This is an optimization exercise on Yosys and OpenROAD, whose aim is small area, a short achievable clock period and few clock cycles, not a production implementation. RTL that was checked went through simulation tests only; none was proved equivalent to the original. Some runs may be left out. An edit can pass the tests and still lose a function that they never use. No functional check of the RTL was part of run 4.

**design/flow/design.v**
```verilog
module additional_alu(i_clk, i_arst_n, i_en, i_operation,
											i_data_a, i_data_b, o_busy, o_div_zero, o_dout);
	parameter DATA_WIDTH = 32;
	parameter OPERATION_WIDTH = 3;
	input i_clk;
	input i_arst_n;
	input i_en;
	input [OPERATION_WIDTH - 1 : 0] i_operation;
	input [DATA_WIDTH - 1 : 0] i_data_a;
	input [DATA_WIDTH - 1 : 0] i_data_b;
	output reg [DATA_WIDTH - 1 : 0] o_dout;
	output reg o_busy;
	output o_div_zero;
	reg [DATA_WIDTH - 1 : 0] data_b;
	reg [DATA_WIDTH - 1 : 0] high;
	reg [DATA_WIDTH - 1 : 0] low;
	wire [DATA_WIDTH - 1 : 0] data_b_nxt;
	reg [DATA_WIDTH - 1 : 0] high_nxt;
	reg [DATA_WIDTH - 1 : 0] low_nxt;
	reg high_en;
	reg low_en;
	wire state_en;
	wire div_en;
	wire sign;
	wire mult_en;
	wire lo_adr;
	wire hi_adr;
	reg div_en_ff;
	reg sign_data_a;
	reg sign_data_b;
	wire lo_read_sel;
	wire hi_read_sel;
	reg sub_true;
	wire carry;
	wire [DATA_WIDTH - 1 : 0] alu_result;
	reg low_shl;
	reg carry_nxt;
	reg carry_ff;
	wire [DATA_WIDTH - 1 : 0] data_a_after_sign;
	wire [DATA_WIDTH - 1 :0] high_after_sign;
	wire [DATA_WIDTH - 1 :0] low_after_sign;
	wire 										 carry_low;
	reg [6 : 0] counter;
	wire counter_end;
	reg counter_en;
	reg [2 : 0] state;
	parameter IDDLE 			= 3'h0,
						START_MULT 	= 3'h1,
						ADD 				= 3'h2,
						SUB					= 3'h3,
						SHL 				= 3'h4,
						SHR		 			= 3'h5;
	assign state_mashine_en = i_en & i_operation[2];
	assign state_en = state_mashine_en & ~o_div_zero;
	assign div_en = i_operation[1] & state_mashine_en;
	assign mult_en = ~i_operation[1] & state_mashine_en;
	assign sign = ~i_operation[0];
	assign {lo_adr, write} = i_operation[1 : 0];
	assign hi_adr = ~lo_adr;
	assign o_div_zero = (i_data_b == 0) & div_en;
	always @(posedge i_clk, negedge i_arst_n) begin
		if(!i_arst_n) 
			div_en_ff <= 1'b0;
		else if(state_en)
			div_en_ff <= div_en;
	end
	always @(posedge i_clk, negedge i_arst_n) begin
		if(!i_arst_n) begin
			sign_data_a <= 1'b0;
			sign_data_b <= 1'b0;
		end else if(state_en) begin
			sign_data_a <= i_data_a[DATA_WIDTH - 1] & sign;
			sign_data_b <= i_data_b[DATA_WIDTH - 1] & sign;
		end
	end
	assign lo_read_sel = sign_data_a ^ sign_data_b;
	assign hi_read_sel = (div_en_ff & sign_data_a) | (~div_en_ff & lo_read_sel);
	sign_unsign_mux u_sign_data_b(.i_sel(sign & i_data_b[DATA_WIDTH - 1]), .i_data(i_data_b), .o_dout(data_b_nxt));
	always @(posedge i_clk, negedge i_arst_n) begin
		if(!i_arst_n)
			data_b <= 0;
		else if(state_en)
			data_b <= data_b_nxt;
	end
	assign {carry, alu_result} = sub_true ?  high - data_b : high + data_b;
	always @(posedge i_clk, negedge i_arst_n) begin
		if(!i_arst_n)
			low_shl <= 1'b0;
		else
			low_shl <= ~carry;
	end
	always @(posedge i_clk, negedge i_arst_n) begin
		if(!i_arst_n)
			carry_ff <= 1'b0;
		else
			carry_ff <= carry_nxt;
	end
	always @(posedge i_clk, negedge i_arst_n) begin
		if(!i_arst_n)
			high <= 0;
		else if(state_en)
			high <= 0;
		else if(high_en)
			high <= high_nxt;
	end
	sign_unsign_mux u_sign_low(.i_sel(sign & i_data_a[DATA_WIDTH - 1]), .i_data(i_data_a), .o_dout(data_a_after_sign));
	always @(posedge i_clk, negedge i_arst_n) begin
		if(!i_arst_n)
			low <= 0;
		else if(low_en)
			low <= low_nxt;
	end
	assign {carry_low, low_after_sign} = (low ^ {DATA_WIDTH{lo_read_sel}}) + {{DATA_WIDTH - 1{1'b0}}, lo_read_sel};
	assign high_after_sign = (high ^ {DATA_WIDTH{hi_read_sel}}) + {{DATA_WIDTH - 1{1'b0}}, hi_read_sel & (div_en_ff | carry_low)};
	always @(lo_adr, high_after_sign, low_after_sign) begin
		if(lo_adr == 1'b1)
			o_dout = low_after_sign;
		else
			o_dout = high_after_sign;
	end
	always @(posedge i_clk, negedge i_arst_n) begin
		if(!i_arst_n)
			counter <= 6'h0;
		else if(counter_end & counter_en)
			counter <= 6'h0;
		else if(counter_en)
			counter <= counter + 6'h1;
	end
	assign counter_end = counter == 6'h20;
	always @(posedge i_clk, negedge i_arst_n) begin
		if(!i_arst_n)
			state <= IDDLE;
		else begin
			case(state)
				IDDLE:begin
					if(state_en) begin
						if(mult_en)
							state <= SHR;
						else if(div_en)
							state <= SUB;
					end
				end
				SUB: begin
					if(carry == 1'b1)
						state <= ADD;
					else
						state <= SHL;
				end
				ADD: begin
					if(div_en_ff)
						state <= SHL;
					else
						state <= SHR;
				end
				SHR: begin
					if(counter_end == 1'b1)
						state <= IDDLE;
					else if(low[0] == 1'b1)
						state <= ADD;
				end
				SHL: begin
					if(counter_end == 1'b1)
						state <= IDDLE;
					else
						state <= SUB;
				end
			endcase
		end
	end
	always @(state, high, low, carry, low_shl, state_en, alu_result, i_data_a, data_a_after_sign,
					 lo_adr, hi_adr, i_en, write) begin
		high_nxt = i_data_a;
		sub_true = 1'b0;
		low_nxt = data_a_after_sign;
		o_busy = 1'b0;
		low_en = 1'b0;
		high_en = 1'b0;
		counter_en = 1'b0;
		carry_nxt = 1'b0;
		case(state)
			SHR: begin
				high_nxt = {carry_ff, high[31 : 1]};
				low_nxt = {high[0], low[31 : 1]};
				o_busy = 1'b1;
				low_en = 1'b1;
				high_en = 1'b1;
				counter_en = 1'b1;
				carry_nxt = 1'b0;
			end
			SHL: begin
				high_nxt = {high[30 : 0], low[31]};
				low_nxt = {low[30 : 0], low_shl};
				o_busy = 1'b1;
				low_en = 1'b1;
				high_en = ~counter_end;
				counter_en = 1'b1;
			end
			ADD: begin
			 	high_nxt = alu_result;
				sub_true = 1'b0;
				o_busy = 1'b1;
				high_en = 1'b1;
				carry_nxt = carry;
			end
			SUB: begin
			 	high_nxt = alu_result;
				sub_true = 1'b1;
				o_busy = 1'b1;
				high_en = 1'b1;
			end
			IDDLE: begin
				high_nxt = i_data_a;
				low_nxt = data_a_after_sign;
				o_busy = 1'b0;
				low_en = lo_adr & i_en & write & ~i_operation[2] | state_en;
				high_en = hi_adr & i_en & write & ~i_operation[2];
			end
		endcase
	end
endmodule
module sign_unsign_mux(i_sel, i_data, o_dout);
	parameter DATA_WIDTH = 32;
	input i_sel;
	input [DATA_WIDTH - 1 : 0] i_data;
	output [DATA_WIDTH - 1 : 0] o_dout;
	assign o_dout = (i_data ^ {DATA_WIDTH{i_sel}}) + {31'b0, i_sel};
endmodule
`timescale 1ns/1ps
module alu_cu(i_function, i_opcode, o_alu_ctrl, o_wrong_instr);
	input  		  [5 : 0] 	i_function;
	input  		  [5 : 0] 	i_opcode;
	output reg 	[5 : 0] 	o_alu_ctrl;
	output reg 	          o_wrong_instr;     
localparam SHIFT_CONSTANT_OUT = 4'h0,
					SHIFT_OUT      	    = 4'h1,
        	LUI_OUT	        		= 4'h3,
					ADDER_OUT       		= 4'h8,
	        LOGIK_OUT 	      	= 4'h9,
					SLT_OUT 	        	= 4'ha;
localparam  SLT 	= 2'h2,
        		SLTU 	= 2'h3;
localparam	ADD 	= 2'h0,
        		ADDU 	= 2'h1,
        		SUB 	= 2'h2,
        		SUBU 	= 2'h3;
localparam 	AND 	= 2'h0,
        		OR  	= 2'h1,
	        	XOR 	= 2'h2,
	        	NOR 	= 2'h3;
localparam 	SLL 	= 2'h0,
        		ROR 	= 2'h1,
	        	SRL 	= 2'h2,
	        	SRA 	= 2'h3;
localparam  ZERO_EXT      = 1'b0,
            SIGN_EXT      = 1'b1;
localparam 	REG_PORT_B = 0,
            IMMEDIATE = 1;
localparam 	REG_A 				= 1'b0,
						INC_PC 				= 1'b1;
localparam 	RT_RB 				= 1'b0,
						ZERO_RB				= 1'b1;
localparam  ALU_OUT       = 2'b00,
            MEM_DATA_OUT  = 2'b01,
            COPR_OUT      = 2'b10;
localparam  RT    = 2'b00,
            RD    = 2'b01,
            R31   = 2'b10;
localparam BYTE 				= 3'b000,
					 BYTE_UNS 		= 3'b100,
					 HALFWORD 		= 3'b001,
					 HALFWORD_UNS = 3'b101,
					 WORD 				= 3'b011,
					 WORDLEFT 		= 3'b010,
					 WORDRIGHT		= 3'b110;
localparam 	ALU = 1'b0,
						SEC_ALU = 1'b1;
localparam READ_HI = 3'b000;
localparam 	R_TYPE 	= 6'b00_0000,
					BRANCHES 	= 6'b00_0001,
	        JMP   	= 6'b00_0010,
	        JAL   	= 6'b00_0011,
	        BEQ   	= 6'b00_0100,
	        BNE   	= 6'b00_0101,
	        BLEZ   	= 6'b00_0110,
	        BGTZ  	= 6'b00_0111,
            ADDI    = 6'b00_1000,
            ADDIU    = 6'b00_1001,
        		SLTI  	= 6'b00_1010,
        		SLTIU  	= 6'b00_1011,
						ANDI 		= 6'b00_1100,
						ORI 		= 6'b00_1101,
						XORI 		= 6'b00_1110,
            LUI   	= 6'b00_1111,
          LB      = 6'b10_0000,
          LH      = 6'b10_0001,
        	LW    	= 6'b10_0011,
          LBU     = 6'b10_0100,
          LHU     = 6'b10_0101,
					LWL 		= 6'b10_0010,
					LWR 		= 6'b10_0110,
          SB      = 6'b10_1000,
          SH      = 6'b10_1001,
	        SW     	= 6'b10_1011,
					SWL 		= 6'b10_1010,
					SWR 		= 6'b10_1110,
          COPR0   = 6'b01_0000;
localparam JR = 6'b001000,
				 JALR = 6'b001001,
				 BREAK= 6'b001101,
					MFHI = 6'b010000,
					MTHI = 6'b010001,
					MFLO = 6'b010010,
					MTLO = 6'b010011,
					MULT = 6'b011000,
					MULTU = 6'b011001,
					DIV 	= 6'b011010,
					DIVU 	= 6'b011011;
localparam  MFC0 = 5'b00000,
            MTC0 = 5'b00100,
            RFE  = 5'b10000;
localparam 	BGEZ 		= 5'b00001,
					 	BGEZAL	= 5'b10001,
						BLTZ 		= 5'b00000,
						BLTZAL 	= 5'b10000;
	always @* begin
		o_alu_ctrl = {i_opcode[3],2'b00, i_opcode[2:0]};
		o_wrong_instr = 1'b0;
		case(i_opcode)
			R_TYPE: begin
					o_alu_ctrl = i_function;
					o_wrong_instr = i_function != 6'hc &
													i_function != 6'hd &
													i_function != 6'h2a &
													i_function != 6'h2b &
													!((i_function >= 6'h18) & (i_function <= 6'h1b)) &
													!(i_function <= 6'h13) &
													!((i_function >= 6'h20) & (i_function <= 6'h27));
				end
			SLTI, SLTIU: 														o_alu_ctrl = {SLT_OUT, i_opcode[1 : 0]};
			LUI: 		  															o_alu_ctrl = {LUI_OUT, SLL};
			BEQ, BNE: 															o_alu_ctrl = {ADDER_OUT, SUBU};
			SB, SH, SW, LB, LH, LW, LBU, LHU, 
			LWR, LWL, SWR, SWL,
			JAL, BRANCHES, BGTZ, BLEZ:							o_alu_ctrl = {ADDER_OUT, ADDU};
		endcase
	end
endmodule 
`timescale 1ns/1ps
module alu(i_operation, i_data_a, i_data_b, i_sa,
		      	o_dout, o_zero_flag, o_ovf_flag);
	parameter DATA_WIDTH 		= 32;
function integer log;
	input [31 : 0] base, number;
	integer i;
	integer tmp;
begin
	tmp = 1;
	for (i = 0; (number > tmp) && (i < 32); i = i + 1) begin
		tmp = tmp * base;
	end
	log = i;
end
endfunction
	localparam AMOUNT_WIDTH = log(2, DATA_WIDTH);
	input 			[5 : 0]									 	i_operation;
	input 			[DATA_WIDTH - 1 : 0] 		  i_data_a;
	input 			[DATA_WIDTH - 1 : 0] 		  i_data_b;
	input 			[AMOUNT_WIDTH - 1 : 0] 		i_sa;           
	output reg 	[DATA_WIDTH - 1 : 0] 	   	o_dout;
	output 	                             	o_zero_flag;
	output                               	o_ovf_flag;     
	wire signed [DATA_WIDTH - 1 : 0]	  s_data_a;  
	wire signed [DATA_WIDTH - 1 : 0]	  s_data_b;
	wire 			  [DATA_WIDTH - 1 : 0] 	  adder_din_b;
	wire    		[DATA_WIDTH - 1 : 0]	  shifter_out;
	reg		    	[DATA_WIDTH - 1 : 0]	  logik_out;
	wire	    	[DATA_WIDTH : 0]		    adder_out;
	reg 		    						            slt_out;
	reg  			    					            sub_true;
	wire 	    	[DATA_WIDTH - 1 : 0] 	  sub_true_ext;
	wire 	    	[DATA_WIDTH - 1 : 0] 	  or_out;
	wire 	    	[5 : 2]							 	  alu_sel;
	wire 	    	[1 : 0]					        op_sel;
	reg 	    	[1 : 0] 				        srs_amount;
	reg 	    	[AMOUNT_WIDTH - 1 : 0]	amount;
localparam SHIFT_CONSTANT_OUT = 4'h0,
					SHIFT_OUT      	    = 4'h1,
        	LUI_OUT	        		= 4'h3,
					ADDER_OUT       		= 4'h8,
	        LOGIK_OUT 	      	= 4'h9,
					SLT_OUT 	        	= 4'ha;
localparam  SLT 	= 2'h2,
        		SLTU 	= 2'h3;
localparam	ADD 	= 2'h0,
        		ADDU 	= 2'h1,
        		SUB 	= 2'h2,
        		SUBU 	= 2'h3;
localparam 	AND 	= 2'h0,
        		OR  	= 2'h1,
	        	XOR 	= 2'h2,
	        	NOR 	= 2'h3;
localparam 	SLL 	= 2'h0,
        		ROR 	= 2'h1,
	        	SRL 	= 2'h2,
	        	SRA 	= 2'h3;
localparam  ZERO_EXT      = 1'b0,
            SIGN_EXT      = 1'b1;
localparam 	REG_PORT_B = 0,
            IMMEDIATE = 1;
localparam 	REG_A 				= 1'b0,
						INC_PC 				= 1'b1;
localparam 	RT_RB 				= 1'b0,
						ZERO_RB				= 1'b1;
localparam  ALU_OUT       = 2'b00,
            MEM_DATA_OUT  = 2'b01,
            COPR_OUT      = 2'b10;
localparam  RT    = 2'b00,
            RD    = 2'b01,
            R31   = 2'b10;
localparam BYTE 				= 3'b000,
					 BYTE_UNS 		= 3'b100,
					 HALFWORD 		= 3'b001,
					 HALFWORD_UNS = 3'b101,
					 WORD 				= 3'b011,
					 WORDLEFT 		= 3'b010,
					 WORDRIGHT		= 3'b110;
localparam 	ALU = 1'b0,
						SEC_ALU = 1'b1;
localparam READ_HI = 3'b000;
	assign o_zero_flag 	= !o_dout;
  assign o_ovf_flag = (alu_sel == ADDER_OUT) & 
                      ((op_sel == ADD) | (op_sel == SUB)) & 
											(adder_out[DATA_WIDTH] ^ adder_out[DATA_WIDTH - 1]);
	assign or_out 	= i_data_a | i_data_b;
	assign s_data_a = i_data_a;   
	assign s_data_b = i_data_b;
	assign {alu_sel, op_sel} = i_operation;
	assign sub_true_ext = { DATA_WIDTH { sub_true }};
	assign adder_din_b = i_data_b ^ sub_true_ext;        
	assign adder_out = {i_data_a[DATA_WIDTH - 1], i_data_a} + {adder_din_b[DATA_WIDTH - 1], adder_din_b} + sub_true;
	always @* begin 
		o_dout = adder_out;
		case(alu_sel)
			SHIFT_OUT, 
				SHIFT_CONSTANT_OUT, 
				LUI_OUT:        	o_dout = shifter_out;
			LOGIK_OUT:	        o_dout = logik_out;
			ADDER_OUT: 	        o_dout = adder_out;
			SLT_OUT: 	          o_dout = {31'b0, slt_out};
		endcase
	end
	always @* begin
		slt_out = 1'b0;
		case(op_sel)
			SLT: 	slt_out	= s_data_a < s_data_b;  
			SLTU:	slt_out	= i_data_a < i_data_b; 
		endcase
	end
	always @* begin
		sub_true = 1'b0;
 		case(op_sel) 
			SUBU:	sub_true = 1'b1;
 			SUB:	sub_true = 1'b1;
 		endcase
	end
	always @* begin
		logik_out = 0;
		case(op_sel)
			AND: 	logik_out = i_data_a & i_data_b;
			OR: 	logik_out = or_out;
			XOR: 	logik_out = i_data_a ^ i_data_b;
			NOR: 	logik_out = ~or_out;
		endcase
	end
	always @* begin
		amount = 'h0;
		case(alu_sel)
			SHIFT_OUT:	        	amount = i_data_a[AMOUNT_WIDTH - 1 : 0]; 
			SHIFT_CONSTANT_OUT: 	amount = i_sa;
			LUI_OUT:	            amount = 5'd16;
		endcase
	end
	shifter u_shifter(
		.i_operation	( op_sel 		  ),
		.i_amount 		( amount		  ),
		.i_din 			  ( i_data_b		),
		.o_dout 		  ( shifter_out ));
endmodule
`timescale 1ns/1ps
module coprocessor(i_clk, i_arst_n, i_en, i_address, i_din, i_rfe_en, 
                    i_interrupts, i_delay_slot, i_exceptions,
                    i_pc,
                    o_dout, o_ie_catch, o_int_only);
  parameter DATA_WIDTH = 32;
  parameter PC_WIDTH = 30;
  parameter REG_ADDR_WIDTH = 5;
	parameter	N_INTS = 9;
  input                           i_clk;
  input                           i_arst_n;
  input                           i_en;              
  input [REG_ADDR_WIDTH - 1 : 0]  i_address;
  input [DATA_WIDTH - 1 : 0]      i_din;
  input                           i_rfe_en;             
	input [4 : 0] 									i_exceptions;
	input 													i_delay_slot;
	input [N_INTS - 1 : 0]	 				i_interrupts;
  input [PC_WIDTH - 1 : 0]        i_pc;
  output reg [DATA_WIDTH - 1 : 0] o_dout;
  output                          o_ie_catch;
  output                          o_int_only;      
  localparam  QUANTITY_INT = 6 + N_INTS; 
  localparam  STATUS_ADDR = 5'd12,
              CAUSE_ADDR = 5'd13,
              EPC_ADDR = 5'd14;
	integer i;
  reg  [4 : 0] 								mask_exceptions;
  reg  [N_INTS - 1 : 0] 			mask_interrupts;
  reg                         int_all_en;
	reg  [N_INTS - 1 : 0] 			interrupts_ff;
  wire  [4 : 0] 							cause_exceptions;
  wire  [N_INTS - 1 : 0] 			cause_interrupts;
  reg  [N_INTS - 1 : 0] 			pending_interrupts;
  reg  [QUANTITY_INT - 1 : 0] cause;
  reg  [DATA_WIDTH - 1 : 0]   dout_nxt;
	reg [DATA_WIDTH - 1 : 0] 		o_epc;
  always @(posedge i_clk, negedge i_arst_n) begin
		if(!i_arst_n)
			interrupts_ff <= {N_INTS{1'b0}};
		else
			interrupts_ff <= i_interrupts;
	end
	assign cause_exceptions = mask_exceptions & i_exceptions & {5{int_all_en}};
	assign cause_interrupts = (mask_interrupts & i_interrupts & ~interrupts_ff) | pending_interrupts;
  assign o_int_only = (|cause_interrupts | (|pending_interrupts)) & int_all_en;
	assign o_ie_catch = o_int_only | (|cause_exceptions);     
  always @(posedge i_clk, negedge i_arst_n) begin
    if(!i_arst_n)
      int_all_en <= 1;
    else if(i_rfe_en)
      int_all_en <= 1;
    else if(o_ie_catch)
      int_all_en <= 0;     
  end
  always @(posedge i_clk, negedge i_arst_n) begin
    if(!i_arst_n) begin
      mask_interrupts <= {N_INTS{1'b1}};
      mask_exceptions <= 5'h1f;
    end else if(i_en & (i_address == STATUS_ADDR)) begin
      mask_interrupts <= i_din[QUANTITY_INT - 1 : 6];
      mask_exceptions <= i_din[4 : 0];
		end
  end
	always @(posedge i_clk, negedge i_arst_n) begin
		if(!i_arst_n)
			pending_interrupts <= {N_INTS{1'b0}};
		else begin
			if(~int_all_en) begin
				for(i = 0; i < N_INTS; i = i + 1)
					if(cause_interrupts[i])
      			pending_interrupts[i] <= 1'b1;
			end else if(o_ie_catch)
				pending_interrupts <= {N_INTS{1'b0}};
		end
	end
  always @(posedge i_clk, negedge i_arst_n) begin
    if(!i_arst_n)
      cause <= 0;
    else begin
			if(o_ie_catch)
				cause <= {cause_interrupts, i_delay_slot, cause_exceptions};
		 	else if(i_en & (i_address == CAUSE_ADDR))
				cause <= i_din[QUANTITY_INT - 1 : 0];
		end
  end
  always @(posedge i_clk, negedge i_arst_n) begin
    if(!i_arst_n)
      o_epc <= 0;
    else begin
			if(o_ie_catch)
      	o_epc <= i_pc;
		end		
  end
  always @* begin
    dout_nxt = 'h0;
    case(i_address)
      STATUS_ADDR:  dout_nxt = { {DATA_WIDTH - QUANTITY_INT - 1{1'b0}}, mask_interrupts, 1'b0, mask_exceptions};
      CAUSE_ADDR: 	dout_nxt = { {DATA_WIDTH - QUANTITY_INT{1'b0}}, cause};               
      EPC_ADDR:    	dout_nxt = {o_epc, 2'b00};                                                       
    endcase
  end
  always @(posedge i_clk, negedge i_arst_n) begin
    if(!i_arst_n)
      o_dout <= 0;
    else
      o_dout <= dout_nxt;
  end
endmodule
`timescale 1ns/1ps
module core(i_clk, i_arst_n, i_int_source,
						i_instr_mem, o_instr_adr,
						o_wb_cyc, o_wb_stb, o_wb_sel, o_wb_we, o_wb_adr, o_wb_dat,
						i_wb_dat, i_wb_ack	);
	parameter DATA_WIDTH        = 32;                   
	parameter INSTR_ADDR_WIDTH  = 32;                  
	parameter INSTR_WIDTH       = 32;
	parameter PC_WIDTH          = INSTR_ADDR_WIDTH - 2;  
	parameter REG_ADDR_WIDTH    = 5;
	parameter N_INTS 						= 9;
	input 									i_clk;
	input 									i_arst_n;
  input [N_INTS - 1 : 0] 	i_int_source;
	input [31 : 0] 					i_instr_mem;
	output [29 : 0] 				o_instr_adr;
	input	 							i_wb_ack;
	input [31 : 0] 			i_wb_dat;
	output 							o_wb_cyc;
	output 							o_wb_stb;
	output 							o_wb_we;
	output [3 : 0] 			o_wb_sel;
	output [31 : 0] 		o_wb_adr;
	output [31 : 0] 		o_wb_dat;
	wire                          stall_en;         
	wire [INSTR_WIDTH - 1 : 0]    instruction;      
  wire [PC_WIDTH - 1 : 0]       pc_fe;         
  wire [PC_WIDTH - 1 : 0]       inc_pc;        	  
	wire [PC_WIDTH - 1 : 0]       pc_jmp;           
	wire                          jmp_en;          
	wire                          beq_en;
  wire                          bne_en;
  wire                          sign_bit;
  wire                          nozero;
  wire                          branch_en;
	wire 	[INSTR_ADDR_WIDTH -1  : 0] pc_branch;
  wire [PC_WIDTH - 1 : 0]       pc_de;          
  wire [PC_WIDTH - 1 : 0]       pc_ex;
	wire [DATA_WIDTH - 1 : 0]     rdout_a;           
	wire [DATA_WIDTH - 1 : 0]     rdout_b;           
	wire [DATA_WIDTH - 1 : 0]     immediate;
	wire [REG_ADDR_WIDTH - 1 : 0] sa;                
	wire                          srs_alu_b;         
	wire [5 : 0] 									alu_ctrl;
	wire [DATA_WIDTH - 1 : 0]     alu_res;           
	wire [DATA_WIDTH - 1 : 0]     rdout_b_ex;        
	wire [DATA_WIDTH - 1 : 0]     dout_mem;          
	wire                          dw_en_de;
	wire                          dw_en_ex;
	wire                          dr_en_de;
	wire                          dr_en_ex;
	wire  [1 : 0]                 dsrs_out_de;
	wire  [1 : 0]                 dsrs_out_ex;
  wire  [2 : 0]                 dsel_width_de;
  wire  [2 : 0]                 dsel_width_ex;
	wire                          rw_en_de;	
	wire                          rw_en_ex;
	wire                          rw_en_ma;
	wire [REG_ADDR_WIDTH - 1 : 0] raddr_w_de;	
	wire [REG_ADDR_WIDTH - 1 : 0] raddr_w_ex;
	wire [REG_ADDR_WIDTH - 1 : 0] raddr_w_ma;
  wire                          wr_addr_data;          
  wire                          ovf_flag;              
  wire                          div_zero;              
  wire                          wr_instr;          
  wire                          wr_adr_instr;          
	wire 	[4 : 0] 								exceptions;
	wire 													delay_slot;				 
  wire                          ie_catch;             
  wire                          int_only; 					  
  wire [DATA_WIDTH - 1 : 0] copr_dout;
  wire [REG_ADDR_WIDTH - 1 : 0] copr_addr;
  wire                          rfe_en;
  wire                          copr_wen;
	wire 													stall_en_ex;
	wire 													sec_alu_en;
	wire [2 : 0]									sec_alu_op;
	wire 													sel_sec_alu;
	wire 													stall_en_ma;
	wire 													mem_data_we;
	wire 													mem_data_re;
	wire [3 : 0]									mem_data_sel;
	wire [29 : 0]									mem_data_adr;
	wire [31 : 0]									mem_data_din;
	wire [31 : 0]									mem_data_dout;
	wire 													mem_data_ack;
	assign exceptions = {div_zero, ovf_flag, wr_addr_data, wr_adr_instr, wr_instr};
	assign o_instr_adr = pc_fe;
	fetch #(
		.INSTR_ADDR_WIDTH ( INSTR_ADDR_WIDTH 	))
	 u_fetch(
		.i_clk						( i_clk 				), 
		.i_arst_n 				( i_arst_n			), 
		.i_jmp_en 			  ( jmp_en			  ),
		.i_pc_jmp 				( pc_jmp 				),
		.i_instr_mem 			( i_instr_mem 	),
		.i_ie_catch 			( ie_catch 			),
		.i_stall_en_de 		( stall_en 			),	
		.i_stall_en_ex 		( stall_en_ex	  ),	
		.i_stall_en_ma 		( stall_en_ma 	),	
		.o_inc_pc 		    ( inc_pc	    	),
    .o_pc_fe		      ( pc_fe      		), 
    .o_instruction 		( instruction 	));
	decode  #(
		.INSTR_ADDR_WIDTH	( INSTR_ADDR_WIDTH 	))
	 u_decode(
		.i_clk						( i_clk 				), 
		.i_arst_n 				( i_arst_n			), 
		.i_instruction  	( instruction 	),
  	.i_rw_en_wb 			( rw_en_ma 			), 
		.i_rdin 					( dout_mem 			),
		.i_raddr_w_wb 		( raddr_w_ma 		),
    .i_raddr_w_ma     ( raddr_w_ex    ),
    .i_rw_en_ex       ( rw_en_ex      ),
    .i_ie_catch      	( ie_catch     ),
    .o_wr_instr			  ( wr_instr 			),
    .o_wr_adr_instr		( wr_adr_instr	),
    .i_pc_fe       		( pc_fe      		),
    .o_copr_addr      ( copr_addr			),
    .o_copr_wen       ( copr_wen			),
    .o_rfe_en        	( rfe_en				),
    .i_branch_en      ( branch_en     ),
		.i_pc_branch 			( pc_branch 		),
    .o_beq_en         ( beq_en        ),
    .o_bne_en         ( bne_en        ),
    .o_nozero         ( nozero        ),
    .o_sign_bit       ( sign_bit      ),
    .o_pc_de       		( pc_de      		),
		.o_stall_en 			( stall_en			), 
		.o_rdout_a 				( rdout_a 			), 
		.o_rdout_b 				( rdout_b 			), 
		.o_ext_immediate	( immediate 		), 
		.o_sa 						( sa 						), 
		.o_srs_alu_b 			( srs_alu_b 		), 
		.o_alu_ctrl 			( alu_ctrl 			),
		.o_dw_en_de 			( dw_en_de 			), 
		.o_dr_en_de 			( dr_en_de 			), 
		.o_dsrs_out_de		( dsrs_out_de 	), 
    .o_dsel_width_de  ( dsel_width_de ),
		.o_pc_jmp 				( pc_jmp 				), 
		.o_jmp_en 			  ( jmp_en 				), 
		.o_raddr_w_de 		( raddr_w_de 		), 
		.o_rw_en_de 			( rw_en_de 			),
		.i_inc_pc 		    ( inc_pc	    	),
		.o_sec_alu_en			( sec_alu_en 		),
		.o_sec_alu_op			(	sec_alu_op		),
		.o_sel_sec_alu		( sel_sec_alu 	),
		.i_stall_en				( stall_en_ex | stall_en_ma 	));
	execute #(
		.INSTR_ADDR_WIDTH	( INSTR_ADDR_WIDTH   ))
	 u_execute(
		.i_clk						( i_clk 				), 
		.i_arst_n 				( i_arst_n			),
		.i_stall_en 			( stall_en_ma		), 
		.i_alu_ctrl 			( alu_ctrl 			), 
		.i_data_a 				( rdout_a 			), 
		.i_data_b 				( rdout_b 			), 
		.i_immediate 			( immediate 		),
		.i_sa 						( sa 						), 
		.i_srs_b 					( srs_alu_b 		),
		.o_alu_result 		( alu_res 			), 
		.o_dout_b 				( rdout_b_ex 		),
    .i_beq_en         ( beq_en        ),
    .i_bne_en         ( bne_en        ),
    .i_sign_bit       ( sign_bit      ),
    .i_nozero       	( nozero      ),
		.o_pc_branch 			( pc_branch 		),
    .o_branch_en      ( branch_en     ),
		.i_dw_en_de 			( dw_en_de 			), 
		.i_dr_en_de 			( dr_en_de 			), 
		.i_dsrs_out_de		( dsrs_out_de		), 
    .i_dsel_width_de  ( dsel_width_de ),
		.i_rw_en_de				( rw_en_de 			), 
		.i_raddr_w_de			( raddr_w_de 		),
		.o_dw_en_ex				( dw_en_ex 			), 
		.o_dr_en_ex				( dr_en_ex 			), 
		.o_dsrs_out_ex 		( dsrs_out_ex 	), 
    .o_dsel_width_ex  ( dsel_width_ex ),
		.o_rw_en_ex 			( rw_en_ex 			), 
		.o_raddr_w_ex 		( raddr_w_ex		),
    .i_pc_de       		( pc_de      		),
    .o_pc_ex       		( pc_ex      		),
		.i_sec_alu_en 		( sec_alu_en 		),
		.i_sec_alu_op 		(	sec_alu_op 		),
		.i_sel_sec_alu 		(	sel_sec_alu 	),
		.i_int_only 			( int_only 			),
		.o_delay_slot 		( delay_slot 		),
		.o_div_zero 			(	div_zero 			),
    .o_ovf_flag       ( ovf_flag      ),
    .o_wr_addr_data   ( wr_addr_data  ),
		.o_stall_en_ex		(	stall_en_ex		));
	mem_access #(
    .PC_WIDTH         ( PC_WIDTH           ))
	 u_mem_access(
		.i_clk						( i_clk 				), 
		.i_arst_n 				( i_arst_n			), 
		.i_dw_en 					( dw_en_ex 			),
		.i_dr_en 					( dr_en_ex 			),
		.i_daddr 					( alu_res 			), 
		.i_din 						( rdout_b_ex 		), 
    .i_copr_dout      ( copr_dout     ), 
		.i_dsrs_out 			( dsrs_out_ex 	),
    .i_dsel_width     ( dsel_width_ex ),
		.o_dout 					( dout_mem 			),
		.i_rw_en_ex 			( rw_en_ex 			),
		.i_raddr_w_ex			( raddr_w_ex 		),
		.o_rw_en_ma 			( rw_en_ma 			),
		.o_raddr_w_ma			( raddr_w_ma 		),
		.o_stall_en_ma 		( stall_en_ma 	),
		.o_adr						( mem_data_adr	),
		.o_sel						( mem_data_sel	),
		.o_we							( mem_data_we 	),
		.o_re							( mem_data_re		),
		.o_din						( mem_data_din 	),
		.i_dout						( mem_data_dout ),
		.i_ack						( mem_data_ack 	));
   coprocessor #( 
    .N_INTS         ( N_INTS           ))
    u_coprocessor(
    .i_clk            ( i_clk         ), 
    .i_arst_n         ( i_arst_n      ), 
    .i_en             ( copr_wen    	), 
    .i_address        ( copr_addr     ), 
    .i_din            ( rdout_b       ), 
		.i_rfe_en         ( rfe_en       	),
		.i_interrupts 		( i_int_source	),
		.i_delay_slot 		( delay_slot 		),
		.i_exceptions 		( exceptions 		),
    .i_pc		       		( pc_ex       	),    
    .o_dout           ( copr_dout     ), 
    .o_ie_catch 	    ( ie_catch     	),
    .o_int_only       ( int_only     	));
	 wishbone u_wishbone(
		.o_wb_cyc					( o_wb_cyc			), 
		.o_wb_stb					( o_wb_stb 			), 
		.o_wb_sel					( o_wb_sel 			), 
		.o_wb_we					( o_wb_we 			), 
		.o_wb_adr					( o_wb_adr 			), 
		.o_wb_dat					( o_wb_dat 			),
		.i_wb_dat					( i_wb_dat 			), 
		.i_wb_ack					( i_wb_ack 			),
		.i_clk						( i_clk					), 
		.i_arst_n					( i_arst_n			), 
		.i_adr						( mem_data_adr 	), 
		.i_we							( mem_data_we 	), 
		.i_re							( mem_data_re 	), 
		.i_din						( mem_data_din 	), 
		.i_sel						( mem_data_sel 	), 
		.o_dout						( mem_data_dout	), 
		.o_ack						( mem_data_ack 	));
endmodule
`timescale 1ns/1ps
module decode(i_clk, i_arst_n, i_instruction, i_pc_fe, i_rw_en_wb, i_rdin, 
			i_raddr_w_wb, i_raddr_w_ma, i_rw_en_ex,
     	i_branch_en, i_pc_branch, o_stall_en,
      i_ie_catch,
      o_copr_addr, o_copr_wen, o_rfe_en, 
			o_rdout_a, o_rdout_b, o_ext_immediate, o_sa, o_srs_alu_b, o_alu_ctrl, 
      o_pc_de, o_beq_en, o_bne_en, o_sign_bit, o_nozero,
			o_dw_en_de, o_dr_en_de, o_dsrs_out_de, o_dsel_width_de, 
			o_pc_jmp, o_jmp_en, o_raddr_w_de, o_rw_en_de,
      o_wr_instr, o_wr_adr_instr,
			i_inc_pc, 
			o_sec_alu_en, o_sec_alu_op, o_sel_sec_alu,
			i_stall_en);
	parameter DATA_WIDTH 	    	        = 32;                      
	parameter INSTR_ADDR_WIDTH 	        = 32;                      
	parameter INSTR_WIDTH 		          = 32;
	parameter PC_WIDTH 		              = INSTR_ADDR_WIDTH - 2;
	parameter JMP_IMM_WIDTH 	          = PC_WIDTH - 4;            
	parameter IMM_WIDTH 		            = 16;                      
	parameter EXT_IM_WIDTH 							= INSTR_ADDR_WIDTH - IMM_WIDTH;
	parameter REG_ADDR_WIDTH 		        = 5;                       
  parameter ADDR_TRANSITION_INTERRUPT = 'h2;                     
function integer log;
	input [31 : 0] base, number;
	integer i;
	integer tmp;
begin
	tmp = 1;
	for (i = 0; (number > tmp) && (i < 32); i = i + 1) begin
		tmp = tmp * base;
	end
	log = i;
end
endfunction
	localparam ADDR_DATA_WIDTH = log(2, DATA_WIDTH);
	input                                 i_clk;
	input                                 i_arst_n;
	input      [INSTR_WIDTH - 1 : 0]      i_instruction;
  input      [PC_WIDTH - 1 : 0]         i_pc_fe;      
	input                                 i_rw_en_wb;      
	input      [DATA_WIDTH - 1 : 0]       i_rdin;          
	input 																i_stall_en;			 
	input 																i_rw_en_ex; 		 
	input      [REG_ADDR_WIDTH - 1 : 0]   i_raddr_w_wb;    
	input      [REG_ADDR_WIDTH - 1 : 0]   i_raddr_w_ma;    
  input                                 i_branch_en;
  input                                 i_ie_catch;     
	input 		 [PC_WIDTH - 1 : 0]					i_inc_pc;				 
	input 		 [31 : 0] 									i_pc_branch;
  output reg                            o_beq_en;        
  output reg                            o_bne_en;        
  output reg                            o_sign_bit;      
  output reg                            o_nozero;     	 
  output reg [PC_WIDTH - 1 : 0]         o_pc_de;      	 
  output reg [DATA_WIDTH - 1 : 0]       o_rdout_a;         
	output reg [DATA_WIDTH - 1 : 0]       o_rdout_b;         
	output reg [DATA_WIDTH - 1 : 0]       o_ext_immediate;   
	output reg [ADDR_DATA_WIDTH - 1 : 0]  o_sa;              
	output reg                            o_srs_alu_b;
	output reg [5 : 0]   									o_alu_ctrl; 
	output reg [PC_WIDTH - 1 : 0]         o_pc_jmp;           
	output                                o_jmp_en;           
	output reg [REG_ADDR_WIDTH - 1 : 0]   o_raddr_w_de;       
	output reg                            o_rw_en_de;
	output reg                            o_dw_en_de;
	output reg                            o_dr_en_de;
	output reg [1 : 0]                    o_dsrs_out_de;
	output reg [2 : 0]                    o_dsel_width_de;
  output reg [REG_ADDR_WIDTH - 1 : 0]   o_copr_addr;
  output reg                            o_copr_wen;
  output reg                            o_rfe_en;
	output                                o_stall_en;      
  output reg                            o_wr_instr;
  output reg                            o_wr_adr_instr;
	output reg 														o_sec_alu_en;
	output reg [2 : 0]										o_sec_alu_op;
	output reg 														o_sel_sec_alu;
	wire [5 : 0]     								opcode;        
	wire [REG_ADDR_WIDTH - 1 : 0]   rs;            
	wire [REG_ADDR_WIDTH - 1 : 0]   rt;	           
  wire [REG_ADDR_WIDTH - 1 : 0] 	rd;                   
	wire [ADDR_DATA_WIDTH - 1 : 0] 	sa_nxt;                   
	wire [5 : 0] 										alu_func;
	wire [IMM_WIDTH - 1 : 0] 	      immediate;
	wire [JMP_IMM_WIDTH - 1 : 0] 	  imm_jmp;
  wire [PC_WIDTH - 1 : 0]         pc_jmp_nxt;
  wire                            jmp_en_nxt;
	wire [DATA_WIDTH - 1 : 0]       rdout_a_nxt;              
	wire [DATA_WIDTH - 1 : 0] 			rdout_a_comb; 					  
	wire [DATA_WIDTH - 1 : 0]       rdout_b_nxt;              
	wire [DATA_WIDTH - 1 : 0]       ext_immediate_nxt;
	wire                            srs_alu_b_nxt;
	wire                            extend_operation;
	wire [5 : 0]   									alu_ctrl_nxt;
	wire [1 : 0]                    dsrs_out_nxt;
	wire [1 : 0]                    raddr_dst;                
  reg  [REG_ADDR_WIDTH - 1 : 0]   raddr_w_de_nxt;
	wire                            rw_en_nxt;
	wire                            beq_en_nxt;
	wire                            bne_en_nxt;
	wire                            dw_en_nxt;                     
	wire                            dr_en_nxt;                     
	wire [2 : 0] 										dsel_width_nxt;
	wire                            wrong_instr_alu_cu;
  wire                            wrong_instr_mipc_cu;
	wire 														rfe_en_nxt;
  wire                            kill_decode;
  wire                            copr_wen_nxt;
	wire                            jregs_true;
  wire                            jregs_en;
	wire 														srs_rb;
	wire [REG_ADDR_WIDTH - 1 : 0]		addr_rb_nxt;
	wire 														srs_rdout_a;
	wire														sign_bit_nxt; 					 
	wire														nozero_nxt; 					 
	wire 														sign_one;
	wire 														sign_zero;
	wire 														sec_alu_en_nxt;
	wire [2 : 0]										sec_alu_op_nxt;
	wire 														sel_sec_alu_nxt;
	wire 														wr_instr_nxt;
	wire 														wr_adr_instr_nxt;
localparam SHIFT_CONSTANT_OUT = 4'h0,
					SHIFT_OUT      	    = 4'h1,
        	LUI_OUT	        		= 4'h3,
					ADDER_OUT       		= 4'h8,
	        LOGIK_OUT 	      	= 4'h9,
					SLT_OUT 	        	= 4'ha;
localparam  SLT 	= 2'h2,
        		SLTU 	= 2'h3;
localparam	ADD 	= 2'h0,
        		ADDU 	= 2'h1,
        		SUB 	= 2'h2,
        		SUBU 	= 2'h3;
localparam 	AND 	= 2'h0,
        		OR  	= 2'h1,
	        	XOR 	= 2'h2,
	        	NOR 	= 2'h3;
localparam 	SLL 	= 2'h0,
        		ROR 	= 2'h1,
	        	SRL 	= 2'h2,
	        	SRA 	= 2'h3;
localparam  ZERO_EXT      = 1'b0,
            SIGN_EXT      = 1'b1;
localparam 	REG_PORT_B = 0,
            IMMEDIATE = 1;
localparam 	REG_A 				= 1'b0,
						INC_PC 				= 1'b1;
localparam 	RT_RB 				= 1'b0,
						ZERO_RB				= 1'b1;
localparam  ALU_OUT       = 2'b00,
            MEM_DATA_OUT  = 2'b01,
            COPR_OUT      = 2'b10;
localparam  RT    = 2'b00,
            RD    = 2'b01,
            R31   = 2'b10;
localparam BYTE 				= 3'b000,
					 BYTE_UNS 		= 3'b100,
					 HALFWORD 		= 3'b001,
					 HALFWORD_UNS = 3'b101,
					 WORD 				= 3'b011,
					 WORDLEFT 		= 3'b010,
					 WORDRIGHT		= 3'b110;
localparam 	ALU = 1'b0,
						SEC_ALU = 1'b1;
localparam READ_HI = 3'b000;
	assign {opcode, rs, rt, rd, sa_nxt, alu_func} = i_instruction;
	assign immediate = i_instruction[IMM_WIDTH - 1 : 0];
	assign imm_jmp = i_instruction[JMP_IMM_WIDTH - 1 : 0];
	assign pc_jmp_nxt = {i_pc_fe[PC_WIDTH - 1 : JMP_IMM_WIDTH], imm_jmp};
	assign jregs_en = jregs_true & ~o_stall_en;
	assign o_jmp_en = jmp_en_nxt | i_branch_en | i_ie_catch | jregs_en;
  assign wr_instr_nxt = wrong_instr_mipc_cu | wrong_instr_alu_cu;
	assign wr_adr_instr_nxt = |rdout_a_nxt[1 : 0] & jregs_en;
	assign en_decode = ~i_stall_en;
  assign kill_decode = en_decode &(o_stall_en | i_ie_catch);
	assign addr_rb_nxt = srs_rb == ZERO_RB ? 5'h0 : rt;
	register_file u_register_file(
		.i_clk							( i_clk 					  	),
		.i_addr_ra					( rs 	  					  	),
		.i_addr_rb					( addr_rb_nxt  				),
		.i_w_en 						( i_rw_en_wb 			  	),
		.i_addr_w 					( i_raddr_w_wb		  	),
		.i_din    					( i_rdin 					  	),
		.o_dout_ra 					( rdout_a_nxt 		  	),
		.o_dout_rb 					( rdout_b_nxt 		  	));
	assign ext_immediate_nxt = {{EXT_IM_WIDTH{(extend_operation == SIGN_EXT) & immediate[15]}},
														  immediate};
	alu_cu u_alu_cu(
		.i_function					( alu_func 						),
		.i_opcode						( opcode 	  					),
		.o_alu_ctrl					( alu_ctrl_nxt 				),
		.o_wrong_instr		 	( wrong_instr_alu_cu	));               
	mips_cu u_mips_cu(
		.i_opcode 					( opcode   				  	),
		.i_function					( alu_func 						),
		.i_copr_code      	( rs            			),
		.i_branch_code      ( rt            			),
		.o_raddr_dst				( raddr_dst				  	),
		.o_dsrs_out 				( dsrs_out_nxt		  	),
		.o_rw_en						( rw_en_nxt 			  	),
		.o_dw_en 						( dw_en_nxt 					),
		.o_dr_en 						( dr_en_nxt 					),
		.o_extend_operation ( extend_operation 	  ),
		.o_srs_alu_b 				( srs_alu_b_nxt 		  ),
		.o_jmp_en 					( jmp_en_nxt 	 			  ),
		.o_beq_en 			    ( beq_en_nxt 	        ),
		.o_bne_en 			    ( bne_en_nxt 	        ),
		.o_nozero 			    ( nozero_nxt	        ),
		.o_sign_one 			    ( sign_one 	        ),
		.o_sign_zero 			    ( sign_zero	        ),
		.o_srs_rdout_a	    ( srs_rdout_a	        ),
		.o_srs_rb 			    ( srs_rb		 	        ),
		.o_dsel_width 			( dsel_width_nxt			),
		.o_jregs_true		    ( jregs_true 	        ),
		.o_rfe_en         	( rfe_en_nxt   	),
    .o_copr_we        	( copr_wen_nxt   ),
		.o_sec_alu_en 		( sec_alu_en_nxt 	),
		.o_sec_alu_op 		( sec_alu_op_nxt 	),
		.o_sel_sec_alu 		( sel_sec_alu_nxt ),
    .o_wrong_instruction( wrong_instr_mipc_cu ));
 	hazard_cu u_hazard_cu(
		.i_opcode 				( opcode 				),
    .i_branch_en      ( i_branch_en   ),
		.i_rs 						( rs 						), 
		.i_rt 						( rt 						), 
		.i_ws_ex					( o_raddr_w_de	), 
		.i_ws_ma					( i_raddr_w_ma	), 
		.i_ws_wb					( i_raddr_w_wb	),
		.i_wen_ex 				( o_rw_en_de 		),
		.i_wen_ma 				( i_rw_en_ex 		),
		.i_wen_wb 				( i_rw_en_wb 		),
		.o_stall_en 			( o_stall_en 		));
  always @* begin
    if(i_ie_catch)
        o_pc_jmp = ADDR_TRANSITION_INTERRUPT;
    else begin
      o_pc_jmp = pc_jmp_nxt;
      if(jregs_true)
        o_pc_jmp = rdout_a_nxt[PC_WIDTH + 1 : 2];        
      if(i_branch_en)                                               
        o_pc_jmp = i_pc_branch;
    end
  end 
 	assign rdout_a_comb = srs_rdout_a == INC_PC ? {i_inc_pc, 2'b00} : rdout_a_nxt;
	assign sign_bit_nxt = (sign_one & rdout_a_nxt[31]) | (sign_zero & ~rdout_a_nxt[31]);
	always @(posedge i_clk, negedge i_arst_n) begin
		if(!i_arst_n) begin
			o_rdout_a <= 0;
			o_rdout_b <= 0;
			o_ext_immediate <= 0;
			o_sa <= 0;
			o_alu_ctrl <= 0;
			o_srs_alu_b <= 0;
      o_pc_de	 <= 0;
      o_beq_en <= 1'b0;
      o_bne_en <= 1'b0;
			o_sign_bit <= 1'b0;
			o_nozero <= 1'b0;
			o_sec_alu_en <= 1'b0;
			o_sel_sec_alu <= 1'b0;
			o_sec_alu_op <= 3'b0;
			o_wr_instr <= 1'b0;
			o_wr_adr_instr <= 1'b0;
    end else if(kill_decode) begin
      o_beq_en <= 1'b0;
      o_bne_en <= 1'b0;
			o_sign_bit <= 0;
			o_nozero <= 0;
      o_alu_ctrl <= 0;
			o_sec_alu_en <= 1'b0;
			o_wr_instr <= 1'b0;
			o_wr_adr_instr <= 1'b0;
		end else if(en_decode) begin
     	o_beq_en <= beq_en_nxt;
     	o_bne_en <= bne_en_nxt;
			o_sign_bit <= sign_bit_nxt;
			o_nozero <= nozero_nxt;
			o_sec_alu_en <= sec_alu_en_nxt;
			o_sec_alu_op <= sec_alu_op_nxt;
			o_sel_sec_alu <= sel_sec_alu_nxt;
			o_alu_ctrl <= alu_ctrl_nxt;
			o_rdout_a <= rdout_a_comb;
			o_rdout_b <= rdout_b_nxt;
   		o_pc_de <= i_pc_fe;
			o_ext_immediate <= ext_immediate_nxt;
			o_sa <= sa_nxt;
			o_srs_alu_b <= srs_alu_b_nxt;
			o_wr_instr <= wr_instr_nxt;
			o_wr_adr_instr <= wr_adr_instr_nxt;
		end
	end
	always @(posedge i_clk, negedge i_arst_n) begin
	 	if(!i_arst_n) begin
	 		o_dw_en_de <= 0;
	 		o_dr_en_de <= 0;
			o_dsrs_out_de <= 0;
			o_dsel_width_de <= 0;
		end else if(kill_decode) begin
	 		o_dw_en_de <= 0;
	 		o_dr_en_de <= 0;
		end else if(en_decode) begin
	 		o_dw_en_de <= dw_en_nxt;
	 		o_dr_en_de <= dr_en_nxt;
	 		o_dsrs_out_de <= dsrs_out_nxt;
			o_dsel_width_de <= dsel_width_nxt;
	 	end
	 end
   always @* begin
	 	raddr_w_de_nxt = rt;
    case(raddr_dst)
    	RD: raddr_w_de_nxt = rd;
			R31: raddr_w_de_nxt = 5'h1f;
		endcase
   end
	always @(posedge i_clk, negedge i_arst_n) begin
	 	if(!i_arst_n) begin
	 		o_rw_en_de <= 0;
			o_raddr_w_de <= 0;
		end else if(kill_decode) begin
	 		o_rw_en_de <= 0;
	 	end else if(en_decode) begin
 			o_rw_en_de <= rw_en_nxt | (sign_bit_nxt & (raddr_dst == R31));
      o_raddr_w_de <= raddr_w_de_nxt;
		end
	 end
  always @(posedge i_clk, negedge i_arst_n) begin
    if(!i_arst_n) begin
      o_copr_wen <= 0;
      o_rfe_en <= 0;
      o_copr_addr <= 0;
    end else if(kill_decode) begin
      o_copr_wen <= 0;
      o_rfe_en <= 0;
	 	end else if(en_decode) begin
     	o_rfe_en <= rfe_en_nxt;
     	o_copr_wen <= copr_wen_nxt;
      o_copr_addr <= rd;
		end
  end
endmodule
`timescale 1ns/1ps
module execute(i_clk, i_arst_n, i_stall_en,
		i_alu_ctrl, i_data_a, i_data_b, i_immediate, i_sa, i_srs_b, 
    i_pc_de, i_beq_en, i_bne_en, i_sign_bit, i_nozero,
		o_alu_result, o_dout_b, o_branch_en, o_pc_branch,
		i_dw_en_de, i_dr_en_de, i_dsrs_out_de, i_dsel_width_de, 
		i_rw_en_de, i_raddr_w_de,
		o_dw_en_ex, o_dr_en_ex, o_dsrs_out_ex, o_dsel_width_ex, 
		o_rw_en_ex, o_raddr_w_ex,
    o_pc_ex,
		i_sec_alu_en, i_sel_sec_alu, i_sec_alu_op,
		i_int_only, o_delay_slot,
		o_div_zero, o_ovf_flag, o_wr_addr_data,
		o_stall_en_ex);
	parameter DATA_WIDTH        = 32;                            
  parameter INSTR_ADDR_WIDTH  = 30;
  parameter PC_WIDTH          = INSTR_ADDR_WIDTH - 2; 
	parameter REG_ADDR_WIDTH    = 5;                        
function integer log;
	input [31 : 0] base, number;
	integer i;
	integer tmp;
begin
	tmp = 1;
	for (i = 0; (number > tmp) && (i < 32); i = i + 1) begin
		tmp = tmp * base;
	end
	log = i;
end
endfunction
	localparam ADDR_WIDTH_DATA  = log(2, DATA_WIDTH);       
	input                          			  i_clk;
	input                          			  i_arst_n;
	input 																i_stall_en;
	input [5 : 0]									 			  i_alu_ctrl;
	input [DATA_WIDTH - 1 : 0]     			  i_data_a;
	input [DATA_WIDTH - 1 : 0]     			  i_data_b;
	input [DATA_WIDTH - 1 : 0]     			  i_immediate;
	input [ADDR_WIDTH_DATA - 1 : 0]			  i_sa;            
	input                          			  i_srs_b;         
  input                                 i_beq_en;
  input                                 i_bne_en;
  input                                 i_sign_bit;
  input                                 i_nozero;
 	input [PC_WIDTH - 1 : 0]       			  i_pc_de;      
	input 																i_sec_alu_en;
	input 																i_sel_sec_alu;
	input [2 : 0] 												i_sec_alu_op;  
	output reg [DATA_WIDTH - 1 : 0]       o_alu_result;
	output reg [DATA_WIDTH - 1 : 0]       o_dout_b;        
  output                                o_branch_en;
	output [31 : 0] 											o_pc_branch;
	input 																i_int_only;
	output reg														o_delay_slot;
	output                                o_ovf_flag;       
	output 																o_div_zero;			 
	output 																o_wr_addr_data;
	input                          			  i_dw_en_de;
	input                          			  i_dr_en_de;
	input [1 : 0]                  			  i_dsrs_out_de;
	input [2 : 0]                  			  i_dsel_width_de;
	input                           		  i_rw_en_de;
	input [REG_ADDR_WIDTH - 1 : 0]        i_raddr_w_de;
	output reg                            o_dw_en_ex;      
	output reg                            o_dr_en_ex;      
	output reg [1 : 0]                    o_dsrs_out_ex;   
	output reg [2 : 0]                    o_dsel_width_ex;
	output reg                            o_rw_en_ex;      
	output reg [REG_ADDR_WIDTH - 1 : 0]   o_raddr_w_ex;    
  output reg [PC_WIDTH - 1 : 0]	        o_pc_ex;
	output 																o_stall_en_ex;  
localparam SHIFT_CONSTANT_OUT = 4'h0,
					SHIFT_OUT      	    = 4'h1,
        	LUI_OUT	        		= 4'h3,
					ADDER_OUT       		= 4'h8,
	        LOGIK_OUT 	      	= 4'h9,
					SLT_OUT 	        	= 4'ha;
localparam  SLT 	= 2'h2,
        		SLTU 	= 2'h3;
localparam	ADD 	= 2'h0,
        		ADDU 	= 2'h1,
        		SUB 	= 2'h2,
        		SUBU 	= 2'h3;
localparam 	AND 	= 2'h0,
        		OR  	= 2'h1,
	        	XOR 	= 2'h2,
	        	NOR 	= 2'h3;
localparam 	SLL 	= 2'h0,
        		ROR 	= 2'h1,
	        	SRL 	= 2'h2,
	        	SRA 	= 2'h3;
localparam  ZERO_EXT      = 1'b0,
            SIGN_EXT      = 1'b1;
localparam 	REG_PORT_B = 0,
            IMMEDIATE = 1;
localparam 	REG_A 				= 1'b0,
						INC_PC 				= 1'b1;
localparam 	RT_RB 				= 1'b0,
						ZERO_RB				= 1'b1;
localparam  ALU_OUT       = 2'b00,
            MEM_DATA_OUT  = 2'b01,
            COPR_OUT      = 2'b10;
localparam  RT    = 2'b00,
            RD    = 2'b01,
            R31   = 2'b10;
localparam BYTE 				= 3'b000,
					 BYTE_UNS 		= 3'b100,
					 HALFWORD 		= 3'b001,
					 HALFWORD_UNS = 3'b101,
					 WORD 				= 3'b011,
					 WORDLEFT 		= 3'b010,
					 WORDRIGHT		= 3'b110;
localparam 	ALU = 1'b0,
						SEC_ALU = 1'b1;
localparam READ_HI = 3'b000;
	reg  [DATA_WIDTH - 1 : 0] alu_b;                 
	wire [DATA_WIDTH - 1 : 0] alu_result_nxt;        
	wire zero_flag;
	wire sec_alu_busy;
	wire [DATA_WIDTH - 1 : 0] sec_alu_out;
	wire en_execute;
	wire kill_execute;
	reg delay_slot_first;
	assign en_execute = ~i_stall_en;
	assign kill_execute = en_execute & (i_int_only | o_stall_en_ex | o_wr_addr_data | o_ovf_flag | o_div_zero);
  assign o_branch_en = (i_beq_en & zero_flag) | (i_bne_en & ~zero_flag) | (i_sign_bit & ~(i_nozero & zero_flag));
	assign o_pc_branch = i_immediate + i_pc_de;
	assign o_stall_en_ex = sec_alu_busy & i_sec_alu_en;
	always @* begin
    alu_b = 0;
    case(i_srs_b)
      REG_PORT_B:   alu_b = i_data_b;
      IMMEDIATE:    alu_b = i_immediate;
    endcase
	end
	alu u_alu( 
		.i_operation 		( i_alu_ctrl     	),
		.i_data_a 			( i_data_a	    	),
		.i_data_b 			( alu_b			    	),
		.i_sa						( i_sa 			    	),
		.o_dout 				( alu_result_nxt  ),
		.o_zero_flag		( zero_flag	    	),
		.o_ovf_flag 		( o_ovf_flag     	));
	additional_alu u_alu_mult_div(
		.i_clk					(i_clk),
		.i_arst_n				(i_arst_n),
		.i_en						(i_sec_alu_en),
		.i_operation		(i_sec_alu_op),
		.i_data_a				(i_data_a),		
		.i_data_b				(i_data_b),
		.o_dout					(sec_alu_out),
		.o_busy					(sec_alu_busy),
		.o_div_zero			(o_div_zero));
	always @(posedge i_clk, negedge i_arst_n) begin
		if(!i_arst_n) begin
			o_alu_result <= 0;
			o_dout_b <= 0;
		end else if(en_execute) begin
			o_alu_result <= i_sel_sec_alu == SEC_ALU ? sec_alu_out : alu_result_nxt;
			o_dout_b <= i_data_b;
		end
	end
	always @(posedge i_clk, negedge i_arst_n) begin
		if(!i_arst_n) begin
			o_dw_en_ex <= 0;
			o_dr_en_ex <= 0;
			o_dsrs_out_ex <= 0;
			o_dsel_width_ex <= 0;
			o_rw_en_ex <= 0;
			o_raddr_w_ex <= 0;   
    end else if(kill_execute) begin
      o_dw_en_ex <= 0;
      o_dr_en_ex <= 0;
      o_rw_en_ex <= 0;
		end else if(en_execute) begin
			o_dw_en_ex <= i_dw_en_de;
			o_dr_en_ex <= i_dr_en_de;
			o_rw_en_ex <= i_rw_en_de;
			o_dsrs_out_ex <= i_dsrs_out_de;
			o_dsel_width_ex <= i_dsel_width_de;
			o_raddr_w_ex <= i_raddr_w_de;
		end
	end
  assign o_wr_addr_data = (i_dw_en_de | i_dr_en_de) & ((|alu_result_nxt[1:0] & (i_dsel_width_de == WORD)) | alu_result_nxt[0] & (i_dsel_width_de == HALFWORD));
	always @(posedge i_clk, negedge i_arst_n) begin
		if(!i_arst_n) begin
      o_pc_ex <= 0;    
      delay_slot_first <= 0;                 
			o_delay_slot <= 0;
    end else if(en_execute) begin
    	delay_slot_first <= o_branch_en;
			o_delay_slot <= delay_slot_first;
      o_pc_ex <= i_pc_de;
		end
 end
endmodule
`timescale 1ns/1ps
module fetch(i_clk, i_arst_n, i_ie_catch, i_jmp_en, i_pc_jmp, 
						i_stall_en_de, i_stall_en_ex, i_stall_en_ma,
						i_instr_mem,
						o_pc_fe, o_inc_pc, o_instruction);
	parameter INSTR_ADDR_WIDTH 	= 32;
	parameter INSTR_WIDTH 			= 32;
	localparam PC_WIDTH 				= INSTR_ADDR_WIDTH - 2;
	input 														i_clk;
	input 														i_arst_n;
	input 														i_jmp_en; 
	input 		  [PC_WIDTH - 1 : 0] 		i_pc_jmp;        
	input 		 	[INSTR_WIDTH - 1 : 0] i_instr_mem;
	input 														i_stall_en_de;	     
	input 														i_stall_en_ex;	     
	input 														i_stall_en_ma;	     
  input                             i_ie_catch;
	output reg 	[INSTR_WIDTH - 1 : 0] o_instruction;
	output reg  [PC_WIDTH - 1 : 0] 		o_pc_fe;         
	output 			[PC_WIDTH - 1 : 0]	  o_inc_pc;        
	wire [INSTR_WIDTH - 1 : 0] 			instruction_nxt;     
	assign o_inc_pc = o_pc_fe + 1;
	always @(posedge i_clk, negedge i_arst_n) begin
		if(!i_arst_n)
			o_pc_fe <= 0;
		else begin
			if(i_ie_catch)
				o_pc_fe <= i_pc_jmp;
			else if(~(i_stall_en_ex | i_stall_en_ma)) begin 
				if(i_jmp_en)
					o_pc_fe <= i_pc_jmp;
				else if(~i_stall_en_de)
					o_pc_fe <= o_inc_pc;
			end
		end
	end
	assign instruction_nxt = i_instr_mem;
	always @(posedge i_clk, negedge i_arst_n) begin
		if(!i_arst_n)
			o_instruction <= 0;
    else if(i_ie_catch)    
      o_instruction <= 0;
		else if(~(i_stall_en_de | i_stall_en_ex | i_stall_en_ma))
			o_instruction <= instruction_nxt;
	end
endmodule
`timescale 1ns/1ps
module hazard_cu(i_opcode, i_branch_en, i_rs, i_rt, 
									i_ws_ex, i_ws_ma, i_ws_wb, i_wen_ex, i_wen_ma, i_wen_wb,
									o_stall_en);
	parameter OPCODE_WIDTH = 6;
	parameter ADDR_REG = 5;
	input [OPCODE_WIDTH - 1 : 0] 	i_opcode;
  input                         i_branch_en;     
	input [ADDR_REG - 1 : 0] 	  	i_rs;
	input [ADDR_REG - 1 : 0] 	  	i_rt;
	input [ADDR_REG - 1 : 0] 	  	i_ws_ex; 				 
	input [ADDR_REG - 1 : 0] 	  	i_ws_ma;
	input [ADDR_REG - 1 : 0] 	  	i_ws_wb;
	input 												i_wen_ex;
	input 												i_wen_ma;
	input 												i_wen_wb;
	output 							          o_stall_en;
	wire re1;
	wire re2;
	wire we_ex;
	wire we_ma;
	wire we_wb;
localparam 	R_TYPE 	= 6'b00_0000,
					BRANCHES 	= 6'b00_0001,
	        JMP   	= 6'b00_0010,
	        JAL   	= 6'b00_0011,
	        BEQ   	= 6'b00_0100,
	        BNE   	= 6'b00_0101,
	        BLEZ   	= 6'b00_0110,
	        BGTZ  	= 6'b00_0111,
            ADDI    = 6'b00_1000,
            ADDIU    = 6'b00_1001,
        		SLTI  	= 6'b00_1010,
        		SLTIU  	= 6'b00_1011,
						ANDI 		= 6'b00_1100,
						ORI 		= 6'b00_1101,
						XORI 		= 6'b00_1110,
            LUI   	= 6'b00_1111,
          LB      = 6'b10_0000,
          LH      = 6'b10_0001,
        	LW    	= 6'b10_0011,
          LBU     = 6'b10_0100,
          LHU     = 6'b10_0101,
					LWL 		= 6'b10_0010,
					LWR 		= 6'b10_0110,
          SB      = 6'b10_1000,
          SH      = 6'b10_1001,
	        SW     	= 6'b10_1011,
					SWL 		= 6'b10_1010,
					SWR 		= 6'b10_1110,
          COPR0   = 6'b01_0000;
localparam JR = 6'b001000,
				 JALR = 6'b001001,
				 BREAK= 6'b001101,
					MFHI = 6'b010000,
					MTHI = 6'b010001,
					MFLO = 6'b010010,
					MTLO = 6'b010011,
					MULT = 6'b011000,
					MULTU = 6'b011001,
					DIV 	= 6'b011010,
					DIVU 	= 6'b011011;
localparam  MFC0 = 5'b00000,
            MTC0 = 5'b00100,
            RFE  = 5'b10000;
localparam 	BGEZ 		= 5'b00001,
					 	BGEZAL	= 5'b10001,
						BLTZ 		= 5'b00000,
						BLTZAL 	= 5'b10000;
	assign re1 = !(i_opcode == JMP) | !(i_opcode == COPR0) | !(i_opcode == JAL);
	assign re2 = (i_opcode == R_TYPE) |
							 (i_opcode == SW) | (i_opcode == SH) | (i_opcode == SB) | (i_opcode == SWR) | (i_opcode == SWL) |
				 			 (i_opcode == COPR0) | (i_opcode == BNE) | (i_opcode == BEQ) | (i_opcode == LWL) | (i_opcode == LWR);
	assign we_ex = i_ws_ex != 0 & i_wen_ex;
	assign we_ma = i_ws_ma != 0 & i_wen_ma;
	assign we_wb = i_ws_wb != 0 & i_wen_wb;
	assign o_stall_en = (	(i_rs == i_ws_ex) & we_ex |
							(i_rs == i_ws_ma) & we_ma |
							(i_rs == i_ws_wb) & we_wb	) & re1 |
						( 	(i_rt == i_ws_ex) & we_ex |
							(i_rt == i_ws_ma) & we_ma |
							(i_rt == i_ws_wb) & we_wb	) & re2 |
              i_branch_en;
endmodule
`timescale 1ns/1ps
module mem_access(i_clk, i_arst_n, i_dw_en, i_dr_en, i_dsrs_out, i_dsel_width, 
			i_daddr, i_din, o_dout,
			i_rw_en_ex, i_raddr_w_ex, o_rw_en_ma, o_raddr_w_ma,
      i_copr_dout,
			o_adr, o_sel, o_we, o_re, o_din, i_dout, i_ack,
			o_stall_en_ma);
	parameter ADDR_REG = 5;                
  parameter PC_WIDTH = 30;
	input             i_clk;
	input             i_arst_n;
	input             i_dw_en;          
	input             i_dr_en;          
	input [1 : 0]     i_dsrs_out;       
	input [2 : 0] 		i_dsel_width;
	input [31 : 0]    i_daddr;          
	input [31 : 0]    i_din;
  input [31 : 0]    i_copr_dout;
	output reg [31 : 0] o_dout;
	input                           i_rw_en_ex;
	input [ADDR_REG - 1 : 0]        i_raddr_w_ex;
	output reg                      o_rw_en_ma;        
	output reg [ADDR_REG - 1 : 0]   o_raddr_w_ma;      
	output [29 : 0] 		o_adr;
	output [3 : 0] 			o_sel;
	output  						o_we;
	output  						o_re;
	output [31 : 0] 		o_din;
	input [31 : 0] 			i_dout;
	input 							i_ack;
	output 							o_stall_en_ma;
	wire [31 :0] 						 dout;
	reg  [3 : 0] 						 sel_width;
	reg	 [31 : 0] 					 din_nxt;
	reg	 [31 : 0] 					 dout_nxt;
	wire 											kill_mem_access;
localparam SHIFT_CONSTANT_OUT = 4'h0,
					SHIFT_OUT      	    = 4'h1,
        	LUI_OUT	        		= 4'h3,
					ADDER_OUT       		= 4'h8,
	        LOGIK_OUT 	      	= 4'h9,
					SLT_OUT 	        	= 4'ha;
localparam  SLT 	= 2'h2,
        		SLTU 	= 2'h3;
localparam	ADD 	= 2'h0,
        		ADDU 	= 2'h1,
        		SUB 	= 2'h2,
        		SUBU 	= 2'h3;
localparam 	AND 	= 2'h0,
        		OR  	= 2'h1,
	        	XOR 	= 2'h2,
	        	NOR 	= 2'h3;
localparam 	SLL 	= 2'h0,
        		ROR 	= 2'h1,
	        	SRL 	= 2'h2,
	        	SRA 	= 2'h3;
localparam  ZERO_EXT      = 1'b0,
            SIGN_EXT      = 1'b1;
localparam 	REG_PORT_B = 0,
            IMMEDIATE = 1;
localparam 	REG_A 				= 1'b0,
						INC_PC 				= 1'b1;
localparam 	RT_RB 				= 1'b0,
						ZERO_RB				= 1'b1;
localparam  ALU_OUT       = 2'b00,
            MEM_DATA_OUT  = 2'b01,
            COPR_OUT      = 2'b10;
localparam  RT    = 2'b00,
            RD    = 2'b01,
            R31   = 2'b10;
localparam BYTE 				= 3'b000,
					 BYTE_UNS 		= 3'b100,
					 HALFWORD 		= 3'b001,
					 HALFWORD_UNS = 3'b101,
					 WORD 				= 3'b011,
					 WORDLEFT 		= 3'b010,
					 WORDRIGHT		= 3'b110;
localparam 	ALU = 1'b0,
						SEC_ALU = 1'b1;
localparam READ_HI = 3'b000;
	assign o_stall_en_ma = (i_dw_en | i_dr_en) & ~i_ack;
	assign kill_mem_access = o_stall_en_ma;
  always @(i_daddr[1:0], i_dsel_width) begin
  	sel_width = 4'h0;
  	case(i_dsel_width)
  		BYTE, BYTE_UNS: 
  			case(i_daddr[1:0])
  				2'b00: sel_width = 4'b0001;
  				2'b01: sel_width = 4'b0010;
 			 		2'b10: sel_width = 4'b0100;
  				2'b11: sel_width = 4'b1000;
  		endcase
  		HALFWORD, HALFWORD_UNS: 
  			case(i_daddr[1])
  				1'b0: sel_width = 4'b0011;
 			 		1'b1: sel_width = 4'b1100;
  		endcase
  		WORD:
  			sel_width = 4'b1111;
			WORDLEFT: begin
				case(i_daddr[1 : 0])
					2'b00: sel_width = 4'b0001;
					2'b01: sel_width = 4'b0011;
					2'b10: sel_width = 4'b0111;
					2'b11: sel_width = 4'b1111;
				endcase
			end
			WORDRIGHT: begin
				case(i_daddr[1 : 0])
					2'b00: sel_width = 4'b1111;
					2'b01: sel_width = 4'b1110;
					2'b10: sel_width = 4'b1100;
					2'b11: sel_width = 4'b1000;
				endcase
			end
  	endcase
  end
	always @(i_din, i_dsel_width, i_daddr) begin
		din_nxt = i_din;
		case(i_dsel_width)
			BYTE:			din_nxt = {4{i_din[7 : 0]}};
			HALFWORD: din_nxt = {2{i_din[15 : 0]}};
			WORD:			din_nxt = i_din;
			WORDLEFT:	begin
				case(i_daddr[1 : 0])
					2'b00:din_nxt = {24'h0, i_din[31 : 24]};
					2'b01:din_nxt = {16'h0, i_din[31 : 16]};
					2'b10:din_nxt = {8'h0, i_din[31 : 8]};
					2'b11:din_nxt = i_din;
				endcase
			end
			WORDRIGHT:	begin
				case(i_daddr[1 : 0])
					2'b00:din_nxt = i_din; 
					2'b01:din_nxt = {i_din[23 : 0], 8'b0};
					2'b10:din_nxt = {i_din[15 : 0], 16'b0};
					2'b11:din_nxt = {i_din[7 : 0], 24'b0};
				endcase
			end
		endcase
	end
	assign o_adr = i_daddr[31 : 2];
	assign o_sel = sel_width;
	assign o_we = i_dw_en;
	assign o_re = i_dr_en;
	assign o_din = din_nxt;
	assign dout = i_dout;
	always @(dout, i_din, i_dsel_width, i_daddr) begin
		dout_nxt = dout;
		case(i_dsel_width)
			BYTE:			begin
				case(i_daddr[1 : 0])
 					2'b00: dout_nxt = {{24{dout[7]}}, dout[7 : 0]};
 					2'b01: dout_nxt = {{24{dout[15]}}, dout[15 : 8]};
					2'b10: dout_nxt = {{24{dout[23]}}, dout[23 : 16]};
					2'b11: dout_nxt = {{24{dout[31]}}, dout[31 : 24]};
				endcase
		 	end
			BYTE_UNS:			begin
				case(i_daddr[1 : 0])
 					2'b00: dout_nxt = {24'h0, dout[7 : 0]};
 					2'b01: dout_nxt = {24'h0, dout[15 : 8]};
					2'b10: dout_nxt = {24'h0, dout[23 : 16]};
					2'b11: dout_nxt = {24'h0, dout[31 : 24]};
				endcase
		 	end
		 	HALFWORD:	begin
				case(i_daddr[1])
					1'b0: dout_nxt = {{16{dout[15]}}, dout[15 : 0]};
					1'b1: dout_nxt = {{16{dout[31]}}, dout[31 : 16]};
				endcase
		 	end
		 	HALFWORD_UNS:	begin
				case(i_daddr[1])
					1'b0: dout_nxt = {16'h0, dout[15 : 0]};
					1'b1: dout_nxt = {16'h0, dout[31 : 16]};
				endcase
		 	end
		 	WORD: 		dout_nxt = dout;
		 	WORDLEFT: begin
				case(i_daddr[1 : 0])
					2'b00: dout_nxt = {dout[7 : 0], i_din[23 : 0]};
					2'b01: dout_nxt = {dout[15 : 0], i_din[15 : 0]};
					2'b10: dout_nxt = {dout[23 : 0], i_din[7 : 0]};
					2'b11: dout_nxt = dout;
				endcase
		 	end
			WORDRIGHT:begin
				case(i_daddr[1 : 0])
					2'b00: dout_nxt = dout;
					2'b01: dout_nxt = {i_din[31 : 24], dout[31 : 8]};
					2'b10: dout_nxt = {i_din[31 : 16], dout[31 : 16]};
					2'b11: dout_nxt = {i_din[31 : 8], dout[31 : 24]};
				endcase
			end
		endcase
	end
	 always @(posedge i_clk, negedge i_arst_n) begin
	 	if(!i_arst_n)
	 		o_dout <= 0;
	 	else begin
      case(i_dsrs_out)
	 			ALU_OUT:o_dout <= i_daddr;
	 			MEM_DATA_OUT:o_dout <= dout_nxt;
        COPR_OUT: o_dout <= i_copr_dout;
      endcase
	 	end
	 end
	 always @(posedge i_clk, negedge i_arst_n) begin
	 	if(!i_arst_n) begin
	 		o_rw_en_ma <= 0;
	 		o_raddr_w_ma <= 0;
    end else begin
			if( kill_mem_access )
      	o_rw_en_ma <= 0;
	 		else begin
	 			o_rw_en_ma <= i_rw_en_ex;
	 			o_raddr_w_ma <= i_raddr_w_ex;
	 		end
		end
	 end
endmodule
`timescale 1ns/1ps
module mips_cu(i_opcode, i_function, i_copr_code, i_branch_code,
	o_raddr_dst, o_dsrs_out, o_rw_en,
	o_dw_en, o_dr_en, o_extend_operation, o_srs_alu_b, 
  o_jmp_en, o_beq_en, o_bne_en, o_sign_one, o_sign_zero, o_nozero, o_jregs_true,
	o_srs_rdout_a, o_srs_rb, o_dsel_width, 
	o_rfe_en, o_copr_we,
	o_sec_alu_en, o_sec_alu_op, o_sel_sec_alu,
  o_wrong_instruction);
	input  			[5 : 0] 						i_opcode;                
	input  			[5 : 0] 						i_function;
	input 			[4 : 0] 						i_copr_code;
	input 			[4 : 0] 						i_branch_code;
	output reg 				          		o_jmp_en;
	output reg 				           		o_rw_en;                 
	output reg	[1 : 0]	         		o_raddr_dst;             
	output reg 				          		o_extend_operation;     
	output reg        	          	o_srs_alu_b;
	output reg 	[1 : 0]           	o_dsrs_out;              
	output reg 					          	o_dw_en;                 
	output reg 					          	o_dr_en;                 
	output reg           						o_beq_en;
  output reg 						          o_bne_en;
  output reg 						          o_nozero;								 
  output reg 						          o_sign_one;
  output reg 						          o_sign_zero;
	output reg 											o_jregs_true;
	output reg 											o_srs_rdout_a;
	output reg 											o_srs_rb;
	output reg 	[2 : 0] 						o_dsel_width;
	output reg 											o_rfe_en;
  output reg 											o_copr_we;
	output reg 											o_sec_alu_en;
	output reg [2 : 0]							o_sec_alu_op;
	output reg 											o_sel_sec_alu;
	output reg                      o_wrong_instruction;
localparam SHIFT_CONSTANT_OUT = 4'h0,
					SHIFT_OUT      	    = 4'h1,
        	LUI_OUT	        		= 4'h3,
					ADDER_OUT       		= 4'h8,
	        LOGIK_OUT 	      	= 4'h9,
					SLT_OUT 	        	= 4'ha;
localparam  SLT 	= 2'h2,
        		SLTU 	= 2'h3;
localparam	ADD 	= 2'h0,
        		ADDU 	= 2'h1,
        		SUB 	= 2'h2,
        		SUBU 	= 2'h3;
localparam 	AND 	= 2'h0,
        		OR  	= 2'h1,
	        	XOR 	= 2'h2,
	        	NOR 	= 2'h3;
localparam 	SLL 	= 2'h0,
        		ROR 	= 2'h1,
	        	SRL 	= 2'h2,
	        	SRA 	= 2'h3;
localparam  ZERO_EXT      = 1'b0,
            SIGN_EXT      = 1'b1;
localparam 	REG_PORT_B = 0,
            IMMEDIATE = 1;
localparam 	REG_A 				= 1'b0,
						INC_PC 				= 1'b1;
localparam 	RT_RB 				= 1'b0,
						ZERO_RB				= 1'b1;
localparam  ALU_OUT       = 2'b00,
            MEM_DATA_OUT  = 2'b01,
            COPR_OUT      = 2'b10;
localparam  RT    = 2'b00,
            RD    = 2'b01,
            R31   = 2'b10;
localparam BYTE 				= 3'b000,
					 BYTE_UNS 		= 3'b100,
					 HALFWORD 		= 3'b001,
					 HALFWORD_UNS = 3'b101,
					 WORD 				= 3'b011,
					 WORDLEFT 		= 3'b010,
					 WORDRIGHT		= 3'b110;
localparam 	ALU = 1'b0,
						SEC_ALU = 1'b1;
localparam READ_HI = 3'b000;
localparam 	R_TYPE 	= 6'b00_0000,
					BRANCHES 	= 6'b00_0001,
	        JMP   	= 6'b00_0010,
	        JAL   	= 6'b00_0011,
	        BEQ   	= 6'b00_0100,
	        BNE   	= 6'b00_0101,
	        BLEZ   	= 6'b00_0110,
	        BGTZ  	= 6'b00_0111,
            ADDI    = 6'b00_1000,
            ADDIU    = 6'b00_1001,
        		SLTI  	= 6'b00_1010,
        		SLTIU  	= 6'b00_1011,
						ANDI 		= 6'b00_1100,
						ORI 		= 6'b00_1101,
						XORI 		= 6'b00_1110,
            LUI   	= 6'b00_1111,
          LB      = 6'b10_0000,
          LH      = 6'b10_0001,
        	LW    	= 6'b10_0011,
          LBU     = 6'b10_0100,
          LHU     = 6'b10_0101,
					LWL 		= 6'b10_0010,
					LWR 		= 6'b10_0110,
          SB      = 6'b10_1000,
          SH      = 6'b10_1001,
	        SW     	= 6'b10_1011,
					SWL 		= 6'b10_1010,
					SWR 		= 6'b10_1110,
          COPR0   = 6'b01_0000;
localparam JR = 6'b001000,
				 JALR = 6'b001001,
				 BREAK= 6'b001101,
					MFHI = 6'b010000,
					MTHI = 6'b010001,
					MFLO = 6'b010010,
					MTLO = 6'b010011,
					MULT = 6'b011000,
					MULTU = 6'b011001,
					DIV 	= 6'b011010,
					DIVU 	= 6'b011011;
localparam  MFC0 = 5'b00000,
            MTC0 = 5'b00100,
            RFE  = 5'b10000;
localparam 	BGEZ 		= 5'b00001,
					 	BGEZAL	= 5'b10001,
						BLTZ 		= 5'b00000,
						BLTZAL 	= 5'b10000;
	always @* begin
		o_raddr_dst = RT;
		o_dsrs_out = 2'b00;
		o_rw_en = 1'b0;
		o_dw_en = 1'b0;
		o_dr_en = 1'b0;
		o_extend_operation = ZERO_EXT;
		o_srs_alu_b = 1'b0;
		o_jmp_en = 1'b0;
		o_beq_en = 1'b0;
		o_bne_en = 1'b0;
		o_nozero = 1'b0;
		o_sign_one = 1'b0;
		o_sign_zero = 1'b0;
		o_jregs_true = 1'b0;
		o_srs_rdout_a = REG_A;
		o_srs_rb	= RT_RB;
		o_dsel_width = WORD;
		o_copr_we = 1'b0;
		o_rfe_en = 1'b0;
		o_sec_alu_en = 1'b0;
		o_sec_alu_op = READ_HI;
		o_sel_sec_alu = ALU;
    o_wrong_instruction = 1'b0;
		case(i_opcode)
			R_TYPE: begin
				o_dsrs_out = ALU_OUT;
        o_srs_alu_b = REG_PORT_B;
				o_rw_en = 1'b1;
        o_raddr_dst = RD;
				case(i_function)
						JR: o_jregs_true = 1'b1;
					JALR: begin
						o_jregs_true = 1'b1;
						o_srs_rb = ZERO_RB;
						o_srs_rdout_a = INC_PC;
					end
					BREAK: o_rw_en = 1'b0;
					MULT, MULTU, DIV,DIVU, MTHI, MTLO: begin
						o_sec_alu_en = 1'b1;
						o_sec_alu_op = {i_function[3], i_function[1 : 0]};
						o_rw_en = 1'b0;
					end
					MFHI, MFLO: begin
						o_sec_alu_en = 1'b1;
						o_sel_sec_alu = SEC_ALU;
						o_sec_alu_op = {i_function[3], i_function[1 : 0]};
					end
				endcase
			end
			BRANCHES: begin
				o_extend_operation = SIGN_EXT;
				case(i_branch_code)
					BGEZ, BGEZAL: o_sign_zero  = 1'b1;
					BLTZ, BLTZAL: o_sign_one = 1'b1;
				endcase
				case(i_branch_code)
					BGEZAL, BLTZAL: begin
						o_raddr_dst = R31;
						o_dsrs_out = ALU_OUT;
						o_srs_alu_b = REG_PORT_B;
						o_srs_rb = ZERO_RB;
						o_srs_rdout_a = INC_PC;
					end
				endcase
			end
      ADDI, ADDIU, SLTI, SLTIU: begin
				o_rw_en = 1'b1;
				o_extend_operation = SIGN_EXT;
				o_srs_alu_b = IMMEDIATE;
				o_dsrs_out = ALU_OUT;
			end
      ANDI, ORI, XORI, LUI: begin
				o_rw_en = 1'b1;
				o_extend_operation = ZERO_EXT;
				o_srs_alu_b = IMMEDIATE;
				o_dsrs_out = ALU_OUT;
			end
			JMP: o_jmp_en = 1'b1;
			JAL: begin
				o_jmp_en = 1'b1;
				o_rw_en = 1'b1;
				o_raddr_dst = R31;
				o_dsrs_out = ALU_OUT;
        o_srs_alu_b = REG_PORT_B;
				o_srs_rb = ZERO_RB;
				o_srs_rdout_a = INC_PC;
			end
      BEQ: begin 
        o_beq_en = 1'b1;
        o_srs_alu_b = REG_PORT_B;
				o_extend_operation = SIGN_EXT;
      end
			BNE: begin 
        o_bne_en = 1'b1;
        o_srs_alu_b = REG_PORT_B;
				o_extend_operation = SIGN_EXT;
      end
			BLEZ: begin
				o_extend_operation = SIGN_EXT;
				o_sign_one = 1'b1;
				o_srs_alu_b = REG_PORT_B;
				o_beq_en = 1'b1;
			end
			BGTZ: begin
				o_extend_operation = SIGN_EXT;
				o_sign_zero = 1'b1;
				o_srs_alu_b = REG_PORT_B;
				o_nozero = 1'b1;
			end
			LW, LB, LH, LBU, LHU, LWR, LWL: begin
				o_dsrs_out = MEM_DATA_OUT;
				o_rw_en = 1'b1;
				o_dr_en = 1'b1;
				o_srs_alu_b = IMMEDIATE;
				o_extend_operation = SIGN_EXT;
				o_dsel_width = i_opcode[2 : 0];
			end
			SW, SH, SB, SWL, SWR: begin
				o_extend_operation = SIGN_EXT;
				o_srs_alu_b = IMMEDIATE;
				o_dw_en = 1'b1;
				o_dsel_width = i_opcode[2 : 0];
			end
      COPR0: begin
			 	case(i_copr_code)
       	 MFC0:o_rw_en 	= 1'b1;
      	 MTC0:o_copr_we = 1'b1;
       	 RFE: o_rfe_en 	= 1'b1;
       	 default: o_wrong_instruction = 1'b1;
      	endcase
        o_dsrs_out = COPR_OUT;
      end
      default: o_wrong_instruction = 1'b1;
		endcase
	end
endmodule
`timescale 1ns/1ps
module register_file(i_clk, i_addr_ra, i_addr_rb, i_w_en, i_addr_w, i_din,
						o_dout_ra, o_dout_rb);
	parameter DATA_WIDTH = 32;
	parameter REG_ADDR_WIDTH = 5;
	input 				            		i_clk;
	input     	[REG_ADDR_WIDTH - 1 : 0] 	i_addr_ra;
	input     	[REG_ADDR_WIDTH - 1 : 0] 	i_addr_rb;
	input						            i_w_en;
	input     	[REG_ADDR_WIDTH - 1 : 0] 	i_addr_w;
	input     	[DATA_WIDTH - 1 : 0] 	   	i_din;
	output reg	[DATA_WIDTH - 1 : 0]    	o_dout_ra;
	output reg	[DATA_WIDTH - 1 : 0]     	o_dout_rb;
	reg [DATA_WIDTH - 1 : 0] registers [2**REG_ADDR_WIDTH - 1 : 1];
	always @* begin
		if(!i_addr_ra)
			o_dout_ra = 0;
		else
			o_dout_ra = registers[i_addr_ra];
	end
	always @* begin
		if(!i_addr_rb)
			o_dout_rb = 0;
		else
			o_dout_rb = registers[i_addr_rb];
	end
	always @(posedge i_clk) begin
		if(i_w_en)
			registers[i_addr_w] <= i_din;
	end
endmodule
`timescale 1ns/1ps
module shifter(i_operation, i_amount, i_din, o_dout);
	parameter DATA_WIDTH = 32;
function integer log;
	input [31 : 0] base, number;
	integer i;
	integer tmp;
begin
	tmp = 1;
	for (i = 0; (number > tmp) && (i < 32); i = i + 1) begin
		tmp = tmp * base;
	end
	log = i;
end
endfunction
	localparam ADDR_WIDTH 		= log(2, DATA_WIDTH);    
	localparam DATA_EXT_WIDTH 	= 2 * DATA_WIDTH;      
	input 	[1 : 0]					i_operation;
	input 	[ADDR_WIDTH - 1 : 0]	i_amount;
	input 	[DATA_WIDTH - 1 : 0] 	i_din;
	output	[DATA_WIDTH - 1 : 0] 	o_dout;
	wire 	[DATA_WIDTH - 2 : 0]		zero_ext;
	wire 	[DATA_WIDTH - 2 : 0]		sign_ext;
	wire	[ADDR_WIDTH - 1 : 0]		sll_true_ext;
	reg		[DATA_EXT_WIDTH - 2 : 0]	din_ext;
	wire 	[DATA_EXT_WIDTH - 2 : 0] 	dout_ext;
localparam SHIFT_CONSTANT_OUT = 4'h0,
					SHIFT_OUT      	    = 4'h1,
        	LUI_OUT	        		= 4'h3,
					ADDER_OUT       		= 4'h8,
	        LOGIK_OUT 	      	= 4'h9,
					SLT_OUT 	        	= 4'ha;
localparam  SLT 	= 2'h2,
        		SLTU 	= 2'h3;
localparam	ADD 	= 2'h0,
        		ADDU 	= 2'h1,
        		SUB 	= 2'h2,
        		SUBU 	= 2'h3;
localparam 	AND 	= 2'h0,
        		OR  	= 2'h1,
	        	XOR 	= 2'h2,
	        	NOR 	= 2'h3;
localparam 	SLL 	= 2'h0,
        		ROR 	= 2'h1,
	        	SRL 	= 2'h2,
	        	SRA 	= 2'h3;
localparam  ZERO_EXT      = 1'b0,
            SIGN_EXT      = 1'b1;
localparam 	REG_PORT_B = 0,
            IMMEDIATE = 1;
localparam 	REG_A 				= 1'b0,
						INC_PC 				= 1'b1;
localparam 	RT_RB 				= 1'b0,
						ZERO_RB				= 1'b1;
localparam  ALU_OUT       = 2'b00,
            MEM_DATA_OUT  = 2'b01,
            COPR_OUT      = 2'b10;
localparam  RT    = 2'b00,
            RD    = 2'b01,
            R31   = 2'b10;
localparam BYTE 				= 3'b000,
					 BYTE_UNS 		= 3'b100,
					 HALFWORD 		= 3'b001,
					 HALFWORD_UNS = 3'b101,
					 WORD 				= 3'b011,
					 WORDLEFT 		= 3'b010,
					 WORDRIGHT		= 3'b110;
localparam 	ALU = 1'b0,
						SEC_ALU = 1'b1;
localparam READ_HI = 3'b000;
	assign zero_ext 	= { DATA_WIDTH - 1 { 1'b0 				   }};
	assign sign_ext 	= { DATA_WIDTH - 1 { i_din[DATA_WIDTH - 1] }};
	assign sll_true_ext = { ADDR_WIDTH 	 { SLL == i_operation    }};
	assign dout_ext 	= din_ext >> (i_amount ^ sll_true_ext);    
	assign o_dout 		= dout_ext[DATA_WIDTH - 1 : 0];
	always @* begin	
		din_ext = 0;		
		case(i_operation)
			SLL: din_ext = {i_din, zero_ext};
			ROR: din_ext = {i_din[DATA_WIDTH - 2 : 0], i_din};
			SRL: din_ext = {zero_ext, i_din};
			SRA: din_ext = {sign_ext, i_din};
		endcase
	end
endmodule
module wishbone(o_wb_cyc, o_wb_stb, o_wb_sel, o_wb_we, o_wb_adr, o_wb_dat,
								i_wb_dat, i_wb_ack,
								i_clk, i_arst_n, i_adr, i_we, i_re, i_din, i_sel, o_dout, o_ack);
input 							i_clk;
input 							i_arst_n;
input 							i_we;
input 							i_re;
input [3 : 0] 			i_sel;
input [29 : 0] 			i_adr;
input [31 : 0] 			i_din;
output [31 : 0] 		o_dout;
output 							o_ack;
input	 							i_wb_ack;
input [31 : 0] 			i_wb_dat;
output 							o_wb_cyc;
output 							o_wb_stb;
output 							o_wb_we;
output [3 : 0] 			o_wb_sel;
output [31 : 0] 		o_wb_adr;
output [31 : 0] 		o_wb_dat;
assign o_wb_cyc = i_we | i_re;
assign o_wb_stb = o_wb_cyc;
assign o_wb_we = i_we;
assign o_wb_sel = i_sel;
assign o_wb_adr = {2'b00, i_adr};
assign o_wb_dat = i_din;
assign o_dout = i_wb_dat;
assign o_ack = i_wb_ack;
endmodule
```
**design/flow/run.sh**
```bash
#!/bin/bash
# synth_recipe.tcl (not shown) runs the flow's synth.tcl, then flattens the netlist and writes it again
# the make line also repeats each setting of config.mk as NAME=value (left out here)
make -C /OpenROAD-flow-scripts/flow DESIGN_CONFIG=/design/flow/config.mk WORK_HOME=/design/flow/orfs CLKGATE_MAP_FILE= SYNTH_SCRIPT=/design/flow/synth_recipe.tcl finish
```
**design/flow/config.mk**
```make
export PLATFORM = sky130hd
export DESIGN_NAME = core
export DESIGN_NICKNAME = core
export VERILOG_FILES = /design/flow/design.v
export SDC_FILE = /design/flow/constraint.sdc
export NUM_CORES = 8
export LEC_CHECK = 0
export CAP_MARGIN = 20
export CORE_MARGIN = 2
export CORE_UTILIZATION = 40
export SLEW_MARGIN = 20
```
**design/flow/constraint.sdc**
```tcl
create_clock -name core_clock -period 9.0 [get_ports {i_clk}]
set_input_delay 1.8000 -clock core_clock [delete_from_list [all_inputs] [get_ports {i_clk}]]
set_output_delay 1.8000 -clock core_clock [all_outputs]
set_load 0.01 [all_outputs]
```
### Signal wires by layer, run 1

(1 px per µm) Only two layers are drawn.
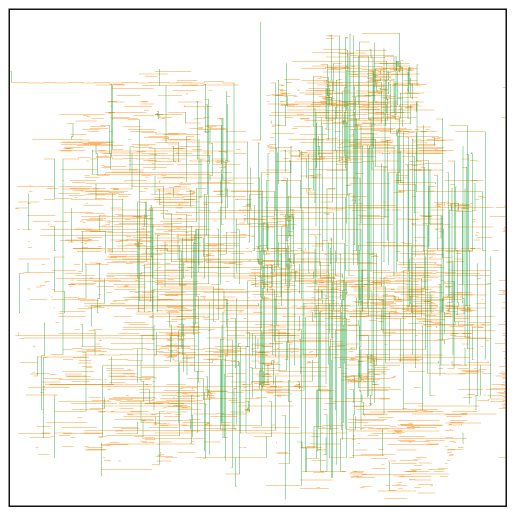
green -> metal 4  # wire length 29.9 mm
orange -> metal 3  # wire length 41.2 mm
DR WL/cell: 34.37 µm
final wirelength: 421900 µm
gr usage total: 33.58%

### Close-up of the layout, run 1

Window x 104 to 144, y 104 to 144 µm. Cells in gray, sequential cells in the stronger gray; small squares are vias.
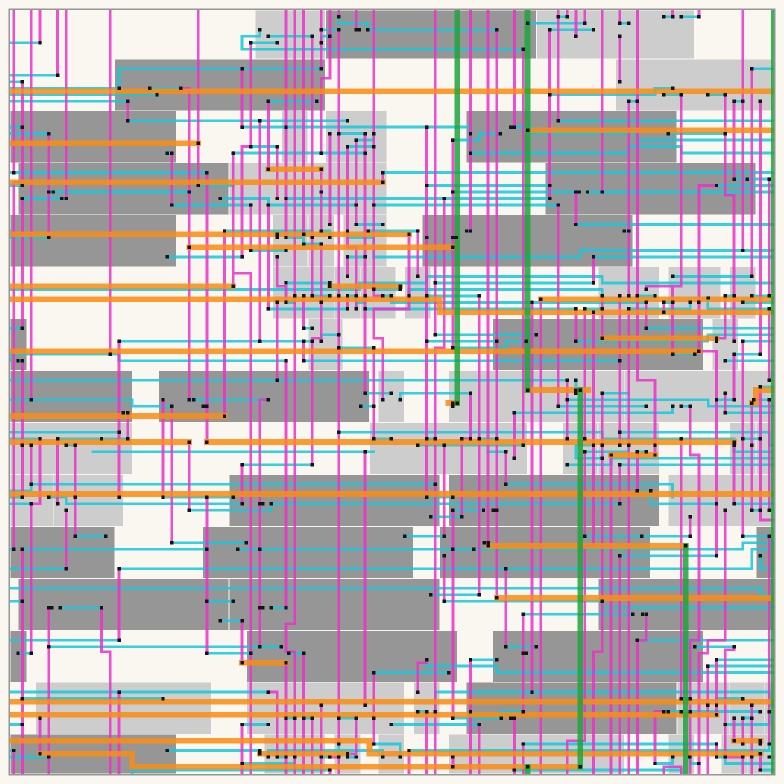
green -> metal 4
cyan -> metal 1
orange -> metal 3
magenta -> metal 2
netlist names of flops here include = u_decode.u_register_file.registers (22)
most frequent = edfxtp_1 (22), nand2_1 (11), mux4_2 (8)
cells with their middle in the window = 64
sequential cells in the window = 22

### Port wiring, run 1

(1 px per µm)
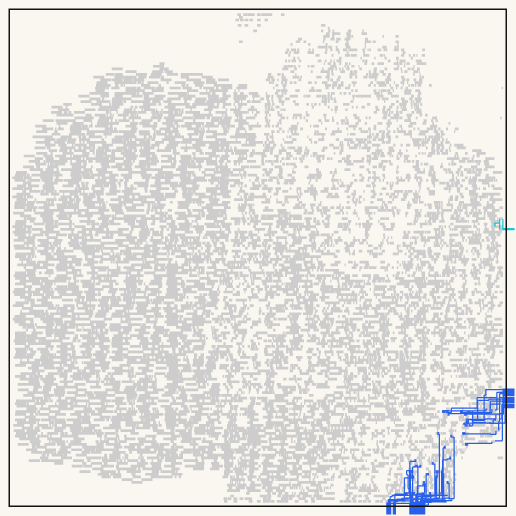
cyan -> o_wb_stb  # bits 1, direction output, edge east, end cells 1, buffers 1, wire 29.6 µm
blue -> o_wb_dat  # bits 32, direction output, edge 20 south, 12 east, end cells 32, buffers 32, wire 1980 µm
IO Count: 177
PortBufs: 174

### Cell placement, run 1

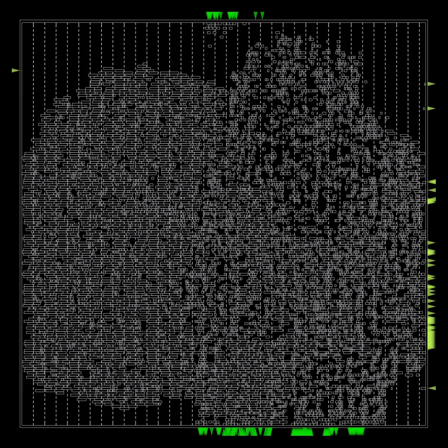
Fillers: 22.25k
# rows: 180

==> results.toml, run 1 <==
[layout]
register_area_um2 = 44230
synthToLayoutAreaGrowth_pct = 11.28
utilization_pct = 44.75
layout_common_cells = "edfxtp_1, nand2_1, nor2_1"

[placement]
dp_slack_ps = 1357
gp_congestion = 1.001
hpwl_um = 295800

[sta]
worst_slack_ps = 1087
setup_violations = 0
min_period_ps = 7913
fin_skew_ps = 52.84
max_freq_ghz = 0.1264
layout_worst_path_cycle_share_pct = 87.92

[worst_hold_path]
min_from = "u_execute.o_pc_ex[10]"
holdPathStages = 2

[detailed_routing]
drt_iter0_drc = 10640
first_pass_iters = 9
drc = 0
vias = 80530
postRouteAntennaNets = 0

[worst_setup_path]
crit_slowest_cell = "dfrtp_2"
endpoint = "u_decode.o_sa[3]"
crit_start = "u_decode.o_srs_alu_b"
cp.required_ps = 9730
slowest_delay_ps = 1010
worstPathCellList = "inv_1 -> a21oi_1 -> inv_1 -> xnor2_1 -> ha_1 -> a21oi_1 -> nand2_1 -> a21o_1 -> a21o_1 -> a21oi_1 -> a21oi_1 -> a31o_2 -> a2111o_1 -> or4b_1 -> nand4bb_1 -> buf_4 -> or2_1 -> nor3_4 -> or4b_4 -> buf_12 -> mux2_1"

[synthesis]
netlist_instances = 9121
ys_seq_area_share_pct = 45.71
synth_top_family_by_area = "multiplexers"
synth_warnings = 14
async_reset_ff_share_pct = 36.65
synth_ff_type = "edfxtp_1"
synth_cell_types = 109
synth_top_area_share_pct = 30.82
synth_area_leaders = "edfxtp_1, dfrtp_1, mux4_2, mux2i_1, nand2_1"
synth_seq_cells = 1566
synth_edf_count = 992

[global_routing]
grt_pass1_vias = 76220
antenna_found_initial = 35

[floorplanning]
die_area_um2 = 245500
core_area_um2 = 240300
die_h_um = 495.5
die_x_um = 495.5

[status]
outcome = "timing/DRC/antenna clean"

[clock_network]
clk_latency_ps = 860
cts_htree_levels = 4
Testbench counts for the RTL of run 1, summed over its fixed seeds: cycles 59,135.
[run 1: cell type report]
cell class                      count  share of cell area (%)
Tap cell                         3185                   3.706
Inverter                          164                  0.5771
Sequential cell                  1566                   41.13
Multi-Input combinational cell   6585                   45.50
Clock buffer                      228                   4.384
Antenna cell                        8                 0.01862
Clock inverter                     83                  0.8819
Timing Repair Buffer              456                   3.809
[run 1: critical path, delay by kind of cell, from the launching register on]
kind / cells / cell delay [ps]
adders and majority gates: 1 / 380
and+or+nand+nor: 6 / 1960
DFF: 1 / 1010
muxes: 1 / 370
xor gates and xnor gates: 1 / 420
buffers and inverters: 4 / 1330
AOI/OAI and AO/OA: 8 / 2290
[run 1: layer usage]
metal | global-route usage [%] | wire length [µm]
met2 | 52.31 | 190900
met1 | 42.32 | 159600
met3 | 8.222 | 41250
met4 | 20.03 | 29870
met5 | 0 | 245
### Routing congestion, run 1

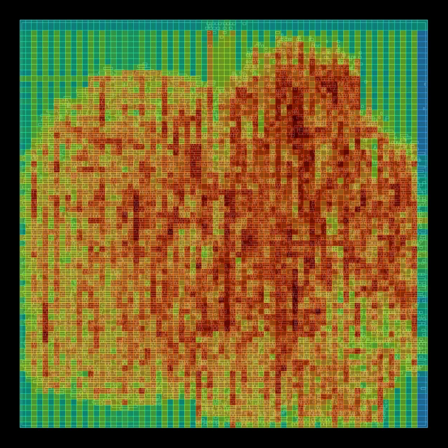

## Run 2: files that changed since run 1, shown whole
==> design/flow/design.v <==
`timescale 1ns/1ps
module core(i_clk, i_arst_n, i_int_source,
            i_instr_mem, o_instr_adr,
            o_wb_cyc, o_wb_stb, o_wb_sel, o_wb_we, o_wb_adr, o_wb_dat,
            i_wb_dat, i_wb_ack);
  input         i_clk;
  input         i_arst_n;
  input  [8:0]  i_int_source;
  input  [31:0] i_instr_mem;
  output [29:0] o_instr_adr;
  input         i_wb_ack;
  input  [31:0] i_wb_dat;
  output        o_wb_cyc;
  output        o_wb_stb;
  output        o_wb_we;
  output [3:0]  o_wb_sel;
  output [31:0] o_wb_adr;
  output [31:0] o_wb_dat;
  reg  [29:0] pc;
  reg         ex_v;
  reg  [31:0] ex_a, ex_b;
  reg  [15:0] ex_imm;
  reg  [4:0]  ex_dest;
  reg         ex_wen, ex_lnkc;
  reg  [2:0]  ex_rsel;
  reg         ex_sub, ex_sgn, ex_ovfc;
  reg  [1:0]  ex_lop, ex_sop;
  reg         ex_svar;
  reg         ex_useimm, ex_sext, ex_lui;
  reg         ex_ld, ex_st;
  reg  [2:0]  ex_mt;
  reg         ex_beq, ex_bne, ex_blez, ex_bgtz, ex_bltz, ex_bgez, ex_cz;
  reg         ex_jmp, ex_jrc;
  reg         ex_mul, ex_div, ex_mdsgn, ex_mthi, ex_mtlo, ex_mdany, ex_hisel;
  reg         ex_mtc0, ex_rfe, ex_resv, ex_ds;
  reg  [29:0] ex_pc;
  reg         mw_req, mw_we, mw_wen, mw_ld;
  reg  [3:0]  mw_sel;
  reg  [31:0] mw_res, mw_dat;
  reg  [4:0]  mw_dest;
  reg  [2:0]  mw_mt;
  reg         mw_take;
  reg  [4:0]  st_exc;
  reg  [8:0]  st_int;
  reg  [14:0] cause;
  reg  [29:0] epc;
  reg         ie;
  reg  [8:0]  int_q, int_q2, pend;
  reg  [31:0] rf [1:31];
  wire freeze = mw_req & ~i_wb_ack;
  wire [31:0] ins = i_instr_mem;
  wire [5:0]  op  = ins[31:26];
  wire [4:0]  rs  = ins[25:21];
  wire [4:0]  rt  = ins[20:16];
  wire [4:0]  rd  = ins[15:11];
  wire [5:0]  fn  = ins[5:0];
  wire [29:0] pc_inc = pc + 30'd1;
  wire op_r     = op == 6'h00;
  wire op_regim = op == 6'h01;
  wire op_j     = op == 6'h02;
  wire op_jal   = op == 6'h03;
  wire op_beq   = op == 6'h04;
  wire op_bne   = op == 6'h05;
  wire op_blez  = op == 6'h06;
  wire op_bgtz  = op == 6'h07;
  wire op_addi  = op == 6'h08;
  wire op_addiu = op == 6'h09;
  wire op_slti  = op == 6'h0a;
  wire op_sltiu = op == 6'h0b;
  wire op_logi  = (op == 6'h0c) | (op == 6'h0d) | (op == 6'h0e);
  wire op_lui   = op == 6'h0f;
  wire op_cop0  = op == 6'h10;
  wire op_ld    = (op[5:3] == 3'b100) & (op[2:0] != 3'b111);
  wire op_st    = (op[5:3] == 3'b101) & ((op[2] == 1'b0) | (op[1:0] == 2'b10));
  wire f_sll  = fn == 6'h00, f_rotr = fn == 6'h01, f_srl = fn == 6'h02, f_sra = fn == 6'h03;
  wire f_sllv = fn == 6'h04, f_rotrv= fn == 6'h05, f_srlv= fn == 6'h06, f_srav= fn == 6'h07;
  wire f_shift = fn[5:3] == 3'b000;
  wire f_jr   = fn == 6'h08, f_jalr = fn == 6'h09;
  wire f_mfhi = fn == 6'h10, f_mthi = fn == 6'h11, f_mflo = fn == 6'h12, f_mtlo = fn == 6'h13;
  wire f_md   = fn[5:2] == 4'b0110;                        
  wire f_add  = fn[5:2] == 4'b1000;                        
  wire f_log  = fn[5:2] == 4'b1001;                        
  wire f_slt  = (fn == 6'h2a) | (fn == 6'h2b);
  wire c_mfc0 = op_cop0 & (rs == 5'd0);
  wire c_mtc0 = op_cop0 & (rs == 5'd4);
  wire c_rfe  = op_cop0 & (rs == 5'd16);
  wire rg_link = op_regim & rt[4];
  reg  [4:0] d_dest;
  reg        d_wen;
  always @* begin
    d_dest = rt;
    d_wen  = 1'b0;
    if (op_r) begin
      d_dest = rd;
      d_wen  = f_shift | f_jalr | f_mfhi | f_mflo | f_add | f_log | f_slt;
    end else if (op_jal | rg_link) begin
      d_dest = 5'd31;
      d_wen  = op_jal;
    end else
      d_wen = op_addi | op_addiu | op_slti | op_sltiu | op_logi | op_lui | op_ld | c_mfc0;
  end
  wire d_wen_nz = d_wen & (d_dest != 5'd0);
  wire d_lnkc   = rg_link;
  reg [2:0] d_rsel;
  always @* begin
    d_rsel = 3'd0;
    if (op_r) begin
      if (f_shift)               d_rsel = 3'd3;
      else if (f_log)            d_rsel = 3'd2;
      else if (f_slt)            d_rsel = 3'd1;
      else if (f_jalr)           d_rsel = 3'd5;
      else if (f_mfhi | f_mflo)  d_rsel = 3'd6;
    end else if (op_slti | op_sltiu) d_rsel = 3'd1;
    else if (op_logi)            d_rsel = 3'd2;
    else if (op_lui)             d_rsel = 3'd4;
    else if (op_jal | op_regim)  d_rsel = 3'd5;
    else if (op_cop0)            d_rsel = 3'd7;
  end
  wire d_sub   = (op_r & (f_add & fn[1] | f_slt)) | op_slti | op_sltiu;
  wire d_sgn   = (op_r & ((f_add & ~fn[0]) | (fn == 6'h2a))) | op_addi | op_slti;
  wire d_ovfc  = (op_r & f_add & ~fn[0]) | op_addi;
  wire [1:0] d_lop = op_r ? fn[1:0] : op[1:0];
  wire [1:0] d_sop = fn[1:0];
  wire d_svar  = fn[2];
  wire d_useimm = ~op_r & ~op_beq & ~op_bne & ~op_blez & ~op_bgtz & ~op_regim;
  wire d_sext  = ~op_logi;
  wire d_lui   = op_lui;
  wire d_cz    = op_blez | op_bgtz | op_regim;
  wire d_jmp   = op_j | op_jal | (op_r & (f_jr | f_jalr));
  wire d_jrc   = op_r & (f_jr | f_jalr);
  wire d_mul   = op_r & f_md & ~fn[1];
  wire d_div   = op_r & f_md & fn[1];
  wire d_mdany = op_r & (f_md | f_mfhi | f_mthi | f_mflo | f_mtlo);
  wire d_resv  = ~(op_r | op_regim | op_j | op_jal | op_beq | op_bne | op_blez | op_bgtz |
                   op_addi | op_addiu | op_slti | op_sltiu | op_logi | op_lui |
                   c_mfc0 | c_mtc0 | c_rfe | op_ld | op_st);
  wire d_uses_rt = op_r | op_beq | op_bne | op_st | (op_ld & (op[1:0] == 2'b10)) | op_cop0;
  wire d_bj    = d_jmp | op_beq | op_bne | op_blez | op_bgtz | op_regim;
  wire        ex_wfin;          
  wire [31:0] ex_res;
  wire [31:0] mw_wdata;
  wire [31:0] rf_a = (rs == 5'd0) ? 32'd0 : rf[rs];
  wire [31:0] rf_b = (rt == 5'd0) ? 32'd0 : rf[rt];
  wire fa_ex = ex_wfin & (rs == ex_dest);
  wire fb_ex = ex_wfin & (rt == ex_dest);
  wire fa_mw = mw_wen & (rs == mw_dest);
  wire fb_mw = mw_wen & (rt == mw_dest);
  wire [31:0] byp_a = fa_ex ? ex_res : fa_mw ? mw_wdata : rf_a;
  wire [31:0] byp_b = fb_ex ? ex_res : fb_mw ? mw_wdata : rf_b;
  wire [31:0] d_a   = (op_j | op_jal) ? {pc_inc[29:26], ins[25:0], 2'b00} : byp_a;
  wire ld_stall = ex_v & ex_ld & ex_wen & ((rs == ex_dest) | (d_uses_rt & (rt == ex_dest)));
  wire [31:0] immx = ex_lui ? {ex_imm, 16'd0} : {{16{ex_sext & ex_imm[15]}}, ex_imm};
  wire [31:0] opb  = ex_useimm ? immx : ex_b;
  wire [32:0] add_x = {ex_sgn & ex_a[31], ex_a};
  wire [32:0] add_y = {ex_sgn & opb[31], opb} ^ {33{ex_sub}};
  wire [32:0] sum   = add_x + add_y + {32'd0, ex_sub};
  wire        ovf   = sum[32] ^ sum[31];
  reg [31:0] logic_r;
  always @* begin
    case (ex_lop)
      2'd0: logic_r = ex_a & opb;
      2'd1: logic_r = ex_a | opb;
      2'd2: logic_r = ex_a ^ opb;
      default: logic_r = ~(ex_a | opb);
    endcase
  end
  wire [4:0]  samt = ex_svar ? ex_a[4:0] : ex_imm[10:6];
  wire        s_left = ex_sop == 2'd0;
  reg  [31:0] sh_hi;
  always @* begin
    case (ex_sop)
      2'd0: sh_hi = ex_b;                        
      2'd1: sh_hi = ex_b;                        
      2'd2: sh_hi = 32'd0;                       
      default: sh_hi = {32{ex_b[31]}};           
    endcase
  end
  wire [62:0] sh_in  = s_left ? {ex_b, 31'd0} : {sh_hi[30:0], ex_b};
  wire [4:0]  sh_n   = s_left ? ~samt : samt;
  wire [62:0] sh_out = sh_in >> sh_n;
  wire [31:0] md_out;
  reg [31:0] cp0_r;
  always @* begin
    case (ex_imm[15:11])
      5'd12: cp0_r = {17'd0, st_int, 1'b0, st_exc};
      5'd13: cp0_r = {17'd0, cause};
      5'd14: cp0_r = {epc, 2'b00};
      default: cp0_r = 32'd0;
    endcase
  end
  wire [31:0] link = {pc_inc, 2'b00};
  reg [31:0] res;
  always @* begin
    case (ex_rsel)
      3'd0: res = sum[31:0];
      3'd1: res = {31'd0, sum[32]};
      3'd2: res = logic_r;
      3'd3: res = sh_out[31:0];
      3'd4: res = opb;
      3'd5: res = link;
      3'd6: res = md_out;
      default: res = cp0_r;
    endcase
  end
  assign ex_res = res;
  wire [31:0] cmp_b = ex_b & {32{~ex_cz}};
  wire        eq    = (ex_a == cmp_b);
  wire        taken = ex_beq & eq | ex_bne & ~eq | ex_blez & (ex_a[31] | eq) |
                      ex_bgtz & ~ex_a[31] & ~eq | ex_bltz & ex_a[31] | ex_bgez & ~ex_a[31];
  wire        redirect = ex_v & (taken | ex_jmp);
  wire [29:0] br_tgt = pc + {{14{ex_imm[15]}}, ex_imm};
  wire [29:0] tgt    = ex_jmp ? ex_a[31:2] : br_tgt;
  wire        md_busy;
  wire        a_lo_bad = (ex_mt == 3'b001) & sum[0] | (ex_mt == 3'b011) & (sum[1] | sum[0]);
  wire        b_zero   = ex_b == 32'd0;
  wire [4:0]  exc = {ex_div & b_zero, ex_ovfc & ovf, (ex_ld | ex_st) & a_lo_bad,
                     ex_jrc & (ex_a[1] | ex_a[0]), ex_resv};
  wire        fault    = |exc;
  wire        ex_stall = ex_v & ex_mdany & md_busy;
  wire        take_exc = ex_v & ~mw_take & ie & |(exc & st_exc);
  wire        take_int = ex_v & ~mw_take & ie & |pend;
  wire        take     = (take_exc | take_int) & ~freeze;
  wire        ex_ok    = ex_v & ~mw_take & ~take_int;      
  assign ex_wfin = ex_v & (ex_wen | ex_lnkc & taken) & ~fault;
  wire md_go   = ex_ok & ~fault & ~freeze & ~md_busy;
  wire md_start = md_go & (ex_mul | ex_div);
  wire md_wrhi  = md_go & ex_mthi;
  wire md_wrlo  = md_go & ex_mtlo;
  wire [1:0] a_lo  = sum[1:0];
  wire [1:0] rot   = a_lo + {1'b0, ex_mt == 3'b010};        
  reg  [31:0] st_d;
  always @* begin
    case (rot)
      2'd0: st_d = ex_b;
      2'd1: st_d = {ex_b[23:0], ex_b[31:24]};
      2'd2: st_d = {ex_b[15:0], ex_b[31:16]};
      default: st_d = {ex_b[7:0], ex_b[31:8]};
    endcase
  end
  reg [3:0] sel;
  always @* begin
    case (ex_mt)
      3'b000, 3'b100: sel = 4'b0001 << a_lo;
      3'b001, 3'b101: sel = a_lo[1] ? 4'b1100 : 4'b0011;
      3'b010:         sel = (a_lo == 2'd0) ? 4'b0001 : (a_lo == 2'd1) ? 4'b0011 :
                            (a_lo == 2'd2) ? 4'b0111 : 4'b1111;
      3'b110:         sel = (a_lo == 2'd0) ? 4'b1111 : (a_lo == 2'd1) ? 4'b1110 :
                            (a_lo == 2'd2) ? 4'b1100 : 4'b1000;
      default:        sel = 4'b1111;
    endcase
  end
  wire [1:0] m_a   = mw_res[1:0];
  wire [1:0] m_rot = (mw_mt[1:0] == 2'b01) ? {m_a[1], 1'b0} : m_a + {1'b0, mw_mt == 3'b010};
  reg  [31:0] m_r;
  always @* begin
    case (m_rot)
      2'd0: m_r = i_wb_dat;
      2'd1: m_r = {i_wb_dat[7:0], i_wb_dat[31:8]};
      2'd2: m_r = {i_wb_dat[15:0], i_wb_dat[31:16]};
      default: m_r = {i_wb_dat[23:0], i_wb_dat[31:24]};
    endcase
  end
  reg [31:0] ld_v;
  always @* begin
    case (mw_mt)
      3'b000: ld_v = {{24{m_r[7]}}, m_r[7:0]};
      3'b100: ld_v = {24'd0, m_r[7:0]};
      3'b001: ld_v = {{16{m_r[15]}}, m_r[15:0]};
      3'b101: ld_v = {16'd0, m_r[15:0]};
      3'b010: ld_v = (m_a == 2'd0) ? {m_r[31:24], mw_dat[23:0]} :
                     (m_a == 2'd1) ? {m_r[31:16], mw_dat[15:0]} :
                     (m_a == 2'd2) ? {m_r[31:8],  mw_dat[7:0]}  : m_r;
      3'b110: ld_v = (m_a == 2'd0) ? m_r :
                     (m_a == 2'd1) ? {mw_dat[31:24], m_r[23:0]} :
                     (m_a == 2'd2) ? {mw_dat[31:16], m_r[15:0]} : {mw_dat[31:8], m_r[7:0]};
      default: ld_v = m_r;
    endcase
  end
  assign mw_wdata = mw_ld ? ld_v : mw_res;
  assign o_wb_cyc = mw_req;
  assign o_wb_stb = mw_req;
  assign o_wb_we  = mw_we;
  assign o_wb_sel = mw_sel;
  assign o_wb_adr = {2'b00, mw_res[31:2]};
  assign o_wb_dat = mw_dat;
  assign o_instr_adr = pc;
  always @(posedge i_clk)
    if (mw_wen) rf[mw_dest] <= mw_wdata;
  wire fd_go = ~freeze & ~mw_take & ~ex_stall & ~ld_stall;
  always @(posedge i_clk, negedge i_arst_n) begin
    if (!i_arst_n) begin
      pc <= 30'd0;
      ex_v <= 1'b0;
      mw_req <= 1'b0;
      mw_wen <= 1'b0;
      mw_take <= 1'b0;
    end else begin
      if (mw_take)    pc <= 30'd2;
      else if (fd_go) pc <= redirect ? tgt : pc_inc;
      if (mw_take) ex_v <= 1'b0;
      else if (~freeze & ~ex_stall) ex_v <= ~ld_stall;
      if (mw_take) begin
        mw_req <= 1'b0;
        mw_wen <= 1'b0;
      end else if (~freeze) begin
        mw_req <= ex_ok & ~fault & (ex_ld | ex_st);
        mw_wen <= ex_ok & ~ex_stall & ex_wfin;
      end
      mw_take <= take;
    end
  end
  always @(posedge i_clk) begin
    if (fd_go) begin
      ex_a <= d_a;
      ex_b <= byp_b;
      ex_imm <= ins[15:0];
      ex_dest <= d_dest;
      ex_wen <= d_wen_nz;
      ex_lnkc <= d_lnkc;
      ex_rsel <= d_rsel;
      ex_sub <= d_sub;
      ex_sgn <= d_sgn;
      ex_ovfc <= d_ovfc;
      ex_lop <= d_lop;
      ex_sop <= d_sop;
      ex_svar <= d_svar;
      ex_useimm <= d_useimm;
      ex_sext <= d_sext;
      ex_lui <= d_lui;
      ex_ld <= op_ld;
      ex_st <= op_st;
      ex_mt <= op[2:0];
      ex_beq <= op_beq;
      ex_bne <= op_bne;
      ex_blez <= op_blez;
      ex_bgtz <= op_bgtz;
      ex_bltz <= op_regim & ~rt[0];
      ex_bgez <= op_regim & rt[0];
      ex_cz <= d_cz;
      ex_jmp <= d_jmp;
      ex_jrc <= d_jrc;
      ex_mul <= d_mul;
      ex_div <= d_div;
      ex_mdsgn <= ~fn[0];
      ex_mthi <= op_r & f_mthi;
      ex_mtlo <= op_r & f_mtlo;
      ex_mdany <= d_mdany;
      ex_hisel <= ~fn[1];
      ex_mtc0 <= c_mtc0;
      ex_rfe <= c_rfe;
      ex_resv <= d_resv;
      ex_ds <= ex_v & ex_jmp | ex_v & (ex_beq | ex_bne | ex_blez | ex_bgtz | ex_bltz | ex_bgez);
      ex_pc <= pc;
    end
  end
  always @(posedge i_clk) begin
    if (~freeze) begin
      mw_we <= ex_st;
      mw_ld <= ex_ld;
      mw_sel <= sel;
      mw_res <= res;
      mw_dat <= (ex_st ? st_d : ex_b);
      mw_dest <= ex_dest;
      mw_mt <= ex_mt;
    end
  end
  wire cp_go = ex_ok & ~freeze;
  always @(posedge i_clk, negedge i_arst_n) begin
    if (!i_arst_n) begin
      st_exc <= 5'h1f;
      st_int <= 9'h1ff;
      cause <= 15'd0;
      epc <= 30'd0;
      ie <= 1'b1;
      int_q <= 9'd0;
      int_q2 <= 9'd0;
      pend <= 9'd0;
    end else begin
      int_q <= i_int_source;
      int_q2 <= int_q;
      if (take_int) pend <= int_q & ~int_q2 & st_int;
      else          pend <= pend | (int_q & ~int_q2 & st_int);
      if (take) begin
        ie <= 1'b0;
        epc <= ex_pc;
        cause <= {take_int ? pend : 9'd0, ex_ds, exc & st_exc & {5{ie}}};
      end else begin
        if (cp_go & ex_rfe) ie <= 1'b1;
        if (cp_go & ex_mtc0 & (ex_imm[15:11] == 5'd12)) begin
          st_int <= ex_b[14:6];
          st_exc <= ex_b[4:0];
        end
        if (cp_go & ex_mtc0 & (ex_imm[15:11] == 5'd13))
          cause <= ex_b[14:0];
      end
    end
  end
  reg         md_bsy;
  reg  [5:0]  md_cnt;
  reg         md_isdiv, md_lead;
  reg  [31:0] hi, lo, bm;
  reg         f_sa, f_sb, f_d;
  assign md_busy = md_bsy;
  wire        s_a = ex_mdsgn & ex_a[31];
  wire        s_b = ex_mdsgn & ex_b[31];
  wire [31:0] mag_a = (ex_a ^ {32{s_a}}) + {31'd0, s_a};
  wire [31:0] mag_b = (ex_b ^ {32{s_b}}) + {31'd0, s_b};
  wire [32:0] md_x  = md_isdiv ? {hi, lo[31]} : {1'b0, hi};
  wire [32:0] md_y  = md_isdiv ? ~{1'b0, bm} : (lo[0] ? {1'b0, bm} : 33'd0);
  wire [33:0] md_s  = {1'b0, md_x} + {1'b0, md_y} + {33'd0, md_isdiv};
  wire        md_ge = md_s[33];                            
  wire skip8 = md_lead & (lo[31:24] == 8'd0) & (md_cnt[5:3] != 3'd0);
  wire skip4 = md_lead & (lo[31:28] == 4'd0);
  always @(posedge i_clk, negedge i_arst_n) begin
    if (!i_arst_n) begin
      md_bsy <= 1'b0;
      md_cnt <= 6'd0;
      md_isdiv <= 1'b0;
      md_lead <= 1'b0;
      hi <= 32'd0;
      lo <= 32'd0;
      bm <= 32'd0;
      f_sa <= 1'b0;
      f_sb <= 1'b0;
      f_d <= 1'b0;
    end else if (md_start) begin
      md_bsy <= 1'b1;
      md_cnt <= 6'd32;
      md_isdiv <= ex_div;
      md_lead <= ex_div;
      hi <= 32'd0;
      lo <= mag_a;
      bm <= mag_b;
      f_sa <= s_a;
      f_sb <= s_b;
      f_d <= ex_div;
    end else if (md_bsy) begin
      if (md_isdiv) begin
        if (skip8) begin
          lo <= {lo[23:0], 8'd0};
          md_cnt <= md_cnt - 6'd8;
          md_bsy <= md_cnt != 6'd8;
        end else if (skip4) begin
          lo <= {lo[27:0], 4'd0};
          md_cnt <= md_cnt - 6'd4;
          md_bsy <= md_cnt != 6'd4;
        end else begin
          md_lead <= 1'b0;
          hi <= md_ge ? md_s[31:0] : {hi[30:0], lo[31]};
          lo <= {lo[30:0], md_ge};
          md_cnt <= md_cnt - 6'd1;
          md_bsy <= md_cnt != 6'd1;
        end
      end else begin
        hi <= md_s[32:1];
        lo <= {md_s[0], lo[31:1]};
        md_cnt <= md_cnt - 6'd1;
        md_bsy <= md_cnt != 6'd1;
      end
    end else begin
      if (md_wrhi) hi <= ex_a;
      if (md_wrlo) lo <= ex_a;
    end
  end
  wire        lo_zero = lo == 32'd0;
  wire        md_neg  = ex_hisel ? (f_d ? f_sa : f_sa ^ f_sb) : (f_sa ^ f_sb);
  wire        md_cin  = md_neg & (~ex_hisel | f_d | lo_zero);
  wire [31:0] md_x2   = ex_hisel ? hi : lo;
  assign md_out = (md_x2 ^ {32{md_neg}}) + {31'd0, md_cin};
endmodule
### Routing congestion, run 2

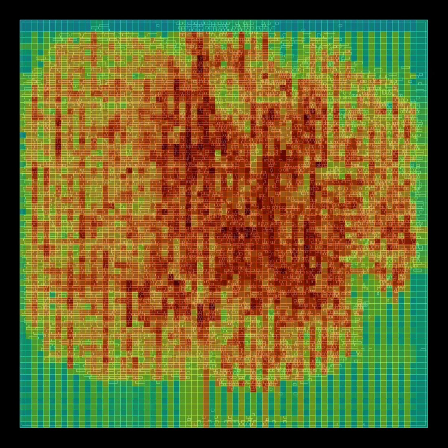
post-layout util: 45.01%
DR WL/cell: 33.58 µm
met3 Usage GRT: 6.279%

### Close-up of the layout, run 2

Window x 99 to 139, y 99 to 139 µm. Cells in gray, sequential cells in the stronger gray; small squares are vias.
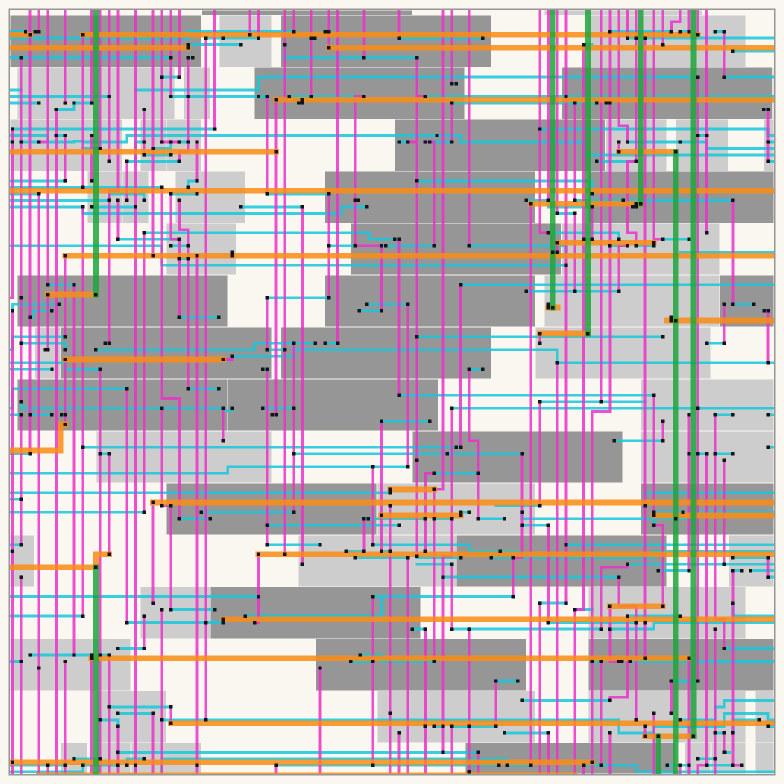
orange -> metal 3
magenta -> metal 2
cyan -> metal 1
green -> metal 4
sequential cells in the window = 22
netlist names of flops here include = rf (22)
cells with their middle in the window = 57
most frequent = edfxtp_1 (22), mux4_2 (12), mux2i_1 (6)

==> results.toml, run 2 <==
[status]
outcome = "timing/DRC/antenna clean"

[synthesis]
ys_seq_area_share_pct = 47.69
netlist_instances = 7562
synth_top_family_by_area = "multiplexers"
synth_area_leaders = "edfxtp_1, mux4_2, dfrtp_1, mux2i_1, a21oi_1"
synth_common_cells = "edfxtp_1, nor2_1, a21oi_1"
synth_seq_cells = 1451
async_reset_ff_share_pct = 15.71
synth_edf_count = 1223
synth_top_area_share_pct = 41.26
synth_warnings = 1
synth_cell_types = 107

[floorplanning]
die_x_um = 475.7
core_area_um2 = 221700
die_h_um = 475.7
io_pins = 177
die_area_um2 = 226300
rows = 173

[worst_setup_path]
cp.required_ps = 9550
path_delay_family = "compound AO/OA/AOI/OAI gates"
crit_slowest_cell = "edfxtp_1"
timing.critical_path.buf_inv = 2
worstPathCellList = "clkinv_1 -> buf_4 -> or3_1 -> o21ai_0 -> xor2_1 -> fa_1 -> a211oi_2 -> o211ai_1 -> a221oi_4 -> a31oi_4 -> a31oi_4 -> o31ai_1 -> xnor2_1 -> xnor3_2 -> a211oi_2 -> and2_2 -> mux2_2"

[clock_network]
clk_latency_ps = 870
cts_tree = "built"
cts_htree_levels = 4

[placement]
dp_slack_ps = 2025
hpwl_um = 242000
gp_congestion = 1.060

[sta]
setup_violations = 0
fin_skew_ps = 70.63
worst_slack_ps = 1755

[detailed_routing]
drt_iter0_drc = 8819
postRouteAntennaNets = 0
highest_layer = "met5"
dr_wl_met2_um = 164800
wl_met3_um = 31470
wl_met1_um = 131200

[global_routing]
met1_usage_pct = 38.19
grt-busiest-layer = "met2"
grt.met2_usage_pct = 48.90
antenna_found_initial = 17

[worst_hold_path]
min_from = "int_q[3]"

[layout]
layout_common_cells = "edfxtp_1, nor2_1, a21oi_1"
fillers = 20190
Testbench counts for the RTL of run 2, summed over its fixed seeds: cycles 25,834.
### Port wiring, run 2

(1 px per µm)
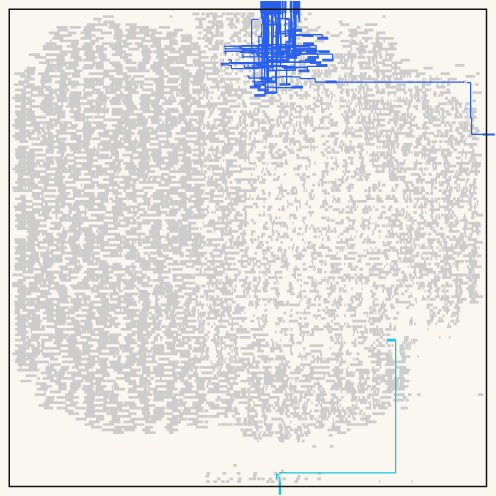
blue -> o_wb_dat  # bits 32, direction output, edge 31 north, 1 east, end cells 32, buffers 32, wire 3690 µm
cyan -> o_wb_stb  # bits 1, direction output, edge south, end cells 1, buffers 1, wire 265 µm

### Signal wires by layer, run 2

(1 px per µm) Only two layers are drawn.
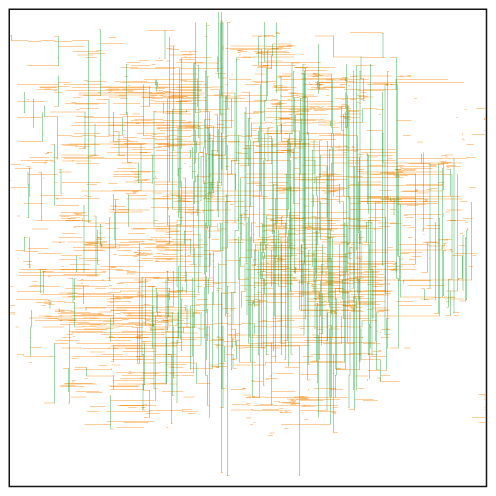
final wirelength: 355900 µm
gr usage total: 30.88%
vias: 68.34k

run 2: cell types whose count changed after synthesis, moves of 95 or more:
cell      before   now
nor3_1       186    73
o21ai_0      575   480
mux2i_1      538   409
nor2_1       745   619
dfrtp_1      559   213
o211ai_1     237    88
nand2_1      947   554
edfxtp_1     992  1223
mux4_2       355   568
run 2: worst max-delay path by stage:
stage                          from  endpoint  cells past startpoint
floorplan           i_instr_mem[26]    pc[28]                     12
global placement          ex_useimm  ex_a[27]                     18
detailed placement        ex_useimm   ex_a[9]                     18
CTS                       ex_useimm   ex_b[5]                     17
global route              ex_useimm   ex_b[5]                     17
finish                    ex_useimm   ex_b[5]                     17
run 2: layout make-up:
type / instances / area, µm² / share of cell area, %
Sequential cell: 1451 / 42460 / 42.56
Antenna cell: 6 / 15.01 / 0.01505
Tap cell: 2975 / 3722 / 3.731
Inverter: 242 / 910.9 / 0.9130
Multi-Input combinational cell: 5228 / 43650 / 43.76
Clock buffer: 197 / 4160 / 4.170
Timing Repair Buffer: 413 / 3625 / 3.633
Clock inverter: 86 / 1225 / 1.228
### Cell placement, run 2

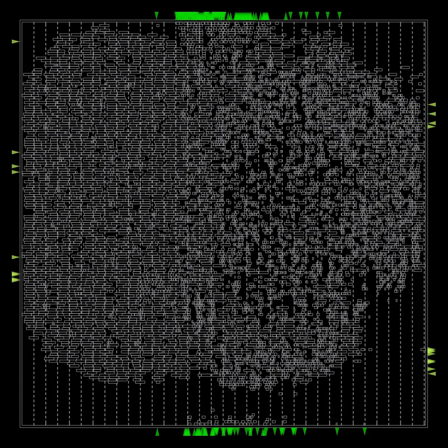

==> inputs of run 3 (changes only) <==
--- a/design/flow/design.v
+++ b/design/flow/design.v
@@ -33,5 +33,5 @@
   reg         ex_jmp, ex_jrc;
   reg         ex_mul, ex_div, ex_mdsgn, ex_mthi, ex_mtlo, ex_mdany, ex_hisel;
-  reg         ex_mtc0, ex_rfe, ex_resv, ex_ds;
+  reg         ex_mtc0, ex_rfe, ex_resv, ex_ds, ex_nofwd;
   reg  [29:0] ex_pc;
   reg         mw_req, mw_we, mw_wen, mw_ld;
@@ -140,8 +140,17 @@
   wire [31:0] ex_res;
   wire [31:0] mw_wdata;
-  wire [31:0] rf_a = (rs == 5'd0) ? 32'd0 : rf[rs];
-  wire [31:0] rf_b = (rt == 5'd0) ? 32'd0 : rf[rt];
-  wire fa_ex = ex_wfin & (rs == ex_dest);
-  wire fb_ex = ex_wfin & (rt == ex_dest);
+  reg [31:0] rf_a, rf_b;
+  integer k;
+  always @* begin
+    rf_a = 32'd0;
+    rf_b = 32'd0;
+    for (k = 1; k < 32; k = k + 1) begin
+      rf_a = rf_a | (rf[k] & {32{rs == k}});
+      rf_b = rf_b | (rf[k] & {32{rt == k}});
+    end
+  end
+  wire ex_fwd = ex_v & (ex_wen | ex_lnkc & (ex_a[31] ^ ex_bgez)) & ~ex_nofwd;
+  wire fa_ex = ex_fwd & (rs == ex_dest);
+  wire fb_ex = ex_fwd & (rt == ex_dest);
   wire fa_mw = mw_wen & (rs == mw_dest);
   wire fb_mw = mw_wen & (rt == mw_dest);
@@ -149,5 +158,5 @@
   wire [31:0] byp_b = fb_ex ? ex_res : fb_mw ? mw_wdata : rf_b;
   wire [31:0] d_a   = (op_j | op_jal) ? {pc_inc[29:26], ins[25:0], 2'b00} : byp_a;
-  wire ld_stall = ex_v & ex_ld & ex_wen & ((rs == ex_dest) | (d_uses_rt & (rt == ex_dest)));
+  wire ld_stall = ex_v & ex_nofwd & ex_wen & ((rs == ex_dest) | (d_uses_rt & (rt == ex_dest)));
   wire [31:0] immx = ex_lui ? {ex_imm, 16'd0} : {{16{ex_sext & ex_imm[15]}}, ex_imm};
   wire [31:0] opb  = ex_useimm ? immx : ex_b;
@@ -329,4 +338,5 @@
       ex_lui <= d_lui;
       ex_ld <= op_ld;
+      ex_nofwd <= op_ld | d_ovfc;
       ex_st <= op_st;
       ex_mt <= op[2:0];
@@ -412,4 +422,6 @@
   wire skip8 = md_lead & (lo[31:24] == 8'd0) & (md_cnt[5:3] != 3'd0);
   wire skip4 = md_lead & (lo[31:28] == 4'd0);
+  always @(posedge i_clk)
+    if (md_start) bm <= mag_b;
   always @(posedge i_clk, negedge i_arst_n) begin
     if (!i_arst_n) begin
@@ -420,5 +432,4 @@
       hi <= 32'd0;
       lo <= 32'd0;
-      bm <= 32'd0;
       f_sa <= 1'b0;
       f_sb <= 1'b0;
@@ -431,5 +442,4 @@
       hi <= 32'd0;
       lo <= mag_a;
-      bm <= mag_b;
       f_sa <= s_a;
       f_sb <= s_b;
### Cell placement, run 3

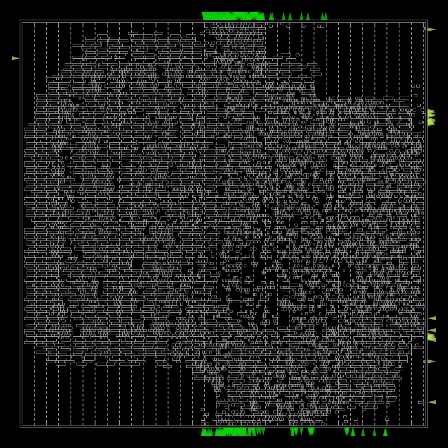
Seq/total area: 44.39%
Core ar.: 209400 µm²

### Port wiring, run 3

(1 px per µm)
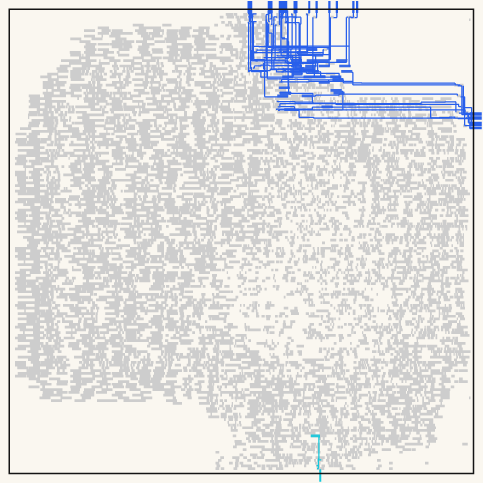

==> results.toml, run 3 <==
[status]
outcome = "timing/DRC/antenna clean"

[floorplanning]
io_pins = 177
die_h_um = 462.6
rows = 168

[sta]
worst_slack_ps = 2254
max_freq_ghz = 0.1482
min_period_ps = 6746
setup_violations = 0
fin_skew_ps = 80.30

[worst_setup_path]
critical_path_depth = 17
crit_slowest_cell = "inv_1"
timing.critical_path.buf_inv = 3

[detailed_routing]
avgRoutedWirePerCell_um = 39.86
vias = 78840
postRouteAntennaNets = 0
totalWireLength_um = 433100
drt_iter0_drc = 16710

[synthesis]
ys_seq_area_share_pct = 50.68
synth_area_leaders = "edfxtp_1, dfrtp_1, a22oi_1, a221oi_1, mux2i_1"
netlist_instances = 7904
synth_top_area_share_pct = 44.82
synth_seq_cells = 1452
synth_common_cells = "edfxtp_1, nor2_1, clkbuf_1"

[placement]
gp_congestion = 1.021
io_buffers = 174

[clock_network]
clk_latency_ps = 880
cts_tree = "built"
cts_htree_levels = 4

[worst_hold_path]
holdPathStages = 0

[layout]
synthToLayoutAreaGrowth_pct = 14.18
fillers = 19300
register_area_um2 = 42650

[global_routing]
antenna_found_initial = 31
Testbench counts for the RTL of run 3, summed over its fixed seeds: cycles 25,834.
### Close-up of the layout, run 3

Window x 96 to 136, y 96 to 136 µm. Cells in gray, sequential cells in the stronger gray; small squares are vias.
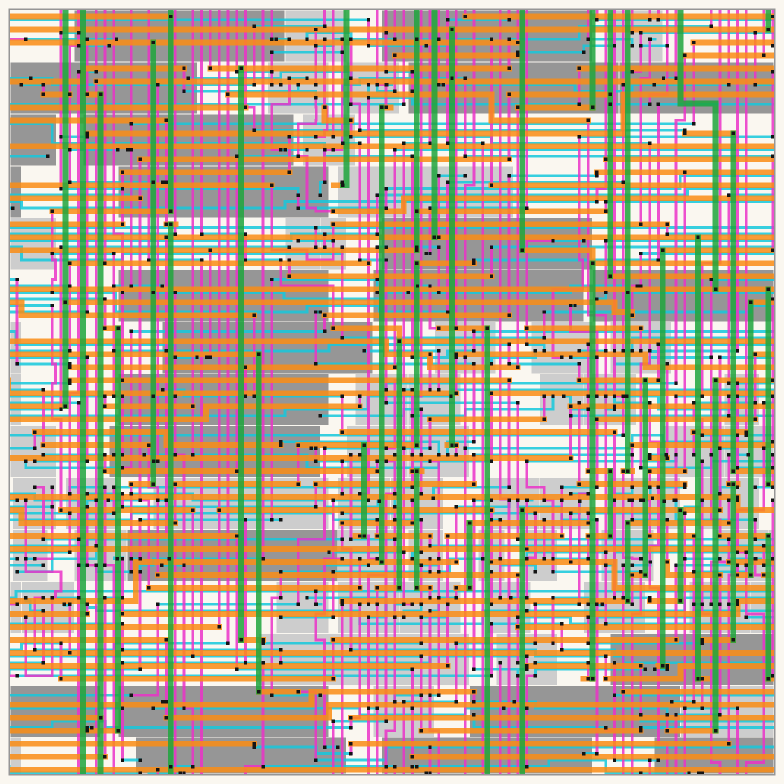

### Routing congestion, run 3

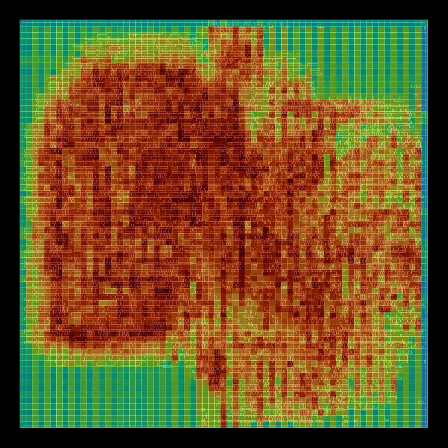
global-route met2 utilization: 56.57%
gr usage total: 38.70%
busiest grt layer: met2
GR Layer Usage met1: 45.14%
met3 Usage GRT: 14.66%

[run 3: metrics by stage]
step	std cells	area (µm²)
final	10860	96080
after global routing	10850	96050
after floorplan	7905	84150
after CTS	10850	95990
after global placement	10550	90500
after detailed placement	10550	90540
[run 3: layout make-up]
type	instances	share of cell area [%]
Multi-Input combinational cell	5558	40.69
Sequential cell	1452	44.39
Timing Repair Buffer	507	4.636
Tap cell	2805	3.653
Clock buffer	182	4.283
Inverter	234	0.9220
Clock inverter	111	1.391
Antenna cell	15	0.03907
[run 3: cell families after synthesis]
group                    Yosys count
other                              1
multiplexers                     407
flip-flops                      1452
adder cells (fa/ha/maj)          179
buffers and inverters            895
AO/OA/AOI/OAI                   2651
XOR/XNOR                         321
AND/OR/NAND/NOR                 1998
[run 3: per-layer routing]
layer	share of wire (%)	vias to the layer above
met2	42	7579
met5	0.083	-
met4	10	30
met3	14	2379
li1	-	30950
met1	33	37900
### Signal wires by layer, run 3

(1 px per µm) Only two layers are drawn.
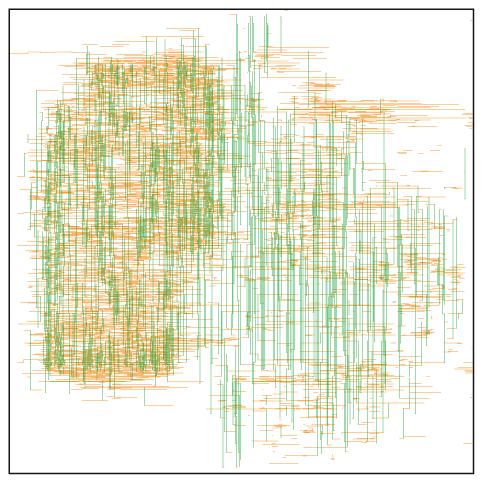

--- run 4 (changed files replaced; the others as in run 3) ---
==> design/flow/design.v <==
`timescale 1ns/1ps
module muldiv(i_clk, i_arst_n, i_start, i_div, i_sgn, i_a, i_b, i_wrhi, i_wrlo,
              i_hisel, o_busy, o_dout);
  input         i_clk, i_arst_n;
  input         i_start, i_div, i_sgn;
  input  [31:0] i_a, i_b;
  input         i_wrhi, i_wrlo;
  input         i_hisel;
  output        o_busy;
  output [31:0] o_dout;
  localparam RUN = 2'd0, NEGA = 2'd1, NEGB = 2'd2;
  reg         bsy;
  reg  [1:0]  ph;
  reg  [5:0]  cnt;
  reg         isdiv, lead;
  reg  [31:0] hi, lo, bm;
  reg         f_sa, f_sb, f_d;
  assign o_busy = bsy;
  wire        lo_zero = lo == 32'd0;
  wire        rneg    = i_hisel ? (f_d ? f_sa : f_sa ^ f_sb) : (f_sa ^ f_sb);
  wire        rcin    = rneg & (~i_hisel | f_d | lo_zero);
  wire [31:0] rx      = (i_hisel ? hi : lo) ^ {32{rneg}};
  pf_inc #(32) u_rd(.a(rx), .ci(rcin), .s(o_dout));
  wire        run = bsy & (ph == RUN);
  reg  [32:0] x, y;
  reg         c;
  always @* begin
    if (run & isdiv) begin
      x = {hi, lo[31]};  y = ~{1'b0, bm};  c = 1'b1;            
    end else if (run) begin
      x = {1'b0, hi};    y = lo[0] ? {1'b0, bm} : 33'd0;  c = 1'b0;    
    end else if (ph == NEGA) begin
      x = 33'd0;         y = ~{1'b0, lo};  c = 1'b1;            
    end else begin
      x = 33'd0;         y = ~{1'b0, bm};  c = 1'b1;            
    end
  end
  wire [32:0] s;
  wire        k;
  ks_add #(33) u_add(.a(x), .b(y), .ci(c), .s(s), .co(k));
  wire        ge = k;                                       
  wire skip8 = isdiv ? lead & (lo[31:24] == 8'd0) : (lo[7:0] == 8'd0);
  wire skip4 = isdiv ? lead & (lo[31:28] == 4'd0) : (lo[3:0] == 4'd0);
  wire can8  = cnt[5:3] != 3'd0;
  wire can4  = cnt[5:2] != 4'd0;
  always @(posedge i_clk)
    if (i_start) bm <= i_b;
    else if (bsy & (ph == NEGB)) bm <= s[31:0];
  always @(posedge i_clk, negedge i_arst_n) begin
    if (!i_arst_n) begin
      bsy <= 1'b0;
      ph <= RUN;
      cnt <= 6'd0;
      isdiv <= 1'b0;
      lead <= 1'b0;
      hi <= 32'd0;
      lo <= 32'd0;
      f_sa <= 1'b0;
      f_sb <= 1'b0;
      f_d <= 1'b0;
    end else if (i_start) begin
      bsy <= 1'b1;
      ph <= (i_sgn & i_a[31]) ? NEGA : (i_sgn & i_b[31]) ? NEGB : RUN;
      cnt <= 6'd32;
      isdiv <= i_div;
      lead <= i_div;
      hi <= 32'd0;
      lo <= i_a;
      f_sa <= i_sgn & i_a[31];
      f_sb <= i_sgn & i_b[31];
      f_d <= i_div;
    end else if (bsy) begin
      if (ph == NEGA) begin
        lo <= s[31:0];
        ph <= f_sb ? NEGB : RUN;
      end else if (ph == NEGB) begin
        ph <= RUN;
      end else if (skip8 & can8 | skip4 & can4) begin
        if (skip8 & can8) begin
          if (isdiv) lo <= {lo[23:0], 8'd0};
          else begin
            hi <= {8'd0, hi[31:8]};
            lo <= {hi[7:0], lo[31:8]};
          end
          cnt <= cnt - 6'd8;
          bsy <= cnt != 6'd8;
        end else begin
          if (isdiv) lo <= {lo[27:0], 4'd0};
          else begin
            hi <= {4'd0, hi[31:4]};
            lo <= {hi[3:0], lo[31:4]};
          end
          cnt <= cnt - 6'd4;
          bsy <= cnt != 6'd4;
        end
      end else begin
        lead <= 1'b0;
        if (isdiv) begin
          hi <= ge ? s[31:0] : {hi[30:0], lo[31]};
          lo <= {lo[30:0], ge};
        end else begin
          hi <= s[32:1];
          lo <= {s[0], lo[31:1]};
        end
        cnt <= cnt - 6'd1;
        bsy <= cnt != 6'd1;
      end
    end else begin
      if (i_wrhi) hi <= i_a;
      if (i_wrlo) lo <= i_a;
    end
  end
endmodule
`timescale 1ns/1ps
module ks_add #(parameter W = 32) (a, b, ci, s, co);
  input  [W-1:0] a, b;
  input          ci;
  output [W-1:0] s;
  output         co;
  function integer clg;
    input integer n;
    integer t;
    begin
      clg = 0;
      for (t = 1; t < n; t = t * 2) clg = clg + 1;
    end
  endfunction
  localparam L = clg(W + 1);
  wire [W:0] g [0:L];
  wire [W:0] p [0:L];
  assign g[0] = {a & b, ci};
  assign p[0] = {a ^ b, 1'b0};
  genvar l, i;
  generate
    for (l = 0; l < L; l = l + 1) begin : lv
      for (i = 0; i <= W; i = i + 1) begin : bt
        if (i >= (1 << l)) begin : c
          assign g[l+1][i] = g[l][i] | (p[l][i] & g[l][i - (1 << l)]);
          assign p[l+1][i] = p[l][i] & p[l][i - (1 << l)];
        end else begin : n
          assign g[l+1][i] = g[l][i];
          assign p[l+1][i] = p[l][i];
        end
      end
    end
  endgenerate
  assign s  = p[0][W:1] ^ g[L][W-1:0];
  assign co = g[L][W];
endmodule
module pf_inc #(parameter W = 32) (a, ci, s);
  input  [W-1:0] a;
  input          ci;
  output [W-1:0] s;
  function integer clg;
    input integer n;
    integer t;
    begin
      clg = 0;
      for (t = 1; t < n; t = t * 2) clg = clg + 1;
    end
  endfunction
  localparam L = clg(W + 1);
  wire [W:0] p [0:L];
  assign p[0] = {a, ci};
  genvar l, i;
  generate
    for (l = 0; l < L; l = l + 1) begin : lv
      for (i = 0; i <= W; i = i + 1) begin : bt
        if (i >= (1 << l)) begin : c
          assign p[l+1][i] = p[l][i] & p[l][i - (1 << l)];
        end else begin : n
          assign p[l+1][i] = p[l][i];
        end
      end
    end
  endgenerate
  assign s = a ^ p[L][W-1:0];
endmodule
`timescale 1ns/1ps
module core(i_clk, i_arst_n, i_int_source,
            i_instr_mem, o_instr_adr,
            o_wb_cyc, o_wb_stb, o_wb_sel, o_wb_we, o_wb_adr, o_wb_dat,
            i_wb_dat, i_wb_ack);
  input         i_clk;
  input         i_arst_n;
  input  [8:0]  i_int_source;
  input  [31:0] i_instr_mem;
  output [29:0] o_instr_adr;
  input         i_wb_ack;
  input  [31:0] i_wb_dat;
  output        o_wb_cyc;
  output        o_wb_stb;
  output        o_wb_we;
  output [3:0]  o_wb_sel;
  output [31:0] o_wb_adr;
  output [31:0] o_wb_dat;
  reg  [29:0] pc;
  reg         ex_v;
  reg  [31:0] ex_a, ex_b, ex_opb;
  reg  [15:0] ex_imm;
  reg  [4:0]  ex_dest;
  reg         ex_wen, ex_lnkc;
  reg  [2:0]  ex_rsel;
  reg         ex_sub, ex_sgn, ex_ovfc;
  reg  [1:0]  ex_lop, ex_sop;
  reg         ex_svar;
  reg         ex_ld, ex_st;
  reg  [2:0]  ex_mt;
  reg         ex_beq, ex_bne, ex_blez, ex_bgtz, ex_bltz, ex_bgez, ex_cz;
  reg         ex_jmp, ex_jrc;
  reg         ex_mul, ex_div, ex_mdsgn, ex_mthi, ex_mtlo, ex_mdany, ex_hisel;
  reg         ex_mtc0, ex_rfe, ex_resv, ex_ds, ex_nofwd, ex_mds;
  reg  [29:0] ex_pc;
  reg         mw_req, mw_we, mw_wen, mw_ld;
  reg  [3:0]  mw_sel;
  reg  [31:0] mw_res, mw_dat;
  reg  [4:0]  mw_dest;
  reg  [2:0]  mw_mt;
  reg         mw_take, mw_ovf;
  reg  [4:0]  st_exc;
  reg  [8:0]  st_int;
  reg  [14:0] cause;
  reg  [29:0] epc;
  reg         ie;
  reg  [8:0]  int_q, pend;
  reg  [31:0] rf [1:31];
  wire freeze = mw_req & ~i_wb_ack;
  wire [31:0] ins = i_instr_mem;
  wire [5:0]  op  = ins[31:26];
  wire [4:0]  rs  = ins[25:21];
  wire [4:0]  rt  = ins[20:16];
  wire [4:0]  rd  = ins[15:11];
  wire [5:0]  fn  = ins[5:0];
  wire [29:0] pc_inc;
  pf_inc #(30) u_pcinc(.a(pc), .ci(1'b1), .s(pc_inc));
  wire op_r     = op == 6'h00;
  wire op_regim = op == 6'h01;
  wire op_j     = op == 6'h02;
  wire op_jal   = op == 6'h03;
  wire op_beq   = op == 6'h04;
  wire op_bne   = op == 6'h05;
  wire op_blez  = op == 6'h06;
  wire op_bgtz  = op == 6'h07;
  wire op_addi  = op == 6'h08;
  wire op_addiu = op == 6'h09;
  wire op_slti  = op == 6'h0a;
  wire op_sltiu = op == 6'h0b;
  wire op_logi  = (op == 6'h0c) | (op == 6'h0d) | (op == 6'h0e);
  wire op_lui   = op == 6'h0f;
  wire op_cop0  = op == 6'h10;
  wire op_ld    = (op[5:3] == 3'b100) & (op[2:0] != 3'b111);
  wire op_st    = (op[5:3] == 3'b101) & ((op[2] == 1'b0) | (op[1:0] == 2'b10));
  wire f_sll  = fn == 6'h00, f_rotr = fn == 6'h01, f_srl = fn == 6'h02, f_sra = fn == 6'h03;
  wire f_sllv = fn == 6'h04, f_rotrv= fn == 6'h05, f_srlv= fn == 6'h06, f_srav= fn == 6'h07;
  wire f_shift = fn[5:3] == 3'b000;
  wire f_jr   = fn == 6'h08, f_jalr = fn == 6'h09;
  wire f_mfhi = fn == 6'h10, f_mthi = fn == 6'h11, f_mflo = fn == 6'h12, f_mtlo = fn == 6'h13;
  wire f_md   = fn[5:2] == 4'b0110;                        
  wire f_add  = fn[5:2] == 4'b1000;                        
  wire f_log  = fn[5:2] == 4'b1001;                        
  wire f_slt  = (fn == 6'h2a) | (fn == 6'h2b);
  wire c_mfc0 = op_cop0 & (rs == 5'd0);
  wire c_mtc0 = op_cop0 & (rs == 5'd4);
  wire c_rfe  = op_cop0 & (rs == 5'd16);
  wire rg_link = op_regim & rt[4];
  reg  [4:0] d_dest;
  reg        d_wen;
  always @* begin
    d_dest = rt;
    d_wen  = 1'b0;
    if (op_r) begin
      d_dest = rd;
      d_wen  = f_shift | f_jalr | f_mfhi | f_mflo | f_add | f_log | f_slt;
    end else if (op_jal | rg_link) begin
      d_dest = 5'd31;
      d_wen  = op_jal;
    end else
      d_wen = op_addi | op_addiu | op_slti | op_sltiu | op_logi | op_lui | op_ld | c_mfc0;
  end
  wire d_wen_nz = d_wen & (d_dest != 5'd0);
  wire d_lnkc   = rg_link;
  reg [2:0] d_rsel;
  always @* begin
    d_rsel = 3'd0;
    if (op_r) begin
      if (f_shift)               d_rsel = 3'd3;
      else if (f_log)            d_rsel = 3'd2;
      else if (f_slt)            d_rsel = 3'd1;
      else if (f_jalr)           d_rsel = 3'd5;
      else if (f_mfhi | f_mflo)  d_rsel = 3'd6;
    end else if (op_slti | op_sltiu) d_rsel = 3'd1;
    else if (op_logi)            d_rsel = 3'd2;
    else if (op_lui)             d_rsel = 3'd4;
    else if (op_jal | op_regim)  d_rsel = 3'd5;
    else if (op_cop0)            d_rsel = 3'd7;
  end
  wire d_sub   = (op_r & (f_add & fn[1] | f_slt)) | op_slti | op_sltiu;
  wire d_sgn   = (op_r & ((f_add & ~fn[0]) | (fn == 6'h2a))) | op_addi | op_slti;
  wire d_ovfc  = (op_r & f_add & ~fn[0]) | op_addi;
  wire [1:0] d_lop = op_r ? fn[1:0] : op[1:0];
  wire [1:0] d_sop = fn[1:0];
  wire d_svar  = fn[2];
  wire d_useimm = ~op_r & ~op_beq & ~op_bne & ~op_blez & ~op_bgtz & ~op_regim;
  wire d_sext  = ~op_logi;
  wire d_lui   = op_lui;
  wire d_cz    = op_blez | op_bgtz | op_regim;
  wire d_jmp   = op_j | op_jal | (op_r & (f_jr | f_jalr));
  wire d_jrc   = op_r & (f_jr | f_jalr);
  wire d_mul   = op_r & f_md & ~fn[1];
  wire d_div   = op_r & f_md & fn[1];
  wire d_mdany = op_r & (f_md | f_mfhi | f_mthi | f_mflo | f_mtlo);
  wire d_resv  = ~(op_r | op_regim | op_j | op_jal | op_beq | op_bne | op_blez | op_bgtz |
                   op_addi | op_addiu | op_slti | op_sltiu | op_logi | op_lui |
                   c_mfc0 | c_mtc0 | c_rfe | op_ld | op_st);
  wire d_uses_rt = op_r | op_beq | op_bne | op_st | (op_ld & (op[1:0] == 2'b10)) | op_cop0;
  wire d_bj    = d_jmp | op_beq | op_bne | op_blez | op_bgtz | op_regim;
  wire        ex_wfin;          
  wire [31:0] ex_res;
  wire [31:0] mw_wdata;
  reg [31:0] rf_a, rf_b;
  integer k;
  always @* begin
    rf_a = 32'd0;
    rf_b = 32'd0;
    for (k = 1; k < 32; k = k + 1) begin
      rf_a = rf_a | (rf[k] & {32{rs == k}});
      rf_b = rf_b | (rf[k] & {32{rt == k}});
    end
  end
  wire ex_fwd = ex_v & (ex_wen | ex_lnkc & (ex_a[31] ^ ex_bgez)) & ~ex_nofwd;
  wire fa_ex = ex_fwd & (rs == ex_dest);
  wire fb_ex = ex_fwd & (rt == ex_dest);
  wire fa_mw = mw_wen & (rs == mw_dest);
  wire fb_mw = mw_wen & (rt == mw_dest);
  wire [31:0] byp_a = fa_ex ? ex_res : fa_mw ? mw_wdata : rf_a;
  wire [31:0] byp_b = fb_ex ? ex_res : fb_mw ? mw_wdata : rf_b;
  wire [31:0] d_a   = (op_j | op_jal) ? {pc_inc[29:26], ins[25:0], 2'b00} : byp_a;
  wire [31:0] d_immx = op_lui ? {ins[15:0], 16'd0} : {{16{d_sext & ins[15]}}, ins[15:0]};
  wire [31:0] d_opb  = d_useimm ? d_immx : byp_b;
  wire ld_stall = ex_v & ex_ovfc | ex_v & ex_nofwd & ex_wen & ((rs == ex_dest) | (d_uses_rt & (rt == ex_dest)));
  wire [31:0] opb  = ex_opb;
  wire [32:0] add_x = {ex_sgn & ex_a[31], ex_a};
  wire [32:0] add_y = {ex_sgn & opb[31], opb} ^ {33{ex_sub}};
  wire [32:0] sum;
  ks_add #(33) u_add(.a(add_x), .b(add_y), .ci(ex_sub), .s(sum), .co());
  wire        ovf   = sum[32] ^ sum[31];
  reg [31:0] logic_r;
  always @* begin
    case (ex_lop)
      2'd0: logic_r = ex_a & opb;
      2'd1: logic_r = ex_a | opb;
      2'd2: logic_r = ex_a ^ opb;
      default: logic_r = ~(ex_a | opb);
    endcase
  end
  wire [4:0]  samt   = ex_svar ? ex_a[4:0] : ex_imm[10:6];
  wire        s_left = ex_sop == 2'd0;
  wire [4:0]  rot_n  = s_left ? 5'd0 - samt : samt;
  wire [63:0] rot_w  = {ex_b, ex_b} >> rot_n;
  wire [31:0] rot_r  = rot_w[31:0];
  reg  [31:0] sh_th;                            
  integer ti;
  always @* for (ti = 0; ti < 32; ti = ti + 1) sh_th[ti] = ti < samt;
  reg  [31:0] sh_mask;
  integer mi;
  always @* for (mi = 0; mi < 32; mi = mi + 1)
    sh_mask[mi] = (ex_sop == 2'd1) ? 1'b0 : s_left ? sh_th[mi] : sh_th[31 - mi];
  wire        sh_fill = (ex_sop == 2'd3) & ex_b[31];
  wire [31:0] sh_out = (rot_r & ~sh_mask) | ({32{sh_fill}} & sh_mask);
  wire [31:0] md_out;
  reg [31:0] cp0_r;
  always @* begin
    case (ex_imm[15:11])
      5'd12: cp0_r = {17'd0, st_int, 1'b0, st_exc};
      5'd13: cp0_r = {17'd0, cause};
      5'd14: cp0_r = {epc, 2'b00};
      default: cp0_r = 32'd0;
    endcase
  end
  wire [31:0] link = {pc_inc, 2'b00};
  reg [31:0] res;
  always @* begin
    case (ex_rsel)
      3'd0: res = sum[31:0];
      3'd1: res = {31'd0, sum[32]};
      3'd2: res = logic_r;
      3'd3: res = sh_out[31:0];
      3'd4: res = opb;
      3'd5: res = link;
      3'd6: res = md_out;
      default: res = cp0_r;
    endcase
  end
  assign ex_res = res;
  wire [31:0] cmp_b = ex_b & {32{~ex_cz}};
  wire        eq    = (ex_a == cmp_b);
  wire        taken = ex_beq & eq | ex_bne & ~eq | ex_blez & (ex_a[31] | eq) |
                      ex_bgtz & ~ex_a[31] & ~eq | ex_bltz & ex_a[31] | ex_bgez & ~ex_a[31];
  wire        redirect = ex_v & (taken | ex_jmp);
  wire [29:0] br_tgt = pc + {{14{ex_imm[15]}}, ex_imm};
  wire [29:0] tgt    = ex_jmp ? ex_a[31:2] : br_tgt;
  wire        md_busy;
  wire        a_lo_bad = (ex_mt == 3'b001) & sum[0] | (ex_mt == 3'b011) & (sum[1] | sum[0]);
  wire        b_zero   = ex_b == 32'd0;
  wire [4:0]  exc = {ex_div & b_zero, ex_ovfc & ovf, (ex_ld | ex_st) & a_lo_bad,
                     ex_jrc & (ex_a[1] | ex_a[0]), ex_resv};
  wire        fault    = |exc;
  wire        ex_stall = ex_v & ex_mdany & md_busy & ~ex_mds;
  wire        ovf_take = mw_ovf & ie & st_exc[3];
  wire        squash   = mw_take | ovf_take;
  wire        int_now  = ex_v & ~squash & ~ex_mds & ie & |pend;
  wire [4:0]  exc_f    = {exc[4], 1'b0, exc[2:0]};
  wire        take     = (int_now | ex_v & ~squash & ie & |(exc_f & st_exc)) & ~freeze;
  wire        ex_ok    = ex_v & ~squash & ~int_now;        
  assign ex_wfin = ex_v & (ex_wen | ex_lnkc & taken) & ~fault;
  wire md_go   = ex_ok & ~(ex_div & b_zero) & ~md_busy;    
  wire md_start = md_go & (ex_mul | ex_div) & ~ex_mds;
  wire md_wrhi  = md_go & ex_mthi;
  wire md_wrlo  = md_go & ex_mtlo;
  wire [1:0] a_lo  = sum[1:0];
  wire [1:0] rot   = a_lo + {1'b0, ex_mt == 3'b010};        
  reg  [31:0] st_d;
  always @* begin
    case (rot)
      2'd0: st_d = ex_b;
      2'd1: st_d = {ex_b[23:0], ex_b[31:24]};
      2'd2: st_d = {ex_b[15:0], ex_b[31:16]};
      default: st_d = {ex_b[7:0], ex_b[31:8]};
    endcase
  end
  reg [3:0] sel;
  always @* begin
    case (ex_mt)
      3'b000, 3'b100: sel = 4'b0001 << a_lo;
      3'b001, 3'b101: sel = a_lo[1] ? 4'b1100 : 4'b0011;
      3'b010:         sel = (a_lo == 2'd0) ? 4'b0001 : (a_lo == 2'd1) ? 4'b0011 :
                            (a_lo == 2'd2) ? 4'b0111 : 4'b1111;
      3'b110:         sel = (a_lo == 2'd0) ? 4'b1111 : (a_lo == 2'd1) ? 4'b1110 :
                            (a_lo == 2'd2) ? 4'b1100 : 4'b1000;
      default:        sel = 4'b1111;
    endcase
  end
  wire [1:0] m_a   = mw_res[1:0];
  wire [1:0] m_rot = (mw_mt[1:0] == 2'b01) ? {m_a[1], 1'b0} : m_a + {1'b0, mw_mt == 3'b010};
  reg  [31:0] m_r;
  always @* begin
    case (m_rot)
      2'd0: m_r = i_wb_dat;
      2'd1: m_r = {i_wb_dat[7:0], i_wb_dat[31:8]};
      2'd2: m_r = {i_wb_dat[15:0], i_wb_dat[31:16]};
      default: m_r = {i_wb_dat[23:0], i_wb_dat[31:24]};
    endcase
  end
  reg [31:0] ld_v;
  always @* begin
    case (mw_mt)
      3'b000: ld_v = {{24{m_r[7]}}, m_r[7:0]};
      3'b100: ld_v = {24'd0, m_r[7:0]};
      3'b001: ld_v = {{16{m_r[15]}}, m_r[15:0]};
      3'b101: ld_v = {16'd0, m_r[15:0]};
      3'b010: ld_v = (m_a == 2'd0) ? {m_r[31:24], mw_dat[23:0]} :
                     (m_a == 2'd1) ? {m_r[31:16], mw_dat[15:0]} :
                     (m_a == 2'd2) ? {m_r[31:8],  mw_dat[7:0]}  : m_r;
      3'b110: ld_v = (m_a == 2'd0) ? m_r :
                     (m_a == 2'd1) ? {mw_dat[31:24], m_r[23:0]} :
                     (m_a == 2'd2) ? {mw_dat[31:16], m_r[15:0]} : {mw_dat[31:8], m_r[7:0]};
      default: ld_v = m_r;
    endcase
  end
  assign mw_wdata = mw_ld ? ld_v : mw_res;
  assign o_wb_cyc = mw_req;
  assign o_wb_stb = mw_req;
  assign o_wb_we  = mw_we;
  assign o_wb_sel = mw_sel;
  assign o_wb_adr = {2'b00, mw_res[31:2]};
  assign o_wb_dat = mw_dat;
  assign o_instr_adr = pc;
  always @(posedge i_clk)
    if (mw_wen) rf[mw_dest] <= mw_wdata;
  wire fd_go = ~freeze & ~squash & ~ex_stall & ~ld_stall;
  always @(posedge i_clk, negedge i_arst_n) begin
    if (!i_arst_n) begin
      pc <= 30'd0;
      ex_v <= 1'b0;
      mw_req <= 1'b0;
      mw_wen <= 1'b0;
      mw_take <= 1'b0;
      mw_ovf <= 1'b0;
      ex_mds <= 1'b0;
    end else begin
      ex_mds <= freeze & (ex_mds | md_start);
      if (squash)     pc <= 30'd2;
      else if (fd_go) pc <= redirect ? tgt : pc_inc;
      if (squash) ex_v <= 1'b0;
      else if (~freeze & ~ex_stall) ex_v <= ~ld_stall;
      if (~freeze) begin
        mw_req <= ex_ok & ~fault & (ex_ld | ex_st);
        mw_wen <= ex_ok & ~ex_stall & ex_wfin;
        mw_ovf <= ex_ok & exc[3];
      end
      mw_take <= take;
    end
  end
  always @(posedge i_clk) begin
    if (fd_go) begin
      ex_a <= d_a;
      ex_b <= byp_b;
      ex_opb <= d_opb;
      ex_imm <= ins[15:0];
      ex_dest <= d_dest;
      ex_wen <= d_wen_nz;
      ex_lnkc <= d_lnkc;
      ex_rsel <= d_rsel;
      ex_sub <= d_sub;
      ex_sgn <= d_sgn;
      ex_ovfc <= d_ovfc;
      ex_lop <= d_lop;
      ex_sop <= d_sop;
      ex_svar <= d_svar;
      ex_ld <= op_ld;
      ex_nofwd <= op_ld | d_ovfc;
      ex_st <= op_st;
      ex_mt <= op[2:0];
      ex_beq <= op_beq;
      ex_bne <= op_bne;
      ex_blez <= op_blez;
      ex_bgtz <= op_bgtz;
      ex_bltz <= op_regim & ~rt[0];
      ex_bgez <= op_regim & rt[0];
      ex_cz <= d_cz;
      ex_jmp <= d_jmp;
      ex_jrc <= d_jrc;
      ex_mul <= d_mul;
      ex_div <= d_div;
      ex_mdsgn <= ~fn[0];
      ex_mthi <= op_r & f_mthi;
      ex_mtlo <= op_r & f_mtlo;
      ex_mdany <= d_mdany;
      ex_hisel <= ~fn[1];
      ex_mtc0 <= c_mtc0;
      ex_rfe <= c_rfe;
      ex_resv <= d_resv;
      ex_ds <= ex_v & ex_jmp | ex_v & (ex_beq | ex_bne | ex_blez | ex_bgtz | ex_bltz | ex_bgez);
      ex_pc <= pc;
    end
  end
  always @(posedge i_clk) begin
    if (~freeze) begin
      mw_we <= ex_st;
      mw_ld <= ex_ld;
      mw_sel <= sel;
      mw_res <= res;
      mw_dat <= (ex_st ? st_d : ex_b);
      mw_dest <= ex_dest;
      mw_mt <= ex_mt;
    end
  end
  wire cp_go = ex_ok & ~freeze;    
  always @(posedge i_clk, negedge i_arst_n) begin
    if (!i_arst_n) begin
      st_exc <= 5'h1f;
      st_int <= 9'h1ff;
      cause <= 15'd0;
      epc <= 30'd0;
      ie <= 1'b1;
      int_q <= 9'd0;
      pend <= 9'd0;
    end else begin
      int_q <= i_int_source;
      if (take & int_now) pend <= i_int_source & ~int_q & st_int;
      else                pend <= pend | (i_int_source & ~int_q & st_int);
      if (take | ovf_take) begin
        ie <= 1'b0;
        epc <= ex_pc;
        cause <= {int_now ? pend : 9'd0, ex_ds, ovf_take ? 5'b01000 : exc_f & st_exc};
      end else begin
        if (cp_go & ex_rfe) ie <= 1'b1;
        if (cp_go & ex_mtc0 & (ex_imm[15:11] == 5'd12)) begin
          st_int <= ex_b[14:6];
          st_exc <= ex_b[4:0];
        end
        if (cp_go & ex_mtc0 & (ex_imm[15:11] == 5'd13))
          cause <= ex_b[14:0];
      end
    end
  end
  muldiv u_md(.i_clk(i_clk), .i_arst_n(i_arst_n), .i_start(md_start), .i_div(ex_div),
              .i_sgn(ex_mdsgn), .i_a(ex_a), .i_b(ex_b), .i_wrhi(md_wrhi), .i_wrlo(md_wrlo),
              .i_hisel(ex_hisel), .o_busy(md_busy), .o_dout(md_out));
endmodule
==> design/flow/config.mk <==
export PLATFORM = sky130hd
export DESIGN_NAME = core
export DESIGN_NICKNAME = core
export VERILOG_FILES = /design/flow/design.v
export SDC_FILE = /design/flow/constraint.sdc
export NUM_CORES = 8
export LEC_CHECK = 0
export CAP_MARGIN = 20
export CORE_MARGIN = 2
export CORE_UTILIZATION = 45
export SETUP_SLACK_MARGIN = 5
export SLEW_MARGIN = 20
### Signal wires by layer, run 4

(1 px per µm) Only two layers are drawn.
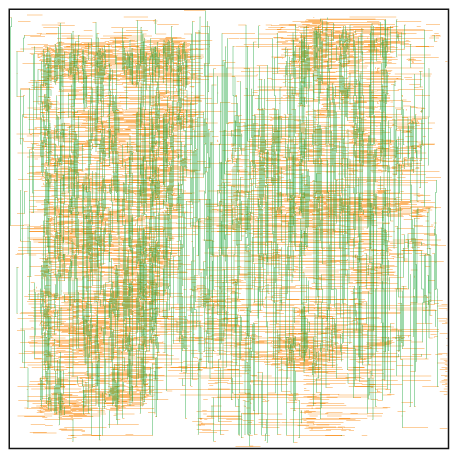
green -> metal 4  # wire length 64.2 mm
orange -> metal 3  # wire length 82.8 mm
DR WL/cell: 46.61 µm
gr usage total: 52.35%
final wirelength: 524300 µm

### Close-up of the layout, run 4

Window x 89 to 129, y 89 to 129 µm. Cells in gray, sequential cells in the stronger gray; small squares are vias.
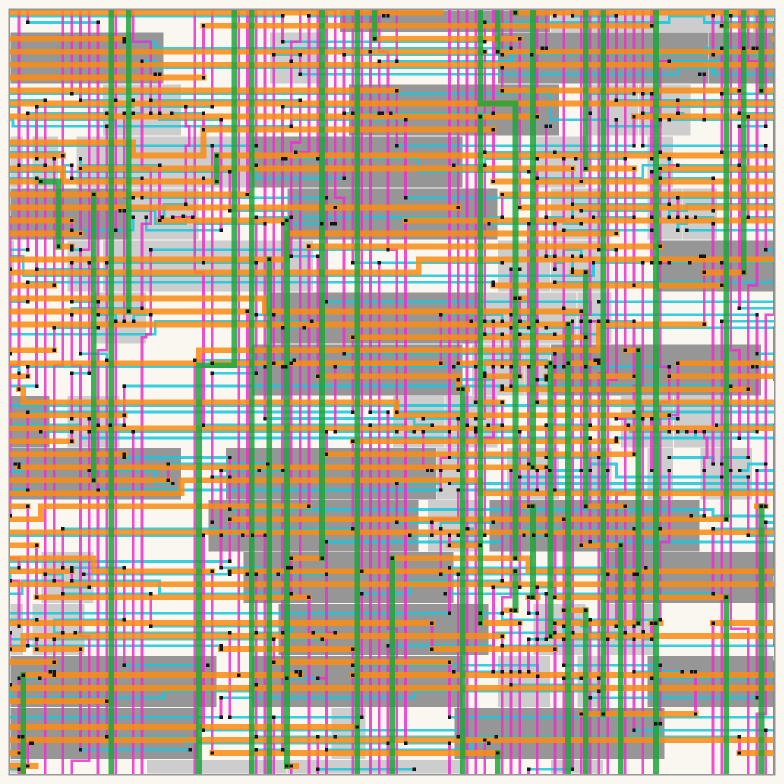

### Cell placement, run 4

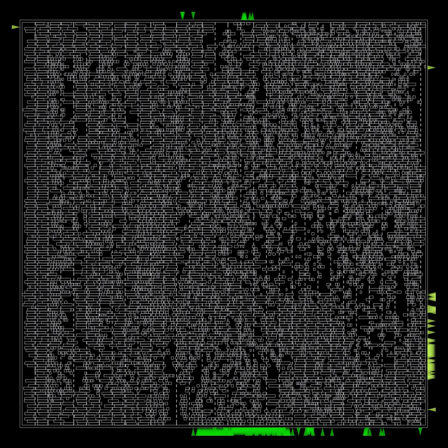
post-layout util: 58.07%
num tapcells: 2495
# rows: 159

### Routing congestion, run 4

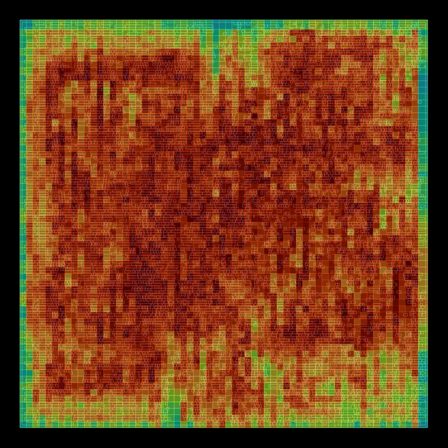
global-route met2 utilization: 73.71%
met3 Usage GRT: 22.12%
GR Layer Usage met1: 60.71%

==> results.toml, run 4 <==
[global_routing]
grt_pass1_vias = 79850
grt-busiest-layer = "met2"

[detailed_routing]
highest_layer = "met5"
wl_met1_um = 168300
postRouteAntennaNets = 0
drt_iter0_drc = 19000
vias = 87330
first_pass_iters = 17
dr_wl_met2_um = 208600
wl_met3_um = 82750
drc = 0

[layout]
n_all_inverters = 175
buffer_area_share_pct = 10.56
nFlopsAndLatches = 1476
seqAreaFraction_pct = 39.90
fillers = 15570
multi_input_area_um2 = 44430
num-clock-buffers = 197

[worst_setup_path]
cp.required_ps = 9600
slowest_delay_ps = 750
crit_slowest_cell = "o211ai_1"

[sta]
worst_slack_ps = 4580
max_freq_ghz = 0.2263
layout_worst_path_cycle_share_pct = 49.11

[placement]
hpwl_um = 329800
gp_congestion = 1.100
dp.cells = 10310

[floorplanning]
core_area_um2 = 187400
die_h_um = 437.7

[synthesis]
synth_top_area_share_pct = 45.58
async_reset_ff_share_pct = 12.94
synth_edf_count = 1285

[status]
outcome = "timing/DRC/antenna clean"
run 4: cell types whose count changed in the layout (fill, tap and decap cells not counted), sizes merged, moves of 50 or more:
cell,before,now
a221oi,322,97
xnor2,237,143
a22oi,441,870
buf,333,951
o21ai,458,395
a22o,261,96
inv,246,167
o211ai,42,132
nor2,588,444
o22ai,89,39
mux2i,275,185
nand2,516,748
run 4: path summary, 6_finish.rpt:
kind | startpoint | end | slack [ps] | depth (start not counted)
worst min register to register | int_q[2] | pend[2] | 420 | 1
min in group asynchronous | i_arst_n | pend[2] | 930 | 1
worst max register to register | u_md.isdiv | u_md.hi[27] | 4590 | 20
worst max-delay path | i_wb_dat[15] | ex_opb[17] | 4580 | 9
worst min-delay path | int_q[2] | pend[2] | 420 | 1
max in group asynchronous | i_arst_n | u_md.lo[2] | 5990 | 3
run 4: cell families (layout without fill, tap and decap cells):
kind of cell	Yosys count	after routing	share of synthesized area, %
compound gates	2712	2714	22.60
mux	357	358	5.222
xor+xnor	269	269	2.801
simple gates	2107	2111	11.82
buf+inv	804	1613	3.736
flops	1476	1476	51.25
fa+ha+maj	173	173	2.575
other cells	1	41	0.004430
### Port wiring, run 4

(1 px per µm)
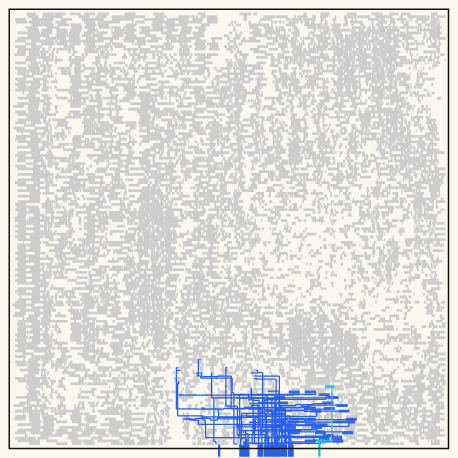

==> inputs of run 5 (changes only) <==
--- a/design/flow/design.v
+++ b/design/flow/design.v
@@ -94,4 +94,9 @@
           bsy <= cnt != 6'd4;
         end
+      end else if (lead & (bm[31:3] != 29'd0)) begin
+        lead <= 1'b0;
+        hi <= {29'd0, lo[31:29]};
+        lo <= {lo[28:0], 3'd0};
+        cnt <= cnt - 6'd3;
       end else begin
         lead <= 1'b0;
@@ -212,7 +217,9 @@
   reg         ex_mtc0, ex_rfe, ex_resv, ex_ds, ex_nofwd, ex_mds;
   reg  [29:0] ex_pc;
-  reg         mw_req, mw_we, mw_wen, mw_ld;
-  reg  [3:0]  mw_sel;
-  reg  [31:0] mw_res, mw_dat;
+  reg         mw_wen, mw_ld;
+  reg  [31:0] mw_res;
+  reg         b_req, b_we;
+  reg  [3:0]  b_sel;
+  reg  [31:0] b_adr, b_dat;
   reg  [4:0]  mw_dest;
   reg  [2:0]  mw_mt;
@@ -225,5 +232,6 @@
   reg  [8:0]  int_q, pend;
   reg  [31:0] rf [1:31];
-  wire freeze = mw_req & ~i_wb_ack;
+  wire bus_hold = b_req & ~i_wb_ack;           
+  wire freeze   = mw_ld & bus_hold;            
   wire [31:0] ins = i_instr_mem;
   wire [5:0]  op  = ins[31:26];
@@ -406,5 +414,6 @@
                      ex_jrc & (ex_a[1] | ex_a[0]), ex_resv};
   wire        fault    = |exc;
-  wire        ex_stall = ex_v & ex_mdany & md_busy & ~ex_mds;
+  wire        ex_stall = ex_v & ex_mdany & md_busy & ~ex_mds |
+                         ex_v & (ex_ld | ex_st) & bus_hold;    
   wire        ovf_take = mw_ovf & ie & st_exc[3];
   wire        squash   = mw_take | ovf_take;
@@ -441,5 +450,5 @@
     endcase
   end
-  wire [1:0] m_a   = mw_res[1:0];
+  wire [1:0] m_a   = b_adr[1:0];
   wire [1:0] m_rot = (mw_mt[1:0] == 2'b01) ? {m_a[1], 1'b0} : m_a + {1'b0, mw_mt == 3'b010};
   reg  [31:0] m_r;
@@ -459,20 +468,20 @@
       3'b001: ld_v = {{16{m_r[15]}}, m_r[15:0]};
       3'b101: ld_v = {16'd0, m_r[15:0]};
-      3'b010: ld_v = (m_a == 2'd0) ? {m_r[31:24], mw_dat[23:0]} :
-                     (m_a == 2'd1) ? {m_r[31:16], mw_dat[15:0]} :
-                     (m_a == 2'd2) ? {m_r[31:8],  mw_dat[7:0]}  : m_r;
+      3'b010: ld_v = (m_a == 2'd0) ? {m_r[31:24], b_dat[23:0]} :
+                     (m_a == 2'd1) ? {m_r[31:16], b_dat[15:0]} :
+                     (m_a == 2'd2) ? {m_r[31:8],  b_dat[7:0]}  : m_r;
       3'b110: ld_v = (m_a == 2'd0) ? m_r :
-                     (m_a == 2'd1) ? {mw_dat[31:24], m_r[23:0]} :
-                     (m_a == 2'd2) ? {mw_dat[31:16], m_r[15:0]} : {mw_dat[31:8], m_r[7:0]};
+                     (m_a == 2'd1) ? {b_dat[31:24], m_r[23:0]} :
+                     (m_a == 2'd2) ? {b_dat[31:16], m_r[15:0]} : {b_dat[31:8], m_r[7:0]};
       default: ld_v = m_r;
     endcase
   end
   assign mw_wdata = mw_ld ? ld_v : mw_res;
-  assign o_wb_cyc = mw_req;
-  assign o_wb_stb = mw_req;
-  assign o_wb_we  = mw_we;
-  assign o_wb_sel = mw_sel;
-  assign o_wb_adr = {2'b00, mw_res[31:2]};
-  assign o_wb_dat = mw_dat;
+  assign o_wb_cyc = b_req;
+  assign o_wb_stb = b_req;
+  assign o_wb_we  = b_we;
+  assign o_wb_sel = b_sel;
+  assign o_wb_adr = {2'b00, b_adr[31:2]};
+  assign o_wb_dat = b_dat;
   assign o_instr_adr = pc;
   always @(posedge i_clk)
@@ -483,5 +492,6 @@
       pc <= 30'd0;
       ex_v <= 1'b0;
-      mw_req <= 1'b0;
+      b_req <= 1'b0;
+      mw_ld <= 1'b0;
       mw_wen <= 1'b0;
       mw_take <= 1'b0;
@@ -494,6 +504,8 @@
       if (squash) ex_v <= 1'b0;
       else if (~freeze & ~ex_stall) ex_v <= ~ld_stall;
+      if (~bus_hold)
+        b_req <= ex_ok & ~ex_stall & ~fault & (ex_ld | ex_st);
       if (~freeze) begin
-        mw_req <= ex_ok & ~fault & (ex_ld | ex_st);
+        mw_ld <= ex_ok & ~ex_stall & ~fault & ex_ld;
         mw_wen <= ex_ok & ~ex_stall & ex_wfin;
         mw_ovf <= ex_ok & exc[3];
@@ -546,10 +558,14 @@
   end
   always @(posedge i_clk) begin
+    if (~bus_hold) begin
+      b_we <= ex_st;
+      b_sel <= sel;
+      b_adr <= sum[31:0];
+      b_dat <= (ex_st ? st_d : ex_b);
+    end
+  end
+  always @(posedge i_clk) begin
     if (~freeze) begin
-      mw_we <= ex_st;
-      mw_ld <= ex_ld;
-      mw_sel <= sel;
       mw_res <= res;
-      mw_dat <= (ex_st ? st_d : ex_b);
       mw_dest <= ex_dest;
       mw_mt <= ex_mt;
### Port wiring, run 5

(1 px per µm)
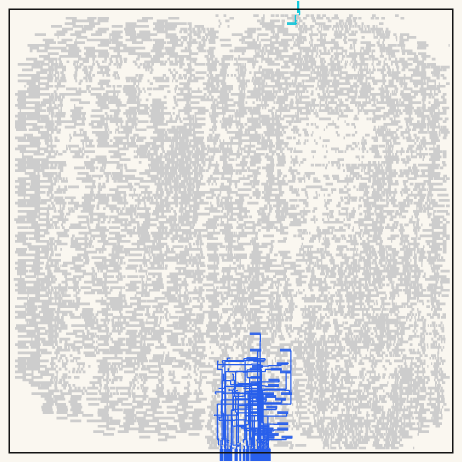

### Cell placement, run 5

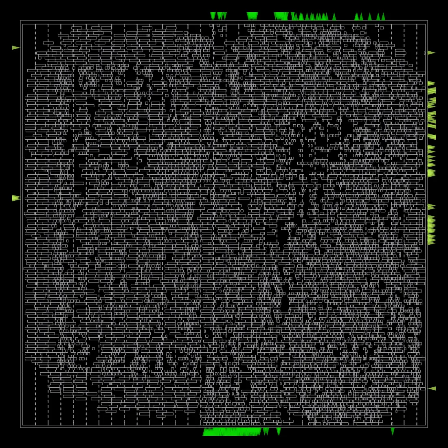
post-layout util: 56.36%
# rows: 160

### Routing congestion, run 5

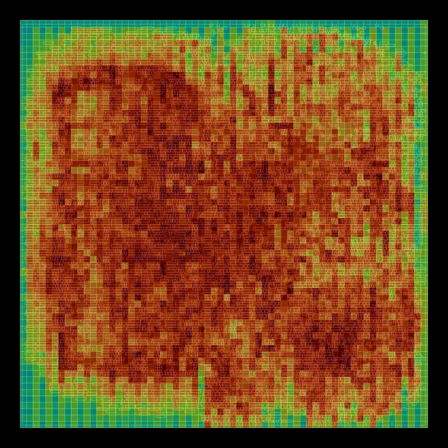
DR WL/cell: 42.09 µm
global-route met2 utilization: 66.91%

### Close-up of the layout, run 5

Window x 91 to 131, y 91 to 131 µm. Cells in gray, sequential cells in the stronger gray; small squares are vias.
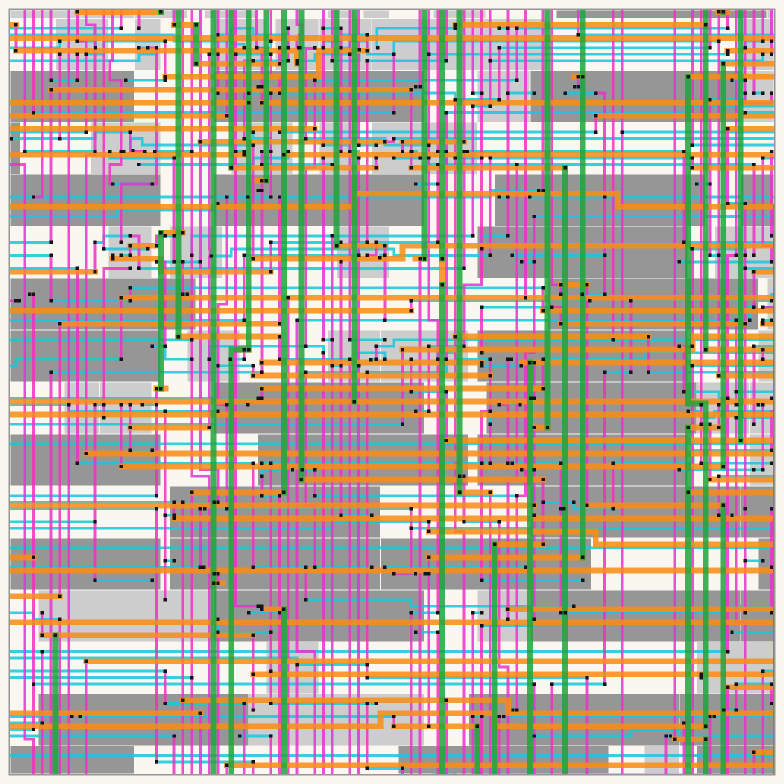
magenta -> metal 2
cyan -> metal 1
orange -> metal 3
green -> metal 4
netlist names of flops here include = rf (27)
most frequent = edfxtp_1 (27), a22oi_1 (13), clkbuf_16 (3)
cells with their middle in the window = 57
sequential cells in the window = 27

==> results.toml, run 5 <==
[status]
outcome = "timing/DRC/antenna clean"

[worst_setup_path]
rr_endpoint = "u_md.hi[2]"
cp.required_ps = 9710

[worst_hold_path]
min_to = "pend[7]"

[layout]
nFlopsAndLatches = 1508
multi_input_area_um2 = 43790
register_area_um2 = 44370
num-clock-buffers = 197
fin_cells = 11190
signal_buffers = 974
synthToLayoutAreaGrowth_pct = 24.25

[detailed_routing]
postRouteAntennaNets = 0
wl_met3_um = 67790
totalWireLength_um = 470800

[synthesis]
ys_seq_area_share_pct = 51.34
synth_top_family_by_area = "compound AO/OA/AOI/OAI gates"
synth_cell_types = 120
synthSimpleGateAreaFrac_pct = 11.93
synth_area_leaders = "edfxtp_1, a22oi_1, dfrtp_1, nand2_1, mux2i_1"

[placement]
dp.cells = 10350
dp_slack_ps = 2402

[sta]
max_freq_ghz = 0.2265
layout_worst_path_cycle_share_pct = 49.06

[floorplanning]
die_h_um = 442.1
die_x_um = 442.1

[global_routing]
antenna_found_initial = 38
use_met3_pct = 16.68
grt_pass1_vias = 77290

[clock_network]
cts_htree_levels = 4
Testbench counts for the RTL of run 5, summed over its fixed seeds: cycles 23,591.
==> run 5: changes by cell type after synthesis, moves of 34 or more <==
| cell | delta |
|---|---|
| nor2_1 | +80 |
| mux2i_1 | +77 |
| a22oi_1 | +72 |
| a22o_1 | -71 |
| o21ai_0 | -45 |
| a31oi_1 | +39 |
| inv_1 | +36 |
| o211ai_1 | -36 |
| buf_4 | +34 |
==> run 5: worst max-delay path by stage <==
stage          slack [ps]     endpoint  cells past startpoint      from
2_1_floorplan        1120        pc[7]                     11  i_wb_ack
3_3_place_gp         2510       pc[28]                     13  i_wb_ack
3_5_place_dp         2400       pc[28]                     13  i_wb_ack
4_1_cts              4730  u_md.hi[10]                     22  u_md.bsy
5_1_grt              4520  u_md.hi[13]                     22  u_md.bsy
6_report             4580   u_md.hi[2]                     17  u_md.bsy
==> run 5: what timing repair did <==
item                                    in CTS  in global routing
hold buffers                                 0                  0
endpoints found under the setup margin    1104                542
setup buffers                              319                158
resized for setup                          664                426
pin swaps                                  238                216
gates cloned                                30                 12
### Signal wires by layer, run 5

(1 px per µm) Only two layers are drawn.
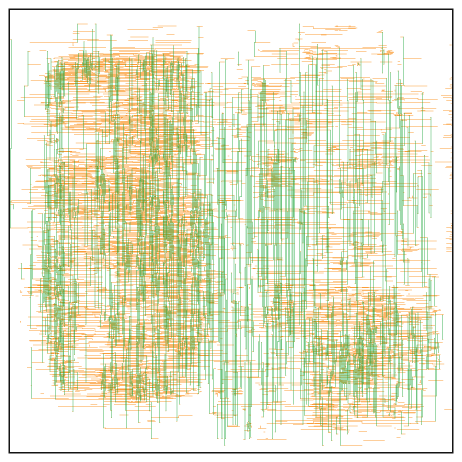

==> inputs of run 6 (changes only) <==
--- a/design/flow/design.v
+++ b/design/flow/design.v
@@ -396,9 +396,9 @@
       3'd4: res = opb;
       3'd5: res = link;
-      3'd6: res = md_out;
       default: res = cp0_r;
     endcase
   end
   assign ex_res = res;
+  wire [31:0] mw_res_d = (ex_rsel == 3'd6) ? md_out : res;
   wire [31:0] cmp_b = ex_b & {32{~ex_cz}};
   wire        eq    = (ex_a == cmp_b);
@@ -531,5 +531,5 @@
       ex_svar <= d_svar;
       ex_ld <= op_ld;
-      ex_nofwd <= op_ld | d_ovfc;
+      ex_nofwd <= op_ld | d_ovfc | op_r & (f_mfhi | f_mflo);
       ex_st <= op_st;
       ex_mt <= op[2:0];
@@ -567,5 +567,5 @@
   always @(posedge i_clk) begin
     if (~freeze) begin
-      mw_res <= res;
+      mw_res <= mw_res_d;
       mw_dest <= ex_dest;
       mw_mt <= ex_mt;
--- a/design/flow/config.mk
+++ b/design/flow/config.mk
@@ -6,7 +6,9 @@
 export NUM_CORES = 8
 export LEC_CHECK = 0
-export CAP_MARGIN = 20
+export CAP_MARGIN = 5
 export CORE_MARGIN = 2
 export CORE_UTILIZATION = 45
+export CTS_CLUSTER_DIAMETER = 100
+export CTS_CLUSTER_SIZE = 20
 export SETUP_SLACK_MARGIN = 5
-export SLEW_MARGIN = 20
+export SLEW_MARGIN = 5
### Signal wires by layer, run 6

(1 px per µm) Only two layers are drawn.
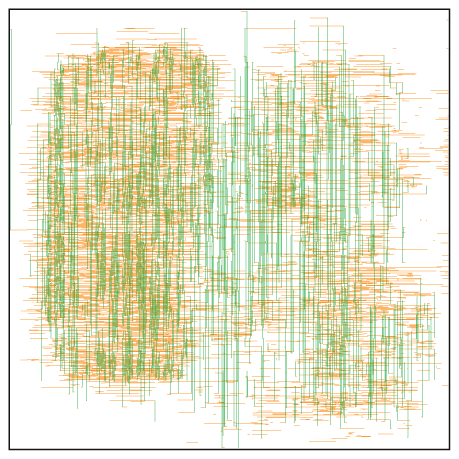
orange -> metal 3  # wire length 72.5 mm
green -> metal 4  # wire length 48.1 mm
gr usage total: 45.27%
final wirelength: 451700 µm
vias: 81.43k
DR WL/cell: 42.39 µm

### Close-up of the layout, run 6

Window x 90 to 130, y 90 to 130 µm. Cells in gray, sequential cells in the stronger gray; small squares are vias.
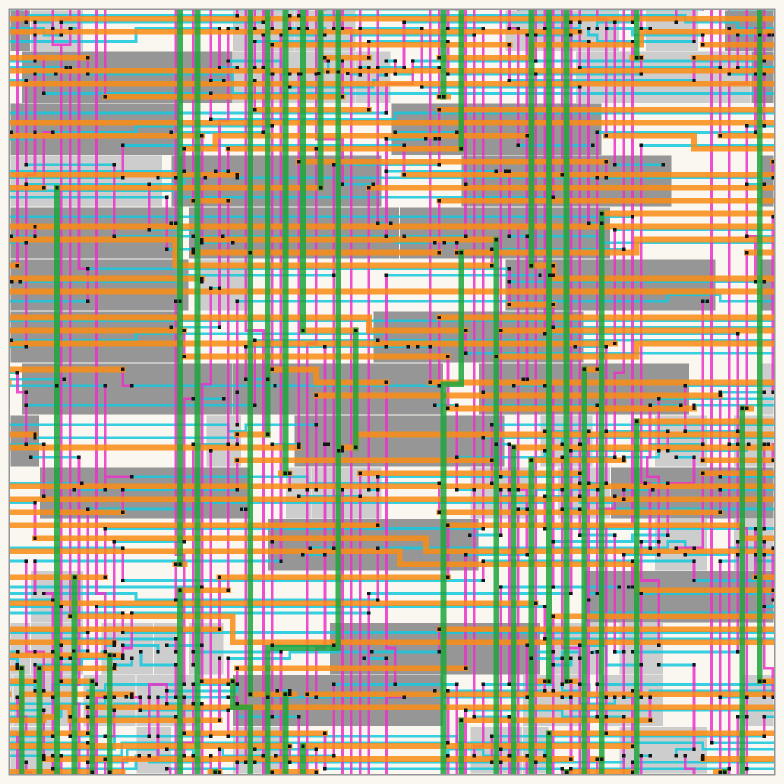
green -> metal 4
magenta -> metal 2
cyan -> metal 1
orange -> metal 3
sequential cells in the window = 22
most frequent = edfxtp_1 (22), a22oi_1 (14), a22o_1 (5)
netlist names of flops here include = rf (22)
cells with their middle in the window = 63

==> results.toml, run 6 <==
[floorplanning]
die_area_um2 = 192500
die_h_um = 438.7
taps = 2495
core_area_um2 = 187800

[worst_setup_path]
slowest_delay_ps = 520
path_delay_family = "simple AND/OR/NAND/NOR gates"
timing.critical_path.buf_inv = 2
critical_path_depth = 11
endpoint = "ex_a[22]"
crit_start = "i_instr_mem[24]"
crit_slowest_cell = "nor2_4"
cp.required_ps = 9620

[placement]
gp_congestion = 1.034
dp.cells = 10120
hpwl_um = 278400
dp_slack_ps = 2322
place_area_um2 = 91000

[worst_hold_path]
min_from = "int_q[6]"
holdPathStages = 1
min_to = "pend[6]"

[global_routing]
grt-busiest-layer = "met2"
antenna_found_initial = 29
grt_pass1_vias = 74240
grt.met2_usage_pct = 63.63

[clock_network]
cts_tree = "built"
cts_resized = 512
clk_latency_ps = 840

[status]
outcome = "timing/DRC/antenna clean"

[detailed_routing]
wl_met3_um = 72450
dr_wl_met2_um = 181400
drt_iter0_drc = 17740
wl_met1_um = 149200

[sta]
layout_worst_path_cycle_share_pct = 49.35
setup_violations = 0
max_freq_ghz = 0.2252

[layout]
postLayoutCellArea_um2 = 100500
diodes = 30
multi_input_area_um2 = 41370
num-multi-input-gates = 5467
layout_common_cells = "edfxtp_1, nand2_1, a22oi_1"
num-clock-buffers = 105
signal_buffers = 843
synthToLayoutAreaGrowth_pct = 18.16
clk_share_pct = 2.636

[synthesis]
synth_ff_type = "edfxtp_1"
synth_seq_cells = 1508
async_reset_ff_share_pct = 12.73
synth_cell_types = 104
synth_area_leaders = "edfxtp_1, a22oi_1, dfrtp_1, mux2i_1, nand2_1"
ys_seq_area_share_pct = 52.14
Testbench counts for the RTL of run 6, summed over its fixed seeds: cycles 23,591.
### Routing congestion, run 6

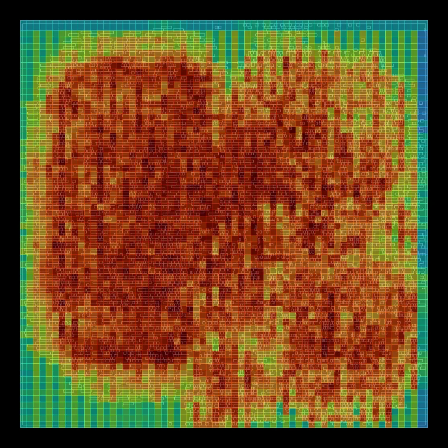
post-layout util: 53.51%
met3 Usage GRT: 18.56%
GR Layer Usage met1: 54.77%

### Cell placement, run 6

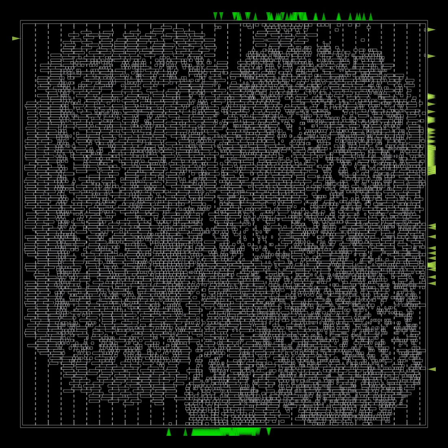
final cell count without fillers: 10.66k
Fillers: 16.18k
Seq cells: 1508
# rows: 159
Seq/total area: 44.14%

-- run 6: changes by cell type in the layout (fill, tap and decap cells not counted), moves of 30 or more --
| cell | change |
|---|---|
| a221oi_1 | +139 |
| o21ai_0 | +55 |
| a22oi_1 | -313 |
| buf_4 | -73 |
| xor2_1 | +39 |
| nand3_1 | +30 |
| clkbuf_16 | -80 |
| a22o_1 | +145 |
| nand2_1 | -68 |
| buf_6 | -32 |
| clkinv_1 | -31 |
-- run 6: cell families (layout without fill, tap and decap cells) --
| family | after synthesis | count (layout) | share of synthesized area, % |
|---|---|---|---|
| AND/OR/NAND/NOR | 2029 | 2037 | 11.04 |
| buffers and inverters | 842 | 1156 | 3.975 |
| AO/OA/AOI/OAI | 2529 | 2533 | 21.03 |
| XOR/XNOR | 274 | 274 | 2.822 |
| flip-flops | 1508 | 1508 | 52.14 |
| other | 1 | 32 | 0.004410 |
| multiplexers | 447 | 447 | 6.415 |
| adder cells (fa/ha/maj) | 174 | 174 | 2.578 |
### Port wiring, run 6

(1 px per µm)
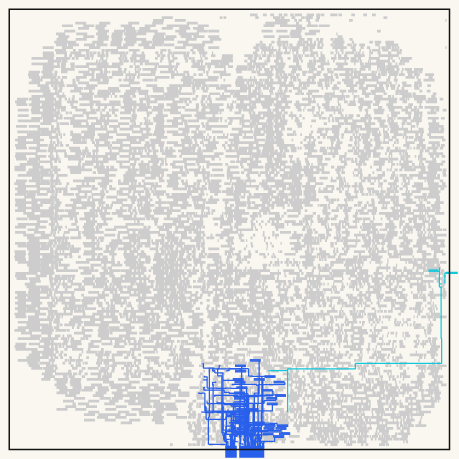

==> inputs of run 7 (changes only) <==
--- a/design/flow/design.v
+++ b/design/flow/design.v
@@ -1,15 +1,14 @@
 `timescale 1ns/1ps
-module muldiv(i_clk, i_arst_n, i_start, i_div, i_sgn, i_a, i_b, i_wrhi, i_wrlo,
+module muldiv(i_clk, i_arst_n, i_start, i_div, i_sgn, i_a, i_b, i_sum, i_wrhi, i_wrlo,
               i_hisel, o_busy, o_dout);
   input         i_clk, i_arst_n;
   input         i_start, i_div, i_sgn;
   input  [31:0] i_a, i_b;
+  input  [31:0] i_sum;                   
   input         i_wrhi, i_wrlo;
   input         i_hisel;
   output        o_busy;
   output [31:0] o_dout;
-  localparam RUN = 2'd0, NEGA = 2'd1, NEGB = 2'd2;
-  reg         bsy;
-  reg  [1:0]  ph;
+  reg         bsy, nega, fix, hs, inv;
   reg  [5:0]  cnt;
   reg         isdiv, lead;
@@ -18,37 +17,66 @@
   assign o_busy = bsy;
   wire        lo_zero = lo == 32'd0;
-  wire        rneg    = i_hisel ? (f_d ? f_sa : f_sa ^ f_sb) : (f_sa ^ f_sb);
-  wire        rcin    = rneg & (~i_hisel | f_d | lo_zero);
-  wire [31:0] rx      = (i_hisel ? hi : lo) ^ {32{rneg}};
+  wire        rhi     = i_hisel & ~nega;
+  wire        rneg    = nega | (rhi ? (f_d ? f_sa : f_sa ^ f_sb) : (f_sa ^ f_sb));
+  wire        rcin    = nega | rneg & (~rhi | f_d | lo_zero);
+  wire [31:0] rx      = (rhi ? hi : lo) ^ {32{rneg}};
   pf_inc #(32) u_rd(.a(rx), .ci(rcin), .s(o_dout));
-  wire        run = bsy & (ph == RUN);
-  reg  [32:0] x, y;
-  reg         c;
-  always @* begin
-    if (run & isdiv) begin
-      x = {hi, lo[31]};  y = ~{1'b0, bm};  c = 1'b1;            
-    end else if (run) begin
-      x = {1'b0, hi};    y = lo[0] ? {1'b0, bm} : 33'd0;  c = 1'b0;    
-    end else if (ph == NEGA) begin
-      x = 33'd0;         y = ~{1'b0, lo};  c = 1'b1;            
+  wire [33:0] x = fix ? {hs, hs, hi} : isdiv ? {hs, hi, lo[31]} : {2'b00, hi};
+  wire [33:0] y = isdiv ? {{2{f_sb}}, bm} ^ {34{inv}} : (lo[0] ? {2'b00, bm} : 34'd0);
+  wire        c = isdiv & inv;
+  wire [33:0] s;
+  ks_add #(34) u_add(.a(x), .b(y), .ci(c), .s(s), .co());
+  wire        q = ~s[32];                                 
+  wire can8  = cnt[5:3] != 3'd0;
+  wire can4  = cnt[5:2] != 4'd0;
+  wire sk8   = can8 & (isdiv ? lead & (lo[31:24] == 8'd0) : (lo[7:0] == 8'd0));
+  wire sk4   = can4 & isdiv & lead & (lo[31:28] == 4'd0);
+  wire sk3   = isdiv & lead & ((bm[31:3] ^ {29{f_sb}}) != 29'd0);
+  wire run   = bsy & ~nega & ~fix;
+  wire step  = run & ~sk8 & ~sk4 & ~sk3;
+  wire [31:0] hi_step = isdiv ? s[31:0] : s[32:1];
+  wire [31:0] lo_step = isdiv ? {lo[30:0], q} : {s[0], lo[31:1]};
+  wire        sa0 = i_sgn & i_a[31];
+  wire        sb0 = i_sgn & i_b[31];
+  wire [31:0] hi0 = (sa0 & sb0) ? ~i_sum : sa0 ? i_b : sb0 ? i_a : 32'd0;
+  reg  [31:0] hi_o, lo_o;
+  always @* begin
+    hi_o = hi;
+    lo_o = lo;
+    if (i_start) begin
+      hi_o = i_div ? 32'd0 : hi0;
+      lo_o = i_div ? i_a : i_a ^ {32{sa0}};
+    end else if (nega) begin
+      lo_o = o_dout;
+    end else if (fix) begin
+      hi_o = s[31:0];
+    end else if (bsy) begin
+      if (sk8) begin
+        if (isdiv) lo_o = {lo[23:0], 8'd0};
+        else begin
+          hi_o = {8'd0, hi[31:8]};
+          lo_o = {hi[7:0], lo[31:8]};
+        end
+      end else if (sk4) begin
+        lo_o = {lo[27:0], 4'd0};
+      end else begin
+        hi_o = {29'd0, lo[31:29]};
+        lo_o = {lo[28:0], 3'd0};
+      end
     end else begin
-      x = 33'd0;         y = ~{1'b0, bm};  c = 1'b1;            
+      if (i_wrhi) hi_o = i_a;
+      if (i_wrlo) lo_o = i_a;
     end
   end
-  wire [32:0] s;
-  wire        k;
-  ks_add #(33) u_add(.a(x), .b(y), .ci(c), .s(s), .co(k));
-  wire        ge = k;                                       
-  wire skip8 = isdiv ? lead & (lo[31:24] == 8'd0) : (lo[7:0] == 8'd0);
-  wire skip4 = isdiv ? lead & (lo[31:28] == 4'd0) : (lo[3:0] == 4'd0);
-  wire can8  = cnt[5:3] != 3'd0;
-  wire can4  = cnt[5:2] != 4'd0;
+  wire do_step = step & ~i_start;
   always @(posedge i_clk)
-    if (i_start) bm <= i_b;
-    else if (bsy & (ph == NEGB)) bm <= s[31:0];
+    if (i_start) bm <= i_div ? i_b : i_b ^ {32{sb0}};
   always @(posedge i_clk, negedge i_arst_n) begin
     if (!i_arst_n) begin
       bsy <= 1'b0;
-      ph <= RUN;
+      nega <= 1'b0;
+      fix <= 1'b0;
+      hs <= 1'b0;
+      inv <= 1'b0;
       cnt <= 6'd0;
       isdiv <= 1'b0;
@@ -59,59 +87,48 @@
       f_sb <= 1'b0;
       f_d <= 1'b0;
-    end else if (i_start) begin
-      bsy <= 1'b1;
-      ph <= (i_sgn & i_a[31]) ? NEGA : (i_sgn & i_b[31]) ? NEGB : RUN;
-      cnt <= 6'd32;
-      isdiv <= i_div;
-      lead <= i_div;
-      hi <= 32'd0;
-      lo <= i_a;
-      f_sa <= i_sgn & i_a[31];
-      f_sb <= i_sgn & i_b[31];
-      f_d <= i_div;
-    end else if (bsy) begin
-      if (ph == NEGA) begin
-        lo <= s[31:0];
-        ph <= f_sb ? NEGB : RUN;
-      end else if (ph == NEGB) begin
-        ph <= RUN;
-      end else if (skip8 & can8 | skip4 & can4) begin
-        if (skip8 & can8) begin
-          if (isdiv) lo <= {lo[23:0], 8'd0};
-          else begin
-            hi <= {8'd0, hi[31:8]};
-            lo <= {hi[7:0], lo[31:8]};
-          end
+    end else begin
+      hi <= do_step ? hi_step : hi_o;
+      lo <= do_step ? lo_step : lo_o;
+      if (i_start) begin
+        bsy <= 1'b1;
+        nega <= i_div & sa0;
+        hs <= 1'b0;
+        inv <= ~sb0;                          
+        cnt <= 6'd32;
+        isdiv <= i_div;
+        lead <= i_div;
+        f_sa <= sa0;
+        f_sb <= sb0;
+        f_d <= i_div;
+      end else if (nega) begin
+        nega <= 1'b0;
+      end else if (fix) begin
+        fix <= 1'b0;
+        bsy <= 1'b0;
+        hs <= 1'b0;
+      end else if (bsy) begin
+        if (sk8) begin
           cnt <= cnt - 6'd8;
           bsy <= cnt != 6'd8;
-        end else begin
-          if (isdiv) lo <= {lo[27:0], 4'd0};
-          else begin
-            hi <= {4'd0, hi[31:4]};
-            lo <= {hi[3:0], lo[31:4]};
-          end
+        end else if (sk4) begin
           cnt <= cnt - 6'd4;
           bsy <= cnt != 6'd4;
-        end
-      end else if (lead & (bm[31:3] != 29'd0)) begin
-        lead <= 1'b0;
-        hi <= {29'd0, lo[31:29]};
-        lo <= {lo[28:0], 3'd0};
-        cnt <= cnt - 6'd3;
-      end else begin
-        lead <= 1'b0;
-        if (isdiv) begin
-          hi <= ge ? s[31:0] : {hi[30:0], lo[31]};
-          lo <= {lo[30:0], ge};
+        end else if (sk3) begin
+          lead <= 1'b0;
+          cnt <= cnt - 6'd3;
         end else begin
-          hi <= s[32:1];
-          lo <= {s[0], lo[31:1]};
+          lead <= 1'b0;
+          cnt <= cnt - 6'd1;
+          if (isdiv) begin
+            hs <= s[32];
+            inv <= s[32] ? f_sb : ~f_sb;        
+          end
+          if (cnt == 6'd1) begin
+            bsy <= isdiv & s[32];               
+            fix <= isdiv & s[32];
+            inv <= f_sb;                        
+          end
         end
-        cnt <= cnt - 6'd1;
-        bsy <= cnt != 6'd1;
       end
-    end else begin
-      if (i_wrhi) hi <= i_a;
-      if (i_wrlo) lo <= i_a;
     end
   end
@@ -341,9 +358,12 @@
   wire fa_mw = mw_wen & (rs == mw_dest);
   wire fb_mw = mw_wen & (rt == mw_dest);
-  wire [31:0] byp_a = fa_ex ? ex_res : fa_mw ? mw_wdata : rf_a;
-  wire [31:0] byp_b = fb_ex ? ex_res : fb_mw ? mw_wdata : rf_b;
-  wire [31:0] d_a   = (op_j | op_jal) ? {pc_inc[29:26], ins[25:0], 2'b00} : byp_a;
+  wire        op_jj = op_j | op_jal;
   wire [31:0] d_immx = op_lui ? {ins[15:0], 16'd0} : {{16{d_sext & ins[15]}}, ins[15:0]};
-  wire [31:0] d_opb  = d_useimm ? d_immx : byp_b;
+  wire [31:0] e_a   = op_jj ? {pc_inc[29:26], ins[25:0], 2'b00} : fa_mw ? mw_wdata : rf_a;
+  wire [31:0] e_b   = fb_mw ? mw_wdata : rf_b;
+  wire [31:0] e_opb = d_useimm ? d_immx : e_b;
+  wire [31:0] d_a   = (fa_ex & ~op_jj) ? ex_res : e_a;
+  wire [31:0] byp_b = fb_ex ? ex_res : e_b;
+  wire [31:0] d_opb = (fb_ex & ~d_useimm) ? ex_res : e_opb;
   wire ld_stall = ex_v & ex_ovfc | ex_v & ex_nofwd & ex_wen & ((rs == ex_dest) | (d_uses_rt & (rt == ex_dest)));
   wire [31:0] opb  = ex_opb;
@@ -387,16 +407,16 @@
   end
   wire [31:0] link = {pc_inc, 2'b00};
-  reg [31:0] res;
+  reg [31:0] res_e;
   always @* begin
     case (ex_rsel)
-      3'd0: res = sum[31:0];
-      3'd1: res = {31'd0, sum[32]};
-      3'd2: res = logic_r;
-      3'd3: res = sh_out[31:0];
-      3'd4: res = opb;
-      3'd5: res = link;
-      default: res = cp0_r;
+      3'd2: res_e = logic_r;
+      3'd4: res_e = opb;
+      3'd5: res_e = link;
+      default: res_e = cp0_r;
     endcase
   end
+  wire [31:0] res = (ex_rsel == 3'd0) ? sum[31:0] :
+                    (ex_rsel == 3'd1) ? {31'd0, sum[32]} :
+                    (ex_rsel == 3'd3) ? sh_out[31:0] : res_e;
   assign ex_res = res;
   wire [31:0] mw_res_d = (ex_rsel == 3'd6) ? md_out : res;
@@ -602,5 +622,5 @@
   end
   muldiv u_md(.i_clk(i_clk), .i_arst_n(i_arst_n), .i_start(md_start), .i_div(ex_div),
-              .i_sgn(ex_mdsgn), .i_a(ex_a), .i_b(ex_b), .i_wrhi(md_wrhi), .i_wrlo(md_wrlo),
+              .i_sgn(ex_mdsgn), .i_a(ex_a), .i_b(ex_b), .i_sum(sum[31:0]), .i_wrhi(md_wrhi), .i_wrlo(md_wrlo),
               .i_hisel(ex_hisel), .o_busy(md_busy), .o_dout(md_out));
 endmodule
### Port wiring, run 7

(1 px per µm)
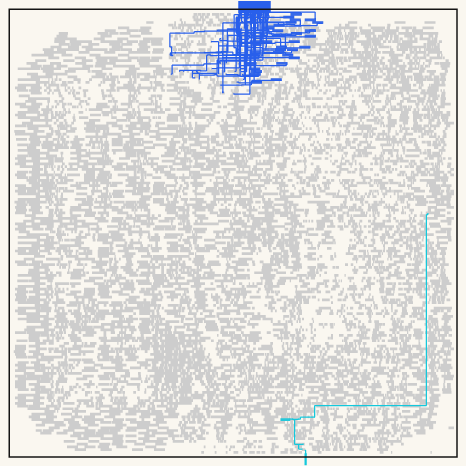
cyan -> o_wb_stb  # bits 1, direction output, edge south, end cells 1, buffers 1, wire 393 µm
blue -> o_wb_dat  # bits 32, direction output, edge north, end cells 32, buffers 32, wire 3940 µm

### Signal wires by layer, run 7

(1 px per µm) Only two layers are drawn.
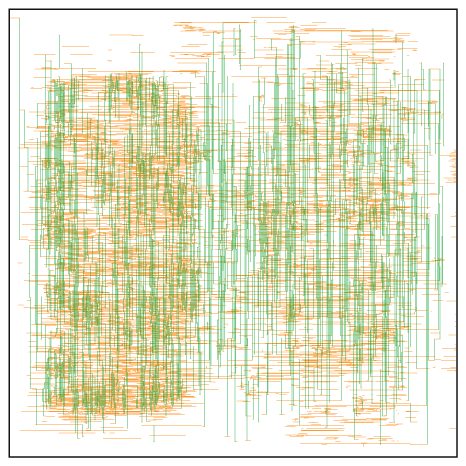
orange -> metal 3  # wire length 72.0 mm
green -> metal 4  # wire length 54.6 mm
gr usage total: 47.03%
DR WL/cell: 43.80 µm
final wirelength: 486700 µm
vias: 85.06k

==> results.toml, run 7 <==
[synthesis]
synthAdderAreaFrac_pct = 2.487
ys_seq_area_share_pct = 50.41
synth_top_area_share_pct = 44.88
synth_ff_type = "edfxtp_1"
synth_edf_count = 1316
netlist_instances = 8292
synth_cell_types = 117
synthSimpleGateAreaFrac_pct = 12.16
synth_seq_cells = 1510
synth-compound-area-share_pct = 21.57
synth_warnings = 6
synth_top_family_by_area = "compound AO/OA/AOI/OAI gates"

[layout]
utilization_pct = 52.83
layout_common_cells = "edfxtp_1, a22oi_1, nand2_1"
synthToLayoutAreaGrowth_pct = 16.75
fin_cells = 11110

[global_routing]
grt_pass1_vias = 77450
antenna_found_initial = 30

[detailed_routing]
drc = 0
highest_layer = "met5"
postRouteAntennaNets = 0
drt_iter0_drc = 17920
first_pass_iters = 14

[sta]
max_freq_ghz = 0.2404
worst_slack_ps = 4841
fin_skew_ps = 94.72
layout_worst_path_cycle_share_pct = 46.21

[floorplanning]
die_area_um2 = 199200
rows = 162
die_x_um = 446.4
die_h_um = 446.4

[worst_setup_path]
endpoint = "u_md.hi[3]"
crit_start = "ex_div"
reg2reg_setup_slack_ps = 4840
r2r-start = "ex_div"
worstPathCellList = "o21ai_0 -> a2111o_1 -> nand2b_2 -> clkbuf_8 -> inv_8 -> buf_6 -> o22ai_2 -> a211oi_2 -> a21oi_1"
reg2regPathDepth = 9
cp.required_ps = 9650

[clock_network]
hold_buffers = 0
clk_latency_ps = 840
cts_htree_levels = 3

[worst_hold_path]
min_to = "pend[4]"

[placement]
place_area_um2 = 93630
dp.cells = 10650
hpwl_um = 304500

[status]
outcome = "timing/DRC/antenna clean"
Testbench counts for the RTL of run 7, summed over its fixed seeds: cycles 23,739.
### Close-up of the layout, run 7

Window x 92 to 132, y 92 to 132 µm. Cells in gray, sequential cells in the stronger gray; small squares are vias.
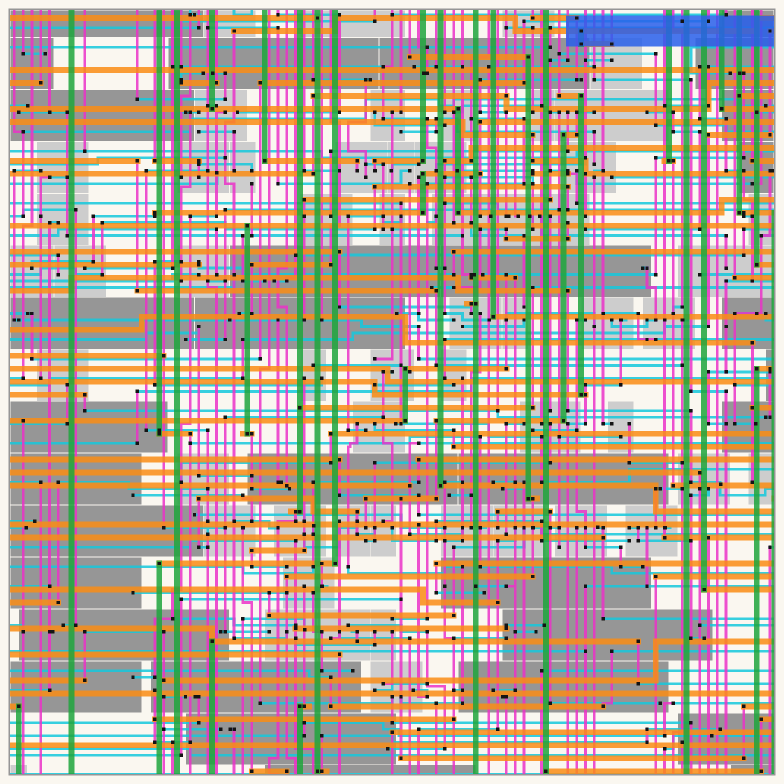
blue -> metal 5
green -> metal 4
orange -> metal 3
magenta -> metal 2
cyan -> metal 1
netlist names of flops here include = rf (21)
cells with their middle in the window = 73
most frequent = a22oi_1 (22), edfxtp_1 (21), nand2_1 (11)
sequential cells in the window = 21

### Cell placement, run 7

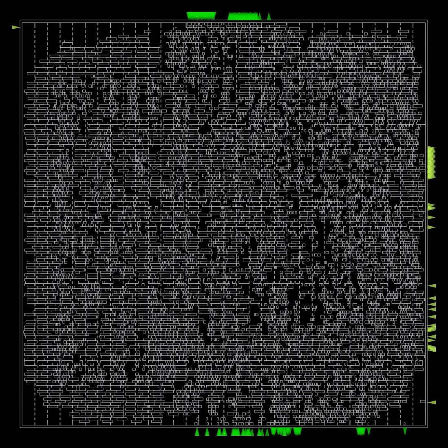
Seq/total area: 43.20%
Seq cells: 1510

## run 7: cell types whose count changed after synthesis, sizes merged, moves of 35 or more
cell,before,now
nor2,513,570
xor2,140,88
o211ai,78,113
mux2,108,150
mux2i,274,239
a22o,169,35
a22oi,621,901
nand2,683,822
a21oi,422,372
a221oi,220,60
xnor2,134,206
## run 7: layout make-up
class / count / area (µm²)
multi-input cells: 5929 / 43930
fillers: 16980 / 91790
clock buffers: 110 / 2370
inverters: 177 / 721.9
repair buffers: 798 / 7796
well taps: 2542 / 3181
diodes: 22 / 55.05
repair inverters: 1 / 8.758
flip-flops and latches: 1510 / 44410
clock inverters: 22 / 329.1
## run 7: routing by layer
layer / GRT usage [%] / vias up
li1: - / 32780
met5: 0.8547 / -
met2: 66.72 / 8332
met4: 39.80 / 22
met1: 55.84 / 41170
met3: 18.20 / 2764
## run 7: critical path: cells and delay by family, from the launching register on
| family | cells | cell delay [ps] |
|---|---|---|
| compound gates | 5 | 1790 |
| simple gates | 1 | 260 |
| flops | 1 | 990 |
| buf+inv | 3 | 970 |
## run 7: timing repair
item	in CTS	in global routing
resized for setup	512	267
setup endpoints to repair	1533	346
buffers inserted	199	86
hold endpoints to repair	0	0
pin swaps	110	91
cloned	22	5
### Routing congestion, run 7

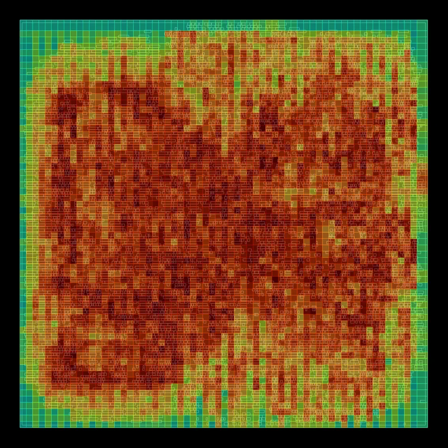

==> inputs of run 8 (changes only) <==
--- a/design/flow/design.v
+++ b/design/flow/design.v
@@ -38,4 +38,6 @@
   wire [31:0] lo_step = isdiv ? {lo[30:0], q} : {s[0], lo[31:1]};
   wire        sa0 = i_sgn & i_a[31];
+  wire        st8 = i_div & ~sa0 & (i_a[31:24] == 8'd0);
+  wire        st4 = i_div & ~sa0 & (i_a[31:28] == 4'd0);
   wire        sb0 = i_sgn & i_b[31];
   wire [31:0] hi0 = (sa0 & sb0) ? ~i_sum : sa0 ? i_b : sb0 ? i_a : 32'd0;
@@ -46,5 +48,5 @@
     if (i_start) begin
       hi_o = i_div ? 32'd0 : hi0;
-      lo_o = i_div ? i_a : i_a ^ {32{sa0}};
+      lo_o = ~i_div ? i_a ^ {32{sa0}} : st8 ? {i_a[23:0], 8'd0} : st4 ? {i_a[27:0], 4'd0} : i_a;
     end else if (nega) begin
       lo_o = o_dout;
@@ -95,5 +97,5 @@
         hs <= 1'b0;
         inv <= ~sb0;                          
-        cnt <= 6'd32;
+        cnt <= st8 ? 6'd24 : st4 ? 6'd28 : 6'd32;
         isdiv <= i_div;
         lead <= i_div;
### Routing congestion, run 8

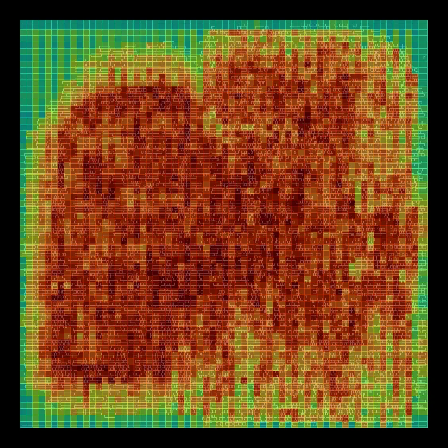
DR WL/cell: 43.93 µm
GR Layer Usage met1: 55.84%

### Signal wires by layer, run 8

(1 px per µm) Only two layers are drawn.
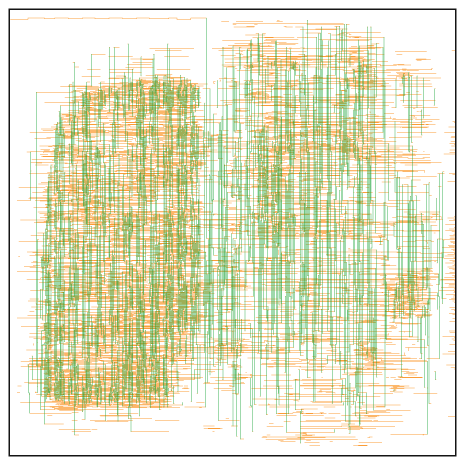
orange -> metal 3  # wire length 77.4 mm
green -> metal 4  # wire length 56.0 mm
gr usage total: 47.38%
final wirelength: 487300 µm
vias: 85.48k

### Port wiring, run 8

(1 px per µm)
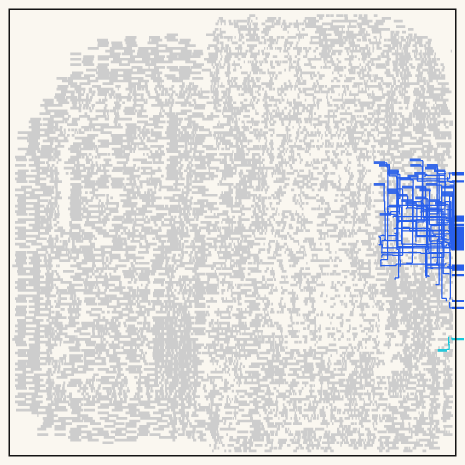
cyan -> o_wb_stb  # bits 1, direction output, edge east, end cells 1, buffers 1, wire 20.8 µm
blue -> o_wb_dat  # bits 32, direction output, edge east, end cells 32, buffers 32, wire 3670 µm

### Close-up of the layout, run 8

Window x 91 to 131, y 91 to 131 µm. Cells in gray, sequential cells in the stronger gray; small squares are vias.
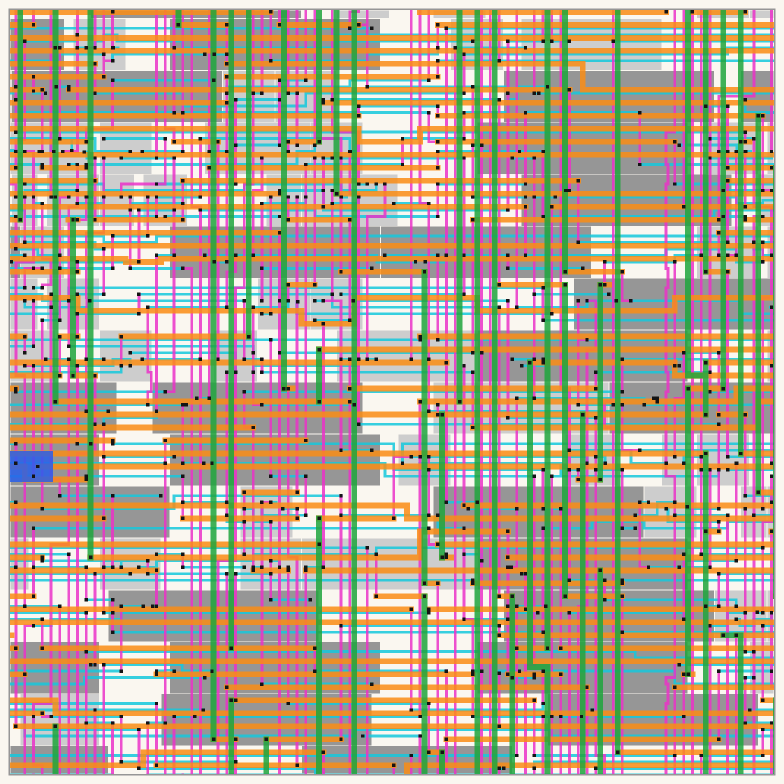

==> results.toml, run 8 <==
[clock_network]
clk_latency_ps = 820
hold_buffers = 0
cts_tree = "built"
cts_htree_levels = 3

[layout]
diodes = 19
synthToLayoutAreaGrowth_pct = 17.21
signal_buffers = 845
dominant_cells = "registers"
nFlopsAndLatches = 1510
num-clock-buffers = 121
fin_cells = 11090

[synthesis]
synth_seq_cells = 1510
synth_area_leaders = "edfxtp_1, a22oi_1, dfrtp_1, nand2_1, mux2i_1"
synth_warnings = 6

[detailed_routing]
wl_met3_um = 77360
postRouteAntennaNets = 0

[floorplanning]
die_h_um = 445.0
core_area_um2 = 193000

[global_routing]
antenna_found_initial = 43
grt.met2_usage_pct = 66.74

[sta]
fin_skew_ps = 52.93
worst_slack_ps = 4852
max_freq_ghz = 0.2411

[status]
outcome = "timing/DRC/antenna clean"

[placement]
gp_congestion = 1.061
place_area_um2 = 93550
io_buffers = 174

[worst_setup_path]
cp.required_ps = 9680
worstPathCellList = "buf_6 -> mux2i_4 -> buf_12 -> ha_4 -> nor3_4 -> a21o_4 -> buf_12 -> buf_16 -> buf_12 -> mux4_2 -> mux2i_4 -> mux4_2 -> mux2_4 -> a221oi_4 -> a21oi_4 -> o21ai_2 -> a21o_1"
path_delay_family = "multiplexers"
Testbench counts for the RTL of run 8, summed over its fixed seeds: cycles 23,537.
run 8: cell types whose count changed after synthesis, sizes merged, moves of 21 or more:
cell,change
o21ai,+47
clkbuf,+21
a221oi,+82
a2111oi,-26
xor2,+50
a22oi,-169
nor2b,+23
a21oi,+46
nand4,+21
mux2i,+25
nand2,-64
a22o,+67
run 8: cells by family (layout without fill, tap and decap cells):
kind of cell               Yosys count  count (layout)
and+or+nand+nor                   2196            2201
xor gates and xnor gates           332             332
AOI/OAI and AO/OA                 2694            2700
DFF                               1510            1510
other                                1              21
muxes                              461             461
buffers and inverters              883            1168
adders and majority gates          174             174
run 8: path summary, 6_finish.rpt:
check,from,cells after the start,endpoint,slack [ps]
min reg2reg,int_q[0],1,pend[0],440
max in group asynchronous,i_arst_n,2,u_md.nega,6560
min,int_q[0],1,pend[0],440
min in group asynchronous,i_arst_n,1,int_q[7],1030
max reg2reg,ex_imm[2],17,ex_opb[2],4850
max,ex_imm[2],17,ex_opb[2],4850
### Cell placement, run 8

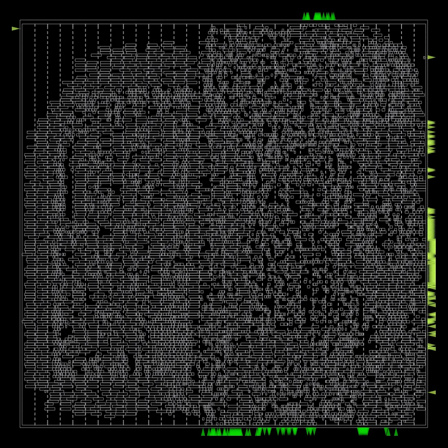

==> inputs of run 9 (changes only) <==
--- a/design/flow/config.mk
+++ b/design/flow/config.mk
@@ -8,5 +8,5 @@
 export CAP_MARGIN = 5
 export CORE_MARGIN = 2
-export CORE_UTILIZATION = 45
+export CORE_UTILIZATION = 50
 export CTS_CLUSTER_DIAMETER = 100
 export CTS_CLUSTER_SIZE = 20
### Cell placement, run 9

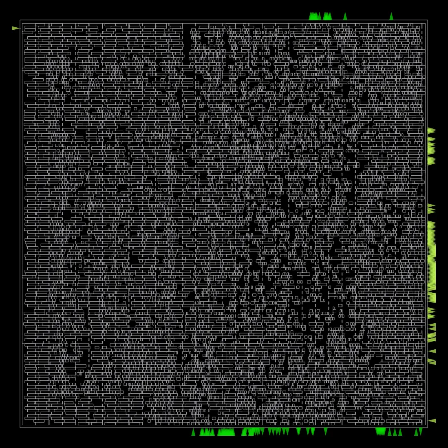
Core ar.: 173800 µm²
# rows: 153
final cell count without fillers: 10.92k

### Close-up of the layout, run 9

Window x 86 to 126, y 86 to 126 µm. Cells in gray, sequential cells in the stronger gray; small squares are vias.
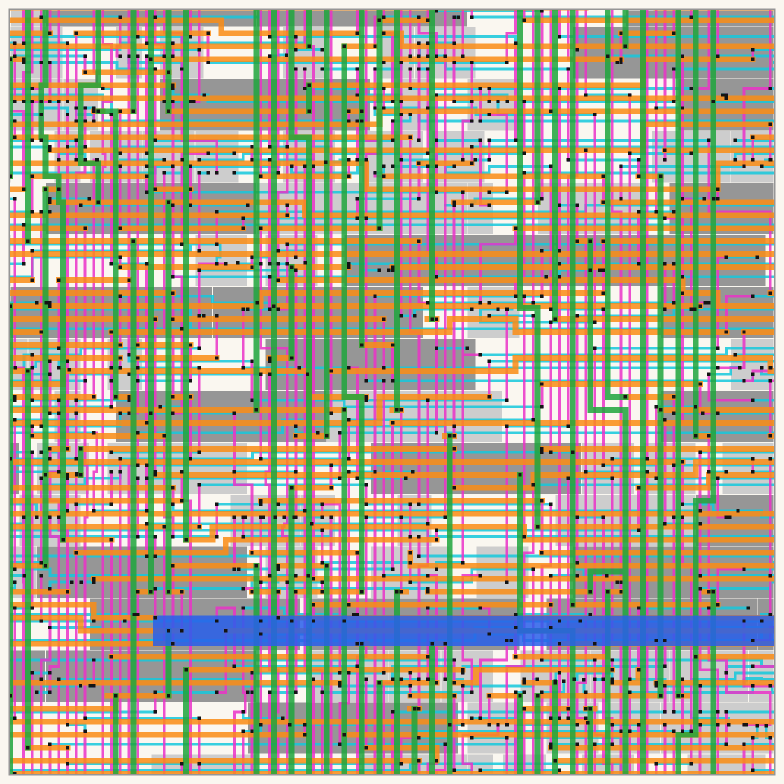
cyan -> metal 1
orange -> metal 3
green -> metal 4
magenta -> metal 2
blue -> metal 5
netlist names of flops here include = rf (19)
most frequent = edfxtp_1 (19), a22oi_1 (16), buf_4 (9)
sequential cells in the window = 19
cells with their middle in the window = 76

==> results.toml, run 9 <==
[worst_hold_path]
min_from = "int_q[6]"
min_to = "pend[6]"

[detailed_routing]
highest_layer = "met5"
wl_met1_um = 156700
vias = 87020
drc = 0
postRouteAntennaNets = 0
first_pass_iters = 17

[global_routing]
grt.met2_usage_pct = 73.14
grt_pass1_vias = 78660

[clock_network]
cts_tree = "built"
clk_latency_ps = 880

[sta]
setup_violations = 0
fin_skew_ps = 99.14

[synthesis]
netlist_instances = 8251
synth_warnings = 6
synth_area_leaders = "edfxtp_1, a22oi_1, dfrtp_1, nand2_1, mux2i_1"
synth_seq_cells = 1510

[placement]
hpwl_um = 305800

[worst_setup_path]
crit_slowest_cell = "mux4_2"
reg2reg_setup_slack_ps = 4780
rr_endpoint = "ex_opb[20]"

[layout]
synthToLayoutAreaGrowth_pct = 18.24
num-multi-input-gates = 5876

[status]
outcome = "timing/DRC/antenna clean"
### Gate families picked out, run 9

(1.5 px per µm)
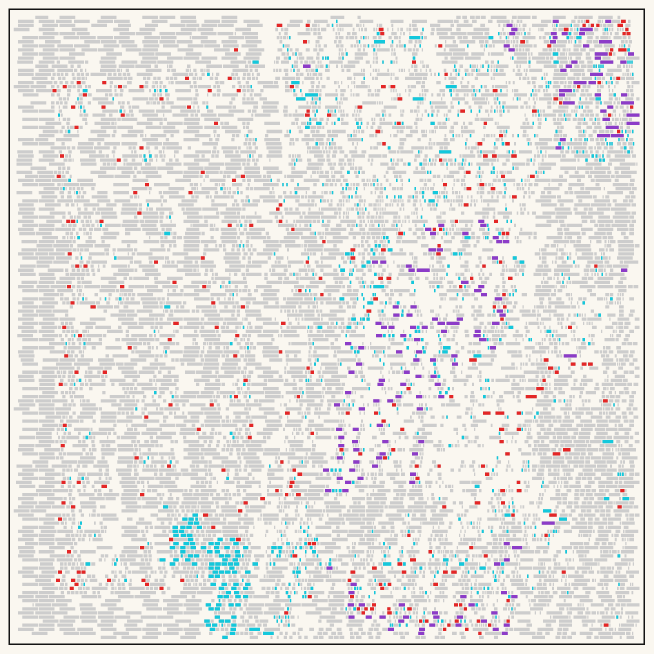
red -> non-inverting ao/oa cells  # cells 307, most used a22o_1, where widely spread
cyan -> nor cells  # cells 829, most used nor2_1
purple -> fa/ha/maj cells  # cells 174, most used ha_1
multi-input combinational area share: 42.69%
most common cell after layout, fill and taps aside: edfxtp_1

### Signal wires by layer, run 9

(1 px per µm) Only two layers are drawn.
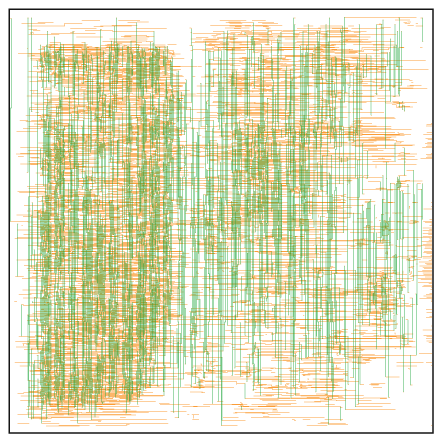
orange -> metal 3  # wire length 81.6 mm
green -> metal 4  # wire length 59.3 mm
gr usage total: 53.00%
DR WL/cell: 45.08 µm
final wirelength: 492300 µm

run 9: cell counts after synthesis:
Identical to the previous run, type by type.
run 9: worst max-delay path by stage:
stage | endpoint | slack, ps | cells past startpoint | from
floorplan | pc[21] | 3440 | 11 | i_wb_ack
global placement | pc[15] | 2680 | 11 | i_instr_mem[16]
detailed placement | pc[28] | 2690 | 11 | i_instr_mem[17]
CTS | ex_opb[12] | 4910 | 13 | i_instr_mem[17]
global route | ex_opb[20] | 4750 | 16 | ex_a[1]
finish | ex_opb[20] | 4780 | 15 | ex_a[1]
run 9: cell families (layout without fill, tap and decap cells):
kind of cell	Yosys count	count (layout)	share of synthesized area (%)
multiplexers	461	461	6.212
AO/OA/AOI/OAI	2694	2705	21.47
AND/OR/NAND/NOR	2196	2201	11.68
flip-flops	1510	1510	50.72
buffers and inverters	883	1171	4.073
adder cells (fa/ha/maj)	174	174	2.502
XOR/XNOR	332	333	3.340
other	1	42	0.004285
### Port wiring, run 9

(1.5 px per µm)
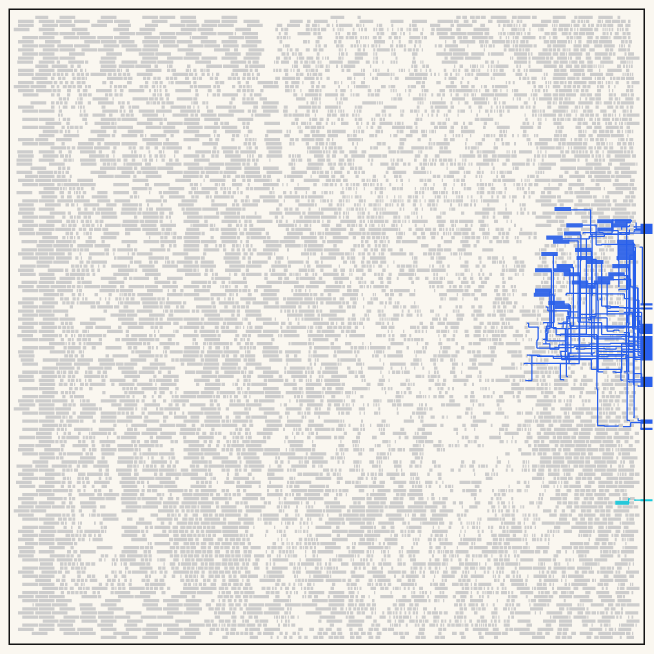

==> inputs of run 10 (changes only) <==
--- a/design/flow/design.v
+++ b/design/flow/design.v
@@ -33,4 +33,5 @@
   wire sk4   = can4 & isdiv & lead & (lo[31:28] == 4'd0);
   wire sk3   = isdiv & lead & ((bm[31:3] ^ {29{f_sb}}) != 29'd0);
+  wire [1:0] z3 = ~can8 ? 2'd0 : lo[31] ? 2'd0 : lo[30] ? 2'd1 : lo[29] ? 2'd2 : 2'd3;
   wire run   = bsy & ~nega & ~fix;
   wire step  = run & ~sk8 & ~sk4 & ~sk3;
@@ -63,6 +64,10 @@
         lo_o = {lo[27:0], 4'd0};
       end else begin
-        hi_o = {29'd0, lo[31:29]};
-        lo_o = {lo[28:0], 3'd0};
+        case (z3)
+          2'd0: begin hi_o = {29'd0, lo[31:29]}; lo_o = {lo[28:0], 3'd0}; end
+          2'd1: begin hi_o = {28'd0, lo[31:28]}; lo_o = {lo[27:0], 4'd0}; end
+          2'd2: begin hi_o = {27'd0, lo[31:27]}; lo_o = {lo[26:0], 5'd0}; end
+          default: begin hi_o = {26'd0, lo[31:26]}; lo_o = {lo[25:0], 6'd0}; end
+        endcase
       end
     end else begin
@@ -118,5 +123,5 @@
         end else if (sk3) begin
           lead <= 1'b0;
-          cnt <= cnt - 6'd3;
+          cnt <= cnt - 6'd3 - {4'd0, z3};
         end else begin
           lead <= 1'b0;
--- a/design/flow/config.mk
+++ b/design/flow/config.mk
@@ -8,5 +8,5 @@
 export CAP_MARGIN = 5
 export CORE_MARGIN = 2
-export CORE_UTILIZATION = 50
+export CORE_UTILIZATION = 45
 export CTS_CLUSTER_DIAMETER = 100
 export CTS_CLUSTER_SIZE = 20
### Port wiring, run 10

(1 px per µm)
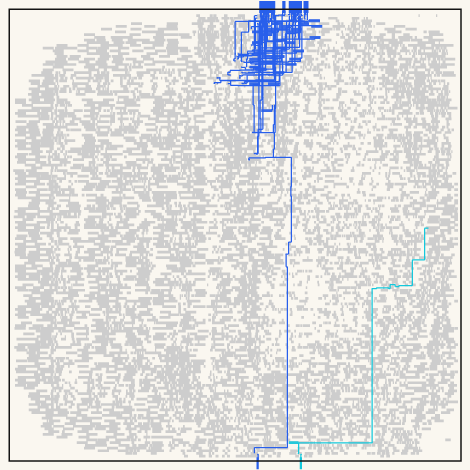
cyan -> o_wb_stb  # bits 1, direction output, edge south, end cells 1, buffers 1, wire 368 µm
blue -> o_wb_dat  # bits 32, direction output, edge 31 north, 1 south, end cells 32, buffers 33, wire 3950 µm

### Routing congestion, run 10

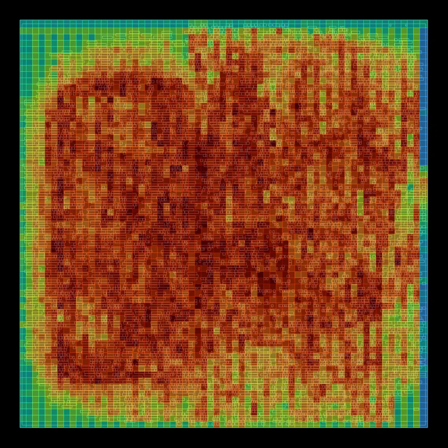
DR WL/cell: 43.08 µm
post-layout util: 52.64%
GR Layer Usage met1: 55.77%

==> results.toml, run 10 <==
[status]
outcome = "timing/DRC/antenna clean"

[worst_setup_path]
r2r-start = "mw_mt[2]"
crit_start = "mw_mt[2]"
endpoint = "ex_a[31]"
cp.required_ps = 9490
reg2regPathDepth = 12

[clock_network]
cts_htree_levels = 3
cts_resized = 425
hold_buffers = 0
cts_setup_buffers = 173
clk_latency_ps = 820

[worst_hold_path]
holdPathStages = 1

[floorplanning]
die_h_um = 450.3
die_area_um2 = 202700
core_area_um2 = 197600

[synthesis]
synth_edf_count = 1316
synth_top_area_share_pct = 44.10
async_reset_ff_share_pct = 12.85

[layout]
synthToLayoutAreaGrowth_pct = 16.09
mostFrequentLayoutCell = "edfxtp_1"

[global_routing]
grt_pass1_vias = 79230
antenna_found_initial = 34

[placement]
gp_congestion = 1.044
hpwl_um = 312600

[detailed_routing]
drt_iter0_drc = 18080
drc = 0
postRouteAntennaNets = 0
Testbench counts for the RTL of run 10, summed over its fixed seeds: cycles 23,237.
### Signal wires by layer, run 10

(1 px per µm) Only two layers are drawn.
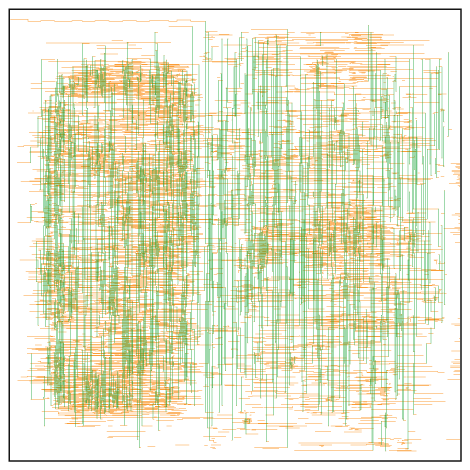
orange -> metal 3  # wire length 70.2 mm
green -> metal 4  # wire length 53.8 mm
vias: 86.51k
final wirelength: 494200 µm
gr usage total: 46.68%

### Close-up of the layout, run 10

Window x 93 to 133, y 93 to 133 µm. Cells in gray, sequential cells in the stronger gray; small squares are vias.
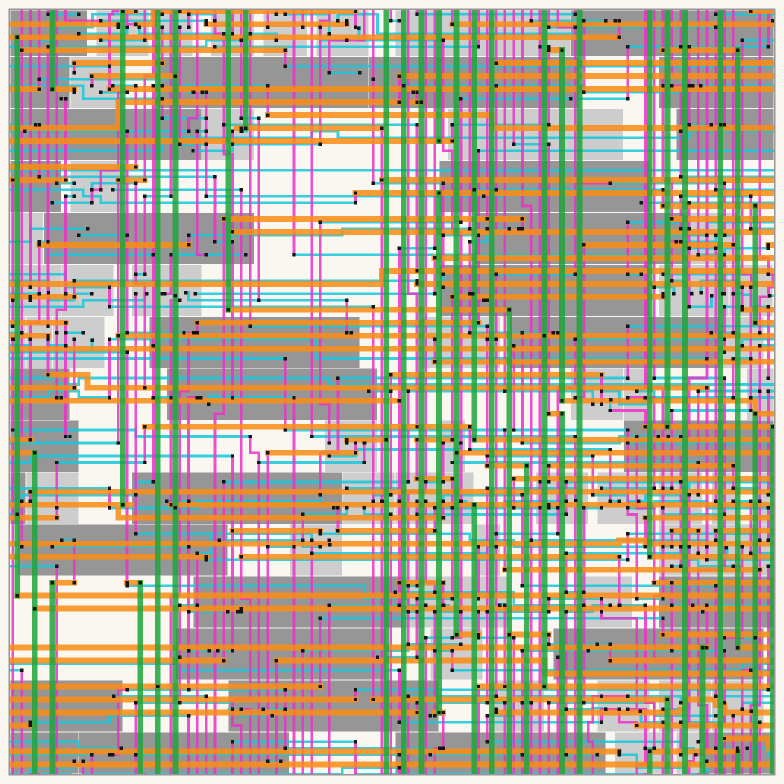

run 10: cell count changes in the layout (fill, tap and decap cells not counted), sizes merged, moves of 32 or more:
cell / change
a22oi: +150
nand2: +120
a221oi: -87
a22o: -67
buf: -59
nand3: +52
nand4: -51
a21oi: -44
nor2: +32
run 10: metrics by stage:
| step | worst slack [ps] | cell area [µm²] | instances |
|---|---|---|---|
| after floorplan | 4473 | 89840 | 8585 |
| after global placement | 2591 | 95540 | 11030 |
| after detailed placement | 2511 | 95540 | 11030 |
| after CTS | 4804 | 101900 | 11360 |
| after global routing | 4864 | 104000 | 11450 |
| final | 4855 | 104000 | 11470 |
run 10: cell families after synthesis:
kind of cell | share of synthesized area (%)
AOI/OAI and AO/OA | 21.35
adders and majority gates | 2.496
muxes | 6.794
DFF | 49.54
other | 0.004185
and+or+nand+nor | 12.55
buffers and inverters | 4.056
xor gates and xnor gates | 3.210
run 10: layout make-up:
cell class,count,area [µm²]
timing repair buffer,796,7610
tap,2640,3303
inverter,175,699.4
clock inverter,22,322.8
clock buffer,111,2416
multi-input combinational,6195,45190
antenna,24,60.06
fill,17240,93590
sequential,1510,44430
### Cell placement, run 10

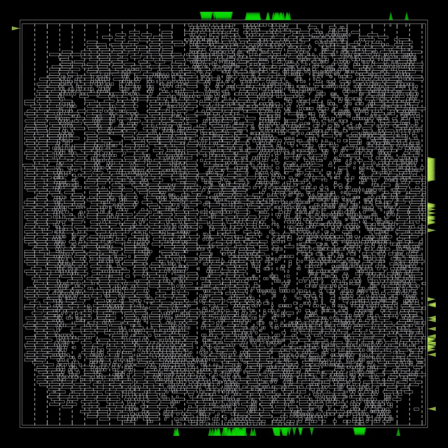

==> inputs of run 11 (changes only) <==
--- a/design/flow/design.v
+++ b/design/flow/design.v
@@ -33,5 +33,4 @@
   wire sk4   = can4 & isdiv & lead & (lo[31:28] == 4'd0);
   wire sk3   = isdiv & lead & ((bm[31:3] ^ {29{f_sb}}) != 29'd0);
-  wire [1:0] z3 = ~can8 ? 2'd0 : lo[31] ? 2'd0 : lo[30] ? 2'd1 : lo[29] ? 2'd2 : 2'd3;
   wire run   = bsy & ~nega & ~fix;
   wire step  = run & ~sk8 & ~sk4 & ~sk3;
@@ -64,10 +63,6 @@
         lo_o = {lo[27:0], 4'd0};
       end else begin
-        case (z3)
-          2'd0: begin hi_o = {29'd0, lo[31:29]}; lo_o = {lo[28:0], 3'd0}; end
-          2'd1: begin hi_o = {28'd0, lo[31:28]}; lo_o = {lo[27:0], 4'd0}; end
-          2'd2: begin hi_o = {27'd0, lo[31:27]}; lo_o = {lo[26:0], 5'd0}; end
-          default: begin hi_o = {26'd0, lo[31:26]}; lo_o = {lo[25:0], 6'd0}; end
-        endcase
+        hi_o = {29'd0, lo[31:29]};
+        lo_o = {lo[28:0], 3'd0};
       end
     end else begin
@@ -123,5 +118,5 @@
         end else if (sk3) begin
           lead <= 1'b0;
-          cnt <= cnt - 6'd3 - {4'd0, z3};
+          cnt <= cnt - 6'd3;
         end else begin
           lead <= 1'b0;
@@ -226,6 +221,7 @@
   reg  [29:0] pc;
   reg         ex_v;
-  reg  [31:0] ex_a, ex_b, ex_opb;
+  reg  [31:0] ex_a, ex_b;
   reg  [15:0] ex_imm;
+  reg         ex_useimm, ex_sext, ex_lui;
   reg  [4:0]  ex_dest;
   reg         ex_wen, ex_lnkc;
@@ -369,10 +365,9 @@
   wire [31:0] e_a   = op_jj ? {pc_inc[29:26], ins[25:0], 2'b00} : fa_mw ? mw_wdata : rf_a;
   wire [31:0] e_b   = fb_mw ? mw_wdata : rf_b;
-  wire [31:0] e_opb = d_useimm ? d_immx : e_b;
   wire [31:0] d_a   = (fa_ex & ~op_jj) ? ex_res : e_a;
   wire [31:0] byp_b = fb_ex ? ex_res : e_b;
-  wire [31:0] d_opb = (fb_ex & ~d_useimm) ? ex_res : e_opb;
   wire ld_stall = ex_v & ex_ovfc | ex_v & ex_nofwd & ex_wen & ((rs == ex_dest) | (d_uses_rt & (rt == ex_dest)));
-  wire [31:0] opb  = ex_opb;
+  wire [31:0] immx = ex_lui ? {ex_imm, 16'd0} : {{16{ex_sext & ex_imm[15]}}, ex_imm};
+  wire [31:0] opb  = ex_useimm ? immx : ex_b;
   wire [32:0] add_x = {ex_sgn & ex_a[31], ex_a};
   wire [32:0] add_y = {ex_sgn & opb[31], opb} ^ {33{ex_sub}};
@@ -545,6 +540,8 @@
       ex_a <= d_a;
       ex_b <= byp_b;
-      ex_opb <= d_opb;
       ex_imm <= ins[15:0];
+      ex_useimm <= d_useimm;
+      ex_sext <= d_sext;
+      ex_lui <= d_lui;
       ex_dest <= d_dest;
       ex_wen <= d_wen_nz;
### Cell placement, run 11

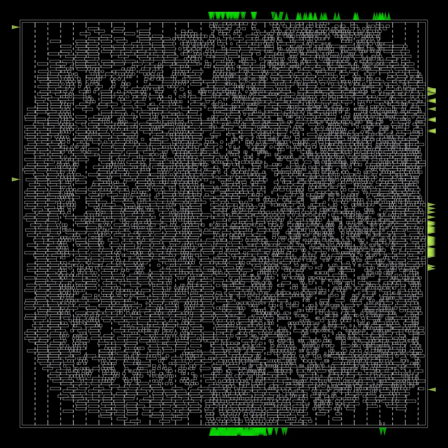
final cell count without fillers: 10.77k
post-layout util: 53.75%
Core ar.: 189800 µm²
num tapcells: 2511

### Signal wires by layer, run 11

(1 px per µm) Only two layers are drawn.
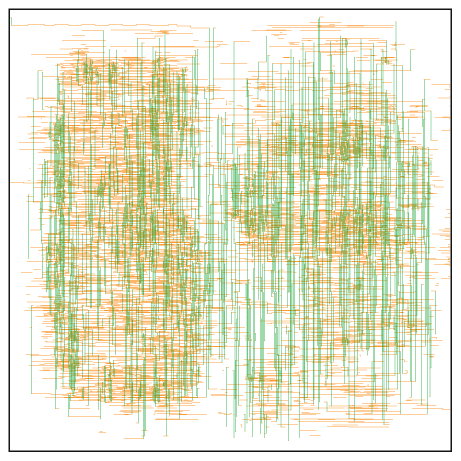
green -> metal 4  # wire length 51.1 mm
orange -> metal 3  # wire length 70.5 mm
gr usage total: 46.37%
final wirelength: 469200 µm

==> results.toml, run 11 <==
[global_routing]
grt-busiest-layer = "met2"
use_met3_pct = 17.21

[worst_setup_path]
reg2reg_setup_slack_ps = 4600
endpoint = "ex_a[0]"
timing.critical_path.buf_inv = 3
reg2regPathDepth = 16
crit_slowest_cell = "or4_4"
rr_endpoint = "ex_a[0]"

[layout]
mostFrequentLayoutCell = "edfxtp_1"
postLayoutCellArea_um2 = 102000
layout_common_cells = "edfxtp_1, nand2_1, buf_4"

[worst_hold_path]
min_to = "pend[7]"
min_from = "int_q[7]"

[synthesis]
async_reset_ff_share_pct = 13.10
synth_cell_types = 107
synth_common_cells = "edfxtp_1, nor2_1, clkbuf_1"

[sta]
min_period_ps = 4403
layout_worst_path_cycle_share_pct = 48.92
worst_slack_ps = 4597
max_freq_ghz = 0.2271

[clock_network]
cts_htree_levels = 3
hold_buffers = 0
cts_tree = "built"

[detailed_routing]
first_pass_iters = 14
drc = 0
drt_iter0_drc = 17370
wl_met1_um = 155800
postRouteAntennaNets = 0
wl_met3_um = 70480

[status]
outcome = "timing/DRC/antenna clean"

[floorplanning]
rows = 160
die_area_um2 = 194100
io_pins = 177
Testbench counts for the RTL of run 11, summed over its fixed seeds: cycles 23,537.
### Close-up of the layout, run 11

Window x 90 to 130, y 90 to 130 µm. Cells in gray, sequential cells in the stronger gray; small squares are vias.
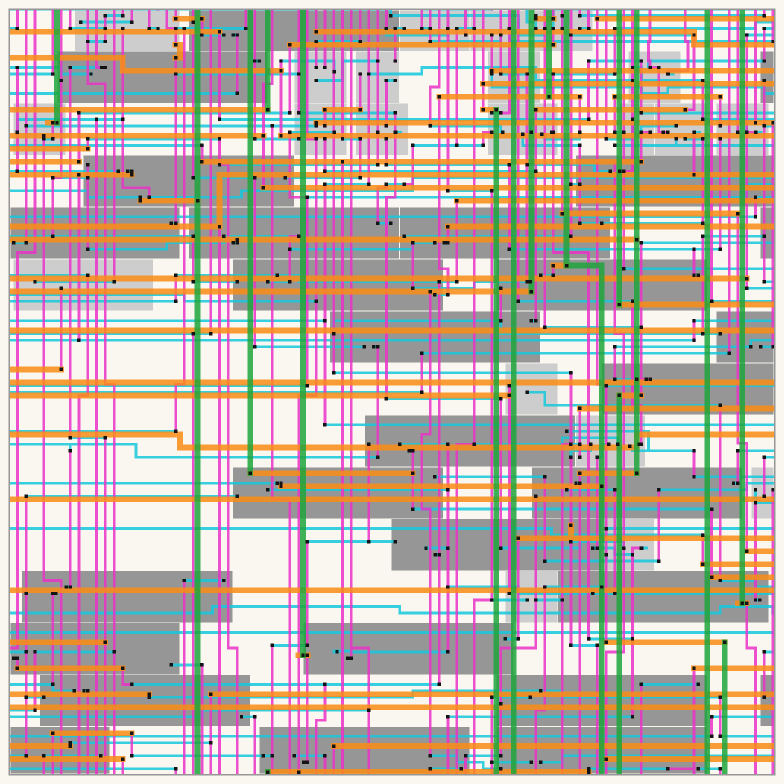
orange -> metal 3
green -> metal 4
cyan -> metal 1
magenta -> metal 2
cells with their middle in the window = 43
netlist names of flops here include = rf (23)
most frequent = edfxtp_1 (23), a22oi_1 (7), buf_4 (3)
sequential cells in the window = 23

### Routing congestion, run 11

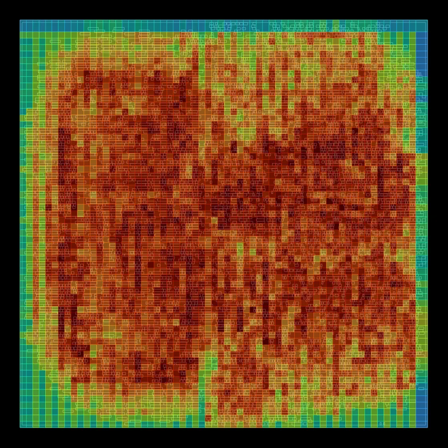
DR WL/cell: 43.56 µm
GR Layer Usage met1: 55.73%
global-route met2 utilization: 66.34%

run 11: cell count changes after synthesis, sizes merged, moves of 48 or more:
cell / delta
nand3: -75
nor4: -57
a221oi: +228
a21oi: +48
a22oi: -376
a22o: +195
o211ai: -49
nand4: +98
nand2: -319
o21ai: -82
run 11: what timing repair did:
action / 4_1_cts / 5_1_grt
resized for setup: 585 / 330
gates cloned: 18 / 12
endpoints found under the setup margin: 835 / 312
pin swaps: 140 / 138
buffers inserted: 261 / 93
run 11: final cells by class:
cell class | instances | area (µm²)
clock inverter | 15 | 224.0
tap | 2511 | 3142
sequential | 1481 | 43540
inverter | 177 | 754.5
timing repair buffer | 852 | 8307
timing repair inverter | 4 | 30.03
clock buffer | 107 | 2305
antenna | 17 | 42.54
multi-input combinational | 5608 | 43660
fill | 16290 | 87780
run 11: logic make-up (layout without fill, tap and decap cells):
kind of cell	after synthesis	count (layout)	synth area share (%)
and+or+nand+nor	2014	2023	11.02
buffers and inverters	876	1155	4.150
DFF	1481	1481	50.74
adders and majority gates	174	174	2.553
xor gates and xnor gates	349	350	3.573
muxes	493	493	6.602
other	1	19	0.004372
AOI/OAI and AO/OA	2566	2566	21.36
### Port wiring, run 11

(1 px per µm)
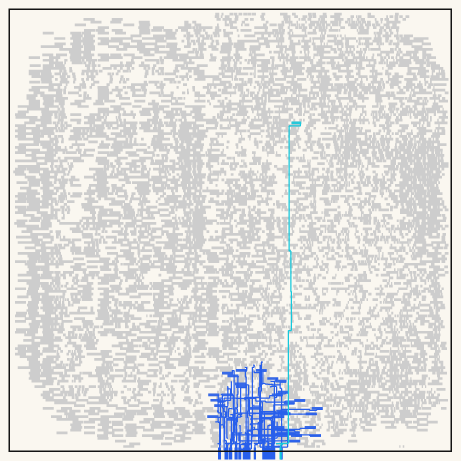

==> inputs of run 12 (changes only) <==
--- a/design/flow/design.v
+++ b/design/flow/design.v
@@ -10,5 +10,6 @@
   output        o_busy;
   output [31:0] o_dout;
-  reg         bsy, nega, fix, hs, inv;
+  reg         bsy, nega, fix, hs, inv, bc;
+  reg         m_neg, m_two, m_one;           
   reg  [5:0]  cnt;
   reg         isdiv, lead;
@@ -22,7 +23,8 @@
   wire [31:0] rx      = (rhi ? hi : lo) ^ {32{rneg}};
   pf_inc #(32) u_rd(.a(rx), .ci(rcin), .s(o_dout));
-  wire [33:0] x = fix ? {hs, hs, hi} : isdiv ? {hs, hi, lo[31]} : {2'b00, hi};
-  wire [33:0] y = isdiv ? {{2{f_sb}}, bm} ^ {34{inv}} : (lo[0] ? {2'b00, bm} : 34'd0);
-  wire        c = isdiv & inv;
+  wire [33:0] m_y   = (m_two ? {1'b0, bm, 1'b0} : m_one ? {2'b00, bm} : 34'd0) ^ {34{m_neg}};
+  wire [33:0] x = (fix | ~isdiv) ? {hs, hs, hi} : {hs, hi, lo[31]};
+  wire [33:0] y = isdiv ? {{2{f_sb}}, bm} ^ {34{inv}} : fix ? {2'b00, bm} : m_y;
+  wire        c = isdiv ? inv : ~fix & m_neg;
   wire [33:0] s;
   ks_add #(34) u_add(.a(x), .b(y), .ci(c), .s(s), .co());
@@ -30,11 +32,16 @@
   wire can8  = cnt[5:3] != 3'd0;
   wire can4  = cnt[5:2] != 4'd0;
-  wire sk8   = can8 & (isdiv ? lead & (lo[31:24] == 8'd0) : (lo[7:0] == 8'd0));
+  wire sk8   = can8 & (isdiv ? lead & (lo[31:24] == 8'd0) :
+                              (lo[7:0] == 8'd0) & ~bc | (lo[7:0] == 8'hff) & bc);
   wire sk4   = can4 & isdiv & lead & (lo[31:28] == 4'd0);
   wire sk3   = isdiv & lead & ((bm[31:3] ^ {29{f_sb}}) != 29'd0);
   wire run   = bsy & ~nega & ~fix;
   wire step  = run & ~sk8 & ~sk4 & ~sk3;
-  wire [31:0] hi_step = isdiv ? s[31:0] : s[32:1];
-  wire [31:0] lo_step = isdiv ? {lo[30:0], q} : {s[0], lo[31:1]};
+  function [2:0] booth;                      
+    input [2:0] t;
+    booth = {t[2] & ~(t[1] & t[0]), ~t[2] & t[1] & t[0] | t[2] & ~t[1] & ~t[0], t[1] ^ t[0]};
+  endfunction
+  wire [31:0] hi_step = isdiv ? s[31:0] : s[33:2];
+  wire [31:0] lo_step = isdiv ? {lo[30:0], q} : {s[1:0], lo[31:2]};
   wire        sa0 = i_sgn & i_a[31];
   wire        st8 = i_div & ~sa0 & (i_a[31:24] == 8'd0);
@@ -57,5 +64,5 @@
         if (isdiv) lo_o = {lo[23:0], 8'd0};
         else begin
-          hi_o = {8'd0, hi[31:8]};
+          hi_o = {{8{hs}}, hi[31:8]};
           lo_o = {hi[7:0], lo[31:8]};
         end
@@ -81,4 +88,6 @@
       hs <= 1'b0;
       inv <= 1'b0;
+      bc <= 1'b0;
+      {m_neg, m_two, m_one} <= 3'd0;
       cnt <= 6'd0;
       isdiv <= 1'b0;
@@ -96,4 +105,6 @@
         nega <= i_div & sa0;
         hs <= 1'b0;
+        bc <= 1'b0;
+        {m_neg, m_two, m_one} <= booth({i_a[1] ^ sa0, i_a[0] ^ sa0, 1'b0});
         inv <= ~sb0;                          
         cnt <= st8 ? 6'd24 : st4 ? 6'd28 : 6'd32;
@@ -113,4 +124,12 @@
           cnt <= cnt - 6'd8;
           bsy <= cnt != 6'd8;
+          if (~isdiv) begin
+            bc <= lo[7];
+            {m_neg, m_two, m_one} <= booth({lo[9:8], lo[7]});
+            if (cnt == 6'd8) begin
+              bsy <= lo[7];                     
+              fix <= lo[7];
+            end
+          end
         end else if (sk4) begin
           cnt <= cnt - 6'd4;
@@ -119,16 +138,23 @@
           lead <= 1'b0;
           cnt <= cnt - 6'd3;
-        end else begin
+        end else if (isdiv) begin
           lead <= 1'b0;
           cnt <= cnt - 6'd1;
-          if (isdiv) begin
-            hs <= s[32];
-            inv <= s[32] ? f_sb : ~f_sb;        
-          end
+          hs <= s[32];
+          inv <= s[32] ? f_sb : ~f_sb;          
           if (cnt == 6'd1) begin
-            bsy <= isdiv & s[32];               
-            fix <= isdiv & s[32];
+            bsy <= s[32];                       
+            fix <= s[32];
             inv <= f_sb;                        
           end
+        end else begin
+          cnt <= cnt - 6'd2;
+          hs <= s[33];
+          bc <= lo[1];
+          {m_neg, m_two, m_one} <= booth({lo[3:2], lo[1]});
+          if (cnt == 6'd2) begin
+            bsy <= lo[1];                       
+            fix <= lo[1];
+          end
         end
       end
@@ -221,7 +247,6 @@
   reg  [29:0] pc;
   reg         ex_v;
-  reg  [31:0] ex_a, ex_b;
+  reg  [31:0] ex_a, ex_b, ex_opb;
   reg  [15:0] ex_imm;
-  reg         ex_useimm, ex_sext, ex_lui;
   reg  [4:0]  ex_dest;
   reg         ex_wen, ex_lnkc;
@@ -365,9 +390,10 @@
   wire [31:0] e_a   = op_jj ? {pc_inc[29:26], ins[25:0], 2'b00} : fa_mw ? mw_wdata : rf_a;
   wire [31:0] e_b   = fb_mw ? mw_wdata : rf_b;
+  wire [31:0] e_opb = d_useimm ? d_immx : e_b;
   wire [31:0] d_a   = (fa_ex & ~op_jj) ? ex_res : e_a;
   wire [31:0] byp_b = fb_ex ? ex_res : e_b;
+  wire [31:0] d_opb = (fb_ex & ~d_useimm) ? ex_res : e_opb;
   wire ld_stall = ex_v & ex_ovfc | ex_v & ex_nofwd & ex_wen & ((rs == ex_dest) | (d_uses_rt & (rt == ex_dest)));
-  wire [31:0] immx = ex_lui ? {ex_imm, 16'd0} : {{16{ex_sext & ex_imm[15]}}, ex_imm};
-  wire [31:0] opb  = ex_useimm ? immx : ex_b;
+  wire [31:0] opb  = ex_opb;
   wire [32:0] add_x = {ex_sgn & ex_a[31], ex_a};
   wire [32:0] add_y = {ex_sgn & opb[31], opb} ^ {33{ex_sub}};
@@ -540,8 +566,6 @@
       ex_a <= d_a;
       ex_b <= byp_b;
+      ex_opb <= d_opb;
       ex_imm <= ins[15:0];
-      ex_useimm <= d_useimm;
-      ex_sext <= d_sext;
-      ex_lui <= d_lui;
       ex_dest <= d_dest;
       ex_wen <= d_wen_nz;
### Port wiring, run 12

(1 px per µm)
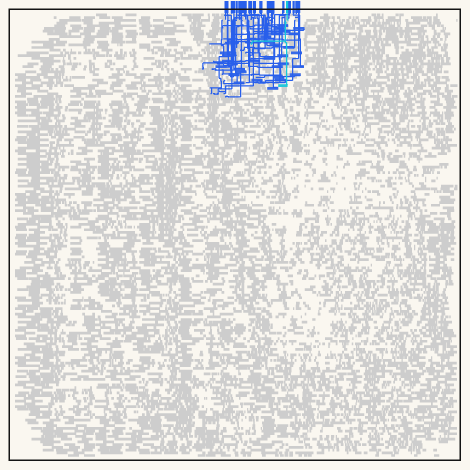
blue -> o_wb_dat  # bits 32, direction output, edge north, end cells 32, buffers 32, wire 3160 µm
cyan -> o_wb_stb  # bits 1, direction output, edge north, end cells 1, buffers 1, wire 116 µm

### Routing congestion, run 12

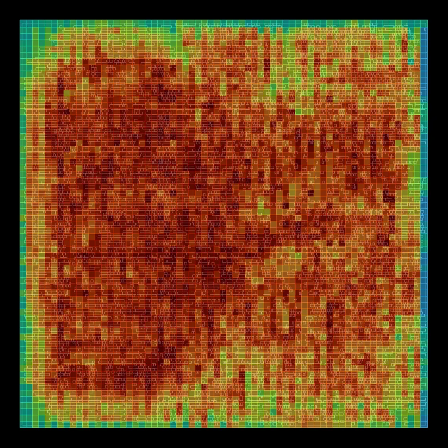
global-route met2 utilization: 69.14%
gr usage total: 49.31%
met3 Usage GRT: 19.17%
DR WL/cell: 45.14 µm

==> results.toml, run 12 <==
[clock_network]
cts_tree = "built"
clk_latency_ps = 860
cts_htree_levels = 3

[layout]
mostFrequentLayoutCell = "edfxtp_1"
utilization_pct = 54.68
synthToLayoutAreaGrowth_pct = 20.82
layout_common_cells = "edfxtp_1, a22oi_1, nand2_1"

[sta]
worst_slack_ps = 4814
layout_worst_path_cycle_share_pct = 46.51
fin_skew_ps = 109.6
max_freq_ghz = 0.2389
setup_violations = 0

[worst_setup_path]
timing.critical_path.buf_inv = 4
critical_path_depth = 10
worstPathCellList = "buf_4 -> inv_1 -> nor2_1 -> buf_4 -> nand2_1 -> o21ai_0 -> a31oi_1 -> a22oi_2 -> buf_12 -> mux2i_1"
reg2reg_setup_slack_ps = 4810
slowest_delay_ps = 620
endpoint = "mw_res[21]"
rr_endpoint = "mw_res[21]"
crit_slowest_cell = "o21ai_0"
path_delay_family = "buffers and inverters"

[placement]
dp.cells = 10940
place_area_um2 = 95380
hpwl_um = 324200

[detailed_routing]
first_pass_iters = 13
drt_iter0_drc = 19020
totalWireLength_um = 523000
vias = 88810

[synthesis]
synth_cell_types = 108
synth_area_leaders = "edfxtp_1, a22oi_1, dfrtp_1, nand2_1, o21ai_0"
synth_seq_cells = 1514
synth_warnings = 6
netlist_instances = 8499
async_reset_ff_share_pct = 13.08
synth_ff_type = "edfxtp_1"
synth_top_area_share_pct = 44.23

[worst_hold_path]
holdPathStages = 1
min_from = "int_q[2]"
min_to = "pend[2]"

[global_routing]
grt_pass1_vias = 80300

[status]
outcome = "timing/DRC/antenna clean"

[floorplanning]
io_pins = 177
die_x_um = 449.6
Testbench counts for the RTL of run 12, summed over its fixed seeds: cycles 23,029.
### Close-up of the layout, run 12

Window x 92 to 132, y 92 to 132 µm. Cells in gray, sequential cells in the stronger gray; small squares are vias.
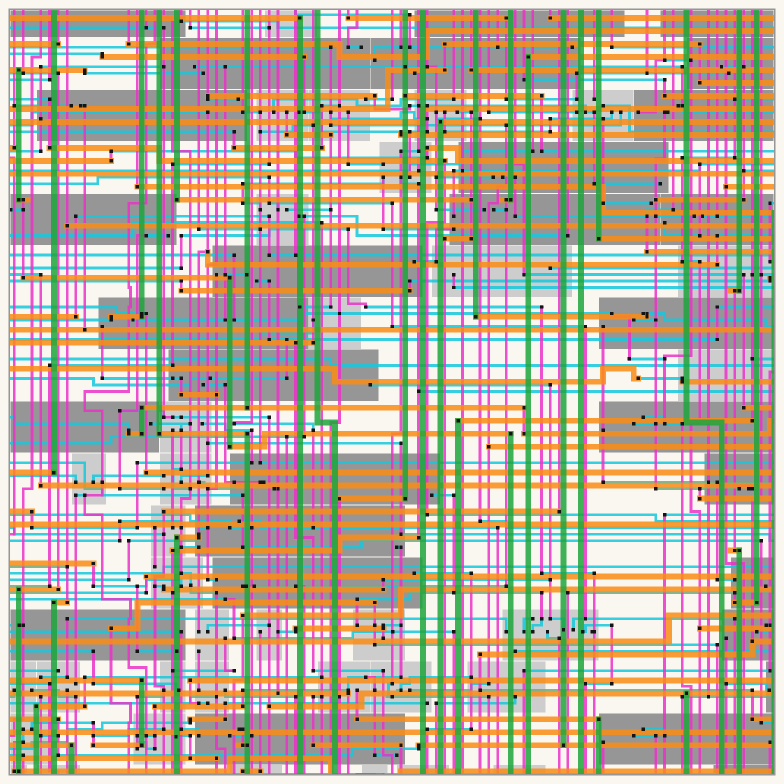
magenta -> metal 2
green -> metal 4
cyan -> metal 1
orange -> metal 3
sequential cells in the window = 23
most frequent = edfxtp_1 (23), a22oi_1 (11)
cells with their middle in the window = 53
netlist names of flops here include = rf (23)

### Cell placement, run 12

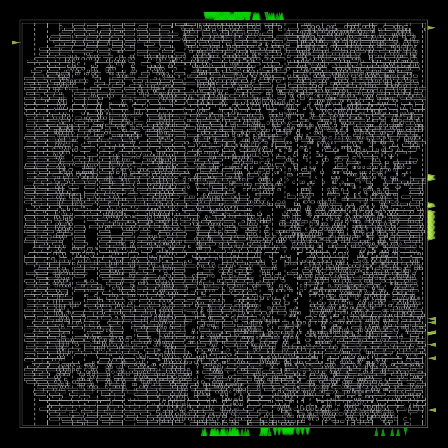
Core ar.: 197400 µm²
Fillers: 17.03k
final cell count without fillers: 11.59k

-- run 12: cell type report --
class                   instances  area, µm²  share of cell area [%]
multi-input cells            6100      46230                   42.83
flip-flops and latches       1514      44520                   41.24
repair buffers               1000      10260                   9.507
well taps                    2640       3303                   3.060
clock buffers                 109       2450                   2.269
inverters                     170      703.2                  0.6514
clock inverters                24      407.9                  0.3779
diodes                         27      67.56                 0.06259
repair inverters                1      8.758                0.008113
-- run 12: timing repair --
item / 4_1_cts / 5_1_grt
setup buffers: 294 / 134
cloned: 33 / 22
setup endpoints to repair: 1478 / 353
resized for setup: 679 / 441
pin swaps: 193 / 188
-- run 12: layer usage --
layer | global-route usage, % | wire length (µm) | share of wire (%)
met4 | 43.25 | 62160 | 12
met3 | 19.17 | 77590 | 15
met1 | 58.53 | 172800 | 33
met5 | 1.776 | 766 | 0.15
met2 | 69.14 | 209600 | 40
-- run 12: kinds of logic after synthesis --
group	Yosys count	share of synthesized area, %
adder cells (fa/ha/maj)	180	2.538
XOR/XNOR	372	3.687
AND/OR/NAND/NOR	2270	11.87
multiplexers	429	5.970
buffers and inverters	902	4.205
AO/OA/AOI/OAI	2831	21.93
flip-flops	1514	49.80
other	1	0.004197
### Signal wires by layer, run 12

(1 px per µm) Only two layers are drawn.
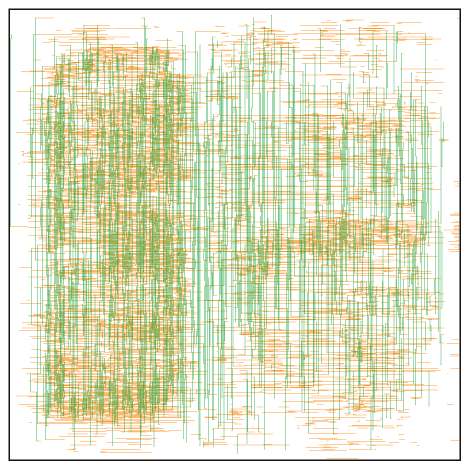

==> inputs of run 13 (changes only) <==
--- a/design/flow/design.v
+++ b/design/flow/design.v
@@ -36,4 +36,5 @@
   wire sk4   = can4 & isdiv & lead & (lo[31:28] == 4'd0);
   wire sk3   = isdiv & lead & ((bm[31:3] ^ {29{f_sb}}) != 29'd0);
+  wire [1:0] z3 = ~can8 ? 2'd0 : lo[31] ? 2'd0 : lo[30] ? 2'd1 : lo[29] ? 2'd2 : 2'd3;
   wire run   = bsy & ~nega & ~fix;
   wire step  = run & ~sk8 & ~sk4 & ~sk3;
@@ -70,6 +71,10 @@
         lo_o = {lo[27:0], 4'd0};
       end else begin
-        hi_o = {29'd0, lo[31:29]};
-        lo_o = {lo[28:0], 3'd0};
+        case (z3)
+          2'd0: begin hi_o = {29'd0, lo[31:29]}; lo_o = {lo[28:0], 3'd0}; end
+          2'd1: begin hi_o = {28'd0, lo[31:28]}; lo_o = {lo[27:0], 4'd0}; end
+          2'd2: begin hi_o = {27'd0, lo[31:27]}; lo_o = {lo[26:0], 5'd0}; end
+          default: begin hi_o = {26'd0, lo[31:26]}; lo_o = {lo[25:0], 6'd0}; end
+        endcase
       end
     end else begin
@@ -137,5 +142,5 @@
         end else if (sk3) begin
           lead <= 1'b0;
-          cnt <= cnt - 6'd3;
+          cnt <= cnt - 6'd3 - {4'd0, z3};
         end else if (isdiv) begin
           lead <= 1'b0;
### Signal wires by layer, run 13

(1 px per µm) Only two layers are drawn.
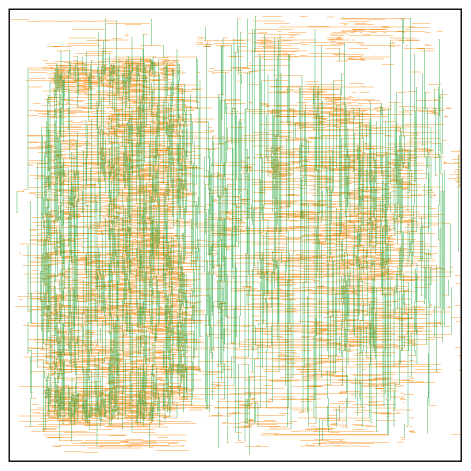
orange -> metal 3  # wire length 74.9 mm
green -> metal 4  # wire length 59.4 mm
vias: 88.36k
final wirelength: 515300 µm
DR WL/cell: 44.33 µm
gr usage total: 48.74%

### Close-up of the layout, run 13

Window x 93 to 133, y 93 to 133 µm. Cells in gray, sequential cells in the stronger gray; small squares are vias.
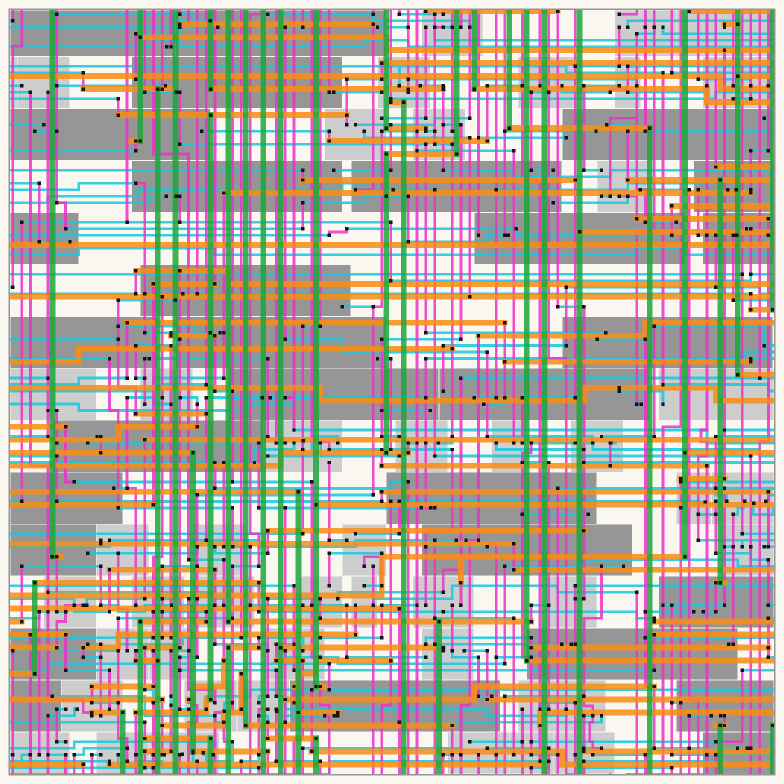

==> results.toml, run 13 <==
[synthesis]
synth_top_area_share_pct = 44.03
synth_seq_cells = 1514
synth_area_leaders = "edfxtp_1, a22oi_1, dfrtp_1, o21ai_0, mux2i_1"
muxShareOfSynthArea_pct = 6.149

[clock_network]
cts_tree = "built"
cts_resized = 669

[layout]
mostFrequentLayoutCell = "edfxtp_1"
fillers = 17080
num-multi-input-gates = 6124
n_all_inverters = 184
layout_common_cells = "edfxtp_1, a22oi_1, nand2_1"
seqAreaFraction_pct = 41.41
num-clock-buffers = 109
clk_share_pct = 2.643
diodes = 32
buffer_area_share_pct = 9.002

[worst_hold_path]
min_to = "pend[3]"

[worst_setup_path]
reg2reg_setup_slack_ps = 4680
crit_start = "u_md.m_neg"
cp.required_ps = 9680

[placement]
dp.cells = 11000
hpwl_um = 322800

[sta]
min_period_ps = 4322
setup_violations = 0

[detailed_routing]
postRouteAntennaNets = 0
drc = 0

[floorplanning]
die_h_um = 450.6
core_area_um2 = 197800

[status]
outcome = "timing/DRC/antenna clean"
Testbench counts for the RTL of run 13, summed over its fixed seeds: cycles 22,729.
### Port wiring, run 13

(1 px per µm)
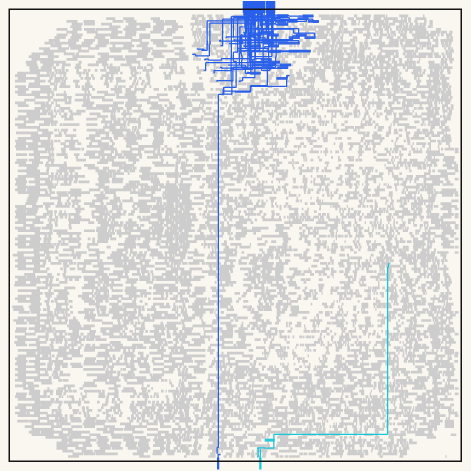
blue -> o_wb_dat  # bits 32, direction output, edge 31 north, 1 south, end cells 32, buffers 33, wire 3880 µm
cyan -> o_wb_stb  # bits 1, direction output, edge south, end cells 1, buffers 1, wire 338 µm

### Routing congestion, run 13

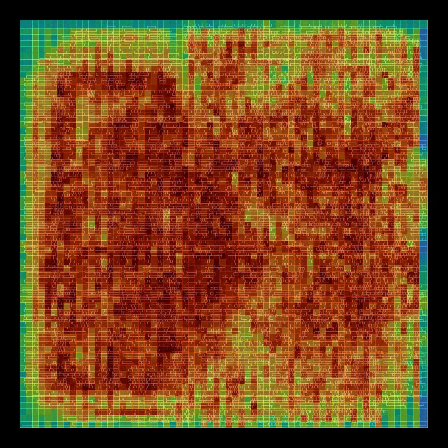
post-layout util: 54.36%
met3 Usage GRT: 18.32%
GR Layer Usage met1: 58.00%
global-route met2 utilization: 68.70%

[run 13: cell count changes after synthesis, sizes merged, moves of 58 or more]
cell / delta
nand2: -72
a22oi: -106
mux2i: +69
a22o: +58
o21ai: +107
a221oi: +58
[run 13: per-layer routing]
layer	up-vias	part of all wire, %	track usage [%]
li1	34070	-	-
met1	42770	33	58.00
met2	8708	40	68.70
met3	2793	15	18.32
met4	20	12	42.87
met5	-	0.023	0.09470
[run 13: worst max-delay path, delay by kind of cell (launching register included)]
| kind | cells | cell delay [ps] |
|---|---|---|
| fa+ha+maj | 1 | 330 |
| flops | 1 | 450 |
| xor+xnor | 1 | 170 |
| buf+inv | 5 | 720 |
| simple gates | 4 | 490 |
| compound gates | 10 | 2010 |
[run 13: worst max path at each step]
| stage | to | slack [ps] | cells after the start |
|---|---|---|---|
| floorplan | st_exc[3] | 4210 | 9 |
| finish | u_md.hi[17] | 4680 | 21 |
| detailed placement | ex_a[1] | 2500 | 11 |
| CTS | u_md.hi[21] | 4690 | 19 |
| global placement | ex_a[1] | 2480 | 11 |
| global route | u_md.hi[26] | 4530 | 18 |

what the ideal ports hide:
No port has a modelled driver above. Below, the same layouts with a new extraction and two added sets of constraints. Step 1, drivers: a clkbuf_16 drives i_clk and a buf_2 each remaining input, both assumed. Step 2, shift: input delay + t, output delay - t, t = (earliest + latest rising clock arrival at the registers) / 2. This alone moves slack from input paths to output paths. a / b / c = ideal / step 1 / step 2; a / b = the first two.
run	t (ns)	setup WS [ns]	latest minus earliest clock arrival (ns)	slew at the worst register clock pin (ns)	worst slew at a driven data input, ns
run 1	0.935	1.087 / 1.087 / 1.087	0.056 / 0.056	0.07 / 0.07	0.08
run 2	0.932	1.755 / 1.755 / 1.755	0.072 / 0.072	0.07 / 0.07	0.08
run 3	0.939	2.254 / 2.254 / 2.107	0.081 / 0.081	0.07 / 0.07	0.10
run 4	0.956	4.580 / 4.586 / 3.660	0.058 / 0.058	0.08 / 0.08	0.19
run 5	0.937	4.585 / 4.585 / 3.832	0.076 / 0.076	0.07 / 0.07	0.19
run 6	0.899	4.559 / 4.544 / 3.646	0.065 / 0.065	0.10 / 0.10	0.20
run 7	0.906	4.841 / 4.841 / 4.097	0.096 / 0.096	0.10 / 0.10	0.05
run 8	0.887	4.852 / 4.852 / 4.084	0.053 / 0.053	0.11 / 0.11	0.06
run 9	0.914	4.776 / 4.776 / 3.951	0.099 / 0.099	0.10 / 0.10	0.05
run 10	0.881	4.855 / 4.855 / 4.092	0.077 / 0.077	0.10 / 0.10	0.06
run 11	0.879	4.597 / 4.597 / 4.071	0.047 / 0.047	0.10 / 0.10	0.21
run 12	0.898	4.814 / 4.814 / 4.033	0.118 / 0.117	0.10 / 0.10	0.05
run 13	0.911	4.678 / 4.678 / 4.012	0.091 / 0.091	0.10 / 0.10	0.08
After both steps setup and hold are still met in every run listed. The setup slack of run 4, which loses most, moves by +0.006 ns with the drivers and by -0.920 ns with both steps.
